This design comes from an exercise in tuning for small area and a short achievable clock period on the open sky130 flow, not from production work.
Where RTL was checked, it was by simulation tests only, not by an equivalence proof against the original.
Some runs may be left out. An edit can pass the tests and still lose a function that they never use.
The RTL of runs 3 and 4 was laid out without a check of its function.

--- flow/config.mk ---
export PLATFORM = sky130hd
export DESIGN_NAME = PE
export DESIGN_NICKNAME = PE
export VERILOG_FILES = /design/flow/design.v
export SDC_FILE = /design/flow/constraint.sdc
export NUM_CORES = 4
export LEC_CHECK = 0
export CAP_MARGIN = 20
export CORE_MARGIN = 2
export CORE_UTILIZATION = 50
export SLEW_MARGIN = 20
export SYNTH_HIERARCHICAL = 1
--- flow/constraint.sdc ---
create_clock -name core_clock -period 26.5 [get_ports {clk}]
set_input_delay 5.3000 -clock core_clock [delete_from_list [all_inputs] [get_ports {clk}]]
set_output_delay 5.3000 -clock core_clock [all_outputs]
set_load 0.01 [all_outputs]
--- flow/design.v ---
module lzc24 (
    input  [23:0] x,
    output [4:0]  n
);
    wire [31:0] v = {x, 8'hFF};
    wire z16 = ~|v[31:16];
    wire [15:0] u16 = z16 ? v[15:0] : v[31:16];
    wire z8 = ~|u16[15:8];
    wire [7:0] u8 = z8 ? u16[7:0] : u16[15:8];
    wire z4 = ~|u8[7:4];
    wire [3:0] u4 = z4 ? u8[3:0] : u8[7:4];
    wire z2 = ~|u4[3:2];
    wire [1:0] u2 = z2 ? u4[1:0] : u4[3:2];
    wire z1 = ~u2[1];
    assign n = {z16, z8, z4, z2, z1};
endmodule
module fadd_s1 (
    input  [31:0] a,
    input  [31:0] b,
    output        sub,         
    output [23:0] big,         
    output [23:0] sml,         
    output        far_sign,
    output [7:0]  base,        
    output [23:0] near_res,    
    output        near_sign,
    output        use_near,
    output [1:0]  spec,        
    output        spec_sign    
);
    wire sa = a[31], sb = b[31];
    wire [7:0] ea = a[30:23], eb = b[30:23];
    wire [22:0] fa = a[22:0], fb = b[22:0];
    wire ha = |ea, hb = |eb;
    wire [23:0] ma = {ha, fa}, mb = {hb, fb};
    wire a_max = &ea, b_max = &eb;
    wire fa_z = ~|fa, fb_z = ~|fb;
    wire nan_a = a_max & ~fa_z, nan_b = b_max & ~fb_z;
    wire inf_a = a_max & fa_z, inf_b = b_max & fb_z;
    wire zero_a = ~ha & fa_z, zero_b = ~hb & fb_z;
    wire is_nan = nan_a | nan_b | (inf_a & inf_b & (sa ^ sb));
    wire is_inf = inf_a | inf_b;
    assign spec = is_nan ? 2'd1 : is_inf ? 2'd2 : (zero_a & zero_b) ? 2'd3 : 2'd0;
    assign spec_sign = inf_a ? sa : sb;
    assign sub = sa ^ sb;
    wire [8:0] dab = {1'b0, ea} - {1'b0, eb};
    wire [7:0] dba = eb - ea;
    wire agtb = ~dab[8] & (|dab[7:0]);
    wire [7:0] d = agtb ? dab[7:0] : dba;
    assign big = agtb ? ma : mb;
    wire [23:0] smlu = agtb ? mb : ma;
    assign sml = smlu >> d;
    assign base = agtb ? ea : eb;
    assign far_sign = sub ? (agtb ? sa : sb) : sa;
    wire n_d1 = ea[0] ^ eb[0];
    wire [1:0] dl = ea[1:0] - eb[1:0];
    wire n_agtb = n_d1 & (dl == 2'd1);
    wire n_bgta = n_d1 & ~(dl == 2'd1);
    wire [23:0] na = n_bgta ? {1'b0, ma[23:1]} : ma;
    wire [23:0] nb = n_agtb ? {1'b0, mb[23:1]} : mb;
    wire [24:0] x = {1'b0, na} + {1'b0, sub ? ~nb : nb} + {24'd0, sub};
    wire [23:0] y = nb - na;
    wire a_lt_b = sub & ~x[24];
    assign near_res = a_lt_b ? y : x[23:0];
    assign near_sign = a_lt_b ? sb : sa;
    wire d_le1 = (dab == 9'h000) | (dab == 9'h001) | (dab == 9'h1FF);
    assign use_near = (sub & d_le1) | (~ha & ~hb);
endmodule
module fadd_s2 (
    input         sub,
    input  [23:0] big,
    input  [23:0] sml,
    input         far_sign,
    input  [7:0]  base,
    input  [23:0] near_res,
    input         near_sign,
    input         use_near,
    input  [1:0]  spec,
    input         spec_sign,
    output [31:0] res
);
    wire [24:0] fs = {1'b0, big} + {1'b0, sub ? ~sml : sml} + {24'd0, sub};
    wire [24:0] fsum = sub ? {1'b0, fs[23:0]} : fs;
    wire [22:0] f_man = fsum[24] ? fsum[23:1] : fsum[23] ? fsum[22:0] : {fsum[21:0], 1'b0};
    wire [7:0]  f_exp = fsum[24] ? base + 8'd1 : fsum[23] ? base : base - 8'd1;
    wire [4:0] lz;
    lzc24 u_lzc (.x(near_res), .n(lz));
    wire [23:0] n_sh = near_res << lz;
    wire n_zero = ~|near_res;
    wire [22:0] n_man = n_sh[22:0];
    wire [7:0]  n_exp = n_zero ? 8'd0 : base - {3'd0, lz};
    wire [31:0] r = use_near ? {near_sign, n_exp, n_man} : {far_sign, f_exp, f_man};
    assign res = spec == 2'd1 ? 32'h7FC00000 :
                 spec == 2'd2 ? {spec_sign, 8'hFF, 23'd0} :
                 spec == 2'd3 ? 32'd0 : r;
endmodule
module fadd (
    input  [31:0] a,
    input  [31:0] b,
    output [31:0] res
);
    wire sub, far_sign, near_sign, use_near, spec_sign;
    wire [23:0] big, sml, near_res;
    wire [7:0] base;
    wire [1:0] spec;
    fadd_s1 s1 (.a(a), .b(b), .sub(sub), .big(big), .sml(sml), .far_sign(far_sign),
                .base(base), .near_res(near_res), .near_sign(near_sign),
                .use_near(use_near), .spec(spec), .spec_sign(spec_sign));
    fadd_s2 s2 (.sub(sub), .big(big), .sml(sml), .far_sign(far_sign), .base(base),
                .near_res(near_res), .near_sign(near_sign), .use_near(use_near),
                .spec(spec), .spec_sign(spec_sign), .res(res));
endmodule
module mul24 (
    input  [23:0] a,
    input  [23:0] b,
    output [47:0] p
);
    wire w1 = ~(a[0] & b[0]);
    wire w2 = ~(a[1] & b[0]);
    wire w3 = ~(a[2] & b[0]);
    wire w4 = ~(a[3] & b[0]);
    wire w5 = ~(a[4] & b[0]);
    wire w6 = ~(a[5] & b[0]);
    wire w7 = ~(a[6] & b[0]);
    wire w8 = ~(a[7] & b[0]);
    wire w9 = ~(a[8] & b[0]);
    wire w10 = ~(a[9] & b[0]);
    wire w11 = ~(a[10] & b[0]);
    wire w12 = ~(a[11] & b[0]);
    wire w13 = ~(a[12] & b[0]);
    wire w14 = ~(a[13] & b[0]);
    wire w15 = ~(a[14] & b[0]);
    wire w16 = ~(a[15] & b[0]);
    wire w17 = ~(a[16] & b[0]);
    wire w18 = ~(a[17] & b[0]);
    wire w19 = ~(a[18] & b[0]);
    wire w20 = ~(a[19] & b[0]);
    wire w21 = ~(a[20] & b[0]);
    wire w22 = ~(a[21] & b[0]);
    wire w23 = ~(a[22] & b[0]);
    wire w24 = ~(a[23] & b[0]);
    wire w25 = ~(a[0] & b[1]);
    wire w26 = ~(a[1] & b[1]);
    wire w27 = ~(a[2] & b[1]);
    wire w28 = ~(a[3] & b[1]);
    wire w29 = ~(a[4] & b[1]);
    wire w30 = ~(a[5] & b[1]);
    wire w31 = ~(a[6] & b[1]);
    wire w32 = ~(a[7] & b[1]);
    wire w33 = ~(a[8] & b[1]);
    wire w34 = ~(a[9] & b[1]);
    wire w35 = ~(a[10] & b[1]);
    wire w36 = ~(a[11] & b[1]);
    wire w37 = ~(a[12] & b[1]);
    wire w38 = ~(a[13] & b[1]);
    wire w39 = ~(a[14] & b[1]);
    wire w40 = ~(a[15] & b[1]);
    wire w41 = ~(a[16] & b[1]);
    wire w42 = ~(a[17] & b[1]);
    wire w43 = ~(a[18] & b[1]);
    wire w44 = ~(a[19] & b[1]);
    wire w45 = ~(a[20] & b[1]);
    wire w46 = ~(a[21] & b[1]);
    wire w47 = ~(a[22] & b[1]);
    wire w48 = ~(a[23] & b[1]);
    wire w49 = ~(a[0] & b[2]);
    wire w50 = ~(a[1] & b[2]);
    wire w51 = ~(a[2] & b[2]);
    wire w52 = ~(a[3] & b[2]);
    wire w53 = ~(a[4] & b[2]);
    wire w54 = ~(a[5] & b[2]);
    wire w55 = ~(a[6] & b[2]);
    wire w56 = ~(a[7] & b[2]);
    wire w57 = ~(a[8] & b[2]);
    wire w58 = ~(a[9] & b[2]);
    wire w59 = ~(a[10] & b[2]);
    wire w60 = ~(a[11] & b[2]);
    wire w61 = ~(a[12] & b[2]);
    wire w62 = ~(a[13] & b[2]);
    wire w63 = ~(a[14] & b[2]);
    wire w64 = ~(a[15] & b[2]);
    wire w65 = ~(a[16] & b[2]);
    wire w66 = ~(a[17] & b[2]);
    wire w67 = ~(a[18] & b[2]);
    wire w68 = ~(a[19] & b[2]);
    wire w69 = ~(a[20] & b[2]);
    wire w70 = ~(a[21] & b[2]);
    wire w71 = ~(a[22] & b[2]);
    wire w72 = ~(a[23] & b[2]);
    wire w73 = ~(a[0] & b[3]);
    wire w74 = ~(a[1] & b[3]);
    wire w75 = ~(a[2] & b[3]);
    wire w76 = ~(a[3] & b[3]);
    wire w77 = ~(a[4] & b[3]);
    wire w78 = ~(a[5] & b[3]);
    wire w79 = ~(a[6] & b[3]);
    wire w80 = ~(a[7] & b[3]);
    wire w81 = ~(a[8] & b[3]);
    wire w82 = ~(a[9] & b[3]);
    wire w83 = ~(a[10] & b[3]);
    wire w84 = ~(a[11] & b[3]);
    wire w85 = ~(a[12] & b[3]);
    wire w86 = ~(a[13] & b[3]);
    wire w87 = ~(a[14] & b[3]);
    wire w88 = ~(a[15] & b[3]);
    wire w89 = ~(a[16] & b[3]);
    wire w90 = ~(a[17] & b[3]);
    wire w91 = ~(a[18] & b[3]);
    wire w92 = ~(a[19] & b[3]);
    wire w93 = ~(a[20] & b[3]);
    wire w94 = ~(a[21] & b[3]);
    wire w95 = ~(a[22] & b[3]);
    wire w96 = ~(a[23] & b[3]);
    wire w97 = ~(a[0] & b[4]);
    wire w98 = ~(a[1] & b[4]);
    wire w99 = ~(a[2] & b[4]);
    wire w100 = ~(a[3] & b[4]);
    wire w101 = ~(a[4] & b[4]);
    wire w102 = ~(a[5] & b[4]);
    wire w103 = ~(a[6] & b[4]);
    wire w104 = ~(a[7] & b[4]);
    wire w105 = ~(a[8] & b[4]);
    wire w106 = ~(a[9] & b[4]);
    wire w107 = ~(a[10] & b[4]);
    wire w108 = ~(a[11] & b[4]);
    wire w109 = ~(a[12] & b[4]);
    wire w110 = ~(a[13] & b[4]);
    wire w111 = ~(a[14] & b[4]);
    wire w112 = ~(a[15] & b[4]);
    wire w113 = ~(a[16] & b[4]);
    wire w114 = ~(a[17] & b[4]);
    wire w115 = ~(a[18] & b[4]);
    wire w116 = ~(a[19] & b[4]);
    wire w117 = ~(a[20] & b[4]);
    wire w118 = ~(a[21] & b[4]);
    wire w119 = ~(a[22] & b[4]);
    wire w120 = ~(a[23] & b[4]);
    wire w121 = ~(a[0] & b[5]);
    wire w122 = ~(a[1] & b[5]);
    wire w123 = ~(a[2] & b[5]);
    wire w124 = ~(a[3] & b[5]);
    wire w125 = ~(a[4] & b[5]);
    wire w126 = ~(a[5] & b[5]);
    wire w127 = ~(a[6] & b[5]);
    wire w128 = ~(a[7] & b[5]);
    wire w129 = ~(a[8] & b[5]);
    wire w130 = ~(a[9] & b[5]);
    wire w131 = ~(a[10] & b[5]);
    wire w132 = ~(a[11] & b[5]);
    wire w133 = ~(a[12] & b[5]);
    wire w134 = ~(a[13] & b[5]);
    wire w135 = ~(a[14] & b[5]);
    wire w136 = ~(a[15] & b[5]);
    wire w137 = ~(a[16] & b[5]);
    wire w138 = ~(a[17] & b[5]);
    wire w139 = ~(a[18] & b[5]);
    wire w140 = ~(a[19] & b[5]);
    wire w141 = ~(a[20] & b[5]);
    wire w142 = ~(a[21] & b[5]);
    wire w143 = ~(a[22] & b[5]);
    wire w144 = ~(a[23] & b[5]);
    wire w145 = ~(a[0] & b[6]);
    wire w146 = ~(a[1] & b[6]);
    wire w147 = ~(a[2] & b[6]);
    wire w148 = ~(a[3] & b[6]);
    wire w149 = ~(a[4] & b[6]);
    wire w150 = ~(a[5] & b[6]);
    wire w151 = ~(a[6] & b[6]);
    wire w152 = ~(a[7] & b[6]);
    wire w153 = ~(a[8] & b[6]);
    wire w154 = ~(a[9] & b[6]);
    wire w155 = ~(a[10] & b[6]);
    wire w156 = ~(a[11] & b[6]);
    wire w157 = ~(a[12] & b[6]);
    wire w158 = ~(a[13] & b[6]);
    wire w159 = ~(a[14] & b[6]);
    wire w160 = ~(a[15] & b[6]);
    wire w161 = ~(a[16] & b[6]);
    wire w162 = ~(a[17] & b[6]);
    wire w163 = ~(a[18] & b[6]);
    wire w164 = ~(a[19] & b[6]);
    wire w165 = ~(a[20] & b[6]);
    wire w166 = ~(a[21] & b[6]);
    wire w167 = ~(a[22] & b[6]);
    wire w168 = ~(a[23] & b[6]);
    wire w169 = ~(a[0] & b[7]);
    wire w170 = ~(a[1] & b[7]);
    wire w171 = ~(a[2] & b[7]);
    wire w172 = ~(a[3] & b[7]);
    wire w173 = ~(a[4] & b[7]);
    wire w174 = ~(a[5] & b[7]);
    wire w175 = ~(a[6] & b[7]);
    wire w176 = ~(a[7] & b[7]);
    wire w177 = ~(a[8] & b[7]);
    wire w178 = ~(a[9] & b[7]);
    wire w179 = ~(a[10] & b[7]);
    wire w180 = ~(a[11] & b[7]);
    wire w181 = ~(a[12] & b[7]);
    wire w182 = ~(a[13] & b[7]);
    wire w183 = ~(a[14] & b[7]);
    wire w184 = ~(a[15] & b[7]);
    wire w185 = ~(a[16] & b[7]);
    wire w186 = ~(a[17] & b[7]);
    wire w187 = ~(a[18] & b[7]);
    wire w188 = ~(a[19] & b[7]);
    wire w189 = ~(a[20] & b[7]);
    wire w190 = ~(a[21] & b[7]);
    wire w191 = ~(a[22] & b[7]);
    wire w192 = ~(a[23] & b[7]);
    wire w193 = ~(a[0] & b[8]);
    wire w194 = ~(a[1] & b[8]);
    wire w195 = ~(a[2] & b[8]);
    wire w196 = ~(a[3] & b[8]);
    wire w197 = ~(a[4] & b[8]);
    wire w198 = ~(a[5] & b[8]);
    wire w199 = ~(a[6] & b[8]);
    wire w200 = ~(a[7] & b[8]);
    wire w201 = ~(a[8] & b[8]);
    wire w202 = ~(a[9] & b[8]);
    wire w203 = ~(a[10] & b[8]);
    wire w204 = ~(a[11] & b[8]);
    wire w205 = ~(a[12] & b[8]);
    wire w206 = ~(a[13] & b[8]);
    wire w207 = ~(a[14] & b[8]);
    wire w208 = ~(a[15] & b[8]);
    wire w209 = ~(a[16] & b[8]);
    wire w210 = ~(a[17] & b[8]);
    wire w211 = ~(a[18] & b[8]);
    wire w212 = ~(a[19] & b[8]);
    wire w213 = ~(a[20] & b[8]);
    wire w214 = ~(a[21] & b[8]);
    wire w215 = ~(a[22] & b[8]);
    wire w216 = ~(a[23] & b[8]);
    wire w217 = ~(a[0] & b[9]);
    wire w218 = ~(a[1] & b[9]);
    wire w219 = ~(a[2] & b[9]);
    wire w220 = ~(a[3] & b[9]);
    wire w221 = ~(a[4] & b[9]);
    wire w222 = ~(a[5] & b[9]);
    wire w223 = ~(a[6] & b[9]);
    wire w224 = ~(a[7] & b[9]);
    wire w225 = ~(a[8] & b[9]);
    wire w226 = ~(a[9] & b[9]);
    wire w227 = ~(a[10] & b[9]);
    wire w228 = ~(a[11] & b[9]);
    wire w229 = ~(a[12] & b[9]);
    wire w230 = ~(a[13] & b[9]);
    wire w231 = ~(a[14] & b[9]);
    wire w232 = ~(a[15] & b[9]);
    wire w233 = ~(a[16] & b[9]);
    wire w234 = ~(a[17] & b[9]);
    wire w235 = ~(a[18] & b[9]);
    wire w236 = ~(a[19] & b[9]);
    wire w237 = ~(a[20] & b[9]);
    wire w238 = ~(a[21] & b[9]);
    wire w239 = ~(a[22] & b[9]);
    wire w240 = ~(a[23] & b[9]);
    wire w241 = ~(a[0] & b[10]);
    wire w242 = ~(a[1] & b[10]);
    wire w243 = ~(a[2] & b[10]);
    wire w244 = ~(a[3] & b[10]);
    wire w245 = ~(a[4] & b[10]);
    wire w246 = ~(a[5] & b[10]);
    wire w247 = ~(a[6] & b[10]);
    wire w248 = ~(a[7] & b[10]);
    wire w249 = ~(a[8] & b[10]);
    wire w250 = ~(a[9] & b[10]);
    wire w251 = ~(a[10] & b[10]);
    wire w252 = ~(a[11] & b[10]);
    wire w253 = ~(a[12] & b[10]);
    wire w254 = ~(a[13] & b[10]);
    wire w255 = ~(a[14] & b[10]);
    wire w256 = ~(a[15] & b[10]);
    wire w257 = ~(a[16] & b[10]);
    wire w258 = ~(a[17] & b[10]);
    wire w259 = ~(a[18] & b[10]);
    wire w260 = ~(a[19] & b[10]);
    wire w261 = ~(a[20] & b[10]);
    wire w262 = ~(a[21] & b[10]);
    wire w263 = ~(a[22] & b[10]);
    wire w264 = ~(a[23] & b[10]);
    wire w265 = ~(a[0] & b[11]);
    wire w266 = ~(a[1] & b[11]);
    wire w267 = ~(a[2] & b[11]);
    wire w268 = ~(a[3] & b[11]);
    wire w269 = ~(a[4] & b[11]);
    wire w270 = ~(a[5] & b[11]);
    wire w271 = ~(a[6] & b[11]);
    wire w272 = ~(a[7] & b[11]);
    wire w273 = ~(a[8] & b[11]);
    wire w274 = ~(a[9] & b[11]);
    wire w275 = ~(a[10] & b[11]);
    wire w276 = ~(a[11] & b[11]);
    wire w277 = ~(a[12] & b[11]);
    wire w278 = ~(a[13] & b[11]);
    wire w279 = ~(a[14] & b[11]);
    wire w280 = ~(a[15] & b[11]);
    wire w281 = ~(a[16] & b[11]);
    wire w282 = ~(a[17] & b[11]);
    wire w283 = ~(a[18] & b[11]);
    wire w284 = ~(a[19] & b[11]);
    wire w285 = ~(a[20] & b[11]);
    wire w286 = ~(a[21] & b[11]);
    wire w287 = ~(a[22] & b[11]);
    wire w288 = ~(a[23] & b[11]);
    wire w289 = ~(a[0] & b[12]);
    wire w290 = ~(a[1] & b[12]);
    wire w291 = ~(a[2] & b[12]);
    wire w292 = ~(a[3] & b[12]);
    wire w293 = ~(a[4] & b[12]);
    wire w294 = ~(a[5] & b[12]);
    wire w295 = ~(a[6] & b[12]);
    wire w296 = ~(a[7] & b[12]);
    wire w297 = ~(a[8] & b[12]);
    wire w298 = ~(a[9] & b[12]);
    wire w299 = ~(a[10] & b[12]);
    wire w300 = ~(a[11] & b[12]);
    wire w301 = ~(a[12] & b[12]);
    wire w302 = ~(a[13] & b[12]);
    wire w303 = ~(a[14] & b[12]);
    wire w304 = ~(a[15] & b[12]);
    wire w305 = ~(a[16] & b[12]);
    wire w306 = ~(a[17] & b[12]);
    wire w307 = ~(a[18] & b[12]);
    wire w308 = ~(a[19] & b[12]);
    wire w309 = ~(a[20] & b[12]);
    wire w310 = ~(a[21] & b[12]);
    wire w311 = ~(a[22] & b[12]);
    wire w312 = ~(a[23] & b[12]);
    wire w313 = ~(a[0] & b[13]);
    wire w314 = ~(a[1] & b[13]);
    wire w315 = ~(a[2] & b[13]);
    wire w316 = ~(a[3] & b[13]);
    wire w317 = ~(a[4] & b[13]);
    wire w318 = ~(a[5] & b[13]);
    wire w319 = ~(a[6] & b[13]);
    wire w320 = ~(a[7] & b[13]);
    wire w321 = ~(a[8] & b[13]);
    wire w322 = ~(a[9] & b[13]);
    wire w323 = ~(a[10] & b[13]);
    wire w324 = ~(a[11] & b[13]);
    wire w325 = ~(a[12] & b[13]);
    wire w326 = ~(a[13] & b[13]);
    wire w327 = ~(a[14] & b[13]);
    wire w328 = ~(a[15] & b[13]);
    wire w329 = ~(a[16] & b[13]);
    wire w330 = ~(a[17] & b[13]);
    wire w331 = ~(a[18] & b[13]);
    wire w332 = ~(a[19] & b[13]);
    wire w333 = ~(a[20] & b[13]);
    wire w334 = ~(a[21] & b[13]);
    wire w335 = ~(a[22] & b[13]);
    wire w336 = ~(a[23] & b[13]);
    wire w337 = ~(a[0] & b[14]);
    wire w338 = ~(a[1] & b[14]);
    wire w339 = ~(a[2] & b[14]);
    wire w340 = ~(a[3] & b[14]);
    wire w341 = ~(a[4] & b[14]);
    wire w342 = ~(a[5] & b[14]);
    wire w343 = ~(a[6] & b[14]);
    wire w344 = ~(a[7] & b[14]);
    wire w345 = ~(a[8] & b[14]);
    wire w346 = ~(a[9] & b[14]);
    wire w347 = ~(a[10] & b[14]);
    wire w348 = ~(a[11] & b[14]);
    wire w349 = ~(a[12] & b[14]);
    wire w350 = ~(a[13] & b[14]);
    wire w351 = ~(a[14] & b[14]);
    wire w352 = ~(a[15] & b[14]);
    wire w353 = ~(a[16] & b[14]);
    wire w354 = ~(a[17] & b[14]);
    wire w355 = ~(a[18] & b[14]);
    wire w356 = ~(a[19] & b[14]);
    wire w357 = ~(a[20] & b[14]);
    wire w358 = ~(a[21] & b[14]);
    wire w359 = ~(a[22] & b[14]);
    wire w360 = ~(a[23] & b[14]);
    wire w361 = ~(a[0] & b[15]);
    wire w362 = ~(a[1] & b[15]);
    wire w363 = ~(a[2] & b[15]);
    wire w364 = ~(a[3] & b[15]);
    wire w365 = ~(a[4] & b[15]);
    wire w366 = ~(a[5] & b[15]);
    wire w367 = ~(a[6] & b[15]);
    wire w368 = ~(a[7] & b[15]);
    wire w369 = ~(a[8] & b[15]);
    wire w370 = ~(a[9] & b[15]);
    wire w371 = ~(a[10] & b[15]);
    wire w372 = ~(a[11] & b[15]);
    wire w373 = ~(a[12] & b[15]);
    wire w374 = ~(a[13] & b[15]);
    wire w375 = ~(a[14] & b[15]);
    wire w376 = ~(a[15] & b[15]);
    wire w377 = ~(a[16] & b[15]);
    wire w378 = ~(a[17] & b[15]);
    wire w379 = ~(a[18] & b[15]);
    wire w380 = ~(a[19] & b[15]);
    wire w381 = ~(a[20] & b[15]);
    wire w382 = ~(a[21] & b[15]);
    wire w383 = ~(a[22] & b[15]);
    wire w384 = ~(a[23] & b[15]);
    wire w385 = ~(a[0] & b[16]);
    wire w386 = ~(a[1] & b[16]);
    wire w387 = ~(a[2] & b[16]);
    wire w388 = ~(a[3] & b[16]);
    wire w389 = ~(a[4] & b[16]);
    wire w390 = ~(a[5] & b[16]);
    wire w391 = ~(a[6] & b[16]);
    wire w392 = ~(a[7] & b[16]);
    wire w393 = ~(a[8] & b[16]);
    wire w394 = ~(a[9] & b[16]);
    wire w395 = ~(a[10] & b[16]);
    wire w396 = ~(a[11] & b[16]);
    wire w397 = ~(a[12] & b[16]);
    wire w398 = ~(a[13] & b[16]);
    wire w399 = ~(a[14] & b[16]);
    wire w400 = ~(a[15] & b[16]);
    wire w401 = ~(a[16] & b[16]);
    wire w402 = ~(a[17] & b[16]);
    wire w403 = ~(a[18] & b[16]);
    wire w404 = ~(a[19] & b[16]);
    wire w405 = ~(a[20] & b[16]);
    wire w406 = ~(a[21] & b[16]);
    wire w407 = ~(a[22] & b[16]);
    wire w408 = ~(a[23] & b[16]);
    wire w409 = ~(a[0] & b[17]);
    wire w410 = ~(a[1] & b[17]);
    wire w411 = ~(a[2] & b[17]);
    wire w412 = ~(a[3] & b[17]);
    wire w413 = ~(a[4] & b[17]);
    wire w414 = ~(a[5] & b[17]);
    wire w415 = ~(a[6] & b[17]);
    wire w416 = ~(a[7] & b[17]);
    wire w417 = ~(a[8] & b[17]);
    wire w418 = ~(a[9] & b[17]);
    wire w419 = ~(a[10] & b[17]);
    wire w420 = ~(a[11] & b[17]);
    wire w421 = ~(a[12] & b[17]);
    wire w422 = ~(a[13] & b[17]);
    wire w423 = ~(a[14] & b[17]);
    wire w424 = ~(a[15] & b[17]);
    wire w425 = ~(a[16] & b[17]);
    wire w426 = ~(a[17] & b[17]);
    wire w427 = ~(a[18] & b[17]);
    wire w428 = ~(a[19] & b[17]);
    wire w429 = ~(a[20] & b[17]);
    wire w430 = ~(a[21] & b[17]);
    wire w431 = ~(a[22] & b[17]);
    wire w432 = ~(a[23] & b[17]);
    wire w433 = ~(a[0] & b[18]);
    wire w434 = ~(a[1] & b[18]);
    wire w435 = ~(a[2] & b[18]);
    wire w436 = ~(a[3] & b[18]);
    wire w437 = ~(a[4] & b[18]);
    wire w438 = ~(a[5] & b[18]);
    wire w439 = ~(a[6] & b[18]);
    wire w440 = ~(a[7] & b[18]);
    wire w441 = ~(a[8] & b[18]);
    wire w442 = ~(a[9] & b[18]);
    wire w443 = ~(a[10] & b[18]);
    wire w444 = ~(a[11] & b[18]);
    wire w445 = ~(a[12] & b[18]);
    wire w446 = ~(a[13] & b[18]);
    wire w447 = ~(a[14] & b[18]);
    wire w448 = ~(a[15] & b[18]);
    wire w449 = ~(a[16] & b[18]);
    wire w450 = ~(a[17] & b[18]);
    wire w451 = ~(a[18] & b[18]);
    wire w452 = ~(a[19] & b[18]);
    wire w453 = ~(a[20] & b[18]);
    wire w454 = ~(a[21] & b[18]);
    wire w455 = ~(a[22] & b[18]);
    wire w456 = ~(a[23] & b[18]);
    wire w457 = ~(a[0] & b[19]);
    wire w458 = ~(a[1] & b[19]);
    wire w459 = ~(a[2] & b[19]);
    wire w460 = ~(a[3] & b[19]);
    wire w461 = ~(a[4] & b[19]);
    wire w462 = ~(a[5] & b[19]);
    wire w463 = ~(a[6] & b[19]);
    wire w464 = ~(a[7] & b[19]);
    wire w465 = ~(a[8] & b[19]);
    wire w466 = ~(a[9] & b[19]);
    wire w467 = ~(a[10] & b[19]);
    wire w468 = ~(a[11] & b[19]);
    wire w469 = ~(a[12] & b[19]);
    wire w470 = ~(a[13] & b[19]);
    wire w471 = ~(a[14] & b[19]);
    wire w472 = ~(a[15] & b[19]);
    wire w473 = ~(a[16] & b[19]);
    wire w474 = ~(a[17] & b[19]);
    wire w475 = ~(a[18] & b[19]);
    wire w476 = ~(a[19] & b[19]);
    wire w477 = ~(a[20] & b[19]);
    wire w478 = ~(a[21] & b[19]);
    wire w479 = ~(a[22] & b[19]);
    wire w480 = ~(a[23] & b[19]);
    wire w481 = ~(a[0] & b[20]);
    wire w482 = ~(a[1] & b[20]);
    wire w483 = ~(a[2] & b[20]);
    wire w484 = ~(a[3] & b[20]);
    wire w485 = ~(a[4] & b[20]);
    wire w486 = ~(a[5] & b[20]);
    wire w487 = ~(a[6] & b[20]);
    wire w488 = ~(a[7] & b[20]);
    wire w489 = ~(a[8] & b[20]);
    wire w490 = ~(a[9] & b[20]);
    wire w491 = ~(a[10] & b[20]);
    wire w492 = ~(a[11] & b[20]);
    wire w493 = ~(a[12] & b[20]);
    wire w494 = ~(a[13] & b[20]);
    wire w495 = ~(a[14] & b[20]);
    wire w496 = ~(a[15] & b[20]);
    wire w497 = ~(a[16] & b[20]);
    wire w498 = ~(a[17] & b[20]);
    wire w499 = ~(a[18] & b[20]);
    wire w500 = ~(a[19] & b[20]);
    wire w501 = ~(a[20] & b[20]);
    wire w502 = ~(a[21] & b[20]);
    wire w503 = ~(a[22] & b[20]);
    wire w504 = ~(a[23] & b[20]);
    wire w505 = ~(a[0] & b[21]);
    wire w506 = ~(a[1] & b[21]);
    wire w507 = ~(a[2] & b[21]);
    wire w508 = ~(a[3] & b[21]);
    wire w509 = ~(a[4] & b[21]);
    wire w510 = ~(a[5] & b[21]);
    wire w511 = ~(a[6] & b[21]);
    wire w512 = ~(a[7] & b[21]);
    wire w513 = ~(a[8] & b[21]);
    wire w514 = ~(a[9] & b[21]);
    wire w515 = ~(a[10] & b[21]);
    wire w516 = ~(a[11] & b[21]);
    wire w517 = ~(a[12] & b[21]);
    wire w518 = ~(a[13] & b[21]);
    wire w519 = ~(a[14] & b[21]);
    wire w520 = ~(a[15] & b[21]);
    wire w521 = ~(a[16] & b[21]);
    wire w522 = ~(a[17] & b[21]);
    wire w523 = ~(a[18] & b[21]);
    wire w524 = ~(a[19] & b[21]);
    wire w525 = ~(a[20] & b[21]);
    wire w526 = ~(a[21] & b[21]);
    wire w527 = ~(a[22] & b[21]);
    wire w528 = ~(a[23] & b[21]);
    wire w529 = ~(a[0] & b[22]);
    wire w530 = ~(a[1] & b[22]);
    wire w531 = ~(a[2] & b[22]);
    wire w532 = ~(a[3] & b[22]);
    wire w533 = ~(a[4] & b[22]);
    wire w534 = ~(a[5] & b[22]);
    wire w535 = ~(a[6] & b[22]);
    wire w536 = ~(a[7] & b[22]);
    wire w537 = ~(a[8] & b[22]);
    wire w538 = ~(a[9] & b[22]);
    wire w539 = ~(a[10] & b[22]);
    wire w540 = ~(a[11] & b[22]);
    wire w541 = ~(a[12] & b[22]);
    wire w542 = ~(a[13] & b[22]);
    wire w543 = ~(a[14] & b[22]);
    wire w544 = ~(a[15] & b[22]);
    wire w545 = ~(a[16] & b[22]);
    wire w546 = ~(a[17] & b[22]);
    wire w547 = ~(a[18] & b[22]);
    wire w548 = ~(a[19] & b[22]);
    wire w549 = ~(a[20] & b[22]);
    wire w550 = ~(a[21] & b[22]);
    wire w551 = ~(a[22] & b[22]);
    wire w552 = ~(a[23] & b[22]);
    wire w553 = ~(a[0] & b[23]);
    wire w554 = ~(a[1] & b[23]);
    wire w555 = ~(a[2] & b[23]);
    wire w556 = ~(a[3] & b[23]);
    wire w557 = ~(a[4] & b[23]);
    wire w558 = ~(a[5] & b[23]);
    wire w559 = ~(a[6] & b[23]);
    wire w560 = ~(a[7] & b[23]);
    wire w561 = ~(a[8] & b[23]);
    wire w562 = ~(a[9] & b[23]);
    wire w563 = ~(a[10] & b[23]);
    wire w564 = ~(a[11] & b[23]);
    wire w565 = ~(a[12] & b[23]);
    wire w566 = ~(a[13] & b[23]);
    wire w567 = ~(a[14] & b[23]);
    wire w568 = ~(a[15] & b[23]);
    wire w569 = ~(a[16] & b[23]);
    wire w570 = ~(a[17] & b[23]);
    wire w571 = ~(a[18] & b[23]);
    wire w572 = ~(a[19] & b[23]);
    wire w573 = ~(a[20] & b[23]);
    wire w574 = ~(a[21] & b[23]);
    wire w575 = ~(a[22] & b[23]);
    wire w576 = ~(a[23] & b[23]);
    wire s577, c577;
    hai u577 (.a(w20), .b(w43), .s(s577), .co(c577));
    wire s578, c578;
    fa1 u578 (.a(w21), .b(w44), .c(w67), .s(s578), .co(c578));
    wire s579, c579;
    hai u579 (.a(w90), .b(w113), .s(s579), .co(c579));
    wire s580, c580;
    fa1 u580 (.a(w22), .b(w45), .c(w68), .s(s580), .co(c580));
    wire s581, c581;
    fa1 u581 (.a(w91), .b(w114), .c(w137), .s(s581), .co(c581));
    wire s582, c582;
    hai u582 (.a(w160), .b(w183), .s(s582), .co(c582));
    wire s583, c583;
    fa1 u583 (.a(w23), .b(w46), .c(w69), .s(s583), .co(c583));
    wire s584, c584;
    fa1 u584 (.a(w92), .b(w115), .c(w138), .s(s584), .co(c584));
    wire s585, c585;
    fa1 u585 (.a(w161), .b(w184), .c(w207), .s(s585), .co(c585));
    wire s586, c586;
    hai u586 (.a(w230), .b(w253), .s(s586), .co(c586));
    wire s587, c587;
    fa1 u587 (.a(w24), .b(w47), .c(w70), .s(s587), .co(c587));
    wire s588, c588;
    fa1 u588 (.a(w93), .b(w116), .c(w139), .s(s588), .co(c588));
    wire s589, c589;
    fa1 u589 (.a(w162), .b(w185), .c(w208), .s(s589), .co(c589));
    wire s590, c590;
    fa1 u590 (.a(w231), .b(w254), .c(w277), .s(s590), .co(c590));
    wire s591, c591;
    hai u591 (.a(w300), .b(w323), .s(s591), .co(c591));
    wire s592, c592;
    fa1 u592 (.a(w48), .b(w71), .c(w94), .s(s592), .co(c592));
    wire s593, c593;
    fa1 u593 (.a(w117), .b(w140), .c(w163), .s(s593), .co(c593));
    wire s594, c594;
    fa1 u594 (.a(w186), .b(w209), .c(w232), .s(s594), .co(c594));
    wire s595, c595;
    fa1 u595 (.a(w255), .b(w278), .c(w301), .s(s595), .co(c595));
    wire s596, c596;
    hai u596 (.a(w324), .b(w347), .s(s596), .co(c596));
    wire s597, c597;
    fa1 u597 (.a(w72), .b(w95), .c(w118), .s(s597), .co(c597));
    wire s598, c598;
    fa1 u598 (.a(w141), .b(w164), .c(w187), .s(s598), .co(c598));
    wire s599, c599;
    fa1 u599 (.a(w210), .b(w233), .c(w256), .s(s599), .co(c599));
    wire s600, c600;
    fa1 u600 (.a(w279), .b(w302), .c(w325), .s(s600), .co(c600));
    wire s601, c601;
    fa1 u601 (.a(w96), .b(w119), .c(w142), .s(s601), .co(c601));
    wire s602, c602;
    fa1 u602 (.a(w165), .b(w188), .c(w211), .s(s602), .co(c602));
    wire s603, c603;
    fa1 u603 (.a(w234), .b(w257), .c(w280), .s(s603), .co(c603));
    wire s604, c604;
    fa1 u604 (.a(w120), .b(w143), .c(w166), .s(s604), .co(c604));
    wire s605, c605;
    fa1 u605 (.a(w189), .b(w212), .c(w235), .s(s605), .co(c605));
    wire s606, c606;
    fa1 u606 (.a(w144), .b(w167), .c(w190), .s(s606), .co(c606));
    wire s607, c607;
    hai u607 (.a(w14), .b(w37), .s(s607), .co(c607));
    wire s608, c608;
    fa1 u608 (.a(w15), .b(w38), .c(w61), .s(s608), .co(c608));
    wire s609, c609;
    hai u609 (.a(w84), .b(w107), .s(s609), .co(c609));
    wire s610, c610;
    fa1 u610 (.a(w16), .b(w39), .c(w62), .s(s610), .co(c610));
    wire s611, c611;
    fa1 u611 (.a(w85), .b(w108), .c(w131), .s(s611), .co(c611));
    wire s612, c612;
    hai u612 (.a(w154), .b(w177), .s(s612), .co(c612));
    wire s613, c613;
    fa1 u613 (.a(w17), .b(w40), .c(w63), .s(s613), .co(c613));
    wire s614, c614;
    fa1 u614 (.a(w86), .b(w109), .c(w132), .s(s614), .co(c614));
    wire s615, c615;
    fa1 u615 (.a(w155), .b(w178), .c(w201), .s(s615), .co(c615));
    wire s616, c616;
    hai u616 (.a(w224), .b(w247), .s(s616), .co(c616));
    wire s617, c617;
    fa1 u617 (.a(w18), .b(w41), .c(w64), .s(s617), .co(c617));
    wire s618, c618;
    fa1 u618 (.a(w87), .b(w110), .c(w133), .s(s618), .co(c618));
    wire s619, c619;
    fa1 u619 (.a(w156), .b(w179), .c(w202), .s(s619), .co(c619));
    wire s620, c620;
    fa1 u620 (.a(w225), .b(w248), .c(w271), .s(s620), .co(c620));
    wire s621, c621;
    hai u621 (.a(w294), .b(w317), .s(s621), .co(c621));
    wire s622, c622;
    fa1 u622 (.a(w19), .b(w42), .c(w65), .s(s622), .co(c622));
    wire s623, c623;
    fa1 u623 (.a(w88), .b(w111), .c(w134), .s(s623), .co(c623));
    wire s624, c624;
    fa1 u624 (.a(w157), .b(w180), .c(w203), .s(s624), .co(c624));
    wire s625, c625;
    fa1 u625 (.a(w226), .b(w249), .c(w272), .s(s625), .co(c625));
    wire s626, c626;
    fa1 u626 (.a(w295), .b(w318), .c(w341), .s(s626), .co(c626));
    wire s627, c627;
    hai u627 (.a(w364), .b(w387), .s(s627), .co(c627));
    wire s628, c628;
    fa1 u628 (.a(s577), .b(w66), .c(w89), .s(s628), .co(c628));
    wire s629, c629;
    fa1 u629 (.a(w112), .b(w135), .c(w158), .s(s629), .co(c629));
    wire s630, c630;
    fa1 u630 (.a(w181), .b(w204), .c(w227), .s(s630), .co(c630));
    wire s631, c631;
    fa1 u631 (.a(w250), .b(w273), .c(w296), .s(s631), .co(c631));
    wire s632, c632;
    fa1 u632 (.a(w319), .b(w342), .c(w365), .s(s632), .co(c632));
    wire s633, c633;
    fa1 u633 (.a(w388), .b(w411), .c(w434), .s(s633), .co(c633));
    wire s634, c634;
    fa1 u634 (.a(c577), .b(s578), .c(s579), .s(s634), .co(c634));
    wire s635, c635;
    fa1 u635 (.a(w136), .b(w159), .c(w182), .s(s635), .co(c635));
    wire s636, c636;
    fa1 u636 (.a(w205), .b(w228), .c(w251), .s(s636), .co(c636));
    wire s637, c637;
    fa1 u637 (.a(w274), .b(w297), .c(w320), .s(s637), .co(c637));
    wire s638, c638;
    fa1 u638 (.a(w343), .b(w366), .c(w389), .s(s638), .co(c638));
    wire s639, c639;
    fa1 u639 (.a(w412), .b(w435), .c(w458), .s(s639), .co(c639));
    wire s640, c640;
    fa1 u640 (.a(c578), .b(c579), .c(s580), .s(s640), .co(c640));
    wire s641, c641;
    fa1 u641 (.a(s581), .b(s582), .c(w206), .s(s641), .co(c641));
    wire s642, c642;
    fa1 u642 (.a(w229), .b(w252), .c(w275), .s(s642), .co(c642));
    wire s643, c643;
    fa1 u643 (.a(w298), .b(w321), .c(w344), .s(s643), .co(c643));
    wire s644, c644;
    fa1 u644 (.a(w367), .b(w390), .c(w413), .s(s644), .co(c644));
    wire s645, c645;
    fa1 u645 (.a(w436), .b(w459), .c(w482), .s(s645), .co(c645));
    wire s646, c646;
    fa1 u646 (.a(c580), .b(c581), .c(c582), .s(s646), .co(c646));
    wire s647, c647;
    fa1 u647 (.a(s583), .b(s584), .c(s585), .s(s647), .co(c647));
    wire s648, c648;
    fa1 u648 (.a(s586), .b(w276), .c(w299), .s(s648), .co(c648));
    wire s649, c649;
    fa1 u649 (.a(w322), .b(w345), .c(w368), .s(s649), .co(c649));
    wire s650, c650;
    fa1 u650 (.a(w391), .b(w414), .c(w437), .s(s650), .co(c650));
    wire s651, c651;
    fa1 u651 (.a(w460), .b(w483), .c(w506), .s(s651), .co(c651));
    wire s652, c652;
    fa1 u652 (.a(c583), .b(c584), .c(c585), .s(s652), .co(c652));
    wire s653, c653;
    fa1 u653 (.a(c586), .b(s587), .c(s588), .s(s653), .co(c653));
    wire s654, c654;
    fa1 u654 (.a(s589), .b(s590), .c(s591), .s(s654), .co(c654));
    wire s655, c655;
    fa1 u655 (.a(w346), .b(w369), .c(w392), .s(s655), .co(c655));
    wire s656, c656;
    fa1 u656 (.a(w415), .b(w438), .c(w461), .s(s656), .co(c656));
    wire s657, c657;
    fa1 u657 (.a(w484), .b(w507), .c(w530), .s(s657), .co(c657));
    wire s658, c658;
    fa1 u658 (.a(c587), .b(c588), .c(c589), .s(s658), .co(c658));
    wire s659, c659;
    fa1 u659 (.a(c590), .b(c591), .c(s592), .s(s659), .co(c659));
    wire s660, c660;
    fa1 u660 (.a(s593), .b(s594), .c(s595), .s(s660), .co(c660));
    wire s661, c661;
    fa1 u661 (.a(s596), .b(w370), .c(w393), .s(s661), .co(c661));
    wire s662, c662;
    fa1 u662 (.a(w416), .b(w439), .c(w462), .s(s662), .co(c662));
    wire s663, c663;
    fa1 u663 (.a(w485), .b(w508), .c(w531), .s(s663), .co(c663));
    wire s664, c664;
    fa1 u664 (.a(c592), .b(c593), .c(c594), .s(s664), .co(c664));
    wire s665, c665;
    fa1 u665 (.a(c595), .b(c596), .c(s597), .s(s665), .co(c665));
    wire s666, c666;
    fa1 u666 (.a(s598), .b(s599), .c(s600), .s(s666), .co(c666));
    wire s667, c667;
    fa1 u667 (.a(w348), .b(w371), .c(w394), .s(s667), .co(c667));
    wire s668, c668;
    fa1 u668 (.a(w417), .b(w440), .c(w463), .s(s668), .co(c668));
    wire s669, c669;
    fa1 u669 (.a(w486), .b(w509), .c(w532), .s(s669), .co(c669));
    wire s670, c670;
    fa1 u670 (.a(c597), .b(c598), .c(c599), .s(s670), .co(c670));
    wire s671, c671;
    fa1 u671 (.a(c600), .b(s601), .c(s602), .s(s671), .co(c671));
    wire s672, c672;
    fa1 u672 (.a(s603), .b(w303), .c(w326), .s(s672), .co(c672));
    wire s673, c673;
    fa1 u673 (.a(w349), .b(w372), .c(w395), .s(s673), .co(c673));
    wire s674, c674;
    fa1 u674 (.a(w418), .b(w441), .c(w464), .s(s674), .co(c674));
    wire s675, c675;
    fa1 u675 (.a(w487), .b(w510), .c(w533), .s(s675), .co(c675));
    wire s676, c676;
    fa1 u676 (.a(c601), .b(c602), .c(c603), .s(s676), .co(c676));
    wire s677, c677;
    fa1 u677 (.a(s604), .b(s605), .c(w258), .s(s677), .co(c677));
    wire s678, c678;
    fa1 u678 (.a(w281), .b(w304), .c(w327), .s(s678), .co(c678));
    wire s679, c679;
    fa1 u679 (.a(w350), .b(w373), .c(w396), .s(s679), .co(c679));
    wire s680, c680;
    fa1 u680 (.a(w419), .b(w442), .c(w465), .s(s680), .co(c680));
    wire s681, c681;
    fa1 u681 (.a(w488), .b(w511), .c(w534), .s(s681), .co(c681));
    wire s682, c682;
    fa1 u682 (.a(c604), .b(c605), .c(s606), .s(s682), .co(c682));
    wire s683, c683;
    fa1 u683 (.a(w213), .b(w236), .c(w259), .s(s683), .co(c683));
    wire s684, c684;
    fa1 u684 (.a(w282), .b(w305), .c(w328), .s(s684), .co(c684));
    wire s685, c685;
    fa1 u685 (.a(w351), .b(w374), .c(w397), .s(s685), .co(c685));
    wire s686, c686;
    fa1 u686 (.a(w420), .b(w443), .c(w466), .s(s686), .co(c686));
    wire s687, c687;
    fa1 u687 (.a(w489), .b(w512), .c(w535), .s(s687), .co(c687));
    wire s688, c688;
    fa1 u688 (.a(c606), .b(w168), .c(w191), .s(s688), .co(c688));
    wire s689, c689;
    fa1 u689 (.a(w214), .b(w237), .c(w260), .s(s689), .co(c689));
    wire s690, c690;
    fa1 u690 (.a(w283), .b(w306), .c(w329), .s(s690), .co(c690));
    wire s691, c691;
    fa1 u691 (.a(w352), .b(w375), .c(w398), .s(s691), .co(c691));
    wire s692, c692;
    fa1 u692 (.a(w421), .b(w444), .c(w467), .s(s692), .co(c692));
    wire s693, c693;
    fa1 u693 (.a(w490), .b(w513), .c(w536), .s(s693), .co(c693));
    wire s694, c694;
    fa1 u694 (.a(w192), .b(w215), .c(w238), .s(s694), .co(c694));
    wire s695, c695;
    fa1 u695 (.a(w261), .b(w284), .c(w307), .s(s695), .co(c695));
    wire s696, c696;
    fa1 u696 (.a(w330), .b(w353), .c(w376), .s(s696), .co(c696));
    wire s697, c697;
    fa1 u697 (.a(w399), .b(w422), .c(w445), .s(s697), .co(c697));
    wire s698, c698;
    fa1 u698 (.a(w468), .b(w491), .c(w514), .s(s698), .co(c698));
    wire s699, c699;
    fa1 u699 (.a(w216), .b(w239), .c(w262), .s(s699), .co(c699));
    wire s700, c700;
    fa1 u700 (.a(w285), .b(w308), .c(w331), .s(s700), .co(c700));
    wire s701, c701;
    fa1 u701 (.a(w354), .b(w377), .c(w400), .s(s701), .co(c701));
    wire s702, c702;
    fa1 u702 (.a(w423), .b(w446), .c(w469), .s(s702), .co(c702));
    wire s703, c703;
    fa1 u703 (.a(w240), .b(w263), .c(w286), .s(s703), .co(c703));
    wire s704, c704;
    fa1 u704 (.a(w309), .b(w332), .c(w355), .s(s704), .co(c704));
    wire s705, c705;
    fa1 u705 (.a(w378), .b(w401), .c(w424), .s(s705), .co(c705));
    wire s706, c706;
    fa1 u706 (.a(w264), .b(w287), .c(w310), .s(s706), .co(c706));
    wire s707, c707;
    fa1 u707 (.a(w333), .b(w356), .c(w379), .s(s707), .co(c707));
    wire s708, c708;
    fa1 u708 (.a(w288), .b(w311), .c(w334), .s(s708), .co(c708));
    wire s709, c709;
    hai u709 (.a(w10), .b(w33), .s(s709), .co(c709));
    wire s710, c710;
    fa1 u710 (.a(w11), .b(w34), .c(w57), .s(s710), .co(c710));
    wire s711, c711;
    hai u711 (.a(w80), .b(w103), .s(s711), .co(c711));
    wire s712, c712;
    fa1 u712 (.a(w12), .b(w35), .c(w58), .s(s712), .co(c712));
    wire s713, c713;
    fa1 u713 (.a(w81), .b(w104), .c(w127), .s(s713), .co(c713));
    wire s714, c714;
    hai u714 (.a(w150), .b(w173), .s(s714), .co(c714));
    wire s715, c715;
    fa1 u715 (.a(w13), .b(w36), .c(w59), .s(s715), .co(c715));
    wire s716, c716;
    fa1 u716 (.a(w82), .b(w105), .c(w128), .s(s716), .co(c716));
    wire s717, c717;
    fa1 u717 (.a(w151), .b(w174), .c(w197), .s(s717), .co(c717));
    wire s718, c718;
    hai u718 (.a(w220), .b(w243), .s(s718), .co(c718));
    wire s719, c719;
    fa1 u719 (.a(s607), .b(w60), .c(w83), .s(s719), .co(c719));
    wire s720, c720;
    fa1 u720 (.a(w106), .b(w129), .c(w152), .s(s720), .co(c720));
    wire s721, c721;
    fa1 u721 (.a(w175), .b(w198), .c(w221), .s(s721), .co(c721));
    wire s722, c722;
    fa1 u722 (.a(w244), .b(w267), .c(w290), .s(s722), .co(c722));
    wire s723, c723;
    fa1 u723 (.a(c607), .b(s608), .c(s609), .s(s723), .co(c723));
    wire s724, c724;
    fa1 u724 (.a(w130), .b(w153), .c(w176), .s(s724), .co(c724));
    wire s725, c725;
    fa1 u725 (.a(w199), .b(w222), .c(w245), .s(s725), .co(c725));
    wire s726, c726;
    fa1 u726 (.a(w268), .b(w291), .c(w314), .s(s726), .co(c726));
    wire s727, c727;
    fa1 u727 (.a(c608), .b(c609), .c(s610), .s(s727), .co(c727));
    wire s728, c728;
    fa1 u728 (.a(s611), .b(s612), .c(w200), .s(s728), .co(c728));
    wire s729, c729;
    fa1 u729 (.a(w223), .b(w246), .c(w269), .s(s729), .co(c729));
    wire s730, c730;
    fa1 u730 (.a(w292), .b(w315), .c(w338), .s(s730), .co(c730));
    wire s731, c731;
    fa1 u731 (.a(c610), .b(c611), .c(c612), .s(s731), .co(c731));
    wire s732, c732;
    fa1 u732 (.a(s613), .b(s614), .c(s615), .s(s732), .co(c732));
    wire s733, c733;
    fa1 u733 (.a(s616), .b(w270), .c(w293), .s(s733), .co(c733));
    wire s734, c734;
    fa1 u734 (.a(w316), .b(w339), .c(w362), .s(s734), .co(c734));
    wire s735, c735;
    fa1 u735 (.a(c613), .b(c614), .c(c615), .s(s735), .co(c735));
    wire s736, c736;
    fa1 u736 (.a(c616), .b(s617), .c(s618), .s(s736), .co(c736));
    wire s737, c737;
    fa1 u737 (.a(s619), .b(s620), .c(s621), .s(s737), .co(c737));
    wire s738, c738;
    fa1 u738 (.a(w340), .b(w363), .c(w386), .s(s738), .co(c738));
    wire s739, c739;
    fa1 u739 (.a(c617), .b(c618), .c(c619), .s(s739), .co(c739));
    wire s740, c740;
    fa1 u740 (.a(c620), .b(c621), .c(s622), .s(s740), .co(c740));
    wire s741, c741;
    fa1 u741 (.a(s623), .b(s624), .c(s625), .s(s741), .co(c741));
    wire s742, c742;
    fa1 u742 (.a(s626), .b(s627), .c(w410), .s(s742), .co(c742));
    wire s743, c743;
    fa1 u743 (.a(c622), .b(c623), .c(c624), .s(s743), .co(c743));
    wire s744, c744;
    fa1 u744 (.a(c625), .b(c626), .c(c627), .s(s744), .co(c744));
    wire s745, c745;
    fa1 u745 (.a(s628), .b(s629), .c(s630), .s(s745), .co(c745));
    wire s746, c746;
    fa1 u746 (.a(s631), .b(s632), .c(s633), .s(s746), .co(c746));
    wire s747, c747;
    fa1 u747 (.a(c628), .b(c629), .c(c630), .s(s747), .co(c747));
    wire s748, c748;
    fa1 u748 (.a(c631), .b(c632), .c(c633), .s(s748), .co(c748));
    wire s749, c749;
    fa1 u749 (.a(s634), .b(s635), .c(s636), .s(s749), .co(c749));
    wire s750, c750;
    fa1 u750 (.a(s637), .b(s638), .c(s639), .s(s750), .co(c750));
    wire s751, c751;
    fa1 u751 (.a(c634), .b(c635), .c(c636), .s(s751), .co(c751));
    wire s752, c752;
    fa1 u752 (.a(c637), .b(c638), .c(c639), .s(s752), .co(c752));
    wire s753, c753;
    fa1 u753 (.a(s640), .b(s641), .c(s642), .s(s753), .co(c753));
    wire s754, c754;
    fa1 u754 (.a(s643), .b(s644), .c(s645), .s(s754), .co(c754));
    wire s755, c755;
    fa1 u755 (.a(c640), .b(c641), .c(c642), .s(s755), .co(c755));
    wire s756, c756;
    fa1 u756 (.a(c643), .b(c644), .c(c645), .s(s756), .co(c756));
    wire s757, c757;
    fa1 u757 (.a(s646), .b(s647), .c(s648), .s(s757), .co(c757));
    wire s758, c758;
    fa1 u758 (.a(s649), .b(s650), .c(s651), .s(s758), .co(c758));
    wire s759, c759;
    fa1 u759 (.a(c646), .b(c647), .c(c648), .s(s759), .co(c759));
    wire s760, c760;
    fa1 u760 (.a(c649), .b(c650), .c(c651), .s(s760), .co(c760));
    wire s761, c761;
    fa1 u761 (.a(s652), .b(s653), .c(s654), .s(s761), .co(c761));
    wire s762, c762;
    fa1 u762 (.a(s655), .b(s656), .c(s657), .s(s762), .co(c762));
    wire s763, c763;
    fa1 u763 (.a(c652), .b(c653), .c(c654), .s(s763), .co(c763));
    wire s764, c764;
    fa1 u764 (.a(c655), .b(c656), .c(c657), .s(s764), .co(c764));
    wire s765, c765;
    fa1 u765 (.a(s658), .b(s659), .c(s660), .s(s765), .co(c765));
    wire s766, c766;
    fa1 u766 (.a(s661), .b(s662), .c(s663), .s(s766), .co(c766));
    wire s767, c767;
    fa1 u767 (.a(c658), .b(c659), .c(c660), .s(s767), .co(c767));
    wire s768, c768;
    fa1 u768 (.a(c661), .b(c662), .c(c663), .s(s768), .co(c768));
    wire s769, c769;
    fa1 u769 (.a(s664), .b(s665), .c(s666), .s(s769), .co(c769));
    wire s770, c770;
    fa1 u770 (.a(s667), .b(s668), .c(s669), .s(s770), .co(c770));
    wire s771, c771;
    fa1 u771 (.a(c664), .b(c665), .c(c666), .s(s771), .co(c771));
    wire s772, c772;
    fa1 u772 (.a(c667), .b(c668), .c(c669), .s(s772), .co(c772));
    wire s773, c773;
    fa1 u773 (.a(s670), .b(s671), .c(s672), .s(s773), .co(c773));
    wire s774, c774;
    fa1 u774 (.a(s673), .b(s674), .c(s675), .s(s774), .co(c774));
    wire s775, c775;
    fa1 u775 (.a(c670), .b(c671), .c(c672), .s(s775), .co(c775));
    wire s776, c776;
    fa1 u776 (.a(c673), .b(c674), .c(c675), .s(s776), .co(c776));
    wire s777, c777;
    fa1 u777 (.a(s676), .b(s677), .c(s678), .s(s777), .co(c777));
    wire s778, c778;
    fa1 u778 (.a(s679), .b(s680), .c(s681), .s(s778), .co(c778));
    wire s779, c779;
    fa1 u779 (.a(c676), .b(c677), .c(c678), .s(s779), .co(c779));
    wire s780, c780;
    fa1 u780 (.a(c679), .b(c680), .c(c681), .s(s780), .co(c780));
    wire s781, c781;
    fa1 u781 (.a(s682), .b(s683), .c(s684), .s(s781), .co(c781));
    wire s782, c782;
    fa1 u782 (.a(s685), .b(s686), .c(s687), .s(s782), .co(c782));
    wire s783, c783;
    fa1 u783 (.a(c682), .b(c683), .c(c684), .s(s783), .co(c783));
    wire s784, c784;
    fa1 u784 (.a(c685), .b(c686), .c(c687), .s(s784), .co(c784));
    wire s785, c785;
    fa1 u785 (.a(s688), .b(s689), .c(s690), .s(s785), .co(c785));
    wire s786, c786;
    fa1 u786 (.a(s691), .b(s692), .c(s693), .s(s786), .co(c786));
    wire s787, c787;
    fa1 u787 (.a(c688), .b(c689), .c(c690), .s(s787), .co(c787));
    wire s788, c788;
    fa1 u788 (.a(c691), .b(c692), .c(c693), .s(s788), .co(c788));
    wire s789, c789;
    fa1 u789 (.a(s694), .b(s695), .c(s696), .s(s789), .co(c789));
    wire s790, c790;
    fa1 u790 (.a(s697), .b(s698), .c(w537), .s(s790), .co(c790));
    wire s791, c791;
    fa1 u791 (.a(c694), .b(c695), .c(c696), .s(s791), .co(c791));
    wire s792, c792;
    fa1 u792 (.a(c697), .b(c698), .c(s699), .s(s792), .co(c792));
    wire s793, c793;
    fa1 u793 (.a(s700), .b(s701), .c(s702), .s(s793), .co(c793));
    wire s794, c794;
    fa1 u794 (.a(w492), .b(w515), .c(w538), .s(s794), .co(c794));
    wire s795, c795;
    fa1 u795 (.a(c699), .b(c700), .c(c701), .s(s795), .co(c795));
    wire s796, c796;
    fa1 u796 (.a(c702), .b(s703), .c(s704), .s(s796), .co(c796));
    wire s797, c797;
    fa1 u797 (.a(s705), .b(w447), .c(w470), .s(s797), .co(c797));
    wire s798, c798;
    fa1 u798 (.a(w493), .b(w516), .c(w539), .s(s798), .co(c798));
    wire s799, c799;
    fa1 u799 (.a(c703), .b(c704), .c(c705), .s(s799), .co(c799));
    wire s800, c800;
    fa1 u800 (.a(s706), .b(s707), .c(w402), .s(s800), .co(c800));
    wire s801, c801;
    fa1 u801 (.a(w425), .b(w448), .c(w471), .s(s801), .co(c801));
    wire s802, c802;
    fa1 u802 (.a(w494), .b(w517), .c(w540), .s(s802), .co(c802));
    wire s803, c803;
    fa1 u803 (.a(c706), .b(c707), .c(s708), .s(s803), .co(c803));
    wire s804, c804;
    fa1 u804 (.a(w357), .b(w380), .c(w403), .s(s804), .co(c804));
    wire s805, c805;
    fa1 u805 (.a(w426), .b(w449), .c(w472), .s(s805), .co(c805));
    wire s806, c806;
    fa1 u806 (.a(w495), .b(w518), .c(w541), .s(s806), .co(c806));
    wire s807, c807;
    fa1 u807 (.a(c708), .b(w312), .c(w335), .s(s807), .co(c807));
    wire s808, c808;
    fa1 u808 (.a(w358), .b(w381), .c(w404), .s(s808), .co(c808));
    wire s809, c809;
    fa1 u809 (.a(w427), .b(w450), .c(w473), .s(s809), .co(c809));
    wire s810, c810;
    fa1 u810 (.a(w496), .b(w519), .c(w542), .s(s810), .co(c810));
    wire s811, c811;
    fa1 u811 (.a(w336), .b(w359), .c(w382), .s(s811), .co(c811));
    wire s812, c812;
    fa1 u812 (.a(w405), .b(w428), .c(w451), .s(s812), .co(c812));
    wire s813, c813;
    fa1 u813 (.a(w474), .b(w497), .c(w520), .s(s813), .co(c813));
    wire s814, c814;
    fa1 u814 (.a(w360), .b(w383), .c(w406), .s(s814), .co(c814));
    wire s815, c815;
    fa1 u815 (.a(w429), .b(w452), .c(w475), .s(s815), .co(c815));
    wire s816, c816;
    fa1 u816 (.a(w384), .b(w407), .c(w430), .s(s816), .co(c816));
    wire s817, c817;
    hai u817 (.a(w7), .b(w30), .s(s817), .co(c817));
    wire s818, c818;
    fa1 u818 (.a(w8), .b(w31), .c(w54), .s(s818), .co(c818));
    wire s819, c819;
    hai u819 (.a(w77), .b(w100), .s(s819), .co(c819));
    wire s820, c820;
    fa1 u820 (.a(w9), .b(w32), .c(w55), .s(s820), .co(c820));
    wire s821, c821;
    fa1 u821 (.a(w78), .b(w101), .c(w124), .s(s821), .co(c821));
    wire s822, c822;
    hai u822 (.a(w147), .b(w170), .s(s822), .co(c822));
    wire s823, c823;
    fa1 u823 (.a(s709), .b(w56), .c(w79), .s(s823), .co(c823));
    wire s824, c824;
    fa1 u824 (.a(w102), .b(w125), .c(w148), .s(s824), .co(c824));
    wire s825, c825;
    fa1 u825 (.a(w171), .b(w194), .c(w217), .s(s825), .co(c825));
    wire s826, c826;
    fa1 u826 (.a(c709), .b(s710), .c(s711), .s(s826), .co(c826));
    wire s827, c827;
    fa1 u827 (.a(w126), .b(w149), .c(w172), .s(s827), .co(c827));
    wire s828, c828;
    fa1 u828 (.a(w195), .b(w218), .c(w241), .s(s828), .co(c828));
    wire s829, c829;
    fa1 u829 (.a(c710), .b(c711), .c(s712), .s(s829), .co(c829));
    wire s830, c830;
    fa1 u830 (.a(s713), .b(s714), .c(w196), .s(s830), .co(c830));
    wire s831, c831;
    fa1 u831 (.a(w219), .b(w242), .c(w265), .s(s831), .co(c831));
    wire s832, c832;
    fa1 u832 (.a(c712), .b(c713), .c(c714), .s(s832), .co(c832));
    wire s833, c833;
    fa1 u833 (.a(s715), .b(s716), .c(s717), .s(s833), .co(c833));
    wire s834, c834;
    fa1 u834 (.a(s718), .b(w266), .c(w289), .s(s834), .co(c834));
    wire s835, c835;
    fa1 u835 (.a(c715), .b(c716), .c(c717), .s(s835), .co(c835));
    wire s836, c836;
    fa1 u836 (.a(c718), .b(s719), .c(s720), .s(s836), .co(c836));
    wire s837, c837;
    fa1 u837 (.a(s721), .b(s722), .c(w313), .s(s837), .co(c837));
    wire s838, c838;
    fa1 u838 (.a(c719), .b(c720), .c(c721), .s(s838), .co(c838));
    wire s839, c839;
    fa1 u839 (.a(c722), .b(s723), .c(s724), .s(s839), .co(c839));
    wire s840, c840;
    fa1 u840 (.a(s725), .b(s726), .c(w337), .s(s840), .co(c840));
    wire s841, c841;
    fa1 u841 (.a(c723), .b(c724), .c(c725), .s(s841), .co(c841));
    wire s842, c842;
    fa1 u842 (.a(c726), .b(s727), .c(s728), .s(s842), .co(c842));
    wire s843, c843;
    fa1 u843 (.a(s729), .b(s730), .c(w361), .s(s843), .co(c843));
    wire s844, c844;
    fa1 u844 (.a(c727), .b(c728), .c(c729), .s(s844), .co(c844));
    wire s845, c845;
    fa1 u845 (.a(c730), .b(s731), .c(s732), .s(s845), .co(c845));
    wire s846, c846;
    fa1 u846 (.a(s733), .b(s734), .c(w385), .s(s846), .co(c846));
    wire s847, c847;
    fa1 u847 (.a(c731), .b(c732), .c(c733), .s(s847), .co(c847));
    wire s848, c848;
    fa1 u848 (.a(c734), .b(s735), .c(s736), .s(s848), .co(c848));
    wire s849, c849;
    fa1 u849 (.a(s737), .b(s738), .c(w409), .s(s849), .co(c849));
    wire s850, c850;
    fa1 u850 (.a(c735), .b(c736), .c(c737), .s(s850), .co(c850));
    wire s851, c851;
    fa1 u851 (.a(c738), .b(s739), .c(s740), .s(s851), .co(c851));
    wire s852, c852;
    fa1 u852 (.a(s741), .b(s742), .c(w433), .s(s852), .co(c852));
    wire s853, c853;
    fa1 u853 (.a(c739), .b(c740), .c(c741), .s(s853), .co(c853));
    wire s854, c854;
    fa1 u854 (.a(c742), .b(s743), .c(s744), .s(s854), .co(c854));
    wire s855, c855;
    fa1 u855 (.a(s745), .b(s746), .c(w457), .s(s855), .co(c855));
    wire s856, c856;
    fa1 u856 (.a(c743), .b(c744), .c(c745), .s(s856), .co(c856));
    wire s857, c857;
    fa1 u857 (.a(c746), .b(s747), .c(s748), .s(s857), .co(c857));
    wire s858, c858;
    fa1 u858 (.a(s749), .b(s750), .c(w481), .s(s858), .co(c858));
    wire s859, c859;
    fa1 u859 (.a(c747), .b(c748), .c(c749), .s(s859), .co(c859));
    wire s860, c860;
    fa1 u860 (.a(c750), .b(s751), .c(s752), .s(s860), .co(c860));
    wire s861, c861;
    fa1 u861 (.a(s753), .b(s754), .c(w505), .s(s861), .co(c861));
    wire s862, c862;
    fa1 u862 (.a(c751), .b(c752), .c(c753), .s(s862), .co(c862));
    wire s863, c863;
    fa1 u863 (.a(c754), .b(s755), .c(s756), .s(s863), .co(c863));
    wire s864, c864;
    fa1 u864 (.a(s757), .b(s758), .c(w529), .s(s864), .co(c864));
    wire s865, c865;
    fa1 u865 (.a(c755), .b(c756), .c(c757), .s(s865), .co(c865));
    wire s866, c866;
    fa1 u866 (.a(c758), .b(s759), .c(s760), .s(s866), .co(c866));
    wire s867, c867;
    fa1 u867 (.a(s761), .b(s762), .c(w553), .s(s867), .co(c867));
    wire s868, c868;
    fa1 u868 (.a(c759), .b(c760), .c(c761), .s(s868), .co(c868));
    wire s869, c869;
    fa1 u869 (.a(c762), .b(s763), .c(s764), .s(s869), .co(c869));
    wire s870, c870;
    fa1 u870 (.a(s765), .b(s766), .c(w554), .s(s870), .co(c870));
    wire s871, c871;
    fa1 u871 (.a(c763), .b(c764), .c(c765), .s(s871), .co(c871));
    wire s872, c872;
    fa1 u872 (.a(c766), .b(s767), .c(s768), .s(s872), .co(c872));
    wire s873, c873;
    fa1 u873 (.a(s769), .b(s770), .c(w555), .s(s873), .co(c873));
    wire s874, c874;
    fa1 u874 (.a(c767), .b(c768), .c(c769), .s(s874), .co(c874));
    wire s875, c875;
    fa1 u875 (.a(c770), .b(s771), .c(s772), .s(s875), .co(c875));
    wire s876, c876;
    fa1 u876 (.a(s773), .b(s774), .c(w556), .s(s876), .co(c876));
    wire s877, c877;
    fa1 u877 (.a(c771), .b(c772), .c(c773), .s(s877), .co(c877));
    wire s878, c878;
    fa1 u878 (.a(c774), .b(s775), .c(s776), .s(s878), .co(c878));
    wire s879, c879;
    fa1 u879 (.a(s777), .b(s778), .c(w557), .s(s879), .co(c879));
    wire s880, c880;
    fa1 u880 (.a(c775), .b(c776), .c(c777), .s(s880), .co(c880));
    wire s881, c881;
    fa1 u881 (.a(c778), .b(s779), .c(s780), .s(s881), .co(c881));
    wire s882, c882;
    fa1 u882 (.a(s781), .b(s782), .c(w558), .s(s882), .co(c882));
    wire s883, c883;
    fa1 u883 (.a(c779), .b(c780), .c(c781), .s(s883), .co(c883));
    wire s884, c884;
    fa1 u884 (.a(c782), .b(s783), .c(s784), .s(s884), .co(c884));
    wire s885, c885;
    fa1 u885 (.a(s785), .b(s786), .c(w559), .s(s885), .co(c885));
    wire s886, c886;
    fa1 u886 (.a(c783), .b(c784), .c(c785), .s(s886), .co(c886));
    wire s887, c887;
    fa1 u887 (.a(c786), .b(s787), .c(s788), .s(s887), .co(c887));
    wire s888, c888;
    fa1 u888 (.a(s789), .b(s790), .c(w560), .s(s888), .co(c888));
    wire s889, c889;
    fa1 u889 (.a(c787), .b(c788), .c(c789), .s(s889), .co(c889));
    wire s890, c890;
    fa1 u890 (.a(c790), .b(s791), .c(s792), .s(s890), .co(c890));
    wire s891, c891;
    fa1 u891 (.a(s793), .b(s794), .c(w561), .s(s891), .co(c891));
    wire s892, c892;
    fa1 u892 (.a(c791), .b(c792), .c(c793), .s(s892), .co(c892));
    wire s893, c893;
    fa1 u893 (.a(c794), .b(s795), .c(s796), .s(s893), .co(c893));
    wire s894, c894;
    fa1 u894 (.a(s797), .b(s798), .c(w562), .s(s894), .co(c894));
    wire s895, c895;
    fa1 u895 (.a(c795), .b(c796), .c(c797), .s(s895), .co(c895));
    wire s896, c896;
    fa1 u896 (.a(c798), .b(s799), .c(s800), .s(s896), .co(c896));
    wire s897, c897;
    fa1 u897 (.a(s801), .b(s802), .c(w563), .s(s897), .co(c897));
    wire s898, c898;
    fa1 u898 (.a(c799), .b(c800), .c(c801), .s(s898), .co(c898));
    wire s899, c899;
    fa1 u899 (.a(c802), .b(s803), .c(s804), .s(s899), .co(c899));
    wire s900, c900;
    fa1 u900 (.a(s805), .b(s806), .c(w564), .s(s900), .co(c900));
    wire s901, c901;
    fa1 u901 (.a(c803), .b(c804), .c(c805), .s(s901), .co(c901));
    wire s902, c902;
    fa1 u902 (.a(c806), .b(s807), .c(s808), .s(s902), .co(c902));
    wire s903, c903;
    fa1 u903 (.a(s809), .b(s810), .c(w565), .s(s903), .co(c903));
    wire s904, c904;
    fa1 u904 (.a(c807), .b(c808), .c(c809), .s(s904), .co(c904));
    wire s905, c905;
    fa1 u905 (.a(c810), .b(s811), .c(s812), .s(s905), .co(c905));
    wire s906, c906;
    fa1 u906 (.a(s813), .b(w543), .c(w566), .s(s906), .co(c906));
    wire s907, c907;
    fa1 u907 (.a(c811), .b(c812), .c(c813), .s(s907), .co(c907));
    wire s908, c908;
    fa1 u908 (.a(s814), .b(s815), .c(w498), .s(s908), .co(c908));
    wire s909, c909;
    fa1 u909 (.a(w521), .b(w544), .c(w567), .s(s909), .co(c909));
    wire s910, c910;
    fa1 u910 (.a(c814), .b(c815), .c(s816), .s(s910), .co(c910));
    wire s911, c911;
    fa1 u911 (.a(w453), .b(w476), .c(w499), .s(s911), .co(c911));
    wire s912, c912;
    fa1 u912 (.a(w522), .b(w545), .c(w568), .s(s912), .co(c912));
    wire s913, c913;
    fa1 u913 (.a(c816), .b(w408), .c(w431), .s(s913), .co(c913));
    wire s914, c914;
    fa1 u914 (.a(w454), .b(w477), .c(w500), .s(s914), .co(c914));
    wire s915, c915;
    fa1 u915 (.a(w523), .b(w546), .c(w569), .s(s915), .co(c915));
    wire s916, c916;
    fa1 u916 (.a(w432), .b(w455), .c(w478), .s(s916), .co(c916));
    wire s917, c917;
    fa1 u917 (.a(w501), .b(w524), .c(w547), .s(s917), .co(c917));
    wire s918, c918;
    fa1 u918 (.a(w456), .b(w479), .c(w502), .s(s918), .co(c918));
    wire s919, c919;
    hai u919 (.a(w5), .b(w28), .s(s919), .co(c919));
    wire s920, c920;
    fa1 u920 (.a(w6), .b(w29), .c(w52), .s(s920), .co(c920));
    wire s921, c921;
    hai u921 (.a(w75), .b(w98), .s(s921), .co(c921));
    wire s922, c922;
    fa1 u922 (.a(s817), .b(w53), .c(w76), .s(s922), .co(c922));
    wire s923, c923;
    fa1 u923 (.a(w99), .b(w122), .c(w145), .s(s923), .co(c923));
    wire s924, c924;
    fa1 u924 (.a(c817), .b(s818), .c(s819), .s(s924), .co(c924));
    wire s925, c925;
    fa1 u925 (.a(w123), .b(w146), .c(w169), .s(s925), .co(c925));
    wire s926, c926;
    fa1 u926 (.a(c818), .b(c819), .c(s820), .s(s926), .co(c926));
    wire s927, c927;
    fa1 u927 (.a(s821), .b(s822), .c(w193), .s(s927), .co(c927));
    wire s928, c928;
    fa1 u928 (.a(c820), .b(c821), .c(c822), .s(s928), .co(c928));
    wire s929, c929;
    fa1 u929 (.a(s823), .b(s824), .c(s825), .s(s929), .co(c929));
    wire s930, c930;
    fa1 u930 (.a(c823), .b(c824), .c(c825), .s(s930), .co(c930));
    wire s931, c931;
    fa1 u931 (.a(s826), .b(s827), .c(s828), .s(s931), .co(c931));
    wire s932, c932;
    fa1 u932 (.a(c826), .b(c827), .c(c828), .s(s932), .co(c932));
    wire s933, c933;
    fa1 u933 (.a(s829), .b(s830), .c(s831), .s(s933), .co(c933));
    wire s934, c934;
    fa1 u934 (.a(c829), .b(c830), .c(c831), .s(s934), .co(c934));
    wire s935, c935;
    fa1 u935 (.a(s832), .b(s833), .c(s834), .s(s935), .co(c935));
    wire s936, c936;
    fa1 u936 (.a(c832), .b(c833), .c(c834), .s(s936), .co(c936));
    wire s937, c937;
    fa1 u937 (.a(s835), .b(s836), .c(s837), .s(s937), .co(c937));
    wire s938, c938;
    fa1 u938 (.a(c835), .b(c836), .c(c837), .s(s938), .co(c938));
    wire s939, c939;
    fa1 u939 (.a(s838), .b(s839), .c(s840), .s(s939), .co(c939));
    wire s940, c940;
    fa1 u940 (.a(c838), .b(c839), .c(c840), .s(s940), .co(c940));
    wire s941, c941;
    fa1 u941 (.a(s841), .b(s842), .c(s843), .s(s941), .co(c941));
    wire s942, c942;
    fa1 u942 (.a(c841), .b(c842), .c(c843), .s(s942), .co(c942));
    wire s943, c943;
    fa1 u943 (.a(s844), .b(s845), .c(s846), .s(s943), .co(c943));
    wire s944, c944;
    fa1 u944 (.a(c844), .b(c845), .c(c846), .s(s944), .co(c944));
    wire s945, c945;
    fa1 u945 (.a(s847), .b(s848), .c(s849), .s(s945), .co(c945));
    wire s946, c946;
    fa1 u946 (.a(c847), .b(c848), .c(c849), .s(s946), .co(c946));
    wire s947, c947;
    fa1 u947 (.a(s850), .b(s851), .c(s852), .s(s947), .co(c947));
    wire s948, c948;
    fa1 u948 (.a(c850), .b(c851), .c(c852), .s(s948), .co(c948));
    wire s949, c949;
    fa1 u949 (.a(s853), .b(s854), .c(s855), .s(s949), .co(c949));
    wire s950, c950;
    fa1 u950 (.a(c853), .b(c854), .c(c855), .s(s950), .co(c950));
    wire s951, c951;
    fa1 u951 (.a(s856), .b(s857), .c(s858), .s(s951), .co(c951));
    wire s952, c952;
    fa1 u952 (.a(c856), .b(c857), .c(c858), .s(s952), .co(c952));
    wire s953, c953;
    fa1 u953 (.a(s859), .b(s860), .c(s861), .s(s953), .co(c953));
    wire s954, c954;
    fa1 u954 (.a(c859), .b(c860), .c(c861), .s(s954), .co(c954));
    wire s955, c955;
    fa1 u955 (.a(s862), .b(s863), .c(s864), .s(s955), .co(c955));
    wire s956, c956;
    fa1 u956 (.a(c862), .b(c863), .c(c864), .s(s956), .co(c956));
    wire s957, c957;
    fa1 u957 (.a(s865), .b(s866), .c(s867), .s(s957), .co(c957));
    wire s958, c958;
    fa1 u958 (.a(c865), .b(c866), .c(c867), .s(s958), .co(c958));
    wire s959, c959;
    fa1 u959 (.a(s868), .b(s869), .c(s870), .s(s959), .co(c959));
    wire s960, c960;
    fa1 u960 (.a(c868), .b(c869), .c(c870), .s(s960), .co(c960));
    wire s961, c961;
    fa1 u961 (.a(s871), .b(s872), .c(s873), .s(s961), .co(c961));
    wire s962, c962;
    fa1 u962 (.a(c871), .b(c872), .c(c873), .s(s962), .co(c962));
    wire s963, c963;
    fa1 u963 (.a(s874), .b(s875), .c(s876), .s(s963), .co(c963));
    wire s964, c964;
    fa1 u964 (.a(c874), .b(c875), .c(c876), .s(s964), .co(c964));
    wire s965, c965;
    fa1 u965 (.a(s877), .b(s878), .c(s879), .s(s965), .co(c965));
    wire s966, c966;
    fa1 u966 (.a(c877), .b(c878), .c(c879), .s(s966), .co(c966));
    wire s967, c967;
    fa1 u967 (.a(s880), .b(s881), .c(s882), .s(s967), .co(c967));
    wire s968, c968;
    fa1 u968 (.a(c880), .b(c881), .c(c882), .s(s968), .co(c968));
    wire s969, c969;
    fa1 u969 (.a(s883), .b(s884), .c(s885), .s(s969), .co(c969));
    wire s970, c970;
    fa1 u970 (.a(c883), .b(c884), .c(c885), .s(s970), .co(c970));
    wire s971, c971;
    fa1 u971 (.a(s886), .b(s887), .c(s888), .s(s971), .co(c971));
    wire s972, c972;
    fa1 u972 (.a(c886), .b(c887), .c(c888), .s(s972), .co(c972));
    wire s973, c973;
    fa1 u973 (.a(s889), .b(s890), .c(s891), .s(s973), .co(c973));
    wire s974, c974;
    fa1 u974 (.a(c889), .b(c890), .c(c891), .s(s974), .co(c974));
    wire s975, c975;
    fa1 u975 (.a(s892), .b(s893), .c(s894), .s(s975), .co(c975));
    wire s976, c976;
    fa1 u976 (.a(c892), .b(c893), .c(c894), .s(s976), .co(c976));
    wire s977, c977;
    fa1 u977 (.a(s895), .b(s896), .c(s897), .s(s977), .co(c977));
    wire s978, c978;
    fa1 u978 (.a(c895), .b(c896), .c(c897), .s(s978), .co(c978));
    wire s979, c979;
    fa1 u979 (.a(s898), .b(s899), .c(s900), .s(s979), .co(c979));
    wire s980, c980;
    fa1 u980 (.a(c898), .b(c899), .c(c900), .s(s980), .co(c980));
    wire s981, c981;
    fa1 u981 (.a(s901), .b(s902), .c(s903), .s(s981), .co(c981));
    wire s982, c982;
    fa1 u982 (.a(c901), .b(c902), .c(c903), .s(s982), .co(c982));
    wire s983, c983;
    fa1 u983 (.a(s904), .b(s905), .c(s906), .s(s983), .co(c983));
    wire s984, c984;
    fa1 u984 (.a(c904), .b(c905), .c(c906), .s(s984), .co(c984));
    wire s985, c985;
    fa1 u985 (.a(s907), .b(s908), .c(s909), .s(s985), .co(c985));
    wire s986, c986;
    fa1 u986 (.a(c907), .b(c908), .c(c909), .s(s986), .co(c986));
    wire s987, c987;
    fa1 u987 (.a(s910), .b(s911), .c(s912), .s(s987), .co(c987));
    wire s988, c988;
    fa1 u988 (.a(c910), .b(c911), .c(c912), .s(s988), .co(c988));
    wire s989, c989;
    fa1 u989 (.a(s913), .b(s914), .c(s915), .s(s989), .co(c989));
    wire s990, c990;
    fa1 u990 (.a(c913), .b(c914), .c(c915), .s(s990), .co(c990));
    wire s991, c991;
    fa1 u991 (.a(s916), .b(s917), .c(w570), .s(s991), .co(c991));
    wire s992, c992;
    fa1 u992 (.a(c916), .b(c917), .c(s918), .s(s992), .co(c992));
    wire s993, c993;
    fa1 u993 (.a(w525), .b(w548), .c(w571), .s(s993), .co(c993));
    wire s994, c994;
    fa1 u994 (.a(c918), .b(w480), .c(w503), .s(s994), .co(c994));
    wire s995, c995;
    fa1 u995 (.a(w526), .b(w549), .c(w572), .s(s995), .co(c995));
    wire s996, c996;
    fa1 u996 (.a(w504), .b(w527), .c(w550), .s(s996), .co(c996));
    wire s997, c997;
    hai u997 (.a(w4), .b(w27), .s(s997), .co(c997));
    wire s998, c998;
    fa1 u998 (.a(s919), .b(w51), .c(w74), .s(s998), .co(c998));
    wire s999, c999;
    fa1 u999 (.a(c919), .b(s920), .c(s921), .s(s999), .co(c999));
    wire s1000, c1000;
    fa1 u1000 (.a(c920), .b(c921), .c(s922), .s(s1000), .co(c1000));
    wire s1001, c1001;
    fa1 u1001 (.a(c922), .b(c923), .c(s924), .s(s1001), .co(c1001));
    wire s1002, c1002;
    fa1 u1002 (.a(c924), .b(c925), .c(s926), .s(s1002), .co(c1002));
    wire s1003, c1003;
    fa1 u1003 (.a(c926), .b(c927), .c(s928), .s(s1003), .co(c1003));
    wire s1004, c1004;
    fa1 u1004 (.a(c928), .b(c929), .c(s930), .s(s1004), .co(c1004));
    wire s1005, c1005;
    fa1 u1005 (.a(c930), .b(c931), .c(s932), .s(s1005), .co(c1005));
    wire s1006, c1006;
    fa1 u1006 (.a(c932), .b(c933), .c(s934), .s(s1006), .co(c1006));
    wire s1007, c1007;
    fa1 u1007 (.a(c934), .b(c935), .c(s936), .s(s1007), .co(c1007));
    wire s1008, c1008;
    fa1 u1008 (.a(c936), .b(c937), .c(s938), .s(s1008), .co(c1008));
    wire s1009, c1009;
    fa1 u1009 (.a(c938), .b(c939), .c(s940), .s(s1009), .co(c1009));
    wire s1010, c1010;
    fa1 u1010 (.a(c940), .b(c941), .c(s942), .s(s1010), .co(c1010));
    wire s1011, c1011;
    fa1 u1011 (.a(c942), .b(c943), .c(s944), .s(s1011), .co(c1011));
    wire s1012, c1012;
    fa1 u1012 (.a(c944), .b(c945), .c(s946), .s(s1012), .co(c1012));
    wire s1013, c1013;
    fa1 u1013 (.a(c946), .b(c947), .c(s948), .s(s1013), .co(c1013));
    wire s1014, c1014;
    fa1 u1014 (.a(c948), .b(c949), .c(s950), .s(s1014), .co(c1014));
    wire s1015, c1015;
    fa1 u1015 (.a(c950), .b(c951), .c(s952), .s(s1015), .co(c1015));
    wire s1016, c1016;
    fa1 u1016 (.a(c952), .b(c953), .c(s954), .s(s1016), .co(c1016));
    wire s1017, c1017;
    fa1 u1017 (.a(c954), .b(c955), .c(s956), .s(s1017), .co(c1017));
    wire s1018, c1018;
    fa1 u1018 (.a(c956), .b(c957), .c(s958), .s(s1018), .co(c1018));
    wire s1019, c1019;
    fa1 u1019 (.a(c958), .b(c959), .c(s960), .s(s1019), .co(c1019));
    wire s1020, c1020;
    fa1 u1020 (.a(c960), .b(c961), .c(s962), .s(s1020), .co(c1020));
    wire s1021, c1021;
    fa1 u1021 (.a(c962), .b(c963), .c(s964), .s(s1021), .co(c1021));
    wire s1022, c1022;
    fa1 u1022 (.a(c964), .b(c965), .c(s966), .s(s1022), .co(c1022));
    wire s1023, c1023;
    fa1 u1023 (.a(c966), .b(c967), .c(s968), .s(s1023), .co(c1023));
    wire s1024, c1024;
    fa1 u1024 (.a(c968), .b(c969), .c(s970), .s(s1024), .co(c1024));
    wire s1025, c1025;
    fa1 u1025 (.a(c970), .b(c971), .c(s972), .s(s1025), .co(c1025));
    wire s1026, c1026;
    fa1 u1026 (.a(c972), .b(c973), .c(s974), .s(s1026), .co(c1026));
    wire s1027, c1027;
    fa1 u1027 (.a(c974), .b(c975), .c(s976), .s(s1027), .co(c1027));
    wire s1028, c1028;
    fa1 u1028 (.a(c976), .b(c977), .c(s978), .s(s1028), .co(c1028));
    wire s1029, c1029;
    fa1 u1029 (.a(c978), .b(c979), .c(s980), .s(s1029), .co(c1029));
    wire s1030, c1030;
    fa1 u1030 (.a(c980), .b(c981), .c(s982), .s(s1030), .co(c1030));
    wire s1031, c1031;
    fa1 u1031 (.a(c982), .b(c983), .c(s984), .s(s1031), .co(c1031));
    wire s1032, c1032;
    fa1 u1032 (.a(c984), .b(c985), .c(s986), .s(s1032), .co(c1032));
    wire s1033, c1033;
    fa1 u1033 (.a(c986), .b(c987), .c(s988), .s(s1033), .co(c1033));
    wire s1034, c1034;
    fa1 u1034 (.a(c988), .b(c989), .c(s990), .s(s1034), .co(c1034));
    wire s1035, c1035;
    fa1 u1035 (.a(c990), .b(c991), .c(s992), .s(s1035), .co(c1035));
    wire s1036, c1036;
    fa1 u1036 (.a(c992), .b(c993), .c(s994), .s(s1036), .co(c1036));
    wire s1037, c1037;
    fa1 u1037 (.a(c994), .b(c995), .c(s996), .s(s1037), .co(c1037));
    wire s1038, c1038;
    fa1 u1038 (.a(c996), .b(w528), .c(w551), .s(s1038), .co(c1038));
    wire s1039, c1039;
    hai u1039 (.a(w3), .b(w26), .s(s1039), .co(c1039));
    wire s1040, c1040;
    fa1 u1040 (.a(s997), .b(w50), .c(w73), .s(s1040), .co(c1040));
    wire s1041, c1041;
    fa1 u1041 (.a(c997), .b(s998), .c(w97), .s(s1041), .co(c1041));
    wire s1042, c1042;
    fa1 u1042 (.a(c998), .b(s999), .c(w121), .s(s1042), .co(c1042));
    wire s1043, c1043;
    fa1 u1043 (.a(c999), .b(s1000), .c(s923), .s(s1043), .co(c1043));
    wire s1044, c1044;
    fa1 u1044 (.a(c1000), .b(s1001), .c(s925), .s(s1044), .co(c1044));
    wire s1045, c1045;
    fa1 u1045 (.a(c1001), .b(s1002), .c(s927), .s(s1045), .co(c1045));
    wire s1046, c1046;
    fa1 u1046 (.a(c1002), .b(s1003), .c(s929), .s(s1046), .co(c1046));
    wire s1047, c1047;
    fa1 u1047 (.a(c1003), .b(s1004), .c(s931), .s(s1047), .co(c1047));
    wire s1048, c1048;
    fa1 u1048 (.a(c1004), .b(s1005), .c(s933), .s(s1048), .co(c1048));
    wire s1049, c1049;
    fa1 u1049 (.a(c1005), .b(s1006), .c(s935), .s(s1049), .co(c1049));
    wire s1050, c1050;
    fa1 u1050 (.a(c1006), .b(s1007), .c(s937), .s(s1050), .co(c1050));
    wire s1051, c1051;
    fa1 u1051 (.a(c1007), .b(s1008), .c(s939), .s(s1051), .co(c1051));
    wire s1052, c1052;
    fa1 u1052 (.a(c1008), .b(s1009), .c(s941), .s(s1052), .co(c1052));
    wire s1053, c1053;
    fa1 u1053 (.a(c1009), .b(s1010), .c(s943), .s(s1053), .co(c1053));
    wire s1054, c1054;
    fa1 u1054 (.a(c1010), .b(s1011), .c(s945), .s(s1054), .co(c1054));
    wire s1055, c1055;
    fa1 u1055 (.a(c1011), .b(s1012), .c(s947), .s(s1055), .co(c1055));
    wire s1056, c1056;
    fa1 u1056 (.a(c1012), .b(s1013), .c(s949), .s(s1056), .co(c1056));
    wire s1057, c1057;
    fa1 u1057 (.a(c1013), .b(s1014), .c(s951), .s(s1057), .co(c1057));
    wire s1058, c1058;
    fa1 u1058 (.a(c1014), .b(s1015), .c(s953), .s(s1058), .co(c1058));
    wire s1059, c1059;
    fa1 u1059 (.a(c1015), .b(s1016), .c(s955), .s(s1059), .co(c1059));
    wire s1060, c1060;
    fa1 u1060 (.a(c1016), .b(s1017), .c(s957), .s(s1060), .co(c1060));
    wire s1061, c1061;
    fa1 u1061 (.a(c1017), .b(s1018), .c(s959), .s(s1061), .co(c1061));
    wire s1062, c1062;
    fa1 u1062 (.a(c1018), .b(s1019), .c(s961), .s(s1062), .co(c1062));
    wire s1063, c1063;
    fa1 u1063 (.a(c1019), .b(s1020), .c(s963), .s(s1063), .co(c1063));
    wire s1064, c1064;
    fa1 u1064 (.a(c1020), .b(s1021), .c(s965), .s(s1064), .co(c1064));
    wire s1065, c1065;
    fa1 u1065 (.a(c1021), .b(s1022), .c(s967), .s(s1065), .co(c1065));
    wire s1066, c1066;
    fa1 u1066 (.a(c1022), .b(s1023), .c(s969), .s(s1066), .co(c1066));
    wire s1067, c1067;
    fa1 u1067 (.a(c1023), .b(s1024), .c(s971), .s(s1067), .co(c1067));
    wire s1068, c1068;
    fa1 u1068 (.a(c1024), .b(s1025), .c(s973), .s(s1068), .co(c1068));
    wire s1069, c1069;
    fa1 u1069 (.a(c1025), .b(s1026), .c(s975), .s(s1069), .co(c1069));
    wire s1070, c1070;
    fa1 u1070 (.a(c1026), .b(s1027), .c(s977), .s(s1070), .co(c1070));
    wire s1071, c1071;
    fa1 u1071 (.a(c1027), .b(s1028), .c(s979), .s(s1071), .co(c1071));
    wire s1072, c1072;
    fa1 u1072 (.a(c1028), .b(s1029), .c(s981), .s(s1072), .co(c1072));
    wire s1073, c1073;
    fa1 u1073 (.a(c1029), .b(s1030), .c(s983), .s(s1073), .co(c1073));
    wire s1074, c1074;
    fa1 u1074 (.a(c1030), .b(s1031), .c(s985), .s(s1074), .co(c1074));
    wire s1075, c1075;
    fa1 u1075 (.a(c1031), .b(s1032), .c(s987), .s(s1075), .co(c1075));
    wire s1076, c1076;
    fa1 u1076 (.a(c1032), .b(s1033), .c(s989), .s(s1076), .co(c1076));
    wire s1077, c1077;
    fa1 u1077 (.a(c1033), .b(s1034), .c(s991), .s(s1077), .co(c1077));
    wire s1078, c1078;
    fa1 u1078 (.a(c1034), .b(s1035), .c(s993), .s(s1078), .co(c1078));
    wire s1079, c1079;
    fa1 u1079 (.a(c1035), .b(s1036), .c(s995), .s(s1079), .co(c1079));
    wire s1080, c1080;
    fa1 u1080 (.a(c1036), .b(s1037), .c(w573), .s(s1080), .co(c1080));
    wire s1081, c1081;
    fa1 u1081 (.a(c1037), .b(s1038), .c(w574), .s(s1081), .co(c1081));
    wire s1082, c1082;
    fa1 u1082 (.a(c1038), .b(w552), .c(w575), .s(s1082), .co(c1082));
    wire [47:0] r0 = {1'b1, c1082, c1081, c1080, c1079, c1078, c1077, c1076, c1075, c1074, c1073, c1072, c1071, c1070, c1069, c1068, c1067, c1066, c1065, c1064, c1063, c1062, c1061, c1060, c1059, c1058, c1057, c1056, c1055, c1054, c1053, c1052, c1051, c1050, c1049, c1048, c1047, c1046, c1045, c1044, c1043, c1042, c1041, c1040, c1039, s1039, w2, w1};
    wire [47:0] r1 = {1'b1, w576, s1082, s1081, s1080, s1079, s1078, s1077, s1076, s1075, s1074, s1073, s1072, s1071, s1070, s1069, s1068, s1067, s1066, s1065, s1064, s1063, s1062, s1061, s1060, s1059, s1058, s1057, s1056, s1055, s1054, s1053, s1052, s1051, s1050, s1049, s1048, s1047, s1046, s1045, s1044, s1043, s1042, s1041, s1040, w49, w25, 1'b1};
    wire [47:0] sn = r0 + r1 + 48'd1;
    assign p = ~sn;
endmodule
module fa1 (input a, input b, input c, output s, output co);
    assign s = a ^ b ^ c;
    assign co = (a & b) | (a & c) | (b & c);
endmodule
module ha1 (input a, input b, output s, output co);
    assign s = a ^ b;
    assign co = a & b;
endmodule
module hai (input a, input b, output s, output co);
    assign s = ~(a ^ b);
    assign co = a | b;
endmodule
module hac (input a, input b, output s, output co);
    assign s = ~(a ^ b);
    assign co = a | b;
endmodule
module bsel (input a, input am, input one, input two, input neg, output s);
    assign s = ((a & one) | (am & two)) ^ neg;
endmodule
module fmul_pre (
    input  [31:0] a,
    input  [31:0] b,
    output        sign,
    output [9:0]  esum,     
    output [1:0]  cls,
    output [23:0] ma,
    output [23:0] mb
);
    wire [7:0] ea = a[30:23], eb = b[30:23];
    wire fa_z = ~|a[22:0], fb_z = ~|b[22:0];
    wire nan_a = (&ea) & ~fa_z, nan_b = (&eb) & ~fb_z;
    wire inf_a = (&ea) & fa_z, inf_b = (&eb) & fb_z;
    wire zero_a = ~|ea & fa_z, zero_b = ~|eb & fb_z;
    assign sign = a[31] ^ b[31];
    assign esum = {2'b00, ea} + {2'b00, eb} - 10'd127;
    assign cls = (nan_a | nan_b | (inf_a & zero_b) | (zero_a & inf_b)) ? 2'd1 :
                 (inf_a | inf_b) ? 2'd2 :
                 (zero_a | zero_b) ? 2'd3 : 2'd0;
    assign ma = {|ea, a[22:0]};
    assign mb = {|eb, b[22:0]};
endmodule
module fmul_core (
    input  [9:0]  esum,
    input  [23:0] ma,
    input  [23:0] mb,
    output [9:0]  enorm,      
    output [22:0] man_norm,
    output        rnd
);
    wire [47:0] p;
    mul24 u_mul (.a(ma), .b(mb), .p(p));
    wire norm = p[47];
    assign man_norm = norm ? p[46:24] : p[45:23];
    wire guard = norm ? p[23] : p[22];
    wire sticky = norm ? |p[22:0] : |p[21:0];
    assign rnd = guard & sticky;
    assign enorm = esum + {9'd0, norm};
endmodule
module fmul_post (
    input         sign,
    input  [1:0]  cls,
    input  [9:0]  enorm,
    input  [22:0] man_norm,
    input         rnd,
    output [31:0] res
);
    wire [23:0] rounded = {1'b0, man_norm} + {23'd0, rnd};
    wire carry = rounded[23];
    wire [22:0] man = carry ? rounded[23:1] : rounded[22:0];
    wire [9:0] exp_raw = enorm + {9'd0, carry};
    wire ovf = exp_raw > 10'd254;
    assign res = (cls == 2'd1) ? 32'h7FC00000 :
                 (cls == 2'd2 || (cls == 2'd0 && ovf)) ? {sign, 8'hFF, 23'd0} :
                 (cls == 2'd3) ? {sign, 31'd0} :
                 {sign, exp_raw[7:0], man};
endmodule
`timescale 1ns / 1ps
module PE(
    input clk, rst, i_vld, bias_add,
    input [31:0] in0, in1, in2, in3, in4, in5, in6, in7, bias_val,
    output [31:0] out_node
);
    reg v1, v2, v3, acc_vld;
    always @(posedge clk or posedge rst) begin
        if (rst) begin
            v1 <= 1'b0;
            v2 <= 1'b0;
            v3 <= 1'b0;
            acc_vld <= 1'b0;
        end else begin
            v1 <= i_vld;
            v2 <= v1;
            v3 <= v2;
            acc_vld <= bias_add | v3;
        end
    end
    wire [31:0] opa [0:3];
    wire [31:0] opb [0:3];
    assign opa[0] = in0; assign opb[0] = in1;
    assign opa[1] = in2; assign opb[1] = in3;
    assign opa[2] = in4; assign opb[2] = in5;
    assign opa[3] = in6; assign opb[3] = in7;
    wire [31:0] prod [0:3];
    genvar k;
    generate
        for (k = 0; k < 4; k = k + 1) begin : mul
            wire        sign_w;
            wire [9:0]  esum_w;
            wire [1:0]  cls_w;
            wire [23:0] ma_w, mb_w;
            fmul_pre u_pre (.a(opa[k]), .b(opb[k]), .sign(sign_w), .esum(esum_w),
                            .cls(cls_w), .ma(ma_w), .mb(mb_w));
            reg        a_sign;
            reg [9:0]  a_esum;
            reg [1:0]  a_cls;
            reg [23:0] a_ma, a_mb;
            always @(posedge clk) begin
                a_sign <= sign_w;
                a_esum <= esum_w;
                a_cls  <= cls_w;
                a_ma   <= ma_w;
                a_mb   <= mb_w;
            end
            wire [9:0]  enorm_w;
            wire [22:0] man_w;
            wire        rnd_w;
            fmul_core u_core (.esum(a_esum), .ma(a_ma), .mb(a_mb),
                              .enorm(enorm_w), .man_norm(man_w), .rnd(rnd_w));
            reg        b_sign;
            reg [1:0]  b_cls;
            reg [9:0]  b_enorm;
            reg [22:0] b_man;
            reg        b_rnd;
            always @(posedge clk) begin
                b_sign  <= a_sign;
                b_cls   <= a_cls;
                b_enorm <= enorm_w;
                b_man   <= man_w;
                b_rnd   <= rnd_w;
            end
            fmul_post u_post (.sign(b_sign), .cls(b_cls), .enorm(b_enorm),
                              .man_norm(b_man), .rnd(b_rnd), .res(prod[k]));
        end
    endgenerate
    wire [31:0] s01_w, s23_w;
    reg  [31:0] s01, s23;
    fadd add0 (.a(prod[0]), .b(prod[1]), .res(s01_w));
    fadd add1 (.a(prod[2]), .b(prod[3]), .res(s23_w));
    always @(posedge clk) begin
        s01 <= s01_w;
        s23 <= s23_w;
    end
    wire [31:0] tree;
    fadd add2 (.a(s01), .b(s23), .res(tree));
    reg  [31:0] acc_r;                       
    wire [31:0] acc_x = bias_add ? bias_val : tree;
    wire        h_sub, h_far_sign, h_near_sign, h_use_near, h_spec_sign;
    wire [23:0] h_big, h_sml, h_near_res;
    wire [7:0]  h_base;
    wire [1:0]  h_spec;
    fadd_s1 acc_s1 (.a(acc_r), .b(acc_x), .sub(h_sub), .big(h_big), .sml(h_sml),
                    .far_sign(h_far_sign), .base(h_base), .near_res(h_near_res),
                    .near_sign(h_near_sign), .use_near(h_use_near), .spec(h_spec),
                    .spec_sign(h_spec_sign));
    reg         q_sub, q_far_sign, q_near_sign, q_use_near, q_spec_sign;
    reg  [23:0] q_big, q_sml, q_near_res;
    reg  [7:0]  q_base;
    reg  [1:0]  q_spec;
    always @(posedge clk) begin
        q_sub       <= h_sub;
        q_big       <= h_big;
        q_sml       <= h_sml;
        q_far_sign  <= h_far_sign;
        q_base      <= h_base;
        q_near_res  <= h_near_res;
        q_near_sign <= h_near_sign;
        q_use_near  <= h_use_near;
        q_spec      <= h_spec;
        q_spec_sign <= h_spec_sign;
    end
    wire [31:0] acc_sum;
    fadd_s2 acc_s2 (.sub(q_sub), .big(q_big), .sml(q_sml), .far_sign(q_far_sign),
                    .base(q_base), .near_res(q_near_res), .near_sign(q_near_sign),
                    .use_near(q_use_near), .spec(q_spec), .spec_sign(q_spec_sign),
                    .res(acc_sum));
    assign out_node = acc_vld ? acc_sum : 32'd0;
    always @(posedge clk) begin
        if (rst)
            acc_r <= 32'd0;
        else
            acc_r <= out_node;
    end
endmodule
--- flow/run.sh ---
#!/bin/bash
# synth_recipe.tcl (not shown) runs the flow's synth.tcl, then flattens the netlist and writes it again
# the make line also repeats each setting of config.mk as NAME=value (left out here)
make -C /OpenROAD-flow-scripts/flow DESIGN_CONFIG=/design/flow/config.mk WORK_HOME=/design/flow/orfs CLKGATE_MAP_FILE= SYNTH_SCRIPT=/design/flow/synth_recipe.tcl finish
**Run 1: the metal 2 layer**

Scale bar: 200 µm.
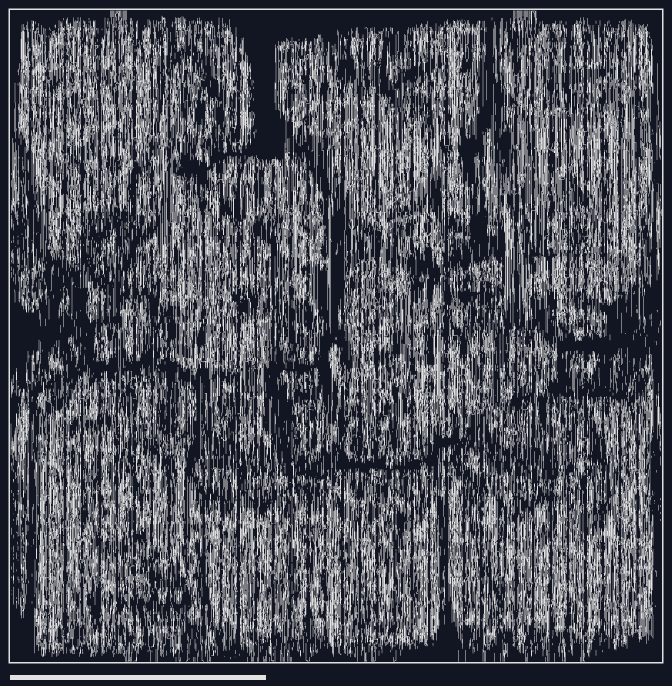
main direction	vertical
wire length on this layer	206 mm
share of all routed wire	46%
nets with wire on the layer	15,192

**Run 1: signal wires by layer**

Two of the layers only.
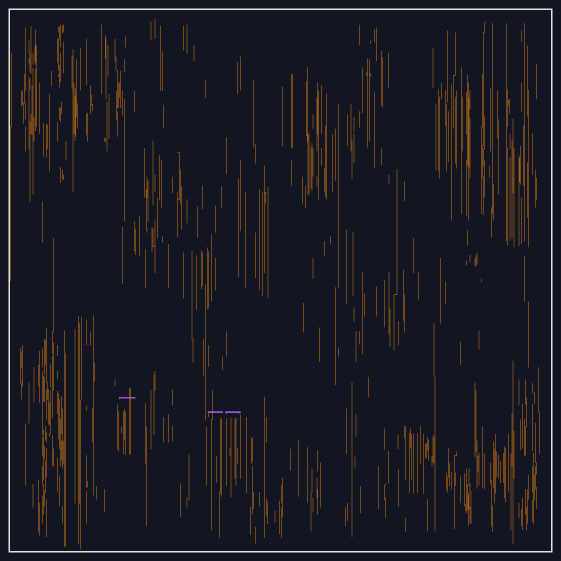
layer	color	wire length
metal 5	purple	39.6 µm
metal 4	orange	21.9 mm

==> impl_metrics.xml, run 1 <==
<?xml version="1.0" encoding="UTF-8"?>
<metrics>
  <group name="floorplan">
    <metric name="pin_count" unit="">324</metric>
    <metric name="well_tap_count" unit="">3366</metric>
    <metric name="rows" unit="">185</metric>
    <metric name="die_height" unit="µm">510.1</metric>
    <metric name="initial_utilization" unit="">0.5034</metric>
  </group>
  <group name="yosys">
    <metric name="seq_area_frac_synth" unit="">0.09068</metric>
    <metric name="synth-async-reset-ratio" unit="">0.006908</metric>
    <metric name="avg_cell_area_syn" unit="µm²">8.604</metric>
    <metric name="synth_top_cells_by_count" unit="">sky130_fd_sc_hd__nand2_1, sky130_fd_sc_hd__fa_1, sky130_fd_sc_hd__inv_1</metric>
    <metric name="synth-seq-cells" unit="">579</metric>
    <metric name="post-synth-top-area-cell" unit="">sky130_fd_sc_hd__fa_1</metric>
    <metric name="post_synth_mux_area_share" unit="">0.06452</metric>
    <metric name="synth-compound-area-share" unit="">0.1501</metric>
    <metric name="syn-instance-count" unit="">14880</metric>
    <metric name="post_synth_and_or_nand_nor_area_fraction" unit="">0.1942</metric>
  </group>
  <group name="clock_network">
    <metric name="ctsHtreeMaxLevel" unit="">3</metric>
    <metric name="cts_tree" unit="">done</metric>
    <metric name="clkLatencyLatePin" unit="ns">0.73</metric>
    <metric name="cts.clk_slew.worst_paths" unit="ns">0.06</metric>
  </group>
  <group name="detailed_routing">
    <metric name="detail-route-antenna-nets" unit="">0</metric>
    <metric name="detail_route_met3_wl" unit="µm">37890</metric>
  </group>
  <group name="placed_design">
    <metric name="hpwl" unit="µm">333100</metric>
    <metric name="gpl.final_weighted_congestion" unit="">0.9720</metric>
    <metric name="detailedPlace.worstSlack" unit="ns">11.16</metric>
  </group>
  <group name="finish">
    <metric name="sh_seq_area" unit="">0.08584</metric>
    <metric name="multi_input_area_share" unit="">0.8000</metric>
    <metric name="antenna-diode-count" unit="">3</metric>
    <metric name="final_core_util" unit="">0.5324</metric>
    <metric name="comb.multi_input.count" unit="">12440</metric>
    <metric name="nClkBuffers" unit="">94</metric>
    <metric name="design.final.nets" unit="">17560</metric>
  </group>
  <group name="run_status">
    <metric name="result_of_the_run" unit="">no timing/DRC/antenna violations</metric>
  </group>
  <group name="job">
    <metric name="max-cap-violations" unit="">0</metric>
  </group>
  <group name="grt">
    <metric name="met2_routing_resource_usage_after_global_routing" unit="">0.5583</metric>
    <metric name="grt_pass1_wl" unit="µm">690900</metric>
    <metric name="grt_antenna_before_repair" unit="">12</metric>
    <metric name="via_count_of_the_first_global_routing_pass" unit="">118100</metric>
    <metric name="global_route_hottest_layer" unit="">met2</metric>
    <metric name="globalRouteMet1Util" unit="">0.4364</metric>
  </group>
  <group name="setup_path">
    <metric name="critical_path_arrival" unit="ns">16.12</metric>
    <metric name="startpoint_type" unit="">flip-flop</metric>
    <metric name="critical-path-top-delay-family" unit="">compound AO/OA/AOI/OAI gates</metric>
    <metric name="timing.critical_path.slowest_cell_delay" unit="ns">0.81</metric>
  </group>
  <group name="sta">
    <metric name="min_period" unit="ns">15.51</metric>
  </group>
  <group name="hold_path">
    <metric name="hold_path_class" unit="">flip-flop to flip-flop</metric>
  </group>
</metrics>
**Run 1: close-up of the layout**

Scale bar: 10 µm. Region (368, 368) to (398, 398) µm. Cells in gray, sequential cells in the stronger gray; small squares are vias.
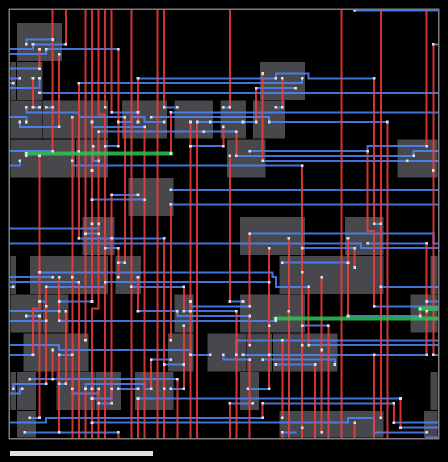
layer	color
metal 2	red
metal 1	blue
metal 3	green
sequential cells in the window	0
cells with their middle in the window	38
most frequent	a21oi_1 (6), ha_1 (6), a21o_1 (4)

## run 1: Yosys stat by module (local to each module, per instance), excerpt
| module | cell area [µm²] | flops+latches | cells | copies in the design |
|---|---|---|---|---|
| fmul_post | 1182 | 0 | 179 | 4 |
| lzc24 | 369.1 | 0 | 51 | 4 |
| fadd_s2 | 4024 | 0 | 572 | 4 |
| fa1 | 20.02 | 0 | 1 | 1932 |
| fadd_s1 | 6350 | 0 | 919 | 4 |
| mul24 | 5126 | 0 | 1041 | 4 |
| PE | 12690 | 579 | 690 | 1 |
| fmul_core | 506.7 | 0 | 56 | 4 |
| fmul_pre | 979.7 | 0 | 132 | 4 |
## run 1: final timing paths
kind | start | end | depth (start not counted)
max | s01[23] | q_near_res[5] | 48
max reg2reg | s01[23] | q_near_res[5] | 48
min in group asynchronous | rst | v1 | 2
min | mul[2].a_cls[0] | mul[2].b_cls[0] | 0
max in group asynchronous | rst | acc_vld | 2
min reg2reg | mul[2].a_cls[0] | mul[2].b_cls[0] | 0
## run 1: metrics by stage
stage	std cells	cell area, µm²
final	17980	135400
after global routing	17980	135400
after CTS	17980	135400
after detailed placement	17850	133000
after global placement	17850	133000
after floorplan	14880	128000
**Run 1: metal 3**

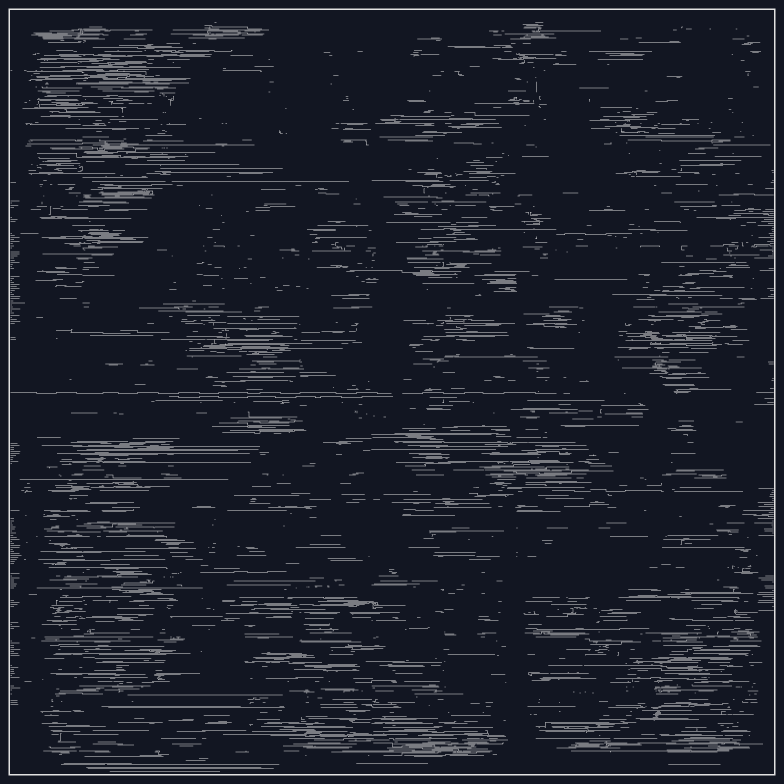

==> run 1 -> run 2 <==
--- a/flow/design.v
+++ b/flow/design.v
@@ -1,38 +1,46 @@
+module lzc8 (
+    input  [7:0] x,
+    output [3:0] n       
+);
+    wire z_hi = ~|x[7:4];
+    wire [3:0] q = z_hi ? x[3:0] : x[7:4];
+    wire z2 = ~|q[3:2];
+    wire [1:0] r = z2 ? q[1:0] : q[3:2];
+    assign n = (~|x) ? 4'd8 : {1'b0, z_hi, z2, ~r[1]};
+endmodule
 module lzc24 (
     input  [23:0] x,
     output [4:0]  n
 );
-    wire [31:0] v = {x, 8'hFF};
-    wire z16 = ~|v[31:16];
-    wire [15:0] u16 = z16 ? v[15:0] : v[31:16];
-    wire z8 = ~|u16[15:8];
-    wire [7:0] u8 = z8 ? u16[7:0] : u16[15:8];
-    wire z4 = ~|u8[7:4];
-    wire [3:0] u4 = z4 ? u8[3:0] : u8[7:4];
-    wire z2 = ~|u4[3:2];
-    wire [1:0] u2 = z2 ? u4[1:0] : u4[3:2];
-    wire z1 = ~u2[1];
-    assign n = {z16, z8, z4, z2, z1};
+    wire [3:0] n2, n1, n0;
+    lzc8 u2 (.x(x[23:16]), .n(n2));
+    lzc8 u1 (.x(x[15:8]),  .n(n1));
+    lzc8 u0 (.x(x[7:0]),   .n(n0));
+    wire z2 = n2[3], z1 = n1[3];
+    assign n = ~z2 ? {2'b00, n2[2:0]} :
+               ~z1 ? {2'b01, n1[2:0]} :
+                     ({1'b1, n0} );
 endmodule
-module fadd_s1 (
+module lshift24 (
+    input  [23:0] x,
+    input  [4:0]  n,
+    output [23:0] y
+);
+    wire [23:0] s4 = n[4] ? {x[7:0], 16'd0} : x;
+    wire [23:0] s3 = n[3] ? {s4[15:0], 8'd0} : s4;
+    wire [23:0] s2 = n[2] ? {s3[19:0], 4'd0} : s3;
+    wire [23:0] s1 = n[1] ? {s2[21:0], 2'd0} : s2;
+    assign y = n[0] ? {s1[22:0], 1'b0} : s1;
+endmodule
+module fadd_ctl (
     input  [31:0] a,
     input  [31:0] b,
-    output        sub,         
-    output [23:0] big,         
-    output [23:0] sml,         
-    output        far_sign,
-    output [7:0]  base,        
-    output [23:0] near_res,    
-    output        near_sign,
-    output        use_near,
-    output [1:0]  spec,        
-    output        spec_sign    
+    output [30:0] ctl
 );
     wire sa = a[31], sb = b[31];
     wire [7:0] ea = a[30:23], eb = b[30:23];
     wire [22:0] fa = a[22:0], fb = b[22:0];
     wire ha = |ea, hb = |eb;
-    wire [23:0] ma = {ha, fa}, mb = {hb, fb};
     wire a_max = &ea, b_max = &eb;
     wire fa_z = ~|fa, fb_z = ~|fb;
     wire nan_a = a_max & ~fa_z, nan_b = b_max & ~fb_z;
@@ -40,22 +48,52 @@
     wire zero_a = ~ha & fa_z, zero_b = ~hb & fb_z;
     wire is_nan = nan_a | nan_b | (inf_a & inf_b & (sa ^ sb));
     wire is_inf = inf_a | inf_b;
-    assign spec = is_nan ? 2'd1 : is_inf ? 2'd2 : (zero_a & zero_b) ? 2'd3 : 2'd0;
-    assign spec_sign = inf_a ? sa : sb;
-    assign sub = sa ^ sb;
+    wire [1:0] spec = is_nan ? 2'd1 : is_inf ? 2'd2 : (zero_a & zero_b) ? 2'd3 : 2'd0;
+    wire spec_sign = inf_a ? sa : sb;
     wire [8:0] dab = {1'b0, ea} - {1'b0, eb};
     wire [7:0] dba = eb - ea;
     wire agtb = ~dab[8] & (|dab[7:0]);
-    wire [7:0] d = agtb ? dab[7:0] : dba;
+    wire [7:0] base = agtb ? ea : eb;
+    wire n_d1 = ea[0] ^ eb[0];
+    wire n_agtb = n_d1 & (ea[1] ^ eb[1] ^ ea[0]);
+    wire n_bgta = n_d1 & ~(ea[1] ^ eb[1] ^ ea[0]);
+    wire d_le1 = (dab == 9'h000) | (dab == 9'h001) | (dab == 9'h1FF);
+    wire use_near = ((sa ^ sb) & d_le1) | (~ha & ~hb);
+    assign ctl = {spec_sign, spec, use_near, n_bgta, n_agtb, base, agtb, dba, dab[7:0]};
+endmodule
+module fadd_s1 (
+    input  [31:0] a,
+    input  [31:0] b,
+    input  [30:0] ctl,
+    output        sub,         
+    output [23:0] big,         
+    output [23:0] sml,         
+    output        far_sign,
+    output [7:0]  base,        
+    output [23:0] near_res,    
+    output        near_sign,
+    output        use_near,
+    output [1:0]  spec,        
+    output        spec_sign    
+);
+    wire [7:0] dab = ctl[7:0];
+    wire [7:0] dba = ctl[15:8];
+    wire agtb = ctl[16];
+    assign base = ctl[24:17];
+    wire n_agtb = ctl[25];
+    wire n_bgta = ctl[26];
+    assign use_near = ctl[27];
+    assign spec = ctl[29:28];
+    assign spec_sign = ctl[30];
+    wire sa = a[31], sb = b[31];
+    wire [23:0] ma = {|a[30:23], a[22:0]};
+    wire [23:0] mb = {|b[30:23], b[22:0]};
+    assign sub = sa ^ sb;
+    wire [23:0] shb = mb >> dab;
+    wire [23:0] sha = ma >> dba;
     assign big = agtb ? ma : mb;
-    wire [23:0] smlu = agtb ? mb : ma;
-    assign sml = smlu >> d;
-    assign base = agtb ? ea : eb;
+    assign sml = agtb ? shb : sha;
     assign far_sign = sub ? (agtb ? sa : sb) : sa;
-    wire n_d1 = ea[0] ^ eb[0];
-    wire [1:0] dl = ea[1:0] - eb[1:0];
-    wire n_agtb = n_d1 & (dl == 2'd1);
-    wire n_bgta = n_d1 & ~(dl == 2'd1);
     wire [23:0] na = n_bgta ? {1'b0, ma[23:1]} : ma;
     wire [23:0] nb = n_agtb ? {1'b0, mb[23:1]} : mb;
     wire [24:0] x = {1'b0, na} + {1'b0, sub ? ~nb : nb} + {24'd0, sub};
@@ -63,8 +101,6 @@
     wire a_lt_b = sub & ~x[24];
     assign near_res = a_lt_b ? y : x[23:0];
     assign near_sign = a_lt_b ? sb : sa;
-    wire d_le1 = (dab == 9'h000) | (dab == 9'h001) | (dab == 9'h1FF);
-    assign use_near = (sub & d_le1) | (~ha & ~hb);
 endmodule
 module fadd_s2 (
     input         sub,
@@ -85,7 +121,8 @@
     wire [7:0]  f_exp = fsum[24] ? base + 8'd1 : fsum[23] ? base : base - 8'd1;
     wire [4:0] lz;
     lzc24 u_lzc (.x(near_res), .n(lz));
-    wire [23:0] n_sh = near_res << lz;
+    wire [23:0] n_sh;
+    lshift24 u_sh (.x(near_res), .n(lz), .y(n_sh));
     wire n_zero = ~|near_res;
     wire [22:0] n_man = n_sh[22:0];
     wire [7:0]  n_exp = n_zero ? 8'd0 : base - {3'd0, lz};
@@ -103,7 +140,26 @@
     wire [23:0] big, sml, near_res;
     wire [7:0] base;
     wire [1:0] spec;
-    fadd_s1 s1 (.a(a), .b(b), .sub(sub), .big(big), .sml(sml), .far_sign(far_sign),
+    wire [30:0] ctl;
+    fadd_ctl c0 (.a(a), .b(b), .ctl(ctl));
+    fadd_s1 s1 (.a(a), .b(b), .ctl(ctl), .sub(sub), .big(big), .sml(sml), .far_sign(far_sign),
+                .base(base), .near_res(near_res), .near_sign(near_sign),
+                .use_near(use_near), .spec(spec), .spec_sign(spec_sign));
+    fadd_s2 s2 (.sub(sub), .big(big), .sml(sml), .far_sign(far_sign), .base(base),
+                .near_res(near_res), .near_sign(near_sign), .use_near(use_near),
+                .spec(spec), .spec_sign(spec_sign), .res(res));
+endmodule
+module fadd_pc (
+    input  [31:0] a,
+    input  [31:0] b,
+    input  [30:0] ctl,
+    output [31:0] res
+);
+    wire sub, far_sign, near_sign, use_near, spec_sign;
+    wire [23:0] big, sml, near_res;
+    wire [7:0] base;
+    wire [1:0] spec;
+    fadd_s1 s1 (.a(a), .b(b), .ctl(ctl), .sub(sub), .big(big), .sml(sml), .far_sign(far_sign),
                 .base(base), .near_res(near_res), .near_sign(near_sign),
                 .use_near(use_near), .spec(spec), .spec_sign(spec_sign));
     fadd_s2 s2 (.sub(sub), .big(big), .sml(sml), .far_sign(far_sign), .base(base),
@@ -1836,39 +1892,40 @@
             wire        rnd_w;
             fmul_core u_core (.esum(a_esum), .ma(a_ma), .mb(a_mb),
                               .enorm(enorm_w), .man_norm(man_w), .rnd(rnd_w));
-            reg        b_sign;
-            reg [1:0]  b_cls;
-            reg [9:0]  b_enorm;
-            reg [22:0] b_man;
-            reg        b_rnd;
-            always @(posedge clk) begin
-                b_sign  <= a_sign;
-                b_cls   <= a_cls;
-                b_enorm <= enorm_w;
-                b_man   <= man_w;
-                b_rnd   <= rnd_w;
-            end
-            fmul_post u_post (.sign(b_sign), .cls(b_cls), .enorm(b_enorm),
-                              .man_norm(b_man), .rnd(b_rnd), .res(prod[k]));
+            fmul_post u_post (.sign(a_sign), .cls(a_cls), .enorm(enorm_w),
+                              .man_norm(man_w), .rnd(rnd_w), .res(prod[k]));
         end
     endgenerate
+    reg [31:0] p0, p1, p2, p3;
+    always @(posedge clk) begin
+        p0 <= prod[0];
+        p1 <= prod[1];
+        p2 <= prod[2];
+        p3 <= prod[3];
+    end
     wire [31:0] s01_w, s23_w;
     reg  [31:0] s01, s23;
-    fadd add0 (.a(prod[0]), .b(prod[1]), .res(s01_w));
-    fadd add1 (.a(prod[2]), .b(prod[3]), .res(s23_w));
+    fadd add0 (.a(p0), .b(p1), .res(s01_w));
+    fadd add1 (.a(p2), .b(p3), .res(s23_w));
+    wire [30:0] ctl2_w;
+    reg  [30:0] ctl2;
+    fadd_ctl add2_ctl (.a(s01_w), .b(s23_w), .ctl(ctl2_w));
     always @(posedge clk) begin
-        s01 <= s01_w;
-        s23 <= s23_w;
+        s01  <= s01_w;
+        s23  <= s23_w;
+        ctl2 <= ctl2_w;
     end
     wire [31:0] tree;
-    fadd add2 (.a(s01), .b(s23), .res(tree));
+    fadd_pc add2 (.a(s01), .b(s23), .ctl(ctl2), .res(tree));
     reg  [31:0] acc_r;                       
     wire [31:0] acc_x = bias_add ? bias_val : tree;
     wire        h_sub, h_far_sign, h_near_sign, h_use_near, h_spec_sign;
     wire [23:0] h_big, h_sml, h_near_res;
     wire [7:0]  h_base;
     wire [1:0]  h_spec;
-    fadd_s1 acc_s1 (.a(acc_r), .b(acc_x), .sub(h_sub), .big(h_big), .sml(h_sml),
+    wire [30:0] h_ctl;
+    fadd_ctl acc_ctl (.a(acc_r), .b(acc_x), .ctl(h_ctl));
+    fadd_s1 acc_s1 (.a(acc_r), .b(acc_x), .ctl(h_ctl), .sub(h_sub), .big(h_big), .sml(h_sml),
                     .far_sign(h_far_sign), .base(h_base), .near_res(h_near_res),
                     .near_sign(h_near_sign), .use_near(h_use_near), .spec(h_spec),
                     .spec_sign(h_spec_sign));
**Run 2: metal 3**

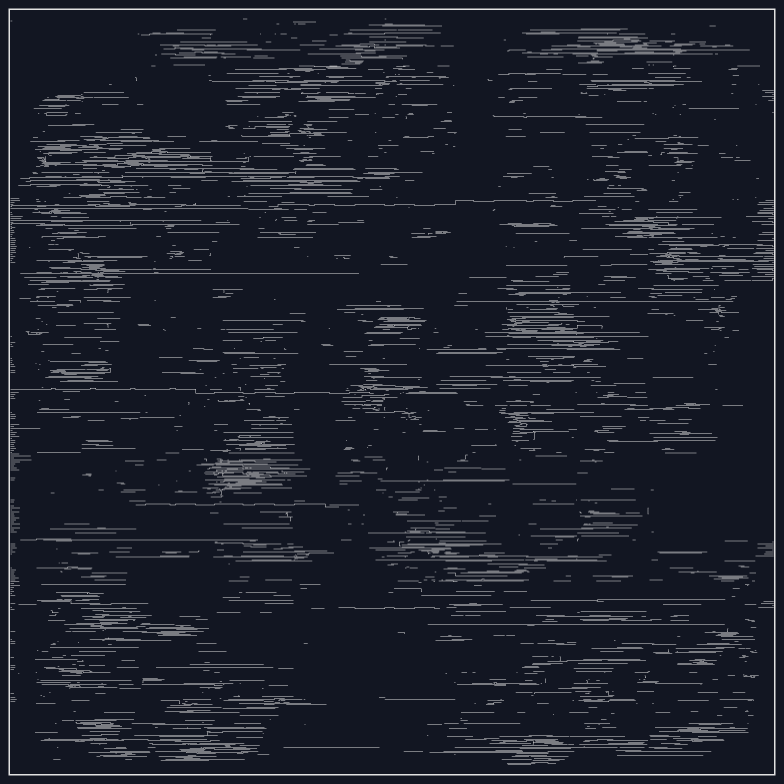
longest straight run	231 µm
wire length on this layer	36.0 mm
share of all routed wire	8.3%
main direction	horizontal
nets with wire on the layer	1,406

**Run 2: the metal 2 layer**

Scale bar: 200 µm.
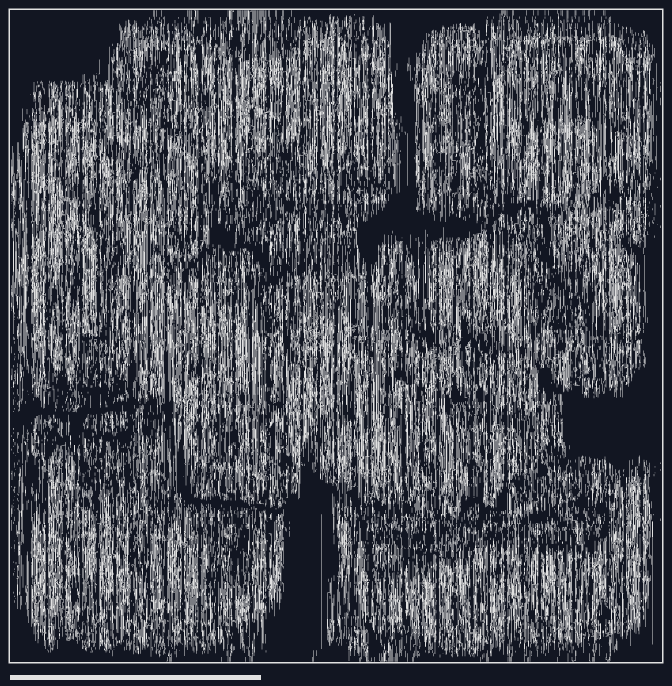
wire length on this layer	196 mm
nets with wire on the layer	15,061
longest straight run	114 µm
share of all routed wire	45%
main direction	vertical

==> run 2 against run 1 <==
Final area increased by 3.8%. Sequential share of layout area shrank 0.14 points. Count of clock-buffer cells in the layout is 5 higher. Non-clock buffer count is 52 lower. Clock skew grew 0.022 ns. Critical path type unchanged.
==> impl_metrics.xml, run 2 <==
<?xml version="1.0" encoding="UTF-8"?>
<metrics>
  <group name="placed_design">
    <metric name="dp_cells" unit="">18420</metric>
    <metric name="gpl.final_weighted_congestion" unit="">0.9891</metric>
    <metric name="hpwl" unit="µm">329900</metric>
  </group>
  <group name="setup_path">
    <metric name="startpoint_type" unit="">flip-flop</metric>
    <metric name="timing.rr.start" unit="">ctl2[25]</metric>
    <metric name="critical_path_arrival" unit="ns">12.06</metric>
    <metric name="critical-path-top-delay-family" unit="">adder cells</metric>
    <metric name="timing.critical_path.slowest_cell_delay" unit="ns">0.73</metric>
  </group>
  <group name="finish">
    <metric name="multi_input_area_share" unit="">0.8041</metric>
    <metric name="post_layout_cell_count" unit="">18570</metric>
    <metric name="comb.multi_input.count" unit="">12850</metric>
    <metric name="design.final.nets" unit="">17940</metric>
    <metric name="final_core_util" unit="">0.5298</metric>
    <metric name="finalInstanceArea" unit="µm²">140600</metric>
    <metric name="sh_seq_area" unit="">0.08439</metric>
    <metric name="nClkBuffers" unit="">99</metric>
  </group>
  <group name="run_status">
    <metric name="result_of_the_run" unit="">no timing/DRC/antenna violations</metric>
  </group>
  <group name="grt">
    <metric name="grt_pass1_wl" unit="µm">679600</metric>
    <metric name="via_count_of_the_first_global_routing_pass" unit="">115800</metric>
  </group>
  <group name="yosys">
    <metric name="syn-instance-count" unit="">15380</metric>
    <metric name="avg_cell_area_syn" unit="µm²">8.675</metric>
  </group>
  <group name="floorplan">
    <metric name="rows" unit="">189</metric>
    <metric name="well_tap_count" unit="">3533</metric>
    <metric name="die_height" unit="µm">520.5</metric>
  </group>
  <group name="sta">
    <metric name="min_period" unit="ns">11.34</metric>
  </group>
  <group name="clock_network">
    <metric name="cts.clk_slew.worst_paths" unit="ns">0.06</metric>
    <metric name="ctsHtreeMaxLevel" unit="">3</metric>
    <metric name="clkLatencyLatePin" unit="ns">0.83</metric>
    <metric name="cts_tree" unit="">done</metric>
  </group>
  <group name="hold_path">
    <metric name="hold_path_class" unit="">flip-flop to flip-flop</metric>
  </group>
  <group name="detailed_routing">
    <metric name="detail-route-antenna-nets" unit="">0</metric>
  </group>
</metrics>
**Run 2: routing view**

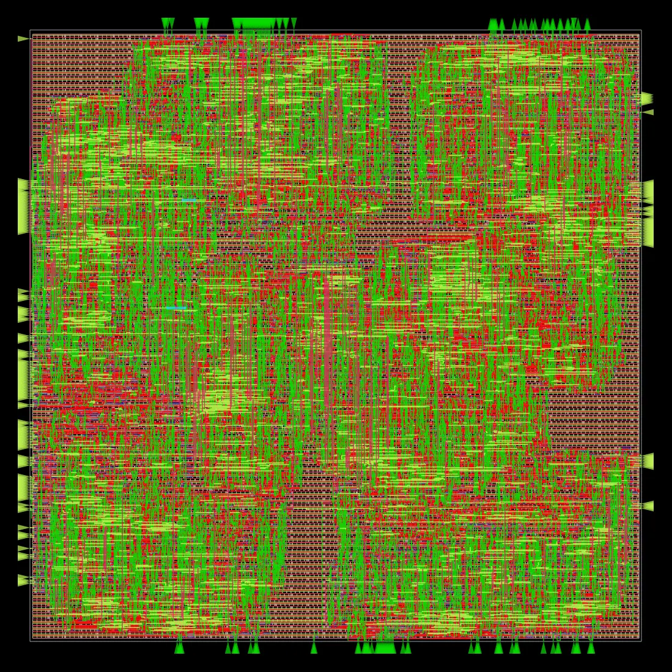
post-detailed-routing wire length: 433,200 µm
Detail Route met3 WL: 35,980 µm
detail-routed net length per standard cell: 23.33 µm

-- run 2: cell count changes in the layout (fill, tap and decap cells not counted), sizes merged, moves of 52 or more --
cell   change
nand3     +52
nor2     +136
nand2    -252
buf       -52
o21ai     -52
mux2i    +244
nor3     +116
nor2b     +56
mux2      +80
-- run 2: final timing paths --
check | depth (start not counted) | endpoint
worst max-delay path | 40 | q_near_res[1]
worst min-delay path | 0 | v3
worst max register to register | 40 | q_near_res[1]
worst min register to register | 0 | v3
max in group asynchronous | 2 | v2
min in group asynchronous | 2 | v1
-- run 2: per-stage QoR --
stage,setup slack (ns)
2_1_floorplan,16.45
3_3_place_gp,14.86
3_5_place_dp,14.91
4_1_cts,14.88
5_1_grt,14.48
6_report,15.16
-- run 2: per-layer routing --
layer,wire length [µm],up-vias,global-route usage
met2,195500,4759,0.5052
met1,184800,56520,0.4337
li1,-,51650,-
met3,35980,880,0.05656
met4,16870,4,0.1117
met5,24,-,0
**Run 2: close-up of the layout**

Scale bar: 10 µm. Region (375, 375) to (405, 405) µm. Cells in gray, sequential cells in the stronger gray; small squares are vias.
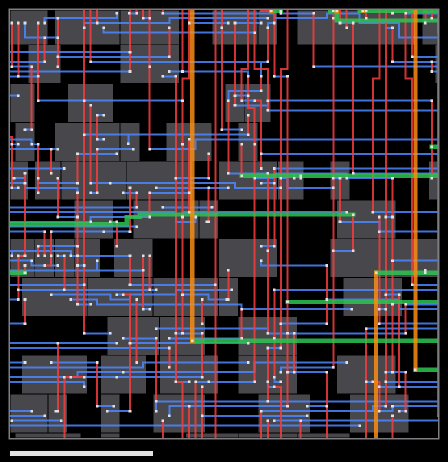

==> run 2 -> run 3 <==
--- a/flow/design.v
+++ b/flow/design.v
@@ -166,6 +166,48 @@
                 .near_res(near_res), .near_sign(near_sign), .use_near(use_near),
                 .spec(spec), .spec_sign(spec_sign), .res(res));
 endmodule
+module fadd_lean (
+    input  [31:0] a,
+    input  [31:0] b,
+    output [31:0] res
+);
+    wire sa = a[31], sb = b[31];
+    wire [7:0] ea = a[30:23], eb = b[30:23];
+    wire [22:0] fa = a[22:0], fb = b[22:0];
+    wire ha = |ea, hb = |eb;
+    wire [23:0] ma = {ha, fa}, mb = {hb, fb};
+    wire a_max = &ea, b_max = &eb;
+    wire fa_z = ~|fa, fb_z = ~|fb;
+    wire nan_a = a_max & ~fa_z, nan_b = b_max & ~fb_z;
+    wire inf_a = a_max & fa_z, inf_b = b_max & fb_z;
+    wire zero_a = ~ha & fa_z, zero_b = ~hb & fb_z;
+    wire is_nan = nan_a | nan_b | (inf_a & inf_b & (sa ^ sb));
+    wire is_inf = inf_a | inf_b;
+    wire sub = sa ^ sb;
+    wire [8:0] dab = {1'b0, ea} - {1'b0, eb};
+    wire [7:0] dba = eb - ea;
+    wire agtb = ~dab[8] & (|dab[7:0]);
+    wire aeqb = ~|dab;
+    wire a_big = agtb | (aeqb & (ma >= mb));
+    wire [7:0] d = agtb ? dab[7:0] : dba;
+    wire [23:0] big = a_big ? ma : mb;
+    wire [23:0] smlu = a_big ? mb : ma;
+    wire [23:0] sml = smlu >> d;
+    wire [7:0] base = agtb ? ea : eb;
+    wire sign = (sub & ~a_big) ? sb : sa;
+    wire [24:0] sum = {1'b0, big} + {1'b0, sub ? ~sml : sml} + {24'd0, sub};
+    wire [24:0] s = sub ? {1'b0, sum[23:0]} : sum;
+    wire [4:0] lz;
+    lzc24 u_lzc (.x(s[23:0]), .n(lz));
+    wire [23:0] sh;
+    lshift24 u_sh (.x(s[23:0]), .n(lz), .y(sh));
+    wire zero = ~|s;
+    wire [22:0] man = s[24] ? s[23:1] : sh[22:0];
+    wire [7:0] exp = zero ? 8'd0 : s[24] ? base + 8'd1 : base - {3'd0, lz};
+    assign res = is_nan ? 32'h7FC00000 :
+                 is_inf ? {inf_a ? sa : sb, 8'hFF, 23'd0} :
+                 (zero_a & zero_b) ? 32'd0 : {sign, exp, man};
+endmodule
 module mul24 (
     input  [23:0] a,
     input  [23:0] b,
--- a/flow/config.mk
+++ b/flow/config.mk
@@ -7,6 +7,6 @@
 export LEC_CHECK = 0
 export CAP_MARGIN = 20
 export CORE_MARGIN = 2
-export CORE_UTILIZATION = 50
+export CORE_UTILIZATION = 70
 export SLEW_MARGIN = 20
 export SYNTH_HIERARCHICAL = 1
**Run 3: close-up of the layout**

Scale bar: 10 µm. Region (315, 315) to (345, 345) µm. Cells in gray, sequential cells in the stronger gray; small squares are vias.
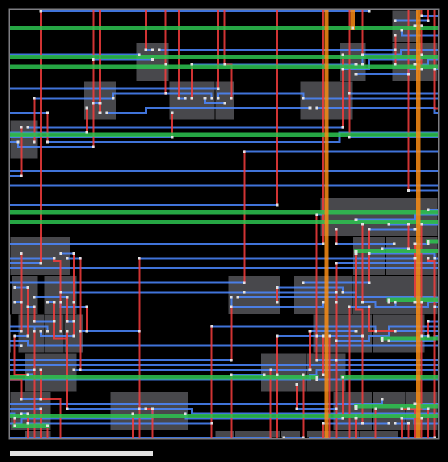
layer	color
metal 1	blue
metal 4	orange
metal 3	green
metal 2	red
sequential cells in the window	0
cells with their middle in the window	32
most frequent	a21oi_1 (5), mux2i_1 (5)

**Run 3: signal wires by layer**

Two of the layers only.
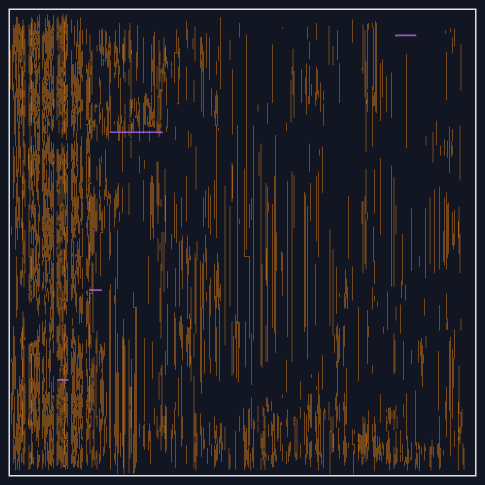
layer	color	wire length
metal 5	purple	86.5 µm
metal 4	orange	41.6 mm

==> run 3 against run 2 <==
Still clean. Register-to-register slack worse by 0.74 ns. Sequential share of layout area rose by 0.10 points. Sequential cell count unchanged. Synthesized cell count stayed put. Via count up 10%. Largest cell class unchanged. Highest routed layer unchanged.
==> impl_metrics.xml, run 3 <==
<?xml version="1.0" encoding="UTF-8"?>
<metrics>
  <group name="grt">
    <metric name="via_count_of_the_first_global_routing_pass" unit="">129800</metric>
    <metric name="globalRouteMet1Util" unit="">0.5920</metric>
    <metric name="globalRouteMet3Util" unit="">0.1858</metric>
    <metric name="met2_routing_resource_usage_after_global_routing" unit="">0.7152</metric>
    <metric name="global_route_hottest_layer" unit="">met2</metric>
  </group>
  <group name="placed_design">
    <metric name="hpwl" unit="µm">354000</metric>
    <metric name="detailedPlace.worstSlack" unit="ns">14.79</metric>
    <metric name="dp_cells" unit="">17360</metric>
    <metric name="gpl.final_weighted_congestion" unit="">1.055</metric>
  </group>
  <group name="sta">
    <metric name="final.setup.worst_slack" unit="ns">14.43</metric>
  </group>
  <group name="setup_path">
    <metric name="critical_path_arrival" unit="ns">12.67</metric>
    <metric name="timing.rr.start" unit="">mul[2].a_mb[6]</metric>
    <metric name="setup.worst_path.start" unit="">mul[2].a_mb[6]</metric>
  </group>
  <group name="hold_path">
    <metric name="hold_critical_path_endpoint" unit="">v3</metric>
    <metric name="hold_path_class" unit="">flip-flop to flip-flop</metric>
  </group>
  <group name="yosys">
    <metric name="syn-instance-count" unit="">15380</metric>
    <metric name="avg_cell_area_syn" unit="µm²">8.675</metric>
  </group>
  <group name="finish">
    <metric name="design.final.nets" unit="">17900</metric>
  </group>
  <group name="detailed_routing">
    <metric name="detail_route_met3_wl" unit="µm">70130</metric>
    <metric name="met1Wirelength" unit="µm">166000</metric>
    <metric name="wire_per_inst" unit="µm">27.34</metric>
  </group>
  <group name="floorplan">
    <metric name="initial_utilization" unit="">0.7029</metric>
    <metric name="die_height" unit="µm">440.5</metric>
  </group>
  <group name="clock_network">
    <metric name="clkLatencyLatePin" unit="ns">0.75</metric>
    <metric name="ctsHtreeMaxLevel" unit="">3</metric>
    <metric name="cts_tree" unit="">done</metric>
  </group>
  <group name="run_status">
    <metric name="result_of_the_run" unit="">no timing/DRC/antenna violations</metric>
  </group>
</metrics>
**Run 3: the metal 2 layer**

Scale bar: 100 µm.
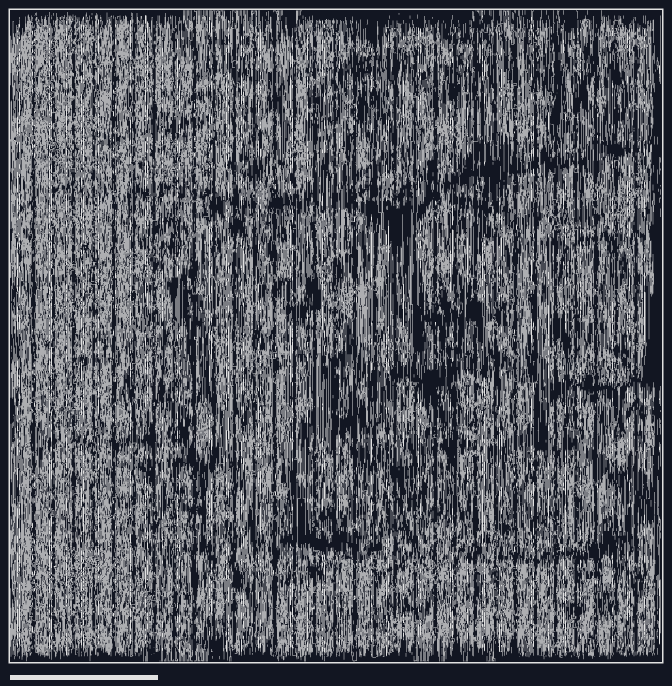
nets with wire on the layer	15,986
share of all routed wire	42%
longest straight run	128 µm

==> run 3: stage by stage <==
stage / area (µm²) / util / hold WS, ns
2_1_floorplan: 133400 / - / 0.3312
3_3_place_gp: 136200 / 0.7179 / 0.3446
3_5_place_dp: 136300 / 0.7180 / 0.3372
4_1_cts: 138900 / 0.7317 / 0.3493
5_1_grt: 138900 / 0.7320 / 0.3516
6_report: 138900 / 0.7321 / 0.3504
==> run 3: area by class of cell <==
type | count | area [µm²]
antenna | 17 | 42.54
clock buffer | 91 | 2027
clock inverter | 40 | 563.0
fill | 13160 | 50840
inverter | 829 | 3132
multi-input combinational | 12850 | 113000
sequential | 590 | 11870
tap | 2511 | 3142
timing repair buffer | 579 | 5145
==> run 3: worst max-delay path, delay by kind of cell (launching register included) <==
kind	cells	cell delay [ns]
flip-flops	1	1.13
adder cells (fa/ha/maj)	10	4.61
buffers and inverters	1	0.26
AND/OR/NAND/NOR	7	2.45
AO/OA/AOI/OAI	11	3.13
multiplexers	1	0.28
**Run 3: routing view**

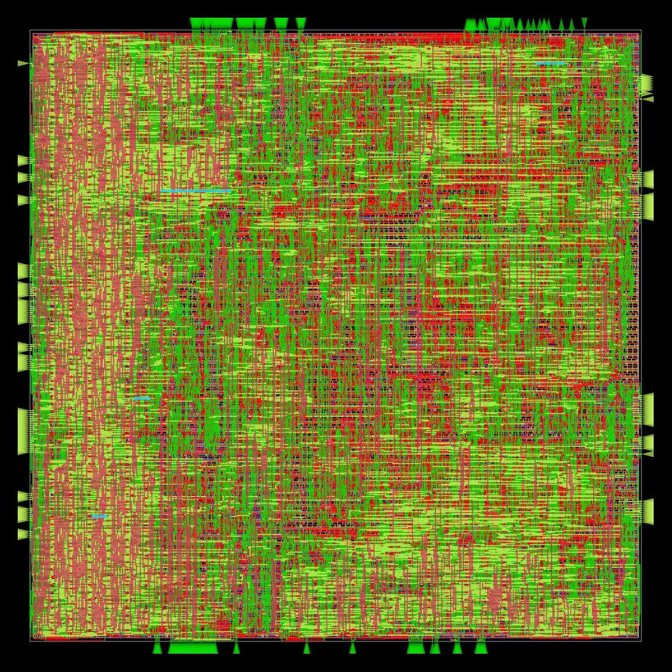

--- run 4 (changed files replaced; the others as in run 3) ---
==> flow/design.v <==
`timescale 1ns / 1ps
module CompareAndShift32Bit (
    input [7:0] exp_a,
    input [7:0] exp_b,
    input [23:0] man_a,
    input [23:0] man_b,
    output reg [23:0] al_man_a,
    output reg [23:0] al_man_b,
    output reg [7:0] shift
);
    always @(*) begin
        if (exp_a > exp_b) begin
            shift = exp_a - exp_b;
            al_man_a = man_a;
            al_man_b = man_b >> shift;
        end else begin
            shift = exp_b - exp_a;
            al_man_a = man_a >> shift;
            al_man_b = man_b;
        end
    end
endmodule
`timescale 1ns / 1ps
module Addition32Bit (
    input sign_a,
    input sign_b,
    input [23:0] a,b,
    output reg [24:0] res,
    output reg sign_res
    );
    always @(*) begin
        if (sign_a == sign_b) begin
            sign_res = sign_a;   
            res = a+b;
        end
        else if (a >= b) begin
            res = a - b;
            sign_res = sign_a;
        end
        else begin
            res = b - a;
            sign_res = sign_b;
        end
    end
endmodule
`timescale 1ns / 1ps
module Normalization32Bit (
    input [24:0] res,
    input [7:0] exp_base,
    output reg [23:0] man_res,
    output reg [7:0] exp_res,
    output reg overflow
);
    reg [24:0] normalized_result;
    integer i;
    reg continue_shift;
    always @(*) begin
        normalized_result = res;
        exp_res = exp_base;
        overflow = 0;
        if (normalized_result == 0) begin  
            man_res = 0;
            exp_res = 0;
            overflow = 0;
        end 
        else begin
            if (normalized_result[24]) begin  
                normalized_result = normalized_result >> 1;
                exp_res = exp_base + 1;
                man_res = normalized_result[23:0];
            end 
            else begin  
                repeat (24) begin                
                    if(normalized_result[23] == 0) begin
                        normalized_result = normalized_result << 1;
                        exp_res = exp_res - 1;
                    end
		        end		    
            man_res = normalized_result[23:0];
                if(exp_res==8'b11111111) begin
                     overflow=1;
                end
            end
        end
    end
endmodule
`timescale 1ns / 1ps
module adder_32bit(
    input clk,
    input rst,
    input [31:0] i_a,
    input [31:0] i_b,
    input i_vld,
    output reg [31:0] o_res,
    output reg o_res_vld,
    output reg overflow );
    wire [7:0] shift;
    wire [23:0] al_man_a, al_man_b;
    wire sign_a, sign_b, sign_res;
    wire [7:0] exp_a, exp_b, exp_res;
    wire [23:0] man_a, man_b, man_res;
    wire [24:0] res;
    wire operation_overflow;
    assign sign_a = i_a[31];
    assign sign_b = i_b[31];
    assign exp_a = i_a[30:23];
    assign exp_b = i_b[30:23];
    assign man_a = (exp_a == 8'b0) ? {1'b0, i_a[22:0]} : {1'b1, i_a[22:0]};  
    assign man_b = (exp_b == 8'b0) ? {1'b0, i_b[22:0]} : {1'b1, i_b[22:0]};
    wire is_nan_a = ((exp_a == 8'b11111111) && (man_a[22:0] != 0));  
    wire is_nan_b = ((exp_b == 8'b11111111) && (man_b[22:0] != 0));
    wire is_inf_a = ((exp_a == 8'b11111111) && (man_a[22:0] == 0));
    wire is_inf_b = ((exp_b == 8'b11111111) && (man_b[22:0] == 0));
    wire is_zero_a = ((i_a[30:0] == 0));  
    wire is_zero_b = ((i_b[30:0] == 0));
    CompareAndShift32Bit u_CompareAndShift32Bit (
        .exp_a(exp_a),           
        .exp_b(exp_b),           
        .man_a(man_a),           
        .man_b(man_b),           
        .al_man_a(al_man_a),     
        .al_man_b(al_man_b),     
        .shift(shift)            
    );
    Addition32Bit u_Addition32Bit (
        .sign_a(sign_a),         
        .sign_b(sign_b),         
        .a(al_man_a),            
        .b(al_man_b),            
        .res(res),               
        .sign_res(sign_res)      
    );
    Normalization32Bit u_Normalization32Bit (
        .res(res),                                   
        .exp_base((exp_a > exp_b) ? exp_a : exp_b),  
        .man_res(man_res),                           
        .exp_res(exp_res),                           
        .overflow(operation_overflow)                
    );
    always @(posedge clk or posedge rst) begin
        if (rst) begin
            o_res_vld <= 1'b0;
            o_res <= 32'b0;
            overflow <=0;
        end
        else if (i_vld) begin
            if (is_nan_a || is_nan_b || (is_inf_a && is_inf_b && (sign_a != sign_b))) begin
                o_res <= 32'h7FC00000;  
                overflow <= 1'b1;
            end 
            else if (is_inf_a || is_inf_b) begin
                o_res <= is_inf_a ? i_a : i_b;  
                overflow <= 1'b1;
            end 
            else if (is_zero_a && is_zero_b) begin
                o_res <= 32'b0;  
            end 
            else begin
            o_res <= {sign_res, exp_res, man_res[22:0]};
            o_res_vld <= 1'b1;
            overflow <= operation_overflow;
            end
            o_res_vld <= 1'b1;
        end 
        else begin
            o_res_vld <= 1'b0;
            o_res <= 32'b0;
        end
    end
endmodule
`timescale 1ns / 1ps
module Multiplication32bit(
    input [23:0] man_a,
    input [23:0] man_b,
    input [7:0] exp_a,
    input [7:0] exp_b,
    output [22:0] final_mantissa,
    output [7:0] final_exp,
    output overflow
);
    wire [47:0] product = man_a * man_b;  
    wire norm_shift = product[47];  
    wire [22:0] man_norm = norm_shift ? product[46:24] : product[45:23];  
    wire guard_bit = norm_shift ? product[23] : product[22];  
    wire sticky_bit = norm_shift ? |product[22:0] : |product[21:0];  
    wire round = guard_bit & sticky_bit;  
    wire [23:0] rounded = {1'b0, man_norm} + round;  
    wire carry = rounded[23];  
    assign final_mantissa = carry ? rounded[23:1] : rounded[22:0];  
    wire [9:0] exp_raw = exp_a + exp_b - 8'd127 + norm_shift + carry;  
    assign final_exp = exp_raw[7:0];
    assign overflow = exp_raw > 8'd254;
endmodule
`timescale 1ns / 1ps
module multiplier_32bit (
    input clk,
    input rst,
    input [31:0] i_a,
    input [31:0] i_b,
    input i_vld,
    output reg [31:0] o_res,
    output reg o_res_vld,
    output reg overflow );
    wire sign_a, sign_b, sign_res;
    wire [7:0] exp_a, exp_b, final_exp;
    wire [22:0] final_mantissa;
    wire result_overflow;
    wire [23:0] man_a, man_b;
    assign sign_a = i_a[31];
    assign sign_b = i_b[31];
    assign exp_a = i_a[30:23];
    assign exp_b = i_b[30:23];
    assign man_a = (exp_a == 8'b0) ? {1'b0, i_a[22:0]} : {1'b1, i_a[22:0]};  
    assign man_b = (exp_b == 8'b0) ? {1'b0, i_b[22:0]} : {1'b1, i_b[22:0]};
    wire is_nan_a = ((exp_a == 8'b11111111) && (man_a[22:0] != 0));  
    wire is_nan_b = ((exp_b == 8'b11111111) && (man_b[22:0] != 0));
    wire is_inf_a = ((exp_a == 8'b11111111) && (man_a[22:0] == 0));
    wire is_inf_b = ((exp_b == 8'b11111111) && (man_b[22:0] == 0));
    wire is_zero_a = ((i_a[30:0] == 0));  
    wire is_zero_b = ((i_b[30:0] == 0));
    assign sign_res = sign_a ^ sign_b;
    Multiplication32bit u_Multiplication32bit (
        .man_a(man_a),
        .man_b(man_b),
        .exp_a(exp_a),
        .exp_b(exp_b),
        .final_mantissa(final_mantissa),
        .final_exp(final_exp),
        .overflow(result_overflow) );
    always @(posedge clk or posedge rst) begin
        if (rst) begin
            o_res_vld <= 1'b0;
            o_res <= 32'b0;
            overflow <=0;
        end
        else if (i_vld) begin
            if (is_nan_a || is_nan_b || ((is_inf_a && is_zero_b) || (is_zero_a && is_inf_b))) begin
                o_res <= 32'h7FC00000;  
                overflow <= 1'b1;
            end else if (is_inf_a || is_inf_b) begin
                o_res <= {sign_res, 8'hFF, 23'b0};  
                overflow <= 1'b1;
            end else if (is_zero_a || is_zero_b) begin
                o_res <= {sign_res, 31'b0};  
                overflow <= 1'b0;
            end else if (result_overflow) begin
                o_res <= {sign_res, 8'hFF, 23'b0};  
                overflow <= 1'b1;
            end else begin
                o_res <= {sign_res, final_exp, final_mantissa};
                overflow <= 1'b0;
            end
            o_res_vld <= 1'b1;
        end 
        else begin
            o_res_vld <= 1'b0;
            o_res <= 32'b0;
        end
    end
endmodule
`timescale 1ns / 1ps
module PE(
    input clk, rst, i_vld, bias_add,  
    input [31:0] in0, in1, in2, in3, in4, in5, in6, in7, bias_val, 
    output [31:0] out_node
);
    wire mul0_overflow, mul1_overflow, mul2_overflow, mul3_overflow;
    wire mul0_o_res_vld, mul1_o_res_vld, mul2_o_res_vld, mul3_o_res_vld;
    wire [31:0] mul0_o_res, mul1_o_res, mul2_o_res, mul3_o_res;
    wire add0_overflow, add1_overflow, add2_overflow;
    wire add0_o_res_vld, add1_o_res_vld, add2_o_res_vld;
    wire [31:0] add0_o_res, add1_o_res, add2_o_res;
    wire i_vld_adder0, i_vld_adder1;
    wire add_acc_o_res_vld;
    wire add_acc_overflow;
	 wire [31:0] out_reg_out;
    reg [31:0] out_reg;
	 wire acc_vld;
	 wire [31:0] accumulate_in;
    always @(posedge clk) begin
        if (rst) begin
            out_reg <= 32'd0;
        end else begin
            out_reg <= out_reg_out;
		  end
    end
    multiplier_32bit multiplier0(
        .clk(clk),
        .rst(rst),
        .i_a(in0),
        .i_b(in1),
        .i_vld(i_vld),
        .o_res(mul0_o_res),
        .o_res_vld(mul0_o_res_vld),
        .overflow(mul0_overflow)
    );
    multiplier_32bit multiplier1(
        .clk(clk),
        .rst(rst),
        .i_a(in2),
        .i_b(in3),
        .i_vld(i_vld),
        .o_res(mul1_o_res),
        .o_res_vld(mul1_o_res_vld),
        .overflow(mul1_overflow)
    );
    multiplier_32bit multiplier2(
        .clk(clk),
        .rst(rst),
        .i_a(in4),
        .i_b(in5),
        .i_vld(i_vld),
        .o_res(mul2_o_res),
        .o_res_vld(mul2_o_res_vld),
        .overflow(mul2_overflow)
    );
    multiplier_32bit multiplier3(
        .clk(clk),
        .rst(rst),
        .i_a(in6),
        .i_b(in7),
        .i_vld(i_vld),
        .o_res(mul3_o_res),
        .o_res_vld(mul3_o_res_vld),
        .overflow(mul3_overflow)
    );
    assign i_vld_adder0 = mul0_o_res_vld & mul1_o_res_vld;
    assign i_vld_adder1 = mul2_o_res_vld & mul3_o_res_vld;
    adder_32bit adder0(
        .clk(clk),
        .rst(rst),
        .i_a(mul0_o_res),
        .i_b(mul1_o_res),
        .i_vld(i_vld_adder0),
        .o_res(add0_o_res),
        .o_res_vld(add0_o_res_vld),
        .overflow(add0_overflow)
    );
    adder_32bit adder1(
        .clk(clk),
        .rst(rst),
        .i_a(mul2_o_res),
        .i_b(mul3_o_res),
        .i_vld(i_vld_adder1),
        .o_res(add1_o_res),
        .o_res_vld(add1_o_res_vld),
        .overflow(add1_overflow)
    );
    adder_32bit adder2(
        .clk(clk),
        .rst(rst),
        .i_a(add0_o_res),
        .i_b(add1_o_res),
        .i_vld(add1_o_res_vld),
        .o_res(add2_o_res),
        .o_res_vld(add2_o_res_vld),
        .overflow(add2_overflow)
    );
	 assign accumulate_in = bias_add ? bias_val : add2_o_res;
	 assign acc_vld = bias_add ? bias_add : add2_o_res_vld;
    adder_32bit adder_acumulate(
        .clk(clk),
        .rst(rst),
        .i_a(out_reg),
        .i_b(accumulate_in),
        .i_vld(acc_vld),
        .o_res(out_reg_out),
        .o_res_vld(add_acc_o_res_vld),
        .overflow(add_acc_overflow)
    );
    assign out_node = out_reg_out;
endmodule
==> flow/config.mk <==
export PLATFORM = sky130hd
export DESIGN_NAME = PE
export DESIGN_NICKNAME = PE
export VERILOG_FILES = /design/flow/design.v
export SDC_FILE = /design/flow/constraint.sdc
export NUM_CORES = 4
export LEC_CHECK = 0
export CAP_MARGIN = 20
export CORE_MARGIN = 2
export CORE_UTILIZATION = 40
export SLEW_MARGIN = 20
**Run 4: routing view**

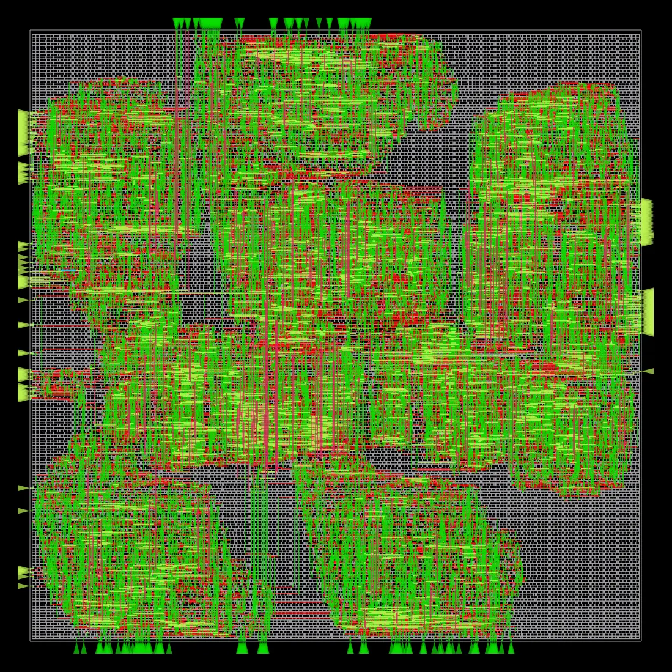
routed length on met2: 242,700 µm
detail-routed net length per standard cell: 21.08 µm
post-detailed-routing wire length: 517,900 µm
via count of the routed design: 142,900

**Run 4: the metal 2 layer**

Scale bar: 200 µm.
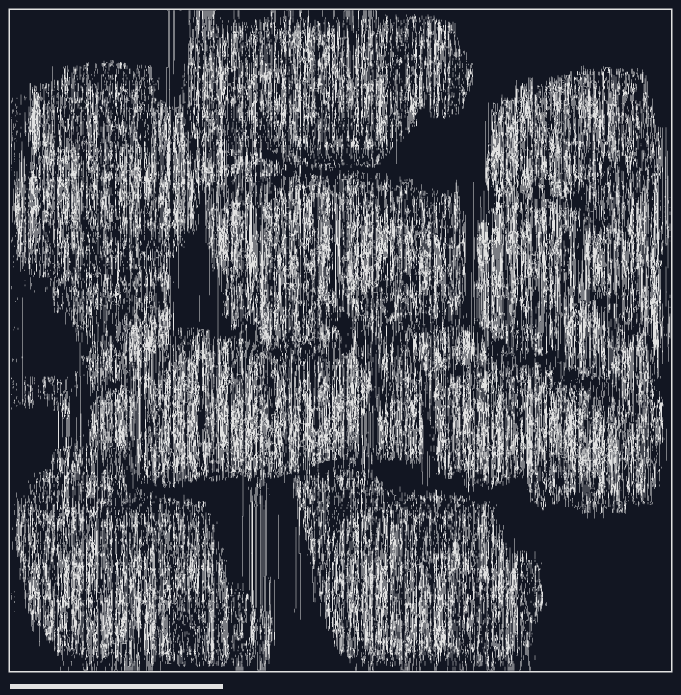
met2 routing resource usage after global routing: 0.4419

**Run 4: signal wires by layer**

Two of the layers only.
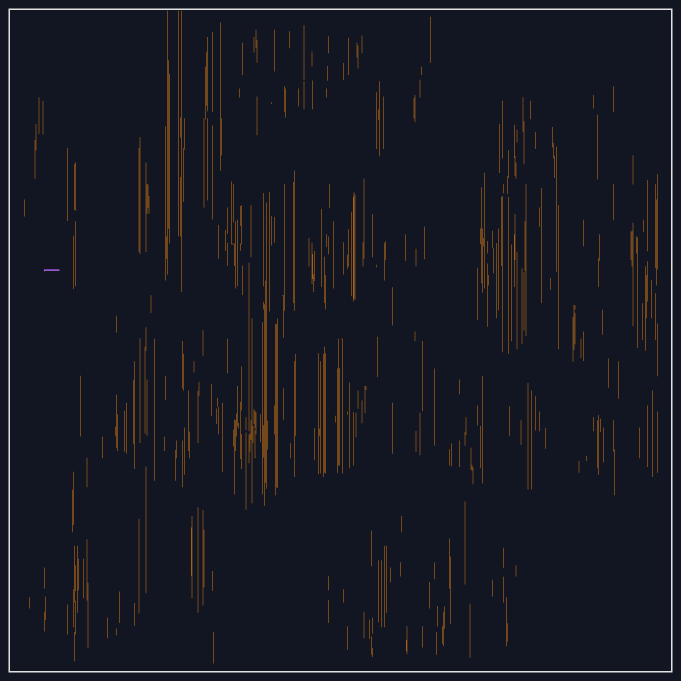
aggregate global-route resource usage: 0.2649

==> run 4 against run 3 <==
Synthesized area up 14%. Wire length increased by 8.2%. Count of clock-buffer cells in the layout fell by 46. Synthesized cell count grew 29%. Critical endpoint is now adder_acumulate.o_res[28].
==> impl_metrics.xml, run 4 <==
<?xml version="1.0" encoding="UTF-8"?>
<metrics>
  <group name="setup_path">
    <metric name="endpoint" unit="">adder_acumulate.o_res[28]</metric>
    <metric name="crit_type" unit="">input pin to flip-flop</metric>
    <metric name="critical-path-top-delay-family" unit="">compound AO/OA/AOI/OAI gates</metric>
    <metric name="timing.critical_path.slowest_cell_delay" unit="ns">0.73</metric>
    <metric name="critical_path_arrival" unit="ns">24.66</metric>
    <metric name="startpoint_type" unit="">input pin</metric>
    <metric name="critPathBufInv" unit="">4</metric>
    <metric name="timing.critical_path.depth" unit="">79</metric>
    <metric name="critical_path.reg2reg.endpoint" unit="">adder2.o_res[30]</metric>
    <metric name="reg2regPathDepth" unit="">106</metric>
  </group>
  <group name="grt">
    <metric name="via_count_of_the_first_global_routing_pass" unit="">141200</metric>
    <metric name="grt-ovfl-total" unit="">0</metric>
    <metric name="grt_pass1_wl" unit="µm">816300</metric>
    <metric name="grt_antenna_before_repair" unit="">10</metric>
  </group>
  <group name="yosys">
    <metric name="synth_top_cells_by_count" unit="">sky130_fd_sc_hd__nand2_1, sky130_fd_sc_hd__inv_1, sky130_fd_sc_hd__fa_1</metric>
    <metric name="synth-seq-cells" unit="">291</metric>
    <metric name="syn-instance-count" unit="">19810</metric>
    <metric name="seq_area_frac_synth" unit="">0.04701</metric>
    <metric name="synth-async-reset-ratio" unit="">0.8900</metric>
    <metric name="post-synth-top-area-cell" unit="">sky130_fd_sc_hd__fa_1</metric>
    <metric name="avg_cell_area_syn" unit="µm²">7.646</metric>
  </group>
  <group name="floorplan">
    <metric name="pin_count" unit="">324</metric>
    <metric name="die_height" unit="µm">619.4</metric>
    <metric name="initial_utilization" unit="">0.4025</metric>
    <metric name="rows" unit="">225</metric>
  </group>
  <group name="clock_network">
    <metric name="clkLatencyLatePin" unit="ns">0.66</metric>
    <metric name="cts_tree" unit="">done</metric>
    <metric name="cts.clk_slew.worst_paths" unit="ns">0.06</metric>
    <metric name="ctsHtreeMaxLevel" unit="">2</metric>
  </group>
  <group name="hold_path">
    <metric name="timing.hold.worst_path_depth" unit="">1</metric>
    <metric name="hold_critical_path_endpoint" unit="">out_reg[11]</metric>
    <metric name="min_from" unit="">adder_acumulate.o_res[11]</metric>
    <metric name="hold_path_class" unit="">flip-flop to flip-flop</metric>
  </group>
  <group name="placed_design">
    <metric name="hpwl" unit="µm">402400</metric>
    <metric name="dp_cells" unit="">24500</metric>
    <metric name="gpl.final_weighted_congestion" unit="">0.9633</metric>
    <metric name="detailedPlace.worstSlack" unit="ns">1.868</metric>
    <metric name="postPlaceCellArea" unit="µm²">160300</metric>
  </group>
  <group name="finish">
    <metric name="final_layout_size_suffix_gt1_frac" unit="">0.05249</metric>
    <metric name="final_core_util" unit="">0.4291</metric>
    <metric name="post_layout_cell_count" unit="">24570</metric>
    <metric name="finalInstanceArea" unit="µm²">161500</metric>
  </group>
  <group name="job">
    <metric name="max-cap-violations" unit="">0</metric>
  </group>
  <group name="sta">
    <metric name="report.final.slew_viol_count" unit="">0</metric>
    <metric name="final.setup.worst_slack" unit="ns">2.294</metric>
    <metric name="min_period" unit="ns">24.21</metric>
  </group>
  <group name="run_status">
    <metric name="result_of_the_run" unit="">no timing/DRC/antenna violations</metric>
  </group>
</metrics>
==> run 4: final cells by class <==
| cell class | instances | area (µm²) | area share |
|---|---|---|---|
| diodes | 9 | 22.52 | 0.0001395 |
| clock buffers | 45 | 943.4 | 0.005842 |
| clock inverters | 16 | 183.9 | 0.001139 |
| inverters | 2572 | 9662 | 0.05983 |
| multi-input cells | 15890 | 130900 | 0.8106 |
| flip-flops and latches | 291 | 7122 | 0.04410 |
| well taps | 4994 | 6248 | 0.03869 |
| repair buffers | 748 | 6402 | 0.03964 |
==> run 4: metal layers <==
metal / routed length, µm / global-route usage / vias to the layer above / part of all wire
li1: - / - / 66160 / -
met1: 222800 / 0.3575 / 70470 / 0.43
met2: 242700 / 0.4419 / 5453 / 0.47
met3: 33950 / 0.02901 / 861 / 0.066
met4: 18490 / 0.08513 / 2 / 0.036
met5: 12 / 0 / - / 0.000023
==> run 4: kinds of logic after synthesis <==
| family | after synthesis | share of synthesized area |
|---|---|---|
| flops | 291 | 0.04701 |
| xor+xnor | 853 | 0.05410 |
| fa+ha+maj | 3172 | 0.3588 |
| compound gates | 4114 | 0.1814 |
| simple gates | 7193 | 0.2251 |
| mux | 560 | 0.04258 |
| buf+inv | 3630 | 0.09097 |
**Run 4: metal 3**

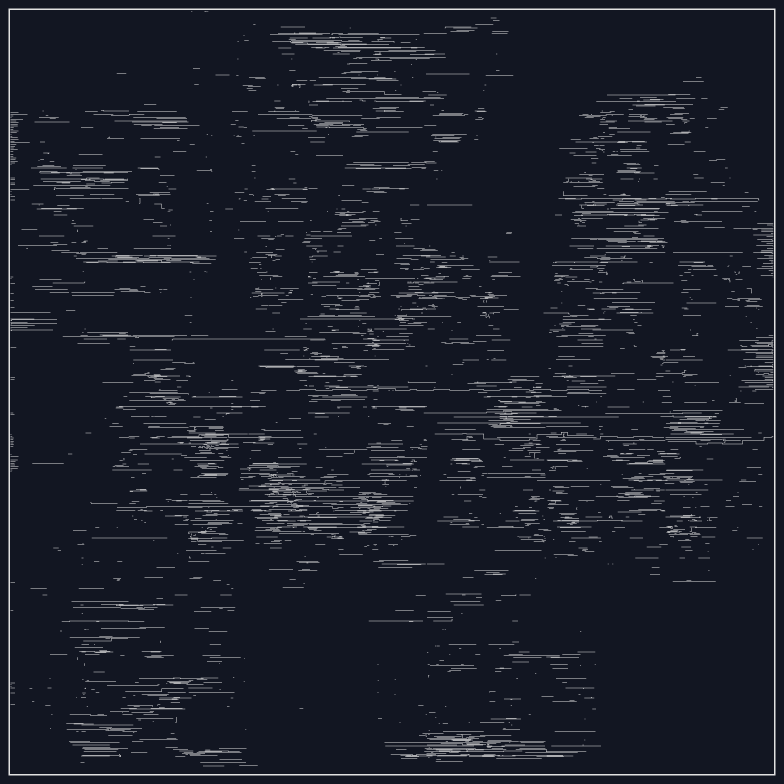

## Run 5: large edit since run 4, in outline
flow/design.v: 372 -> 2072 lines; modules unchanged: 0
  lzc8: new, 10 lines
  lzc24: new, 13 lines
  lshift24: new, 11 lines
  esub: new, 10 lines
  fadd_ctl: new, 29 lines
  fadd_s1: new, 61 lines
  fadd_s2: new, 38 lines
  fadd: new, 20 lines
  fadd_pc: new, 19 lines
  nctl: new, 11 lines
  mul24: new, 1644 lines
  fa1: new, 4 lines
  ha1: new, 4 lines
  ao22: new, 3 lines
  xo2: new, 3 lines
  orx: new, 3 lines
  xnx: new, 3 lines
  fmul_pre: new, 22 lines
  fmul_core: new, 16 lines
  fmul_post: new, 25 lines
  PE: edited, 111 -> 122 lines
  removed: CompareAndShift32Bit, Addition32Bit, Normalization32Bit, adder_32bit, Multiplication32bit, multiplier_32bit
==> module fadd_s1 as of run 5 <==
module fadd_s1 #(parameter DUAL_SHIFT = 0) (
    input  [31:0] a,
    input  [31:0] b,
    input  [30:0] ctl,
    output        sub,         
    output [23:0] big,         
    output [23:0] sml,         
    output        far_sign,
    output [7:0]  base,        
    output [23:0] near_x,      
    output [23:0] near_y,      
    output        near_lt,     
    output        near_sx,     
    output        near_sy,     
    output        use_near,
    output [1:0]  spec,        
    output        spec_sign    
);
    wire [7:0] dab = ctl[7:0];
    wire [7:0] dba = ctl[15:8];
    wire agtb = ctl[16];
    assign base = ctl[24:17];
    assign use_near = ctl[27];
    assign spec = ctl[29:28];
    assign spec_sign = ctl[30];
    wire sa = a[31], sb = b[31];
    wire [23:0] ma = {|a[30:23], a[22:0]};
    wire [23:0] mb = {|b[30:23], b[22:0]};
    assign sub = sa ^ sb;
    assign big = agtb ? ma : mb;
    generate
        if (DUAL_SHIFT) begin : g_dual
            wire [23:0] shb = mb >> dab;
            wire [23:0] sha = ma >> dba;
            assign sml = agtb ? shb : sha;
        end else begin : g_swap
            wire [7:0] d = agtb ? dab : dba;
            wire [23:0] smlu = agtb ? mb : ma;
            assign sml = smlu >> d;
        end
    endgenerate
    assign far_sign = sub ? (agtb ? sa : sb) : sa;
    wire [23:0] na, nb;
    wire [24:0] ma_e = {1'b0, ma}, mb_e = {1'b0, mb};
    genvar g;
    generate
        for (g = 0; g < 4; g = g + 1) begin : g_nal
            wire sh_a, sh_b;
            nctl u_nctl (.ea(a[24:23]), .eb(b[24:23]), .sh_a(sh_a), .sh_b(sh_b));
            assign na[6*g+5:6*g] = sh_a ? ma_e[6*g+6:6*g+1] : ma_e[6*g+5:6*g];
            assign nb[6*g+5:6*g] = sh_b ? mb_e[6*g+6:6*g+1] : mb_e[6*g+5:6*g];
        end
    endgenerate
    wire [24:0] xw = {1'b0, na} + {1'b0, sub ? ~nb : nb} + {24'd0, sub};
    wire [24:0] yw = {1'b0, nb} + {1'b0, ~na} + 25'd1;
    assign near_lt = sub & ~xw[24];
    assign near_x = xw[23:0];
    assign near_y = yw[23:0];
    assign near_sx = sa;
    assign near_sy = sb;
endmodule
==> module fmul_pre as of run 5 <==
module fmul_pre (
    input  [31:0] a,
    input  [31:0] b,
    output        sign,
    output [9:0]  esum,     
    output [1:0]  cls,
    output [23:0] ma,
    output [23:0] mb
);
    wire [7:0] ea = a[30:23], eb = b[30:23];
    wire fa_z = ~|a[22:0], fb_z = ~|b[22:0];
    wire nan_a = (&ea) & ~fa_z, nan_b = (&eb) & ~fb_z;
    wire inf_a = (&ea) & fa_z, inf_b = (&eb) & fb_z;
    wire zero_a = ~|ea & fa_z, zero_b = ~|eb & fb_z;
    assign sign = a[31] ^ b[31];
    assign esum = {2'b00, ea} + {2'b00, eb} - 10'd127;
    assign cls = (nan_a | nan_b | (inf_a & zero_b) | (zero_a & inf_b)) ? 2'd1 :
                 (inf_a | inf_b) ? 2'd2 :
                 (zero_a | zero_b) ? 2'd3 : 2'd0;
    assign ma = {|ea, a[22:0]};
    assign mb = {|eb, b[22:0]};
endmodule
==> module fmul_core as of run 5 <==
module fmul_core (
    input  [9:0]  esum,
    input  [23:0] ma,
    input  [23:0] mb,
    output        norm,       
    output [22:0] man_norm,
    output        rnd
);
    wire [47:0] p;
    mul24 u_mul (.a(ma), .b(mb), .p(p));
    assign norm = p[47];
    assign man_norm = norm ? p[46:24] : p[45:23];
    wire guard = norm ? p[23] : p[22];
    wire sticky = norm ? |p[22:0] : |p[21:0];
    assign rnd = guard & sticky;
endmodule
==> module xo2 as of run 5 <==
module xo2 (input a, input b, output s);
    assign s = a ^ b;
endmodule
==> module lshift24 as of run 5 <==
module lshift24 (
    input  [23:0] x,
    input  [4:0]  n,
    output [23:0] y
);
    wire [23:0] s4 = n[4] ? {x[7:0], 16'd0} : x;
    wire [23:0] s3 = n[3] ? {s4[15:0], 8'd0} : s4;
    wire [23:0] s2 = n[2] ? {s3[19:0], 4'd0} : s3;
    wire [23:0] s1 = n[1] ? {s2[21:0], 2'd0} : s2;
    assign y = n[0] ? {s1[22:0], 1'b0} : s1;
endmodule
==> module fadd_s2 as of run 5 <==
module fadd_s2 (
    input         sub,
    input  [23:0] big,
    input  [23:0] sml,
    input         far_sign,
    input  [7:0]  base,
    input  [23:0] near_x,
    input  [23:0] near_y,
    input         near_lt,
    input         near_sx,
    input         near_sy,
    input         use_near,
    input  [1:0]  spec,
    input         spec_sign,
    output [31:0] res
);
    wire [24:0] fs = {1'b0, big} + {1'b0, sub ? ~sml : sml} + {24'd0, sub};
    wire [24:0] fsum = sub ? {1'b0, fs[23:0]} : fs;
    wire [22:0] f_man = fsum[24] ? fsum[23:1] : fsum[23] ? fsum[22:0] : {fsum[21:0], 1'b0};
    wire [7:0]  f_exp = fsum[24] ? base + 8'd1 : fsum[23] ? base : base - 8'd1;
    wire [4:0] lzx, lzy;
    lzc24 u_lzx (.x(near_x), .n(lzx));
    lzc24 u_lzy (.x(near_y), .n(lzy));
    wire [4:0] lz = near_lt ? lzy : lzx;
    wire [23:0] n_val = near_lt ? near_y : near_x;
    wire near_sign = near_lt ? near_sy : near_sx;
    wire [23:0] n_sh;
    lshift24 u_sh (.x(n_val), .n(lz), .y(n_sh));
    wire n_zero = lz[4] & lz[3];             
    wire [22:0] n_man = n_sh[22:0];
    wire [7:0]  n_e;
    esub u_esub (.base(base), .n(lz), .d(n_e));
    wire [7:0]  n_exp = n_zero ? 8'd0 : n_e;
    wire [31:0] r = use_near ? {near_sign, n_exp, n_man} : {far_sign, f_exp, f_man};
    assign res = spec == 2'd1 ? 32'h7FC00000 :
                 spec == 2'd2 ? {spec_sign, 8'hFF, 23'd0} :
                 spec == 2'd3 ? 32'd0 : r;
endmodule
==> module nctl as of run 5 <==
module nctl (
    input  [1:0] ea,
    input  [1:0] eb,
    output       sh_a,
    output       sh_b
);
    wire d1 = ea[0] ^ eb[0];
    wire k = ea[1] ^ eb[1] ^ ea[0];
    assign sh_a = d1 & ~k;
    assign sh_b = d1 & k;
endmodule
==> module orx as of run 5 <==
module orx (input a, input b, output s);
    assign s = a | b;
endmodule
==> module lzc8 as of run 5 <==
module lzc8 (
    input  [7:0] x,
    output [3:0] n       
);
    wire z_hi = ~|x[7:4];
    wire [3:0] q = z_hi ? x[3:0] : x[7:4];
    wire z2 = ~|q[3:2];
    wire [1:0] r = z2 ? q[1:0] : q[3:2];
    assign n = (~|x) ? 4'd8 : {1'b0, z_hi, z2, ~r[1]};
endmodule
==> module fadd_pc as of run 5 <==
module fadd_pc (
    input  [31:0] a,
    input  [31:0] b,
    input  [30:0] ctl,
    output [31:0] res
);
    wire sub, far_sign, near_sx, near_sy, near_lt, use_near, spec_sign;
    wire [23:0] big, sml, near_x, near_y;
    wire [7:0] base;
    wire [1:0] spec;
    fadd_s1 s1 (.a(a), .b(b), .ctl(ctl), .sub(sub), .big(big), .sml(sml), .far_sign(far_sign),
                .base(base), .near_x(near_x), .near_y(near_y), .near_lt(near_lt),
                .near_sx(near_sx), .near_sy(near_sy),
                .use_near(use_near), .spec(spec), .spec_sign(spec_sign));
    fadd_s2 s2 (.sub(sub), .big(big), .sml(sml), .far_sign(far_sign), .base(base),
                .near_x(near_x), .near_y(near_y), .near_lt(near_lt),
                .near_sx(near_sx), .near_sy(near_sy), .use_near(use_near),
                .spec(spec), .spec_sign(spec_sign), .res(res));
endmodule
==> module ha1 as of run 5 <==
module ha1 (input a, input b, output s, output co);
    assign s = a ^ b;
    assign co = a & b;
endmodule
==> module ao22 as of run 5 <==
module ao22 (input a, input b, input c, input d, output s);
    assign s = (a & b) | (c & d);
endmodule
==> module fmul_post as of run 5 <==
module fmul_post (
    input         sign,
    input  [1:0]  cls,
    input  [9:0]  esum,
    input         norm,
    input  [22:0] man_norm,
    input         rnd,
    output [31:0] res
);
    wire [23:0] rounded = {1'b0, man_norm} + {23'd0, rnd};
    wire carry = rnd & (&man_norm);
    wire [22:0] man = carry ? 23'h400000 : rounded[22:0];
    wire [9:0] e1 = esum + 10'd1;
    wire [9:0] e2 = esum + 10'd2;
    wire ov0 = esum > 10'd254;
    wire ov1 = e1 > 10'd254;
    wire ov2 = e2 > 10'd254;
    wire [1:0] inc = {1'b0, norm} + {1'b0, carry};
    wire [7:0] exp = inc[1] ? e2[7:0] : inc[0] ? e1[7:0] : esum[7:0];
    wire ovf = inc[1] ? ov2 : inc[0] ? ov1 : ov0;
    assign res = (cls == 2'd1) ? 32'h7FC00000 :
                 (cls == 2'd2 || (cls == 2'd0 && ovf)) ? {sign, 8'hFF, 23'd0} :
                 (cls == 2'd3) ? {sign, 31'd0} :
                 {sign, exp, man};
endmodule
==> module fadd as of run 5 <==
module fadd (
    input  [31:0] a,
    input  [31:0] b,
    output [31:0] res
);
    wire sub, far_sign, near_sx, near_sy, near_lt, use_near, spec_sign;
    wire [23:0] big, sml, near_x, near_y;
    wire [7:0] base;
    wire [1:0] spec;
    wire [30:0] ctl;
    fadd_ctl c0 (.a(a), .b(b), .ctl(ctl));
    fadd_s1 s1 (.a(a), .b(b), .ctl(ctl), .sub(sub), .big(big), .sml(sml), .far_sign(far_sign),
                .base(base), .near_x(near_x), .near_y(near_y), .near_lt(near_lt),
                .near_sx(near_sx), .near_sy(near_sy),
                .use_near(use_near), .spec(spec), .spec_sign(spec_sign));
    fadd_s2 s2 (.sub(sub), .big(big), .sml(sml), .far_sign(far_sign), .base(base),
                .near_x(near_x), .near_y(near_y), .near_lt(near_lt),
                .near_sx(near_sx), .near_sy(near_sy), .use_near(use_near),
                .spec(spec), .spec_sign(spec_sign), .res(res));
endmodule
==> module fadd_ctl as of run 5 <==
module fadd_ctl (
    input  [31:0] a,
    input  [31:0] b,
    output [30:0] ctl
);
    wire sa = a[31], sb = b[31];
    wire [7:0] ea = a[30:23], eb = b[30:23];
    wire [22:0] fa = a[22:0], fb = b[22:0];
    wire ha = |ea, hb = |eb;
    wire a_max = &ea, b_max = &eb;
    wire fa_z = ~|fa, fb_z = ~|fb;
    wire nan_a = a_max & ~fa_z, nan_b = b_max & ~fb_z;
    wire inf_a = a_max & fa_z, inf_b = b_max & fb_z;
    wire zero_a = ~ha & fa_z, zero_b = ~hb & fb_z;
    wire is_nan = nan_a | nan_b | (inf_a & inf_b & (sa ^ sb));
    wire is_inf = inf_a | inf_b;
    wire [1:0] spec = is_nan ? 2'd1 : is_inf ? 2'd2 : (zero_a & zero_b) ? 2'd3 : 2'd0;
    wire spec_sign = inf_a ? sa : sb;
    wire [8:0] dab = {1'b0, ea} - {1'b0, eb};
    wire [7:0] dba = eb - ea;
    wire agtb = ~dab[8] & (|dab[7:0]);
    wire [7:0] base = agtb ? ea : eb;
    wire n_d1 = ea[0] ^ eb[0];
    wire n_agtb = n_d1 & (ea[1] ^ eb[1] ^ ea[0]);
    wire n_bgta = n_d1 & ~(ea[1] ^ eb[1] ^ ea[0]);
    wire d_le1 = (dab == 9'h000) | (dab == 9'h001) | (dab == 9'h1FF);
    wire use_near = ((sa ^ sb) & d_le1) | (~ha & ~hb);
    assign ctl = {spec_sign, spec, use_near, n_bgta, n_agtb, base, agtb, dba, dab[7:0]};
endmodule
==> module fa1 as of run 5 <==
module fa1 (input a, input b, input c, output s, output co);
    assign s = a ^ b ^ c;
    assign co = (a & b) | (a & c) | (b & c);
endmodule
==> module xnx as of run 5 <==
module xnx (input a, input b, output s);
    assign s = ~(a ^ b);
endmodule
==> module esub as of run 5 <==
module esub (
    input  [7:0] base,
    input  [4:0] n,
    output [7:0] d
);
    wire [3:0] lo = {1'b0, base[2:0]} - {1'b0, n[2:0]};
    wire [4:0] hi0 = base[7:3] - {3'd0, n[4:3]};
    wire [4:0] hi1 = hi0 - 5'd1;
    assign d = {lo[3] ? hi1 : hi0, lo[2:0]};
endmodule
==> module PE as of run 5 <==
module PE(
    input clk, rst, i_vld, bias_add,
    input [31:0] in0, in1, in2, in3, in4, in5, in6, in7, bias_val,
    output [31:0] out_node
);
    reg v1, v2, v3, acc_vld;
    always @(posedge clk or posedge rst) begin
        if (rst) begin
            v1 <= 1'b0;
            v2 <= 1'b0;
            v3 <= 1'b0;
            acc_vld <= 1'b0;
        end else begin
            v1 <= i_vld;
            v2 <= v1;
            v3 <= v2;
            acc_vld <= bias_add | v3;
        end
    end
    wire [31:0] opa [0:3];
    wire [31:0] opb [0:3];
    assign opa[0] = in0; assign opb[0] = in1;
    assign opa[1] = in2; assign opb[1] = in3;
    assign opa[2] = in4; assign opb[2] = in5;
    assign opa[3] = in6; assign opb[3] = in7;
    wire [31:0] prod [0:3];
    genvar k;
    generate
        for (k = 0; k < 4; k = k + 1) begin : mul
            wire        sign_w;
            wire [9:0]  esum_w;
            wire [1:0]  cls_w;
            wire [23:0] ma_w, mb_w;
            fmul_pre u_pre (.a(opa[k]), .b(opb[k]), .sign(sign_w), .esum(esum_w),
                            .cls(cls_w), .ma(ma_w), .mb(mb_w));
            reg        a_sign;
            reg [9:0]  a_esum;
            reg [1:0]  a_cls;
            reg [23:0] a_ma, a_mb;
            always @(posedge clk) begin
                a_sign <= sign_w;
                a_esum <= esum_w;
                a_cls  <= cls_w;
                a_ma   <= ma_w;
                a_mb   <= mb_w;
            end
            wire        norm_w;
            wire [22:0] man_w;
            wire        rnd_w;
            fmul_core u_core (.esum(a_esum), .ma(a_ma), .mb(a_mb),
                              .norm(norm_w), .man_norm(man_w), .rnd(rnd_w));
            fmul_post u_post (.sign(a_sign), .cls(a_cls), .esum(a_esum), .norm(norm_w),
                              .man_norm(man_w), .rnd(rnd_w), .res(prod[k]));
        end
    endgenerate
    reg [31:0] p0, p1, p2, p3;
    always @(posedge clk) begin
        p0 <= prod[0];
        p1 <= prod[1];
        p2 <= prod[2];
        p3 <= prod[3];
    end
    wire [31:0] s01_w, s23_w;
    reg  [31:0] s01, s23;
    fadd add0 (.a(p0), .b(p1), .res(s01_w));
    fadd add1 (.a(p2), .b(p3), .res(s23_w));
    wire [30:0] ctl2_w;
    reg  [30:0] ctl2;
    fadd_ctl add2_ctl (.a(s01_w), .b(s23_w), .ctl(ctl2_w));
    always @(posedge clk) begin
        s01  <= s01_w;
        s23  <= s23_w;
        ctl2 <= ctl2_w;
    end
    wire [31:0] tree;
    fadd_pc add2 (.a(s01), .b(s23), .ctl(ctl2), .res(tree));
    reg  [31:0] acc_r;                       
    wire [31:0] acc_x = bias_add ? bias_val : tree;
    wire        h_sub, h_far_sign, h_near_sx, h_near_sy, h_near_lt, h_use_near, h_spec_sign;
    wire [23:0] h_big, h_sml, h_near_x, h_near_y;
    wire [7:0]  h_base;
    wire [1:0]  h_spec;
    wire [30:0] h_ctl;
    fadd_ctl acc_ctl (.a(acc_r), .b(acc_x), .ctl(h_ctl));
    fadd_s1 #(.DUAL_SHIFT(1)) acc_s1 (.a(acc_r), .b(acc_x), .ctl(h_ctl), .sub(h_sub), .big(h_big), .sml(h_sml),
                    .far_sign(h_far_sign), .base(h_base), .near_x(h_near_x),
                    .near_y(h_near_y), .near_lt(h_near_lt), .near_sx(h_near_sx),
                    .near_sy(h_near_sy), .use_near(h_use_near), .spec(h_spec),
                    .spec_sign(h_spec_sign));
    reg         q_sub, q_far_sign, q_near_sx, q_near_sy, q_near_lt, q_use_near, q_spec_sign;
    reg  [23:0] q_big, q_sml, q_near_x, q_near_y;
    reg  [7:0]  q_base;
    reg  [1:0]  q_spec;
    always @(posedge clk) begin
        q_sub       <= h_sub;
        q_big       <= h_big;
        q_sml       <= h_sml;
        q_far_sign  <= h_far_sign;
        q_base      <= h_base;
        q_near_x    <= h_near_x;
        q_near_y    <= h_near_y;
        q_near_lt   <= h_near_lt;
        q_near_sx   <= h_near_sx;
        q_near_sy   <= h_near_sy;
        q_use_near  <= h_use_near;
        q_spec      <= h_spec;
        q_spec_sign <= h_spec_sign;
    end
    wire [31:0] acc_sum;
    fadd_s2 acc_s2 (.sub(q_sub), .big(q_big), .sml(q_sml), .far_sign(q_far_sign),
                    .base(q_base), .near_x(q_near_x), .near_y(q_near_y),
                    .near_lt(q_near_lt), .near_sx(q_near_sx), .near_sy(q_near_sy),
                    .use_near(q_use_near), .spec(q_spec), .spec_sign(q_spec_sign),
                    .res(acc_sum));
    assign out_node = acc_vld ? acc_sum : 32'd0;
    always @(posedge clk) begin
        if (rst)
            acc_r <= 32'd0;
        else
            acc_r <= out_node;
    end
endmodule
==> module lzc24 as of run 5 <==
module lzc24 (
    input  [23:0] x,
    output [4:0]  n
);
    wire [3:0] n2, n1, n0;
    lzc8 u2 (.x(x[23:16]), .n(n2));
    lzc8 u1 (.x(x[15:8]),  .n(n1));
    lzc8 u0 (.x(x[7:0]),   .n(n0));
    wire z2 = n2[3], z1 = n1[3];
    assign n = ~z2 ? {2'b00, n2[2:0]} :
               ~z1 ? {2'b01, n1[2:0]} :
                     ({1'b1, n0} );
endmodule
--- a/flow/config.mk
+++ b/flow/config.mk
@@ -8,4 +8,5 @@
 export CAP_MARGIN = 20
 export CORE_MARGIN = 2
-export CORE_UTILIZATION = 40
+export CORE_UTILIZATION = 50
 export SLEW_MARGIN = 20
+export SYNTH_HIERARCHICAL = 1
**Run 5: metal 3**

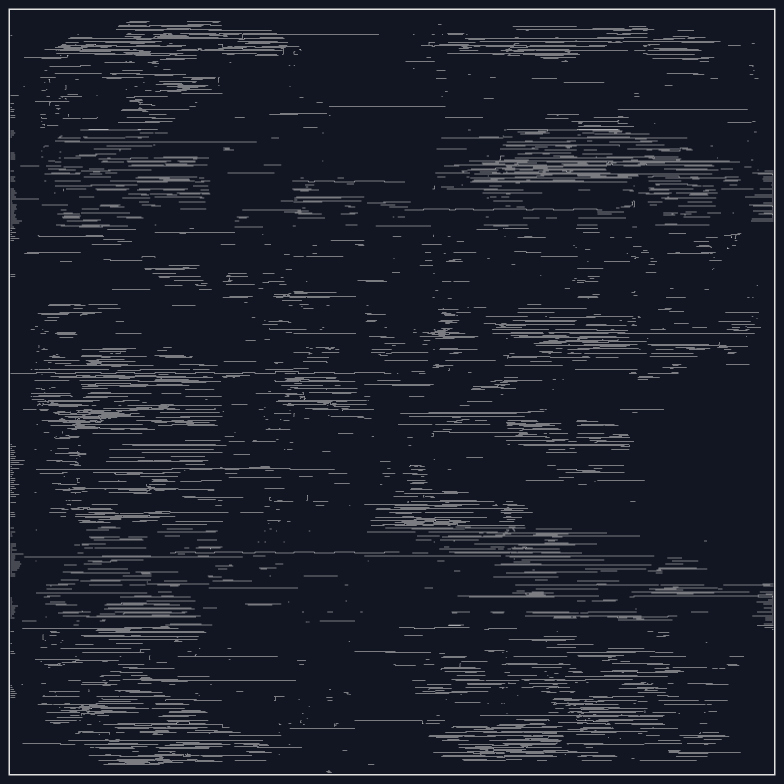
nets with wire on the layer	1,414
share of all routed wire	9.1%
longest straight run	162 µm
wire length on this layer	39.0 mm

**Run 5: signal wires by layer**

Two of the layers only.
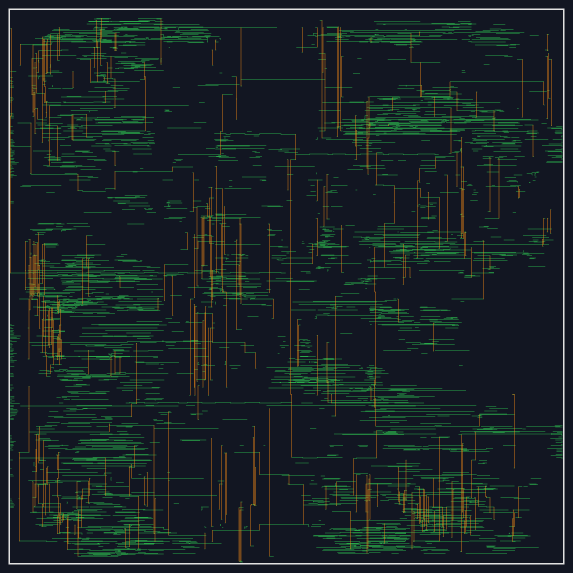
layer	color	wire length
metal 3	green	39.0 mm
metal 4	orange	12,600 µm

==> run 5 against run 4 <==
Still clean on timing, DRC and antenna. Sequential cell count up 323. Core utilization rose by 10 points. Final cell count down 26%. Wire length fell by 18%. Synthesized area decreased by 12%. Critical endpoint is now q_near_y[21].
==> impl_metrics.xml, run 5 <==
<?xml version="1.0" encoding="UTF-8"?>
<metrics>
  <group name="yosys">
    <metric name="syn-instance-count" unit="">15150</metric>
    <metric name="avg_cell_area_syn" unit="µm²">8.819</metric>
  </group>
  <group name="setup_path">
    <metric name="crit_type" unit="">flip-flop to flip-flop</metric>
    <metric name="reg2regPathDepth" unit="">39</metric>
    <metric name="endpoint" unit="">q_near_y[21]</metric>
    <metric name="critical_path.reg2reg.endpoint" unit="">q_near_y[21]</metric>
    <metric name="critical_path_arrival" unit="ns">12.83</metric>
    <metric name="timing.rr.start" unit="">s23[24]</metric>
    <metric name="setup.worst_path.start" unit="">s23[24]</metric>
    <metric name="startpoint_type" unit="">flip-flop</metric>
  </group>
  <group name="run_status">
    <metric name="result_of_the_run" unit="">no timing/DRC/antenna violations</metric>
  </group>
  <group name="placed_design">
    <metric name="hpwl" unit="µm">323000</metric>
    <metric name="gpl.final_weighted_congestion" unit="">0.9680</metric>
    <metric name="port-buffer-count" unit="">323</metric>
  </group>
  <group name="finish">
    <metric name="final_layout_size_suffix_gt1_frac" unit="">0.1013</metric>
    <metric name="final_core_util" unit="">0.5288</metric>
    <metric name="design.final.nets" unit="">17600</metric>
  </group>
  <group name="floorplan">
    <metric name="die_height" unit="µm">520.8</metric>
    <metric name="initial_utilization" unit="">0.5034</metric>
    <metric name="pin_count" unit="">324</metric>
    <metric name="placeableCoreArea" unit="µm²">265300</metric>
    <metric name="rows" unit="">189</metric>
  </group>
  <group name="grt">
    <metric name="met2_routing_resource_usage_after_global_routing" unit="">0.4809</metric>
    <metric name="grt-ovfl-total" unit="">0</metric>
    <metric name="grt_pass1_wl" unit="µm">667200</metric>
    <metric name="grt_antenna_before_repair" unit="">8</metric>
    <metric name="global_route_hottest_layer" unit="">met2</metric>
  </group>
  <group name="sta">
    <metric name="min_period" unit="ns">12.13</metric>
    <metric name="report.final.slew_viol_count" unit="">0</metric>
  </group>
  <group name="clock_network">
    <metric name="cts_tree" unit="">done</metric>
    <metric name="cts.clk_slew.worst_paths" unit="ns">0.06</metric>
    <metric name="ctsHtreeMaxLevel" unit="">3</metric>
    <metric name="clkLatencyLatePin" unit="ns">0.81</metric>
  </group>
  <group name="hold_path">
    <metric name="timing.hold.worst_path_depth" unit="">0</metric>
    <metric name="min_from" unit="">v2</metric>
    <metric name="hold_critical_path_endpoint" unit="">v3</metric>
    <metric name="hold_path_class" unit="">flip-flop to flip-flop</metric>
  </group>
  <group name="job">
    <metric name="max-cap-violations" unit="">0</metric>
  </group>
  <group name="detailed_routing">
    <metric name="met1Wirelength" unit="µm">187800</metric>
    <metric name="detail-route-antenna-nets" unit="">0</metric>
    <metric name="first_pass_iteration_count_of_the_detailed_router" unit="">7</metric>
    <metric name="highest_layer" unit="">met4</metric>
    <metric name="met2RoutedLength" unit="µm">187500</metric>
    <metric name="detail_route_met3_wl" unit="µm">38980</metric>
  </group>
</metrics>
**Run 5: routing view**

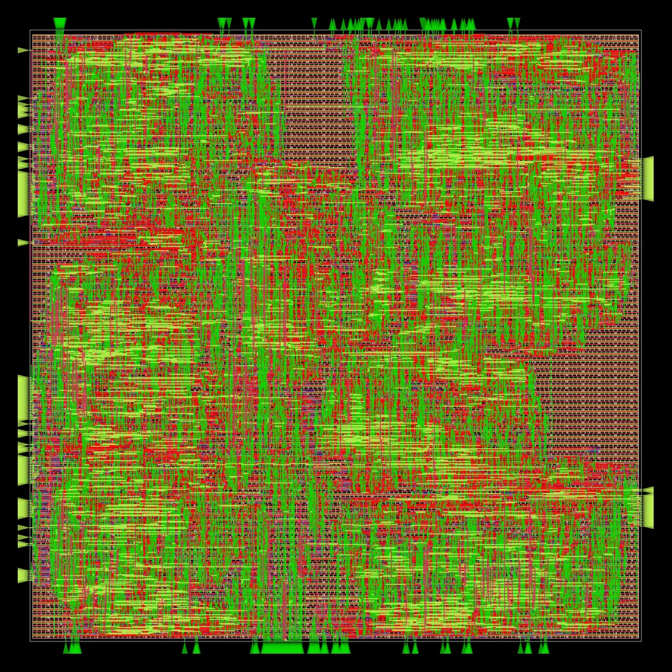
post-detailed-routing wire length: 426,900 µm
aggregate global-route resource usage: 0.3120
detail-routed net length per standard cell: 23.33 µm
via count of the routed design: 112,100

[run 5: stage by stage]
stage | instance area [µm²] | instances | hold WS (ns) | setup slack [ns]
final | 140300 | 18300 | 0.3457 | 14.37
after global routing | 140300 | 18300 | 0.3509 | 13.51
after CTS | 140300 | 18290 | 0.3485 | 14.56
after detailed placement | 137500 | 18140 | 0.3379 | 14.60
after global placement | 137500 | 18140 | 0.3330 | 14.63
after floorplan | 133600 | 15150 | 0.3312 | 16.82
[run 5: critical path, delay by kind of cell (launching register included)]
kind                     cells  cell delay (ns)
multiplexers                 6             3.43
AO/OA/AOI/OAI               12             2.85
AND/OR/NAND/NOR              9             2.41
adder cells (fa/ha/maj)      4             1.53
XOR/XNOR                     5             1.08
flip-flops                   1             0.46
buffers and inverters        3             0.23
[run 5: cell type report]
cell class	count	area, µm²
Timing Repair Buffer	584	5182
Clock inverter	45	534.3
Clock buffer	102	2261
Inverter	493	1858
Tap cell	3533	4420
Sequential cell	614	12320
Multi-Input combinational cell	12920	113700
Fill cell	25050	125000
Antenna cell	5	12.51
**Run 5: close-up of the layout**

Scale bar: 10 µm. Region (376, 376) to (406, 406) µm. Cells in gray, sequential cells in the stronger gray; small squares are vias.
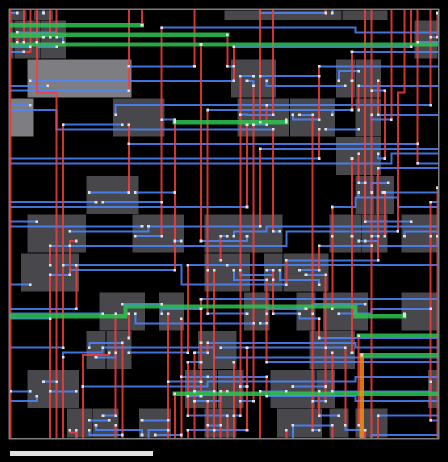

==> run 5 -> run 6 <==
--- a/flow/design.v
+++ b/flow/design.v
@@ -113,17 +113,10 @@
         end
     endgenerate
     assign far_sign = sub ? (agtb ? sa : sb) : sa;
-    wire [23:0] na, nb;
-    wire [24:0] ma_e = {1'b0, ma}, mb_e = {1'b0, mb};
-    genvar g;
-    generate
-        for (g = 0; g < 4; g = g + 1) begin : g_nal
-            wire sh_a, sh_b;
-            nctl u_nctl (.ea(a[24:23]), .eb(b[24:23]), .sh_a(sh_a), .sh_b(sh_b));
-            assign na[6*g+5:6*g] = sh_a ? ma_e[6*g+6:6*g+1] : ma_e[6*g+5:6*g];
-            assign nb[6*g+5:6*g] = sh_b ? mb_e[6*g+6:6*g+1] : mb_e[6*g+5:6*g];
-        end
-    endgenerate
+    wire n_agtb = ctl[25];
+    wire n_bgta = ctl[26];
+    wire [23:0] na = n_bgta ? {1'b0, ma[23:1]} : ma;
+    wire [23:0] nb = n_agtb ? {1'b0, mb[23:1]} : mb;
     wire [24:0] xw = {1'b0, na} + {1'b0, sub ? ~nb : nb} + {24'd0, sub};
     wire [24:0] yw = {1'b0, nb} + {1'b0, ~na} + 25'd1;
     assign near_lt = sub & ~xw[24];
@@ -209,17 +202,6 @@
                 .near_sx(near_sx), .near_sy(near_sy), .use_near(use_near),
                 .spec(spec), .spec_sign(spec_sign), .res(res));
 endmodule
-module nctl (
-    input  [1:0] ea,
-    input  [1:0] eb,
-    output       sh_a,
-    output       sh_b
-);
-    wire d1 = ea[0] ^ eb[0];
-    wire k = ea[1] ^ eb[1] ^ ea[0];
-    assign sh_a = d1 & ~k;
-    assign sh_b = d1 & k;
-endmodule
 module mul24 (
     input  [23:0] a,
     input  [23:0] b,
@@ -1953,18 +1935,16 @@
     input [31:0] in0, in1, in2, in3, in4, in5, in6, in7, bias_val,
     output [31:0] out_node
 );
-    reg v1, v2, v3, acc_vld;
+    reg v1, v2, v3;
     always @(posedge clk or posedge rst) begin
         if (rst) begin
             v1 <= 1'b0;
             v2 <= 1'b0;
             v3 <= 1'b0;
-            acc_vld <= 1'b0;
         end else begin
             v1 <= i_vld;
             v2 <= v1;
             v3 <= v2;
-            acc_vld <= bias_add | v3;
         end
     end
     wire [31:0] opa [0:3];
@@ -2053,16 +2033,21 @@
         q_near_sx   <= h_near_sx;
         q_near_sy   <= h_near_sy;
         q_use_near  <= h_use_near;
-        q_spec      <= h_spec;
         q_spec_sign <= h_spec_sign;
     end
+    always @(posedge clk or posedge rst) begin
+        if (rst)
+            q_spec <= 2'd3;
+        else
+            q_spec <= (bias_add | v3) ? h_spec : 2'd3;
+    end
     wire [31:0] acc_sum;
     fadd_s2 acc_s2 (.sub(q_sub), .big(q_big), .sml(q_sml), .far_sign(q_far_sign),
                     .base(q_base), .near_x(q_near_x), .near_y(q_near_y),
                     .near_lt(q_near_lt), .near_sx(q_near_sx), .near_sy(q_near_sy),
                     .use_near(q_use_near), .spec(q_spec), .spec_sign(q_spec_sign),
                     .res(acc_sum));
-    assign out_node = acc_vld ? acc_sum : 32'd0;
+    assign out_node = acc_sum;
     always @(posedge clk) begin
         if (rst)
             acc_r <= 32'd0;
**Run 6: close-up of the layout**

Scale bar: 10 µm. Region (374, 374) to (404, 404) µm. Cells in gray, sequential cells in the stronger gray; small squares are vias.
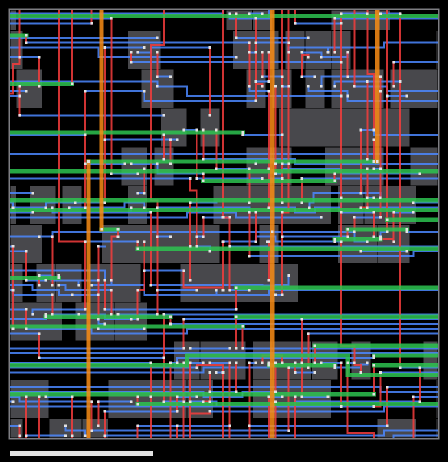

**Run 6: the metal 2 layer**

Scale bar: 200 µm.
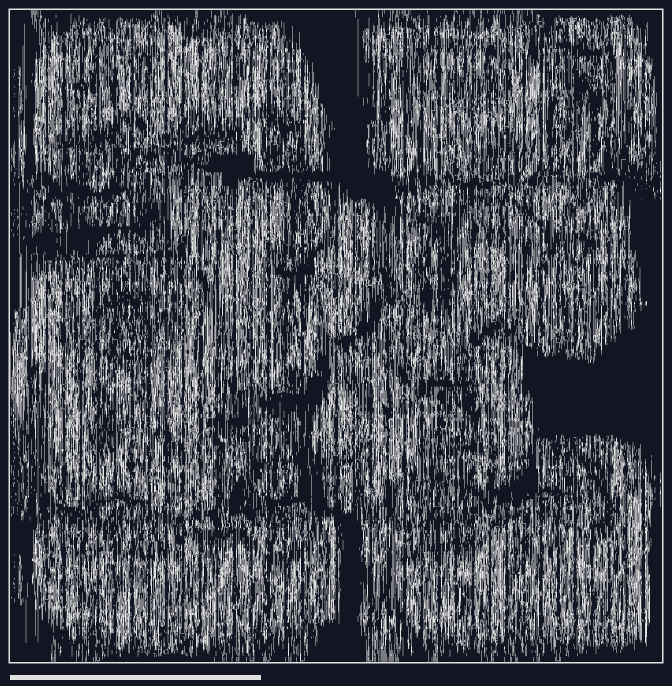
nets with wire on the layer	14,836
wire length on this layer	184 mm
share of all routed wire	44%
longest straight run	191 µm
main direction	vertical

**Run 6: routing view**

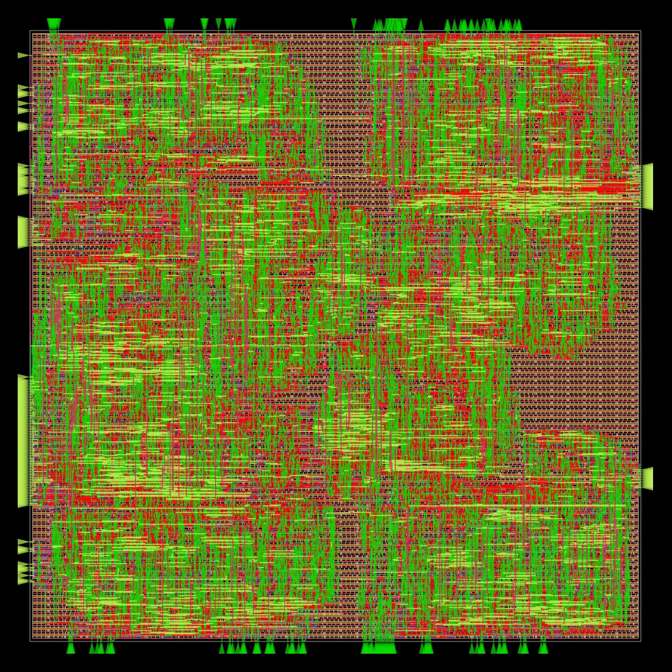
post-detailed-routing wire length: 419,500 µm
routed length on met2: 184,400 µm
Detail Route met3 WL: 36,890 µm

==> run 6 against run 5 <==
Via count fell by 1.2%. Still clean. Critical path depth fell by 1. Die area fell by 0.62%.
==> impl_metrics.xml, run 6 <==
<?xml version="1.0" encoding="UTF-8"?>
<metrics>
  <group name="run_status">
    <metric name="result_of_the_run" unit="">no timing/DRC/antenna violations</metric>
  </group>
  <group name="sta">
    <metric name="final.setup.worst_slack" unit="ns">14.88</metric>
    <metric name="report.final.slew_viol_count" unit="">0</metric>
  </group>
  <group name="floorplan">
    <metric name="initial_utilization" unit="">0.5015</metric>
    <metric name="pin_count" unit="">324</metric>
    <metric name="placeableCoreArea" unit="µm²">264600</metric>
  </group>
  <group name="hold_path">
    <metric name="min_from" unit="">v2</metric>
    <metric name="hold_critical_path_endpoint" unit="">v3</metric>
  </group>
  <group name="setup_path">
    <metric name="critical-path-top-delay-family" unit="">compound AO/OA/AOI/OAI gates</metric>
    <metric name="startpoint_type" unit="">flip-flop</metric>
    <metric name="timing.critical_path.depth" unit="">38</metric>
    <metric name="crit_type" unit="">flip-flop to flip-flop</metric>
    <metric name="critical_path.reg2reg.endpoint" unit="">ctl2[24]</metric>
    <metric name="critical_path_arrival" unit="ns">12.34</metric>
  </group>
  <group name="grt">
    <metric name="grt_antenna_before_repair" unit="">4</metric>
    <metric name="grt_pass1_wl" unit="µm">661000</metric>
  </group>
  <group name="finish">
    <metric name="final_layout_size_suffix_gt1_frac" unit="">0.1041</metric>
    <metric name="filler_cell_count" unit="">24920</metric>
    <metric name="sequential_cell_area_in_the_final_layout" unit="µm²">12350</metric>
  </group>
  <group name="placed_design">
    <metric name="port-buffer-count" unit="">323</metric>
    <metric name="hpwl" unit="µm">318700</metric>
    <metric name="gpl.final_weighted_congestion" unit="">0.9415</metric>
  </group>
  <group name="detailed_routing">
    <metric name="detail-route-antenna-nets" unit="">0</metric>
  </group>
  <group name="clock_network">
    <metric name="cts_tree" unit="">done</metric>
    <metric name="ctsHtreeMaxLevel" unit="">3</metric>
  </group>
  <group name="job">
    <metric name="max-cap-violations" unit="">0</metric>
  </group>
</metrics>
[run 6: routing by layer]
| metal | part of all wire | vias to the layer above | GRT usage |
|---|---|---|---|
| met5 | 0 | - | 0 |
| met4 | 0.033 | 0 | 0.09357 |
| met3 | 0.088 | 792 | 0.06220 |
| met2 | 0.44 | 4553 | 0.4774 |
| met1 | 0.44 | 54950 | 0.4356 |
| li1 | - | 50560 | - |
[run 6: per-stage QoR]
stage	hold WS [ns]	area (µm²)	util	instances
2_1_floorplan	0.3312	132700	-	15060
3_3_place_gp	0.3346	136900	0.5173	18090
3_5_place_dp	0.3413	136900	0.5173	18090
4_1_cts	0.3549	139500	0.5273	18230
5_1_grt	0.3696	139600	0.5274	18230
6_report	0.3506	139600	0.5274	18230
[run 6: layout make-up]
| cell class | instances | area share |
|---|---|---|
| Antenna cell | 2 | 0.00003586 |
| Clock buffer | 99 | 0.01549 |
| Clock inverter | 37 | 0.003469 |
| Inverter | 503 | 0.01360 |
| Multi-Input combinational cell | 12840 | 0.8092 |
| Sequential cell | 615 | 0.08845 |
| Tap cell | 3533 | 0.03167 |
| Timing Repair Buffer | 602 | 0.03810 |
**Run 6: metal 3**

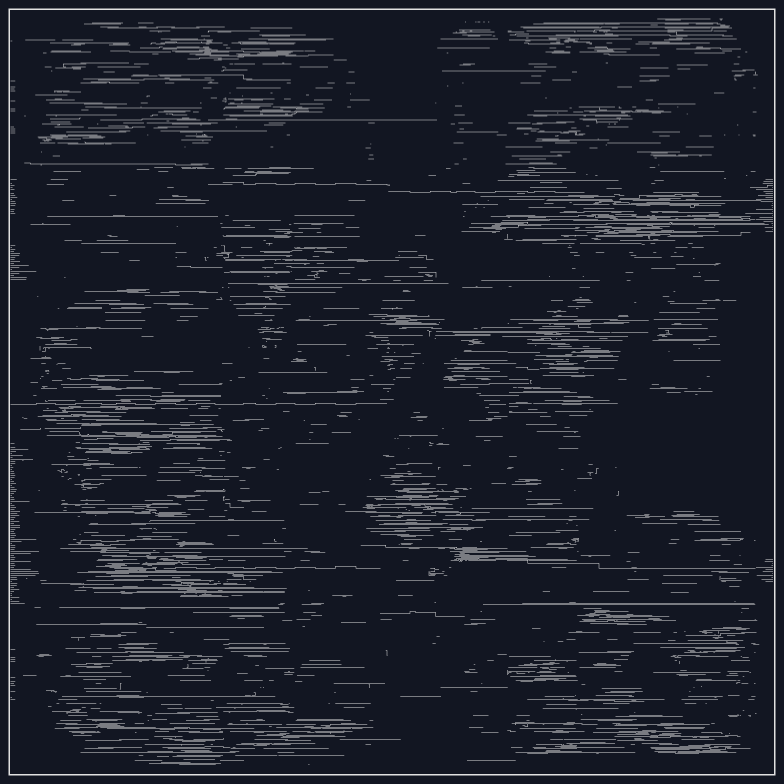

==> run 6 -> run 7 <==
--- a/flow/design.v
+++ b/flow/design.v
@@ -62,7 +62,7 @@
     wire spec_sign = inf_a ? sa : sb;
     wire [8:0] dab = {1'b0, ea} - {1'b0, eb};
     wire [7:0] dba = eb - ea;
-    wire agtb = ~dab[8] & (|dab[7:0]);
+    wire agtb = ea > eb;
     wire [7:0] base = agtb ? ea : eb;
     wire n_d1 = ea[0] ^ eb[0];
     wire n_agtb = n_d1 & (ea[1] ^ eb[1] ^ ea[0]);
@@ -115,13 +115,25 @@
     assign far_sign = sub ? (agtb ? sa : sb) : sa;
     wire n_agtb = ctl[25];
     wire n_bgta = ctl[26];
-    wire [23:0] na = n_bgta ? {1'b0, ma[23:1]} : ma;
-    wire [23:0] nb = n_agtb ? {1'b0, mb[23:1]} : mb;
-    wire [24:0] xw = {1'b0, na} + {1'b0, sub ? ~nb : nb} + {24'd0, sub};
-    wire [24:0] yw = {1'b0, nb} + {1'b0, ~na} + 25'd1;
-    assign near_lt = sub & ~xw[24];
-    assign near_x = xw[23:0];
-    assign near_y = yw[23:0];
+    generate
+        if (DUAL_SHIFT) begin : g_near3
+            wire [24:0] x0 = {1'b0, ma} + {1'b0, sub ? ~mb : mb} + {24'd0, sub};
+            wire [24:0] y0 = {1'b0, mb} + {1'b0, ~ma} + 25'd1;
+            wire [24:0] x1 = {1'b0, ma} + {2'b11, ~mb[23:1]} + 25'd1;
+            wire [24:0] y2 = {1'b0, mb} + {2'b11, ~ma[23:1]} + 25'd1;
+            assign near_x = n_agtb ? x1[23:0] : x0[23:0];
+            assign near_y = n_bgta ? y2[23:0] : y0[23:0];
+            assign near_lt = n_bgta | (sub & ~x0[24] & ~n_agtb);
+        end else begin : g_near1
+            wire [23:0] na = n_bgta ? {1'b0, ma[23:1]} : ma;
+            wire [23:0] nb = n_agtb ? {1'b0, mb[23:1]} : mb;
+            wire [24:0] xw = {1'b0, na} + {1'b0, sub ? ~nb : nb} + {24'd0, sub};
+            wire [24:0] yw = {1'b0, nb} + {1'b0, ~na} + 25'd1;
+            assign near_lt = sub & ~xw[24];
+            assign near_x = xw[23:0];
+            assign near_y = yw[23:0];
+        end
+    endgenerate
     assign near_sx = sa;
     assign near_sy = sb;
 endmodule
**Run 7: metal 3**

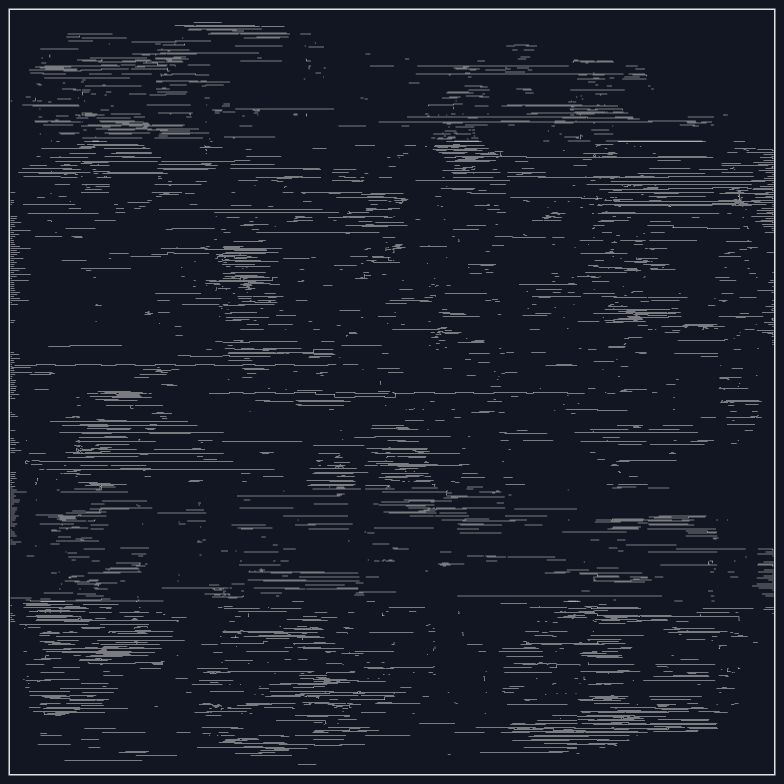
wire length on this layer	32.8 mm
share of all routed wire	7.5%
main direction	horizontal

**Run 7: signal wires by layer**

Two of the layers only.
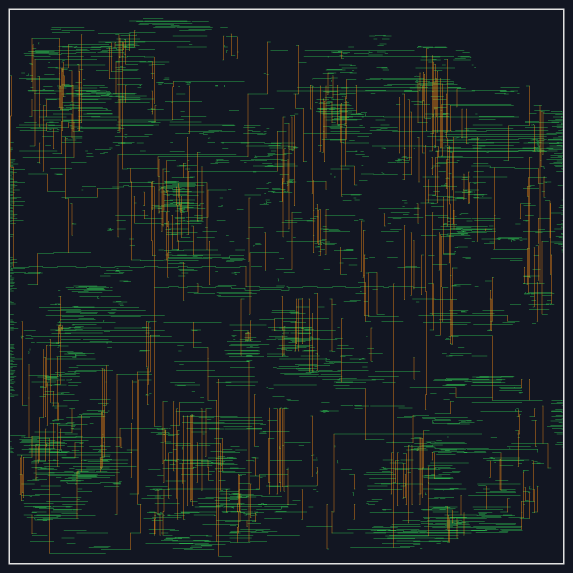
layer	color	wire length
metal 4	orange	17,400 µm
metal 3	green	32.8 mm

==> run 7 against run 6 <==
Clock skew down 0.030 ns. Final area up 0.73%. Wire length up 3.9%. Critical endpoint is now out_node[30]. Count of clock-buffer cells in the layout up 2. Highest routed layer unchanged. Global-route usage up 1.0 points. Still clean on timing, DRC and antenna. Sequential cell count unchanged. Setup slack better by 0.69 ns.
==> impl_metrics.xml, run 7 <==
<?xml version="1.0" encoding="UTF-8"?>
<metrics>
  <group name="setup_path">
    <metric name="critical_path.reg2reg.endpoint" unit="">p2[6]</metric>
    <metric name="setup.worst_path.start" unit="">q_near_y[21]</metric>
    <metric name="critPathBufInv" unit="">2</metric>
    <metric name="crit_type" unit="">flip-flop to primary output</metric>
    <metric name="endpoint" unit="">out_node[30]</metric>
    <metric name="timing.critical_path.slowest_cell_delay" unit="ns">0.65</metric>
    <metric name="timing.rr.start" unit="">mul[2].a_mb[4]</metric>
    <metric name="timing.critical_path.depth" unit="">15</metric>
    <metric name="critical_path_arrival" unit="ns">5.63</metric>
    <metric name="critical-path-top-delay-family" unit="">simple AND/OR/NAND/NOR gates</metric>
  </group>
  <group name="grt">
    <metric name="grt_antenna_before_repair" unit="">1</metric>
    <metric name="via_count_of_the_first_global_routing_pass" unit="">115100</metric>
    <metric name="grt-ovfl-total" unit="">0</metric>
    <metric name="grt_pass1_wl" unit="µm">683200</metric>
  </group>
  <group name="finish">
    <metric name="mostFrequentLayoutCell" unit="">sky130_fd_sc_hd__nand2_1</metric>
    <metric name="filler_cell_count" unit="">25040</metric>
    <metric name="design.final.nets" unit="">17870</metric>
    <metric name="multi_input_comb_area" unit="µm²">113700</metric>
    <metric name="sequential_cell_area_in_the_final_layout" unit="µm²">12370</metric>
    <metric name="finalInstanceArea" unit="µm²">140600</metric>
  </group>
  <group name="floorplan">
    <metric name="pin_count" unit="">324</metric>
    <metric name="rows" unit="">189</metric>
    <metric name="placeableCoreArea" unit="µm²">265300</metric>
    <metric name="die_height" unit="µm">520.7</metric>
  </group>
  <group name="placed_design">
    <metric name="port-buffer-count" unit="">323</metric>
    <metric name="gpl.final_weighted_congestion" unit="">0.9662</metric>
    <metric name="postPlaceCellArea" unit="µm²">137600</metric>
    <metric name="hpwl" unit="µm">332200</metric>
  </group>
  <group name="yosys">
    <metric name="syn-instance-count" unit="">15370</metric>
    <metric name="avg_cell_area_syn" unit="µm²">8.685</metric>
  </group>
  <group name="hold_path">
    <metric name="hold_path_class" unit="">flip-flop to flip-flop</metric>
    <metric name="timing.hold.worst_path_depth" unit="">0</metric>
    <metric name="min_from" unit="">v2</metric>
  </group>
  <group name="clock_network">
    <metric name="cts_tree" unit="">done</metric>
    <metric name="clkLatencyLatePin" unit="ns">0.83</metric>
    <metric name="cts.clk_slew.worst_paths" unit="ns">0.07</metric>
    <metric name="ctsHtreeMaxLevel" unit="">3</metric>
  </group>
  <group name="job">
    <metric name="max-cap-violations" unit="">0</metric>
  </group>
  <group name="detailed_routing">
    <metric name="detail-route-antenna-nets" unit="">0</metric>
    <metric name="first_pass_iteration_count_of_the_detailed_router" unit="">8</metric>
  </group>
  <group name="run_status">
    <metric name="result_of_the_run" unit="">no timing/DRC/antenna violations</metric>
  </group>
  <group name="sta">
    <metric name="min_period" unit="ns">10.93</metric>
  </group>
</metrics>
**Run 7: routing view**

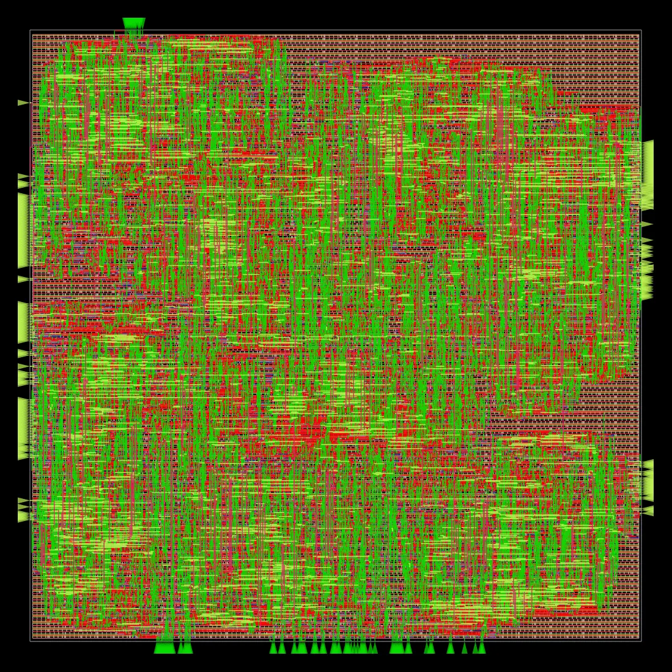
uppermost signal routing layer after detailed routing: met4
aggregate global-route resource usage: 0.3196
post-detailed-routing wire length: 436,000 µm
via count of the routed design: 113,600
Detail Route met3 WL: 32,820 µm

run 7: worst register-to-register path, delay by kind of cell (launching register included):
family          cells  cell delay (ns)
fa+ha+maj           9             4.44
buf+inv             2             0.52
simple gates        9             1.70
compound gates      9             2.86
flops               1             1.08
run 7: layout make-up:
type,count,share of cell area
repair buffers,594,0.03756
inverters,511,0.01364
clock buffers,101,0.01597
multi-input cells,13110,0.8089
flip-flops and latches,615,0.08796
diodes,1,0.00001780
well taps,3533,0.03144
clock inverters,47,0.004548
run 7: layer usage:
layer  up-vias  routed length [µm]  track usage
li1      51600                   -            -
met1     56310              184500       0.4301
met2      4723              201300       0.5207
met3       917               32820      0.04863
met4         0               17400       0.1169
met5         -                   0            0
run 7: through the flow:
stage	std cells	worst slack [ns]	hold WS (ns)	utilization
final	18510	15.57	0.3541	0.5299
after detailed placement	18360	15.59	0.3418	0.5187
after floorplan	15370	17.23	0.3312	-
after CTS	18510	15.55	0.3529	0.5296
after global placement	18360	15.59	0.3358	0.5187
after global routing	18510	14.95	0.3594	0.5299
**Run 7: close-up of the layout**

Scale bar: 10 µm. Region (375, 375) to (405, 405) µm. Cells in gray, sequential cells in the stronger gray; small squares are vias.
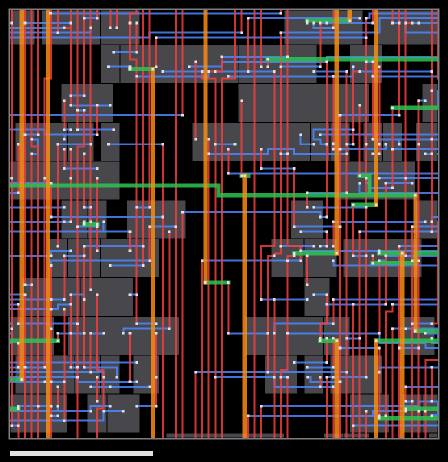

==> run 7 -> run 8 <==
==> flow/flow/run.sh (new file) <==
#!/bin/bash
# Layout: the standard ORFS flow (standard.sh: the standard synthesis,
# floorplan, placement, CTS, routing), with one setting changed: the timing
# repair of each stage (floorplan, CTS, global route) works until the setup
# slack at the design's clock period is at least SETUP_SLACK_MARGIN ns,
# instead of stopping at non-negative slack. The clock, its period and the
# input/output constraints are the design's, unchanged.
set -euo pipefail
cd "$(dirname "$0")/.."
bash standard.sh SETUP_SLACK_MARGIN=16.5 finish > layout_orfs_make.log 2>&1
==> flow/standard.sh (new file) <==
#!/bin/bash
# synth_recipe.tcl (not shown) runs the flow's synth.tcl, then flattens the netlist and writes it again
# the make line also repeats each setting of config.mk as NAME=value (left out here)
make -C /OpenROAD-flow-scripts/flow DESIGN_CONFIG=/design/flow/config.mk WORK_HOME=/design/flow/orfs CLKGATE_MAP_FILE= SYNTH_SCRIPT=/design/flow/synth_recipe.tcl "${@:-finish}"
removed: flow/run.sh
**Run 8: close-up of the layout**

Scale bar: 10 µm. Region (375, 375) to (405, 405) µm. Cells in gray, sequential cells in the stronger gray; small squares are vias.
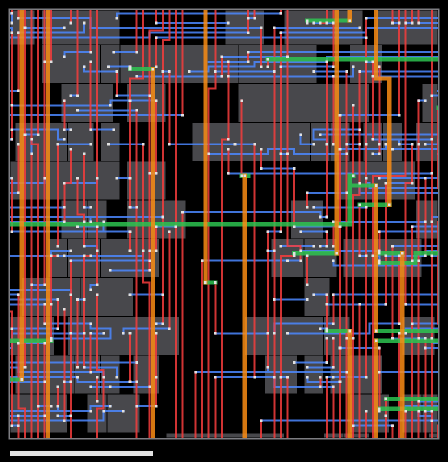
layer	color
metal 1	blue
metal 4	orange
metal 2	red
metal 3	green
sequential cells in the window	0
cells with their middle in the window	57
most frequent	mux2_4 (7), nor2_1 (7)

**Run 8: metal 3**

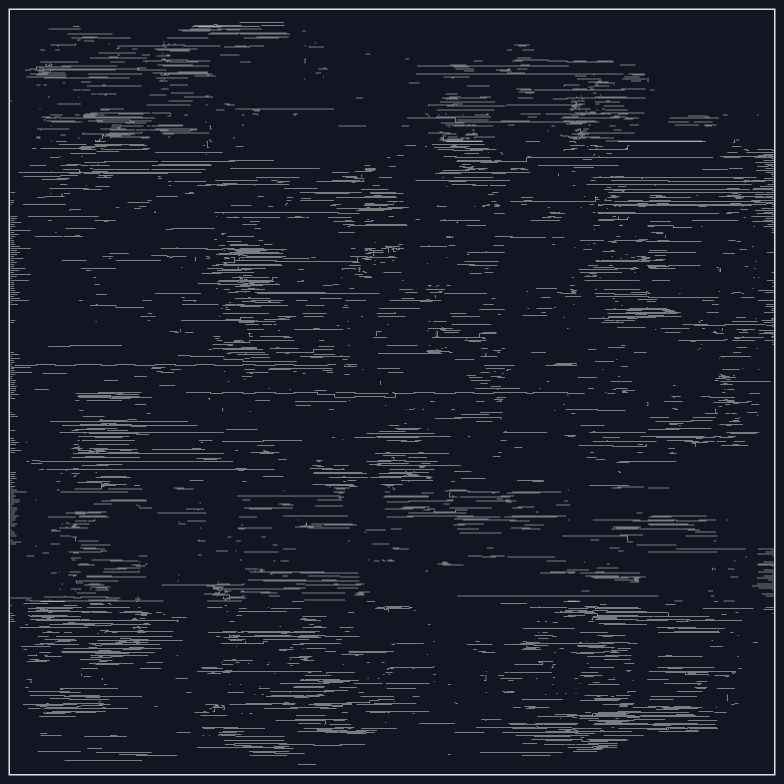
share of all routed wire	7.8%
main direction	horizontal
longest straight run	155 µm
nets with wire on the layer	1,555

**Run 8: the metal 2 layer**

Scale bar: 200 µm.
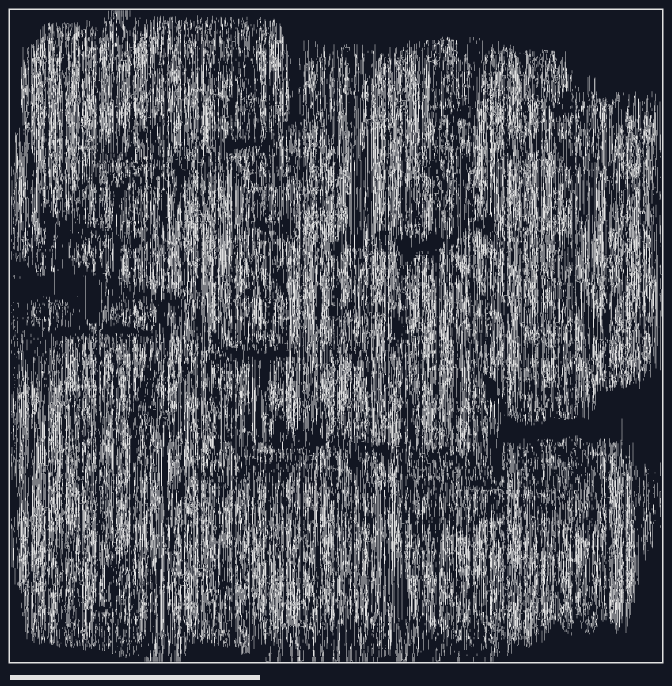
nets with wire on the layer	15,269
share of all routed wire	46%

==> run 8 against run 7 <==
Still clean. Global-route usage rose by 0.24 points. Core utilization grew 0.94 points. Critical endpoint is now out_node[3].
==> impl_metrics.xml, run 8 <==
<?xml version="1.0" encoding="UTF-8"?>
<metrics>
  <group name="setup_path">
    <metric name="critical_path_arrival" unit="ns">4.66</metric>
    <metric name="startpoint_type" unit="">flip-flop</metric>
    <metric name="endpoint" unit="">out_node[3]</metric>
    <metric name="crit_type" unit="">flip-flop to primary output</metric>
  </group>
  <group name="detailed_routing">
    <metric name="wire_per_inst" unit="µm">23.70</metric>
    <metric name="first_pass_iteration_count_of_the_detailed_router" unit="">7</metric>
    <metric name="post_detailed_routing_wire_length" unit="µm">441700</metric>
    <metric name="via_count" unit="">114800</metric>
    <metric name="met1Wirelength" unit="µm">185600</metric>
    <metric name="highest_layer" unit="">met4</metric>
    <metric name="detail_route_met3_wl" unit="µm">34320</metric>
    <metric name="detail-route-antenna-nets" unit="">0</metric>
  </group>
  <group name="finish">
    <metric name="design.final.nets" unit="">18000</metric>
    <metric name="mostFrequentLayoutCell" unit="">sky130_fd_sc_hd__nand2_1</metric>
    <metric name="final_layout_size_suffix_gt1_frac" unit="">0.1075</metric>
  </group>
  <group name="clock_network">
    <metric name="cts.clk_slew.worst_paths" unit="ns">0.06</metric>
    <metric name="ctsHtreeMaxLevel" unit="">3</metric>
  </group>
  <group name="grt">
    <metric name="grt_pass1_wl" unit="µm">688100</metric>
    <metric name="globalRouteMet3Util" unit="">0.04807</metric>
    <metric name="globalRouteMet1Util" unit="">0.4338</metric>
    <metric name="via_count_of_the_first_global_routing_pass" unit="">115800</metric>
  </group>
  <group name="floorplan">
    <metric name="pin_count" unit="">324</metric>
    <metric name="placeableCoreArea" unit="µm²">265300</metric>
    <metric name="die_height" unit="µm">520.7</metric>
  </group>
  <group name="sta">
    <metric name="report.final.slew_viol_count" unit="">0</metric>
    <metric name="final.setup.worst_slack" unit="ns">16.54</metric>
    <metric name="hold_slack" unit="ns">0.3534</metric>
  </group>
  <group name="placed_design">
    <metric name="postPlaceCellArea" unit="µm²">137600</metric>
    <metric name="detailedPlace.worstSlack" unit="ns">15.59</metric>
  </group>
  <group name="run_status">
    <metric name="result_of_the_run" unit="">no timing/DRC/antenna violations</metric>
  </group>
  <group name="job">
    <metric name="max-cap-violations" unit="">0</metric>
  </group>
</metrics>
-- run 8: layout make-up --
type,instances,area (µm²)
fill,24820,122300
tap,3533,4420
inverter,511,1944
clock inverter,47,639.4
timing repair buffer,707,6668
sequential,615,12420
clock buffer,101,2246
multi-input combinational,13120,114700
-- run 8: critical path, cell delays in order, from the launching register on --
cell	delay (ns)
sky130_fd_sc_hd__dfxtp_2	0.39
sky130_fd_sc_hd__buf_12	0.18
sky130_fd_sc_hd__buf_12	0.13
sky130_fd_sc_hd__xor2_2	0.20
sky130_fd_sc_hd__ha_1	0.34
sky130_fd_sc_hd__and3_1	0.23
sky130_fd_sc_hd__and3_1	0.20
sky130_fd_sc_hd__o211ai_2	0.09
sky130_fd_sc_hd__a21boi_2	0.11
sky130_fd_sc_hd__a221o_1	0.38
sky130_fd_sc_hd__buf_4	0.16
sky130_fd_sc_hd__xor2_2	0.14
sky130_fd_sc_hd__buf_8	0.18
sky130_fd_sc_hd__nor2_1	0.11
sky130_fd_sc_hd__a21oi_1	0.05
sky130_fd_sc_hd__o211ai_1	0.30
sky130_fd_sc_hd__clkdlybuf4s50_1	0.61
**Run 8: routing view**

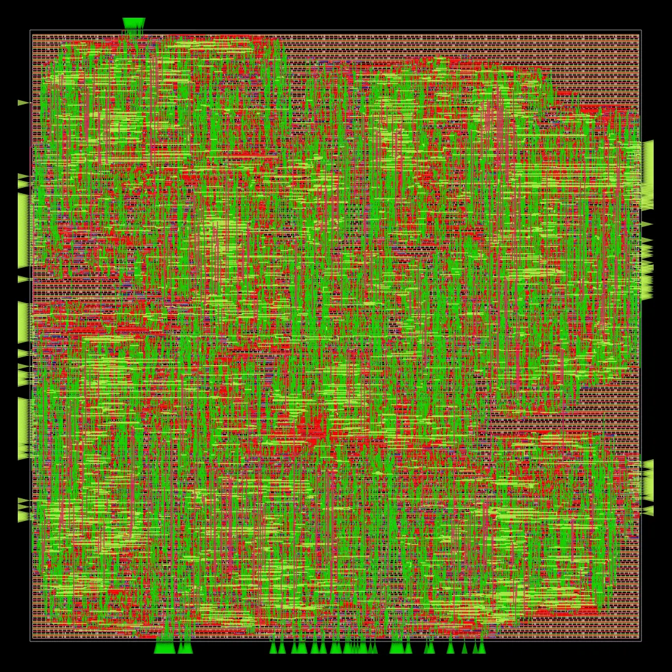

==> run 8 -> run 9 <==
==> flow/flow/run.sh (replaced) <==
#!/bin/bash
# Layout: the standard ORFS flow (standard.sh: the standard synthesis,
# floorplan, placement, CTS, routing), with two settings changed:
#  - the timing repair of each stage (floorplan, CTS, global route) works
#    until the setup slack at the design's clock period is at least
#    SETUP_SLACK_MARGIN ns, instead of stopping at non-negative slack;
#  - every input and output port still gets its own buffer, but a buf_4
#    rather than the delay cell buffer_ports picks by default.
# The clock, its period and the input/output constraints are the design's,
# unchanged.
set -euo pipefail
cd "$(dirname "$0")/.."
bash standard.sh "BUFFER_PORTS_ARGS=-buffer_cell sky130_fd_sc_hd__buf_4" \
    SETUP_SLACK_MARGIN=17 finish > layout_orfs_make.log 2>&1
**Run 9: routing view**

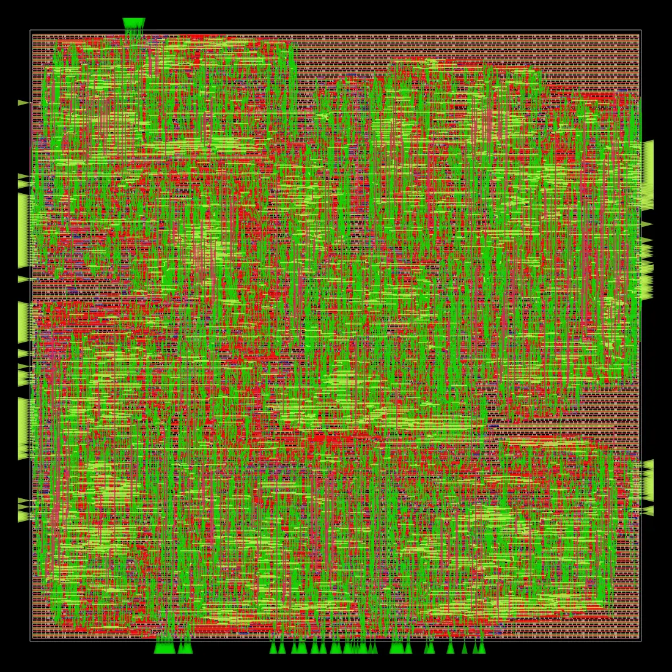
Detail Route met3 WL: 35,960 µm
via count of the routed design: 115,900
detail-routed net length per standard cell: 23.96 µm
post-detailed-routing wire length: 449,100 µm

**Run 9: close-up of the layout**

Scale bar: 10 µm. Region (375, 375) to (405, 405) µm. Cells in gray, sequential cells in the stronger gray; small squares are vias.
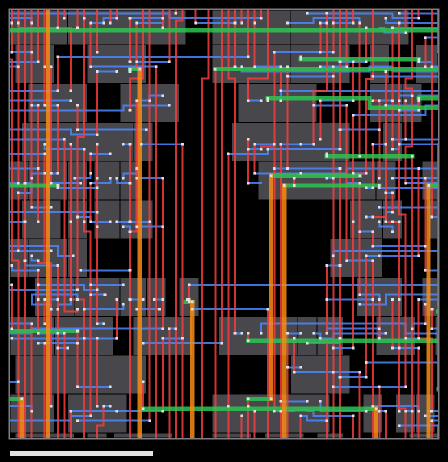
layer	color
metal 4	orange
metal 1	blue
metal 3	green
metal 2	red
sequential cells in the window	0
most frequent	mux2_2 (6), nor2_1 (6)
cells with their middle in the window	56

==> run 9 against run 8 <==
Final area grew 1.3%. Setup slack gained 0.19 ns. Core utilization grew 0.68 points. Count of clock-buffer cells in the layout is the same.
==> impl_metrics.xml, run 9 <==
<?xml version="1.0" encoding="UTF-8"?>
<metrics>
  <group name="clock_network">
    <metric name="clkLatencyLatePin" unit="ns">0.84</metric>
    <metric name="ctsHtreeMaxLevel" unit="">3</metric>
    <metric name="cts.clk_slew.worst_paths" unit="ns">0.06</metric>
    <metric name="cts_tree" unit="">done</metric>
  </group>
  <group name="finish">
    <metric name="sh_seq_area" unit="">0.08584</metric>
    <metric name="nFlopsAndLatches" unit="">615</metric>
    <metric name="comb.multi_input.count" unit="">13130</metric>
    <metric name="nonClkBufAreaFrac" unit="">0.04989</metric>
    <metric name="final_layout_size_suffix_gt1_frac" unit="">0.1456</metric>
    <metric name="num-nonclk-inverters" unit="">511</metric>
    <metric name="mostFrequentLayoutCell" unit="">sky130_fd_sc_hd__nand2_1</metric>
    <metric name="post_layout_cell_count" unit="">18750</metric>
    <metric name="multi_input_area_share" unit="">0.8005</metric>
    <metric name="clock_tree_area_fraction" unit="">0.01986</metric>
    <metric name="multi_input_comb_area" unit="µm²">116000</metric>
    <metric name="largest_class" unit="">multi-input combinational cells</metric>
    <metric name="nClkBuffers" unit="">101</metric>
    <metric name="antenna-diode-count" unit="">1</metric>
    <metric name="non_clock_buffer_count" unit="">807</metric>
    <metric name="sequential_cell_area_in_the_final_layout" unit="µm²">12440</metric>
  </group>
  <group name="setup_path">
    <metric name="crit_chain" unit="">or4_4, nor4_4, buf_4, buf_4, mux2i_1, a21oi_1, mux2_4, buf_4, clkinvlp_4, mux2_2, mux2i_1, o211ai_1, a32oi_1, o21ai_0, buf_4</metric>
    <metric name="critical_path.reg2reg.endpoint" unit="">ctl2[27]</metric>
    <metric name="startpoint_type" unit="">flip-flop</metric>
    <metric name="timing.critical_path.slowest_stage_cell" unit="">sky130_fd_sc_hd__or4_4</metric>
    <metric name="timing.rr.start" unit="">p0[24]</metric>
    <metric name="most_common_cell_type_on_the_critical_path" unit="">sky130_fd_sc_hd__buf_4</metric>
    <metric name="timing.critical_path.slowest_cell_delay" unit="ns">0.55</metric>
  </group>
  <group name="sta">
    <metric name="hold_slack" unit="ns">0.3506</metric>
    <metric name="report.final.slew_viol_count" unit="">0</metric>
    <metric name="final.setup.worst_slack" unit="ns">16.73</metric>
  </group>
  <group name="floorplan">
    <metric name="rows" unit="">189</metric>
    <metric name="die_height" unit="µm">520.7</metric>
    <metric name="pin_count" unit="">324</metric>
    <metric name="well_tap_count" unit="">3533</metric>
  </group>
  <group name="run_status">
    <metric name="result_of_the_run" unit="">no timing/DRC/antenna violations</metric>
  </group>
  <group name="placed_design">
    <metric name="hpwl" unit="µm">333500</metric>
    <metric name="dp_cells" unit="">18360</metric>
    <metric name="gpl.final_weighted_congestion" unit="">0.9652</metric>
    <metric name="postPlaceCellArea" unit="µm²">136800</metric>
    <metric name="detailedPlace.worstSlack" unit="ns">15.65</metric>
    <metric name="port-buffer-count" unit="">323</metric>
  </group>
  <group name="hold_path">
    <metric name="hold_path_class" unit="">flip-flop to flip-flop</metric>
    <metric name="hold_critical_path_endpoint" unit="">v3</metric>
  </group>
  <group name="yosys">
    <metric name="avg_cell_area_syn" unit="µm²">8.685</metric>
  </group>
  <group name="grt">
    <metric name="groute.usage.overall" unit="">0.3265</metric>
    <metric name="grt-ovfl-total" unit="">0</metric>
  </group>
  <group name="detailed_routing">
    <metric name="first_pass_iteration_count_of_the_detailed_router" unit="">9</metric>
  </group>
</metrics>
**Run 9: the metal 2 layer**

Scale bar: 200 µm.
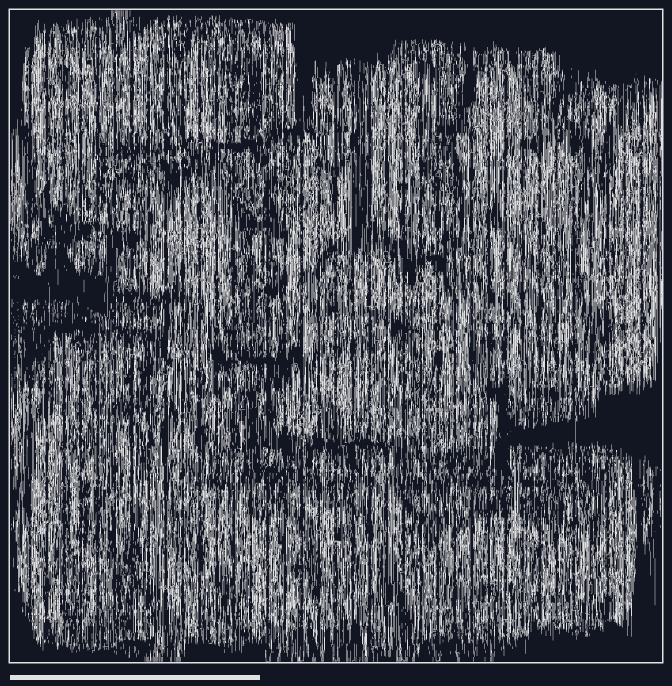
met2 routing resource usage after global routing: 0.5315

==> run 9: metal layers <==
| metal | up-vias | wire length [µm] | share of wire | GRT usage |
|---|---|---|---|---|
| met1 | 57480 | 186300 | 0.41 | 0.4379 |
| met3 | 1063 | 35960 | 0.080 | 0.05150 |
| met2 | 5224 | 207000 | 0.46 | 0.5315 |
| met5 | - | 0 | 0 | 0 |
| met4 | 0 | 19740 | 0.044 | 0.1220 |
| li1 | 52160 | - | - | - |
==> run 9: timing repair <==
item / 4_1_cts / 5_1_grt
resized for setup: 342 / 377
endpoints found under the setup margin: 247 / 217
cloned: 20 / 13
pin swaps: 72 / 75
buffers inserted: 100 / 104
==> run 9: worst max-delay path by stage <==
stage	depth (start not counted)	end	slack (ns)	start
2_1_floorplan	39	ctl2[27]	17.23	p2[24]
3_5_place_dp	36	q_sml[19]	15.65	ctl2[25]
6_report	15	out_node[10]	16.73	q_near_y[13]
5_1_grt	37	ctl2[27]	16.58	p0[24]
3_3_place_gp	36	q_sml[19]	15.82	s01[31]
4_1_cts	15	out_node[18]	16.83	q_near_x[20]
**Run 9: metal 3**

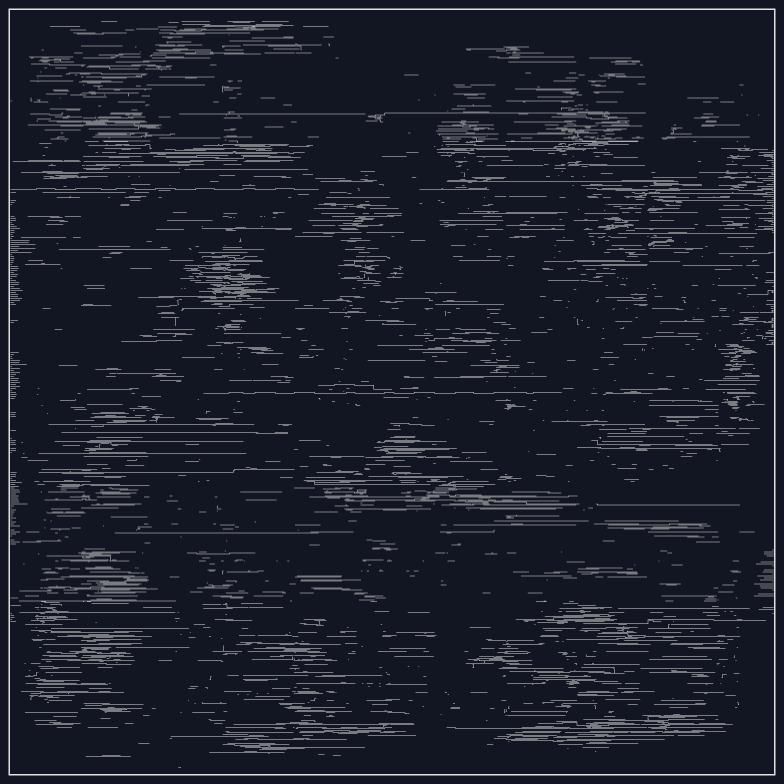

==> run 9 -> run 10 <==
--- a/flow/design.v
+++ b/flow/design.v
@@ -137,7 +137,7 @@
     assign near_sx = sa;
     assign near_sy = sb;
 endmodule
-module fadd_s2 (
+module fadd_s2 #(parameter FAST_EXP = 0) (
     input         sub,
     input  [23:0] big,
     input  [23:0] sml,
@@ -168,7 +168,16 @@
     wire n_zero = lz[4] & lz[3];             
     wire [22:0] n_man = n_sh[22:0];
     wire [7:0]  n_e;
-    esub u_esub (.base(base), .n(lz), .d(n_e));
+    generate
+        if (FAST_EXP) begin : g_fexp
+            wire [7:0] n_ex, n_ey;
+            esub u_esx (.base(base), .n(lzx), .d(n_ex));
+            esub u_esy (.base(base), .n(lzy), .d(n_ey));
+            assign n_e = near_lt ? n_ey : n_ex;
+        end else begin : g_exp
+            esub u_esub (.base(base), .n(lz), .d(n_e));
+        end
+    endgenerate
     wire [7:0]  n_exp = n_zero ? 8'd0 : n_e;
     wire [31:0] r = use_near ? {near_sign, n_exp, n_man} : {far_sign, f_exp, f_man};
     assign res = spec == 2'd1 ? 32'h7FC00000 :
@@ -2054,7 +2063,7 @@
             q_spec <= (bias_add | v3) ? h_spec : 2'd3;
     end
     wire [31:0] acc_sum;
-    fadd_s2 acc_s2 (.sub(q_sub), .big(q_big), .sml(q_sml), .far_sign(q_far_sign),
+    fadd_s2 #(.FAST_EXP(1)) acc_s2 (.sub(q_sub), .big(q_big), .sml(q_sml), .far_sign(q_far_sign),
                     .base(q_base), .near_x(q_near_x), .near_y(q_near_y),
                     .near_lt(q_near_lt), .near_sx(q_near_sx), .near_sy(q_near_sy),
                     .use_near(q_use_near), .spec(q_spec), .spec_sign(q_spec_sign),
**Run 10: metal 3**

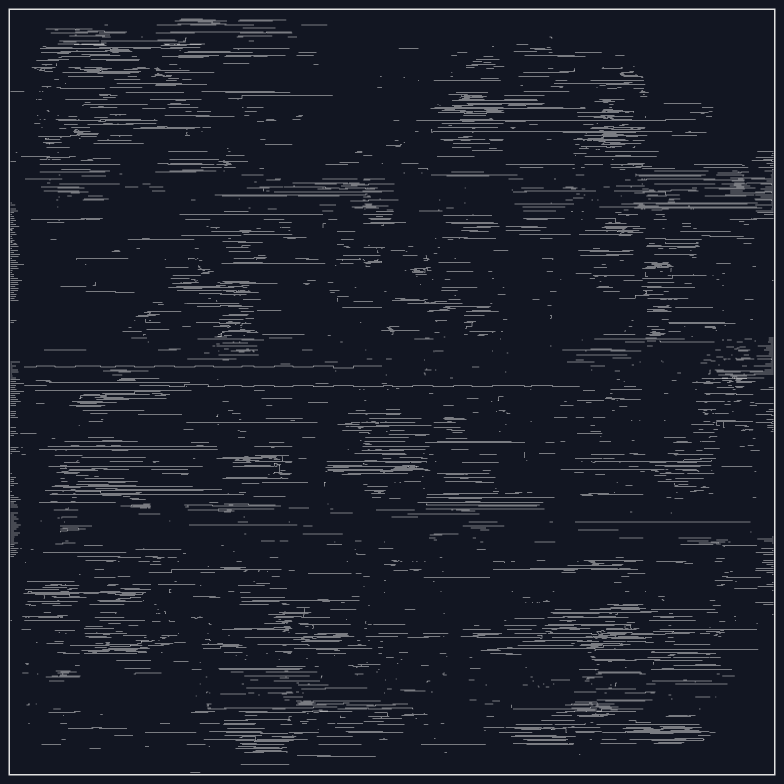
longest straight run	170 µm
wire length on this layer	33.0 mm
share of all routed wire	7.3%

**Run 10: close-up of the layout**

Scale bar: 10 µm. Region (377, 377) to (407, 407) µm. Cells in gray, sequential cells in the stronger gray; small squares are vias.
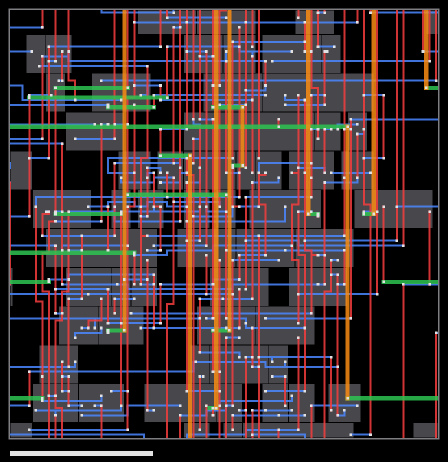
layer	color
metal 3	green
metal 2	red
metal 4	orange
metal 1	blue
cells with their middle in the window	56
most frequent	mux2_2 (13), a21oi_1 (8), nor2_1 (6)
sequential cells in the window	0

**Run 10: the metal 2 layer**

Scale bar: 200 µm.
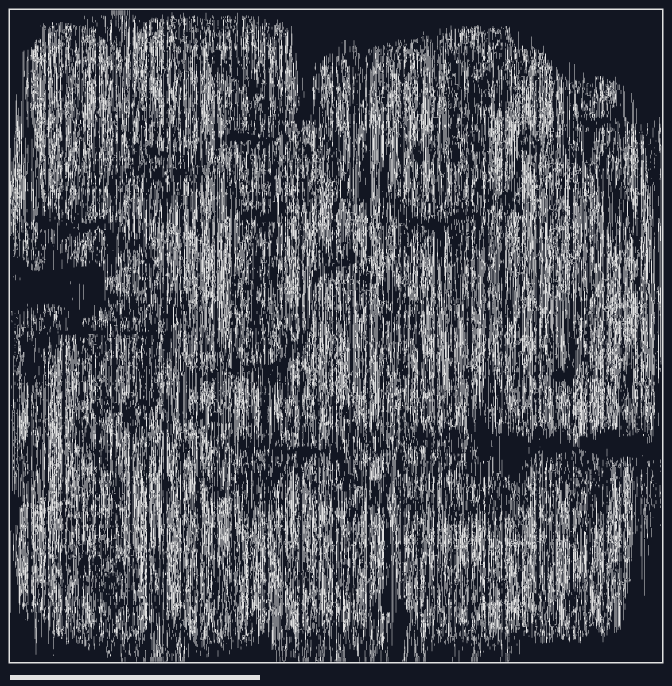
main direction	vertical
share of all routed wire	46%
wire length on this layer	207 mm
nets with wire on the layer	15,454

==> run 10 against run 9 <==
Still clean on timing, DRC and antenna. Synthesized cell count rose by 0.69%.
==> impl_metrics.xml, run 10 <==
<?xml version="1.0" encoding="UTF-8"?>
<metrics>
  <group name="finish">
    <metric name="sequential_cell_area_in_the_final_layout" unit="µm²">12430</metric>
    <metric name="final_layout_size_suffix_gt1_frac" unit="">0.1459</metric>
    <metric name="multi_input_comb_area" unit="µm²">116800</metric>
    <metric name="design.final.nets" unit="">18240</metric>
    <metric name="post_layout_cell_count" unit="">18890</metric>
    <metric name="filler_cell_count" unit="">25020</metric>
  </group>
  <group name="grt">
    <metric name="via_count_of_the_first_global_routing_pass" unit="">118100</metric>
    <metric name="grt-ovfl-total" unit="">0</metric>
    <metric name="grt_antenna_before_repair" unit="">3</metric>
  </group>
  <group name="placed_design">
    <metric name="hpwl" unit="µm">336800</metric>
    <metric name="dp_cells" unit="">18490</metric>
    <metric name="port-buffer-count" unit="">323</metric>
    <metric name="gpl.final_weighted_congestion" unit="">0.9664</metric>
  </group>
  <group name="run_status">
    <metric name="result_of_the_run" unit="">no timing/DRC/antenna violations</metric>
  </group>
  <group name="setup_path">
    <metric name="startpoint_type" unit="">flip-flop</metric>
    <metric name="most_common_cell_type_on_the_critical_path" unit="">sky130_fd_sc_hd__buf_6</metric>
    <metric name="timing.critical_path.depth" unit="">15</metric>
    <metric name="timing.critical_path.slowest_stage_cell" unit="">sky130_fd_sc_hd__mux4_2</metric>
    <metric name="critical-path-top-delay-family" unit="">multiplexers</metric>
    <metric name="setup.worst_path.start" unit="">q_near_y[20]</metric>
  </group>
  <group name="detailed_routing">
    <metric name="highest_layer" unit="">met5</metric>
    <metric name="via_count" unit="">116000</metric>
    <metric name="met1Wirelength" unit="µm">187500</metric>
    <metric name="wire_per_inst" unit="µm">23.82</metric>
    <metric name="first_pass_iteration_count_of_the_detailed_router" unit="">8</metric>
    <metric name="post_detailed_routing_wire_length" unit="µm">450000</metric>
    <metric name="met2RoutedLength" unit="µm">207300</metric>
  </group>
  <group name="clock_network">
    <metric name="clkLatencyLatePin" unit="ns">0.85</metric>
    <metric name="ctsHtreeMaxLevel" unit="">3</metric>
  </group>
  <group name="hold_path">
    <metric name="hold_path_class" unit="">flip-flop to flip-flop</metric>
  </group>
  <group name="floorplan">
    <metric name="placeableCoreArea" unit="µm²">267700</metric>
    <metric name="die_height" unit="µm">522.6</metric>
  </group>
  <group name="sta">
    <metric name="report.final.slew_viol_count" unit="">0</metric>
    <metric name="hold_slack" unit="ns">0.3552</metric>
  </group>
  <group name="yosys">
    <metric name="avg_cell_area_syn" unit="µm²">8.691</metric>
  </group>
</metrics>
==> run 10: timing repair <==
item / 4_1_cts / 5_1_grt
setup endpoints to repair: 248 / 221
setup buffers: 119 / 111
pin swaps: 86 / 77
resized for setup: 301 / 450
cloned: 13 / 10
==> run 10: worst min-delay path by stage <==
stage	to	slack, ns
final	v2	0.36
after detailed placement	v2	0.35
after CTS	v2	0.36
after global routing	v2	0.37
after floorplan	v2	0.33
after global placement	v2	0.34
==> run 10: layout make-up <==
cell class / instances / share of cell area
Clock inverter: 46 / 0.003898
Antenna cell: 2 / 0.00003427
Inverter: 541 / 0.01400
Clock buffer: 101 / 0.01522
Tap cell: 3552 / 0.03043
Sequential cell: 615 / 0.08508
Multi-Input combinational cell: 13210 / 0.7999
Timing Repair Buffer: 825 / 0.05144

==> layout pictures side by side <==
Signal wires by layer.
Two of the layers only.
Plate I
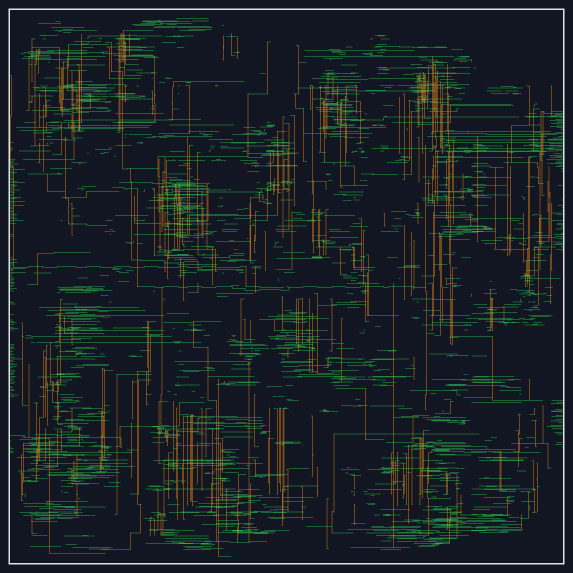
Plate II
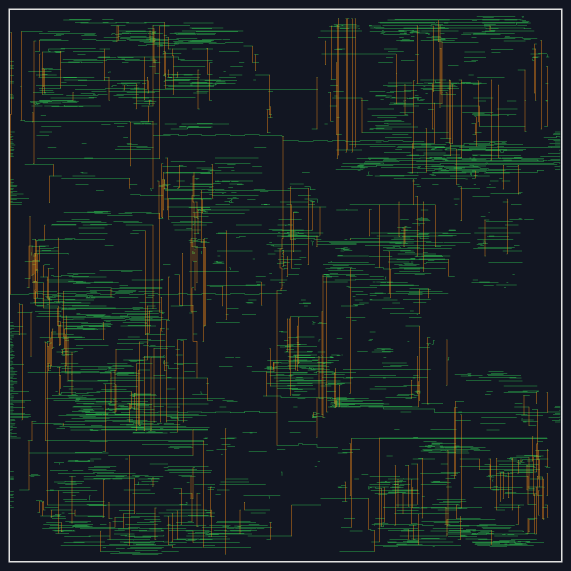
Plate III
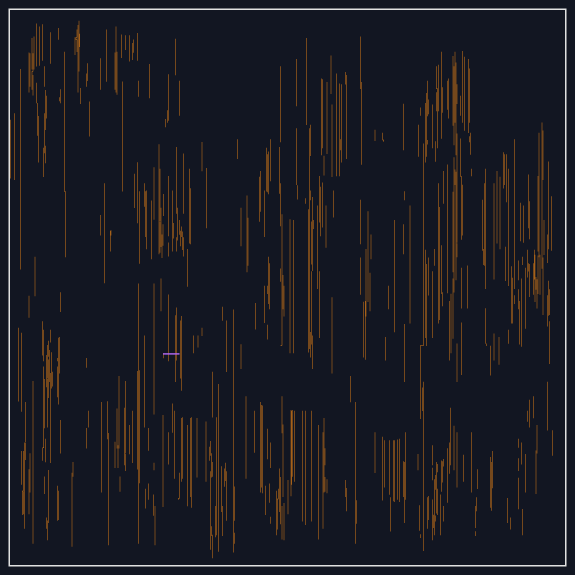
Plate IV
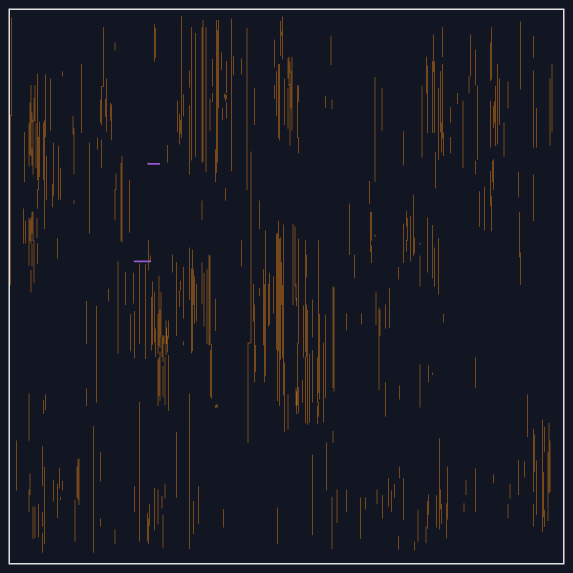
Plate III comes from run 10.
Plate IV comes from run 2.
Plate II comes from run 6.
Plate I comes from run 8.

Key to Plate III:
layer	color	wire length
metal 5	purple	13.8 µm
metal 4	orange	22.2 mm

[what the ideal ports hide]
No port has a modelled driver above. Below, the same layouts with a new extraction and two added sets of constraints. Step 1: set_driving_cell puts a clkbuf_16 on clk and a buf_2 on each other input, an assumption about the parent block. Step 2, shift: input delay + t, output delay - t, t = (earliest + latest rising clock arrival at the registers) / 2. This alone moves slack from input paths to output paths. Three values: ideal ports, drivers, drivers and shift; two values: the first two.
| run | t (ns) | setup slack, ns | worst setup path at the end | cell pins on the clock port's net |
|---|---|---|---|---|
| run 1 | 0.795 | 10.994 / 10.994 / 10.994 | register to register | 1 |
| run 2 | 0.900 | 15.162 / 15.110 / 15.162 | register to register | 1 |
| run 3 | 0.851 | 14.427 / 14.427 / 14.427 | register to register | 1 |
| run 4 | 0.719 | 2.294 / 2.358 / 1.639 | input to register | 1 |
| run 5 | 0.897 | 14.371 / 14.371 / 14.371 | register to register | 1 |
| run 6 | 0.910 | 14.883 / 14.883 / 14.883 | register to register | 1 |
| run 7 | 0.900 | 15.572 / 15.476 / 15.752 | register to register | 1 |
| run 8 | 0.905 | 16.537 / 16.440 / 16.513 | input to register | 1 |
| run 9 | 0.911 | 16.731 / 16.630 / 16.560 | input to register | 1 |
| run 10 | 0.923 | 16.623 / 16.522 / 16.590 | input to register | 1 |
After both steps setup and hold are still met in every run listed. The setup slack of run 4, which loses most, moves by +0.064 ns with the drivers and by -0.655 ns with both steps.
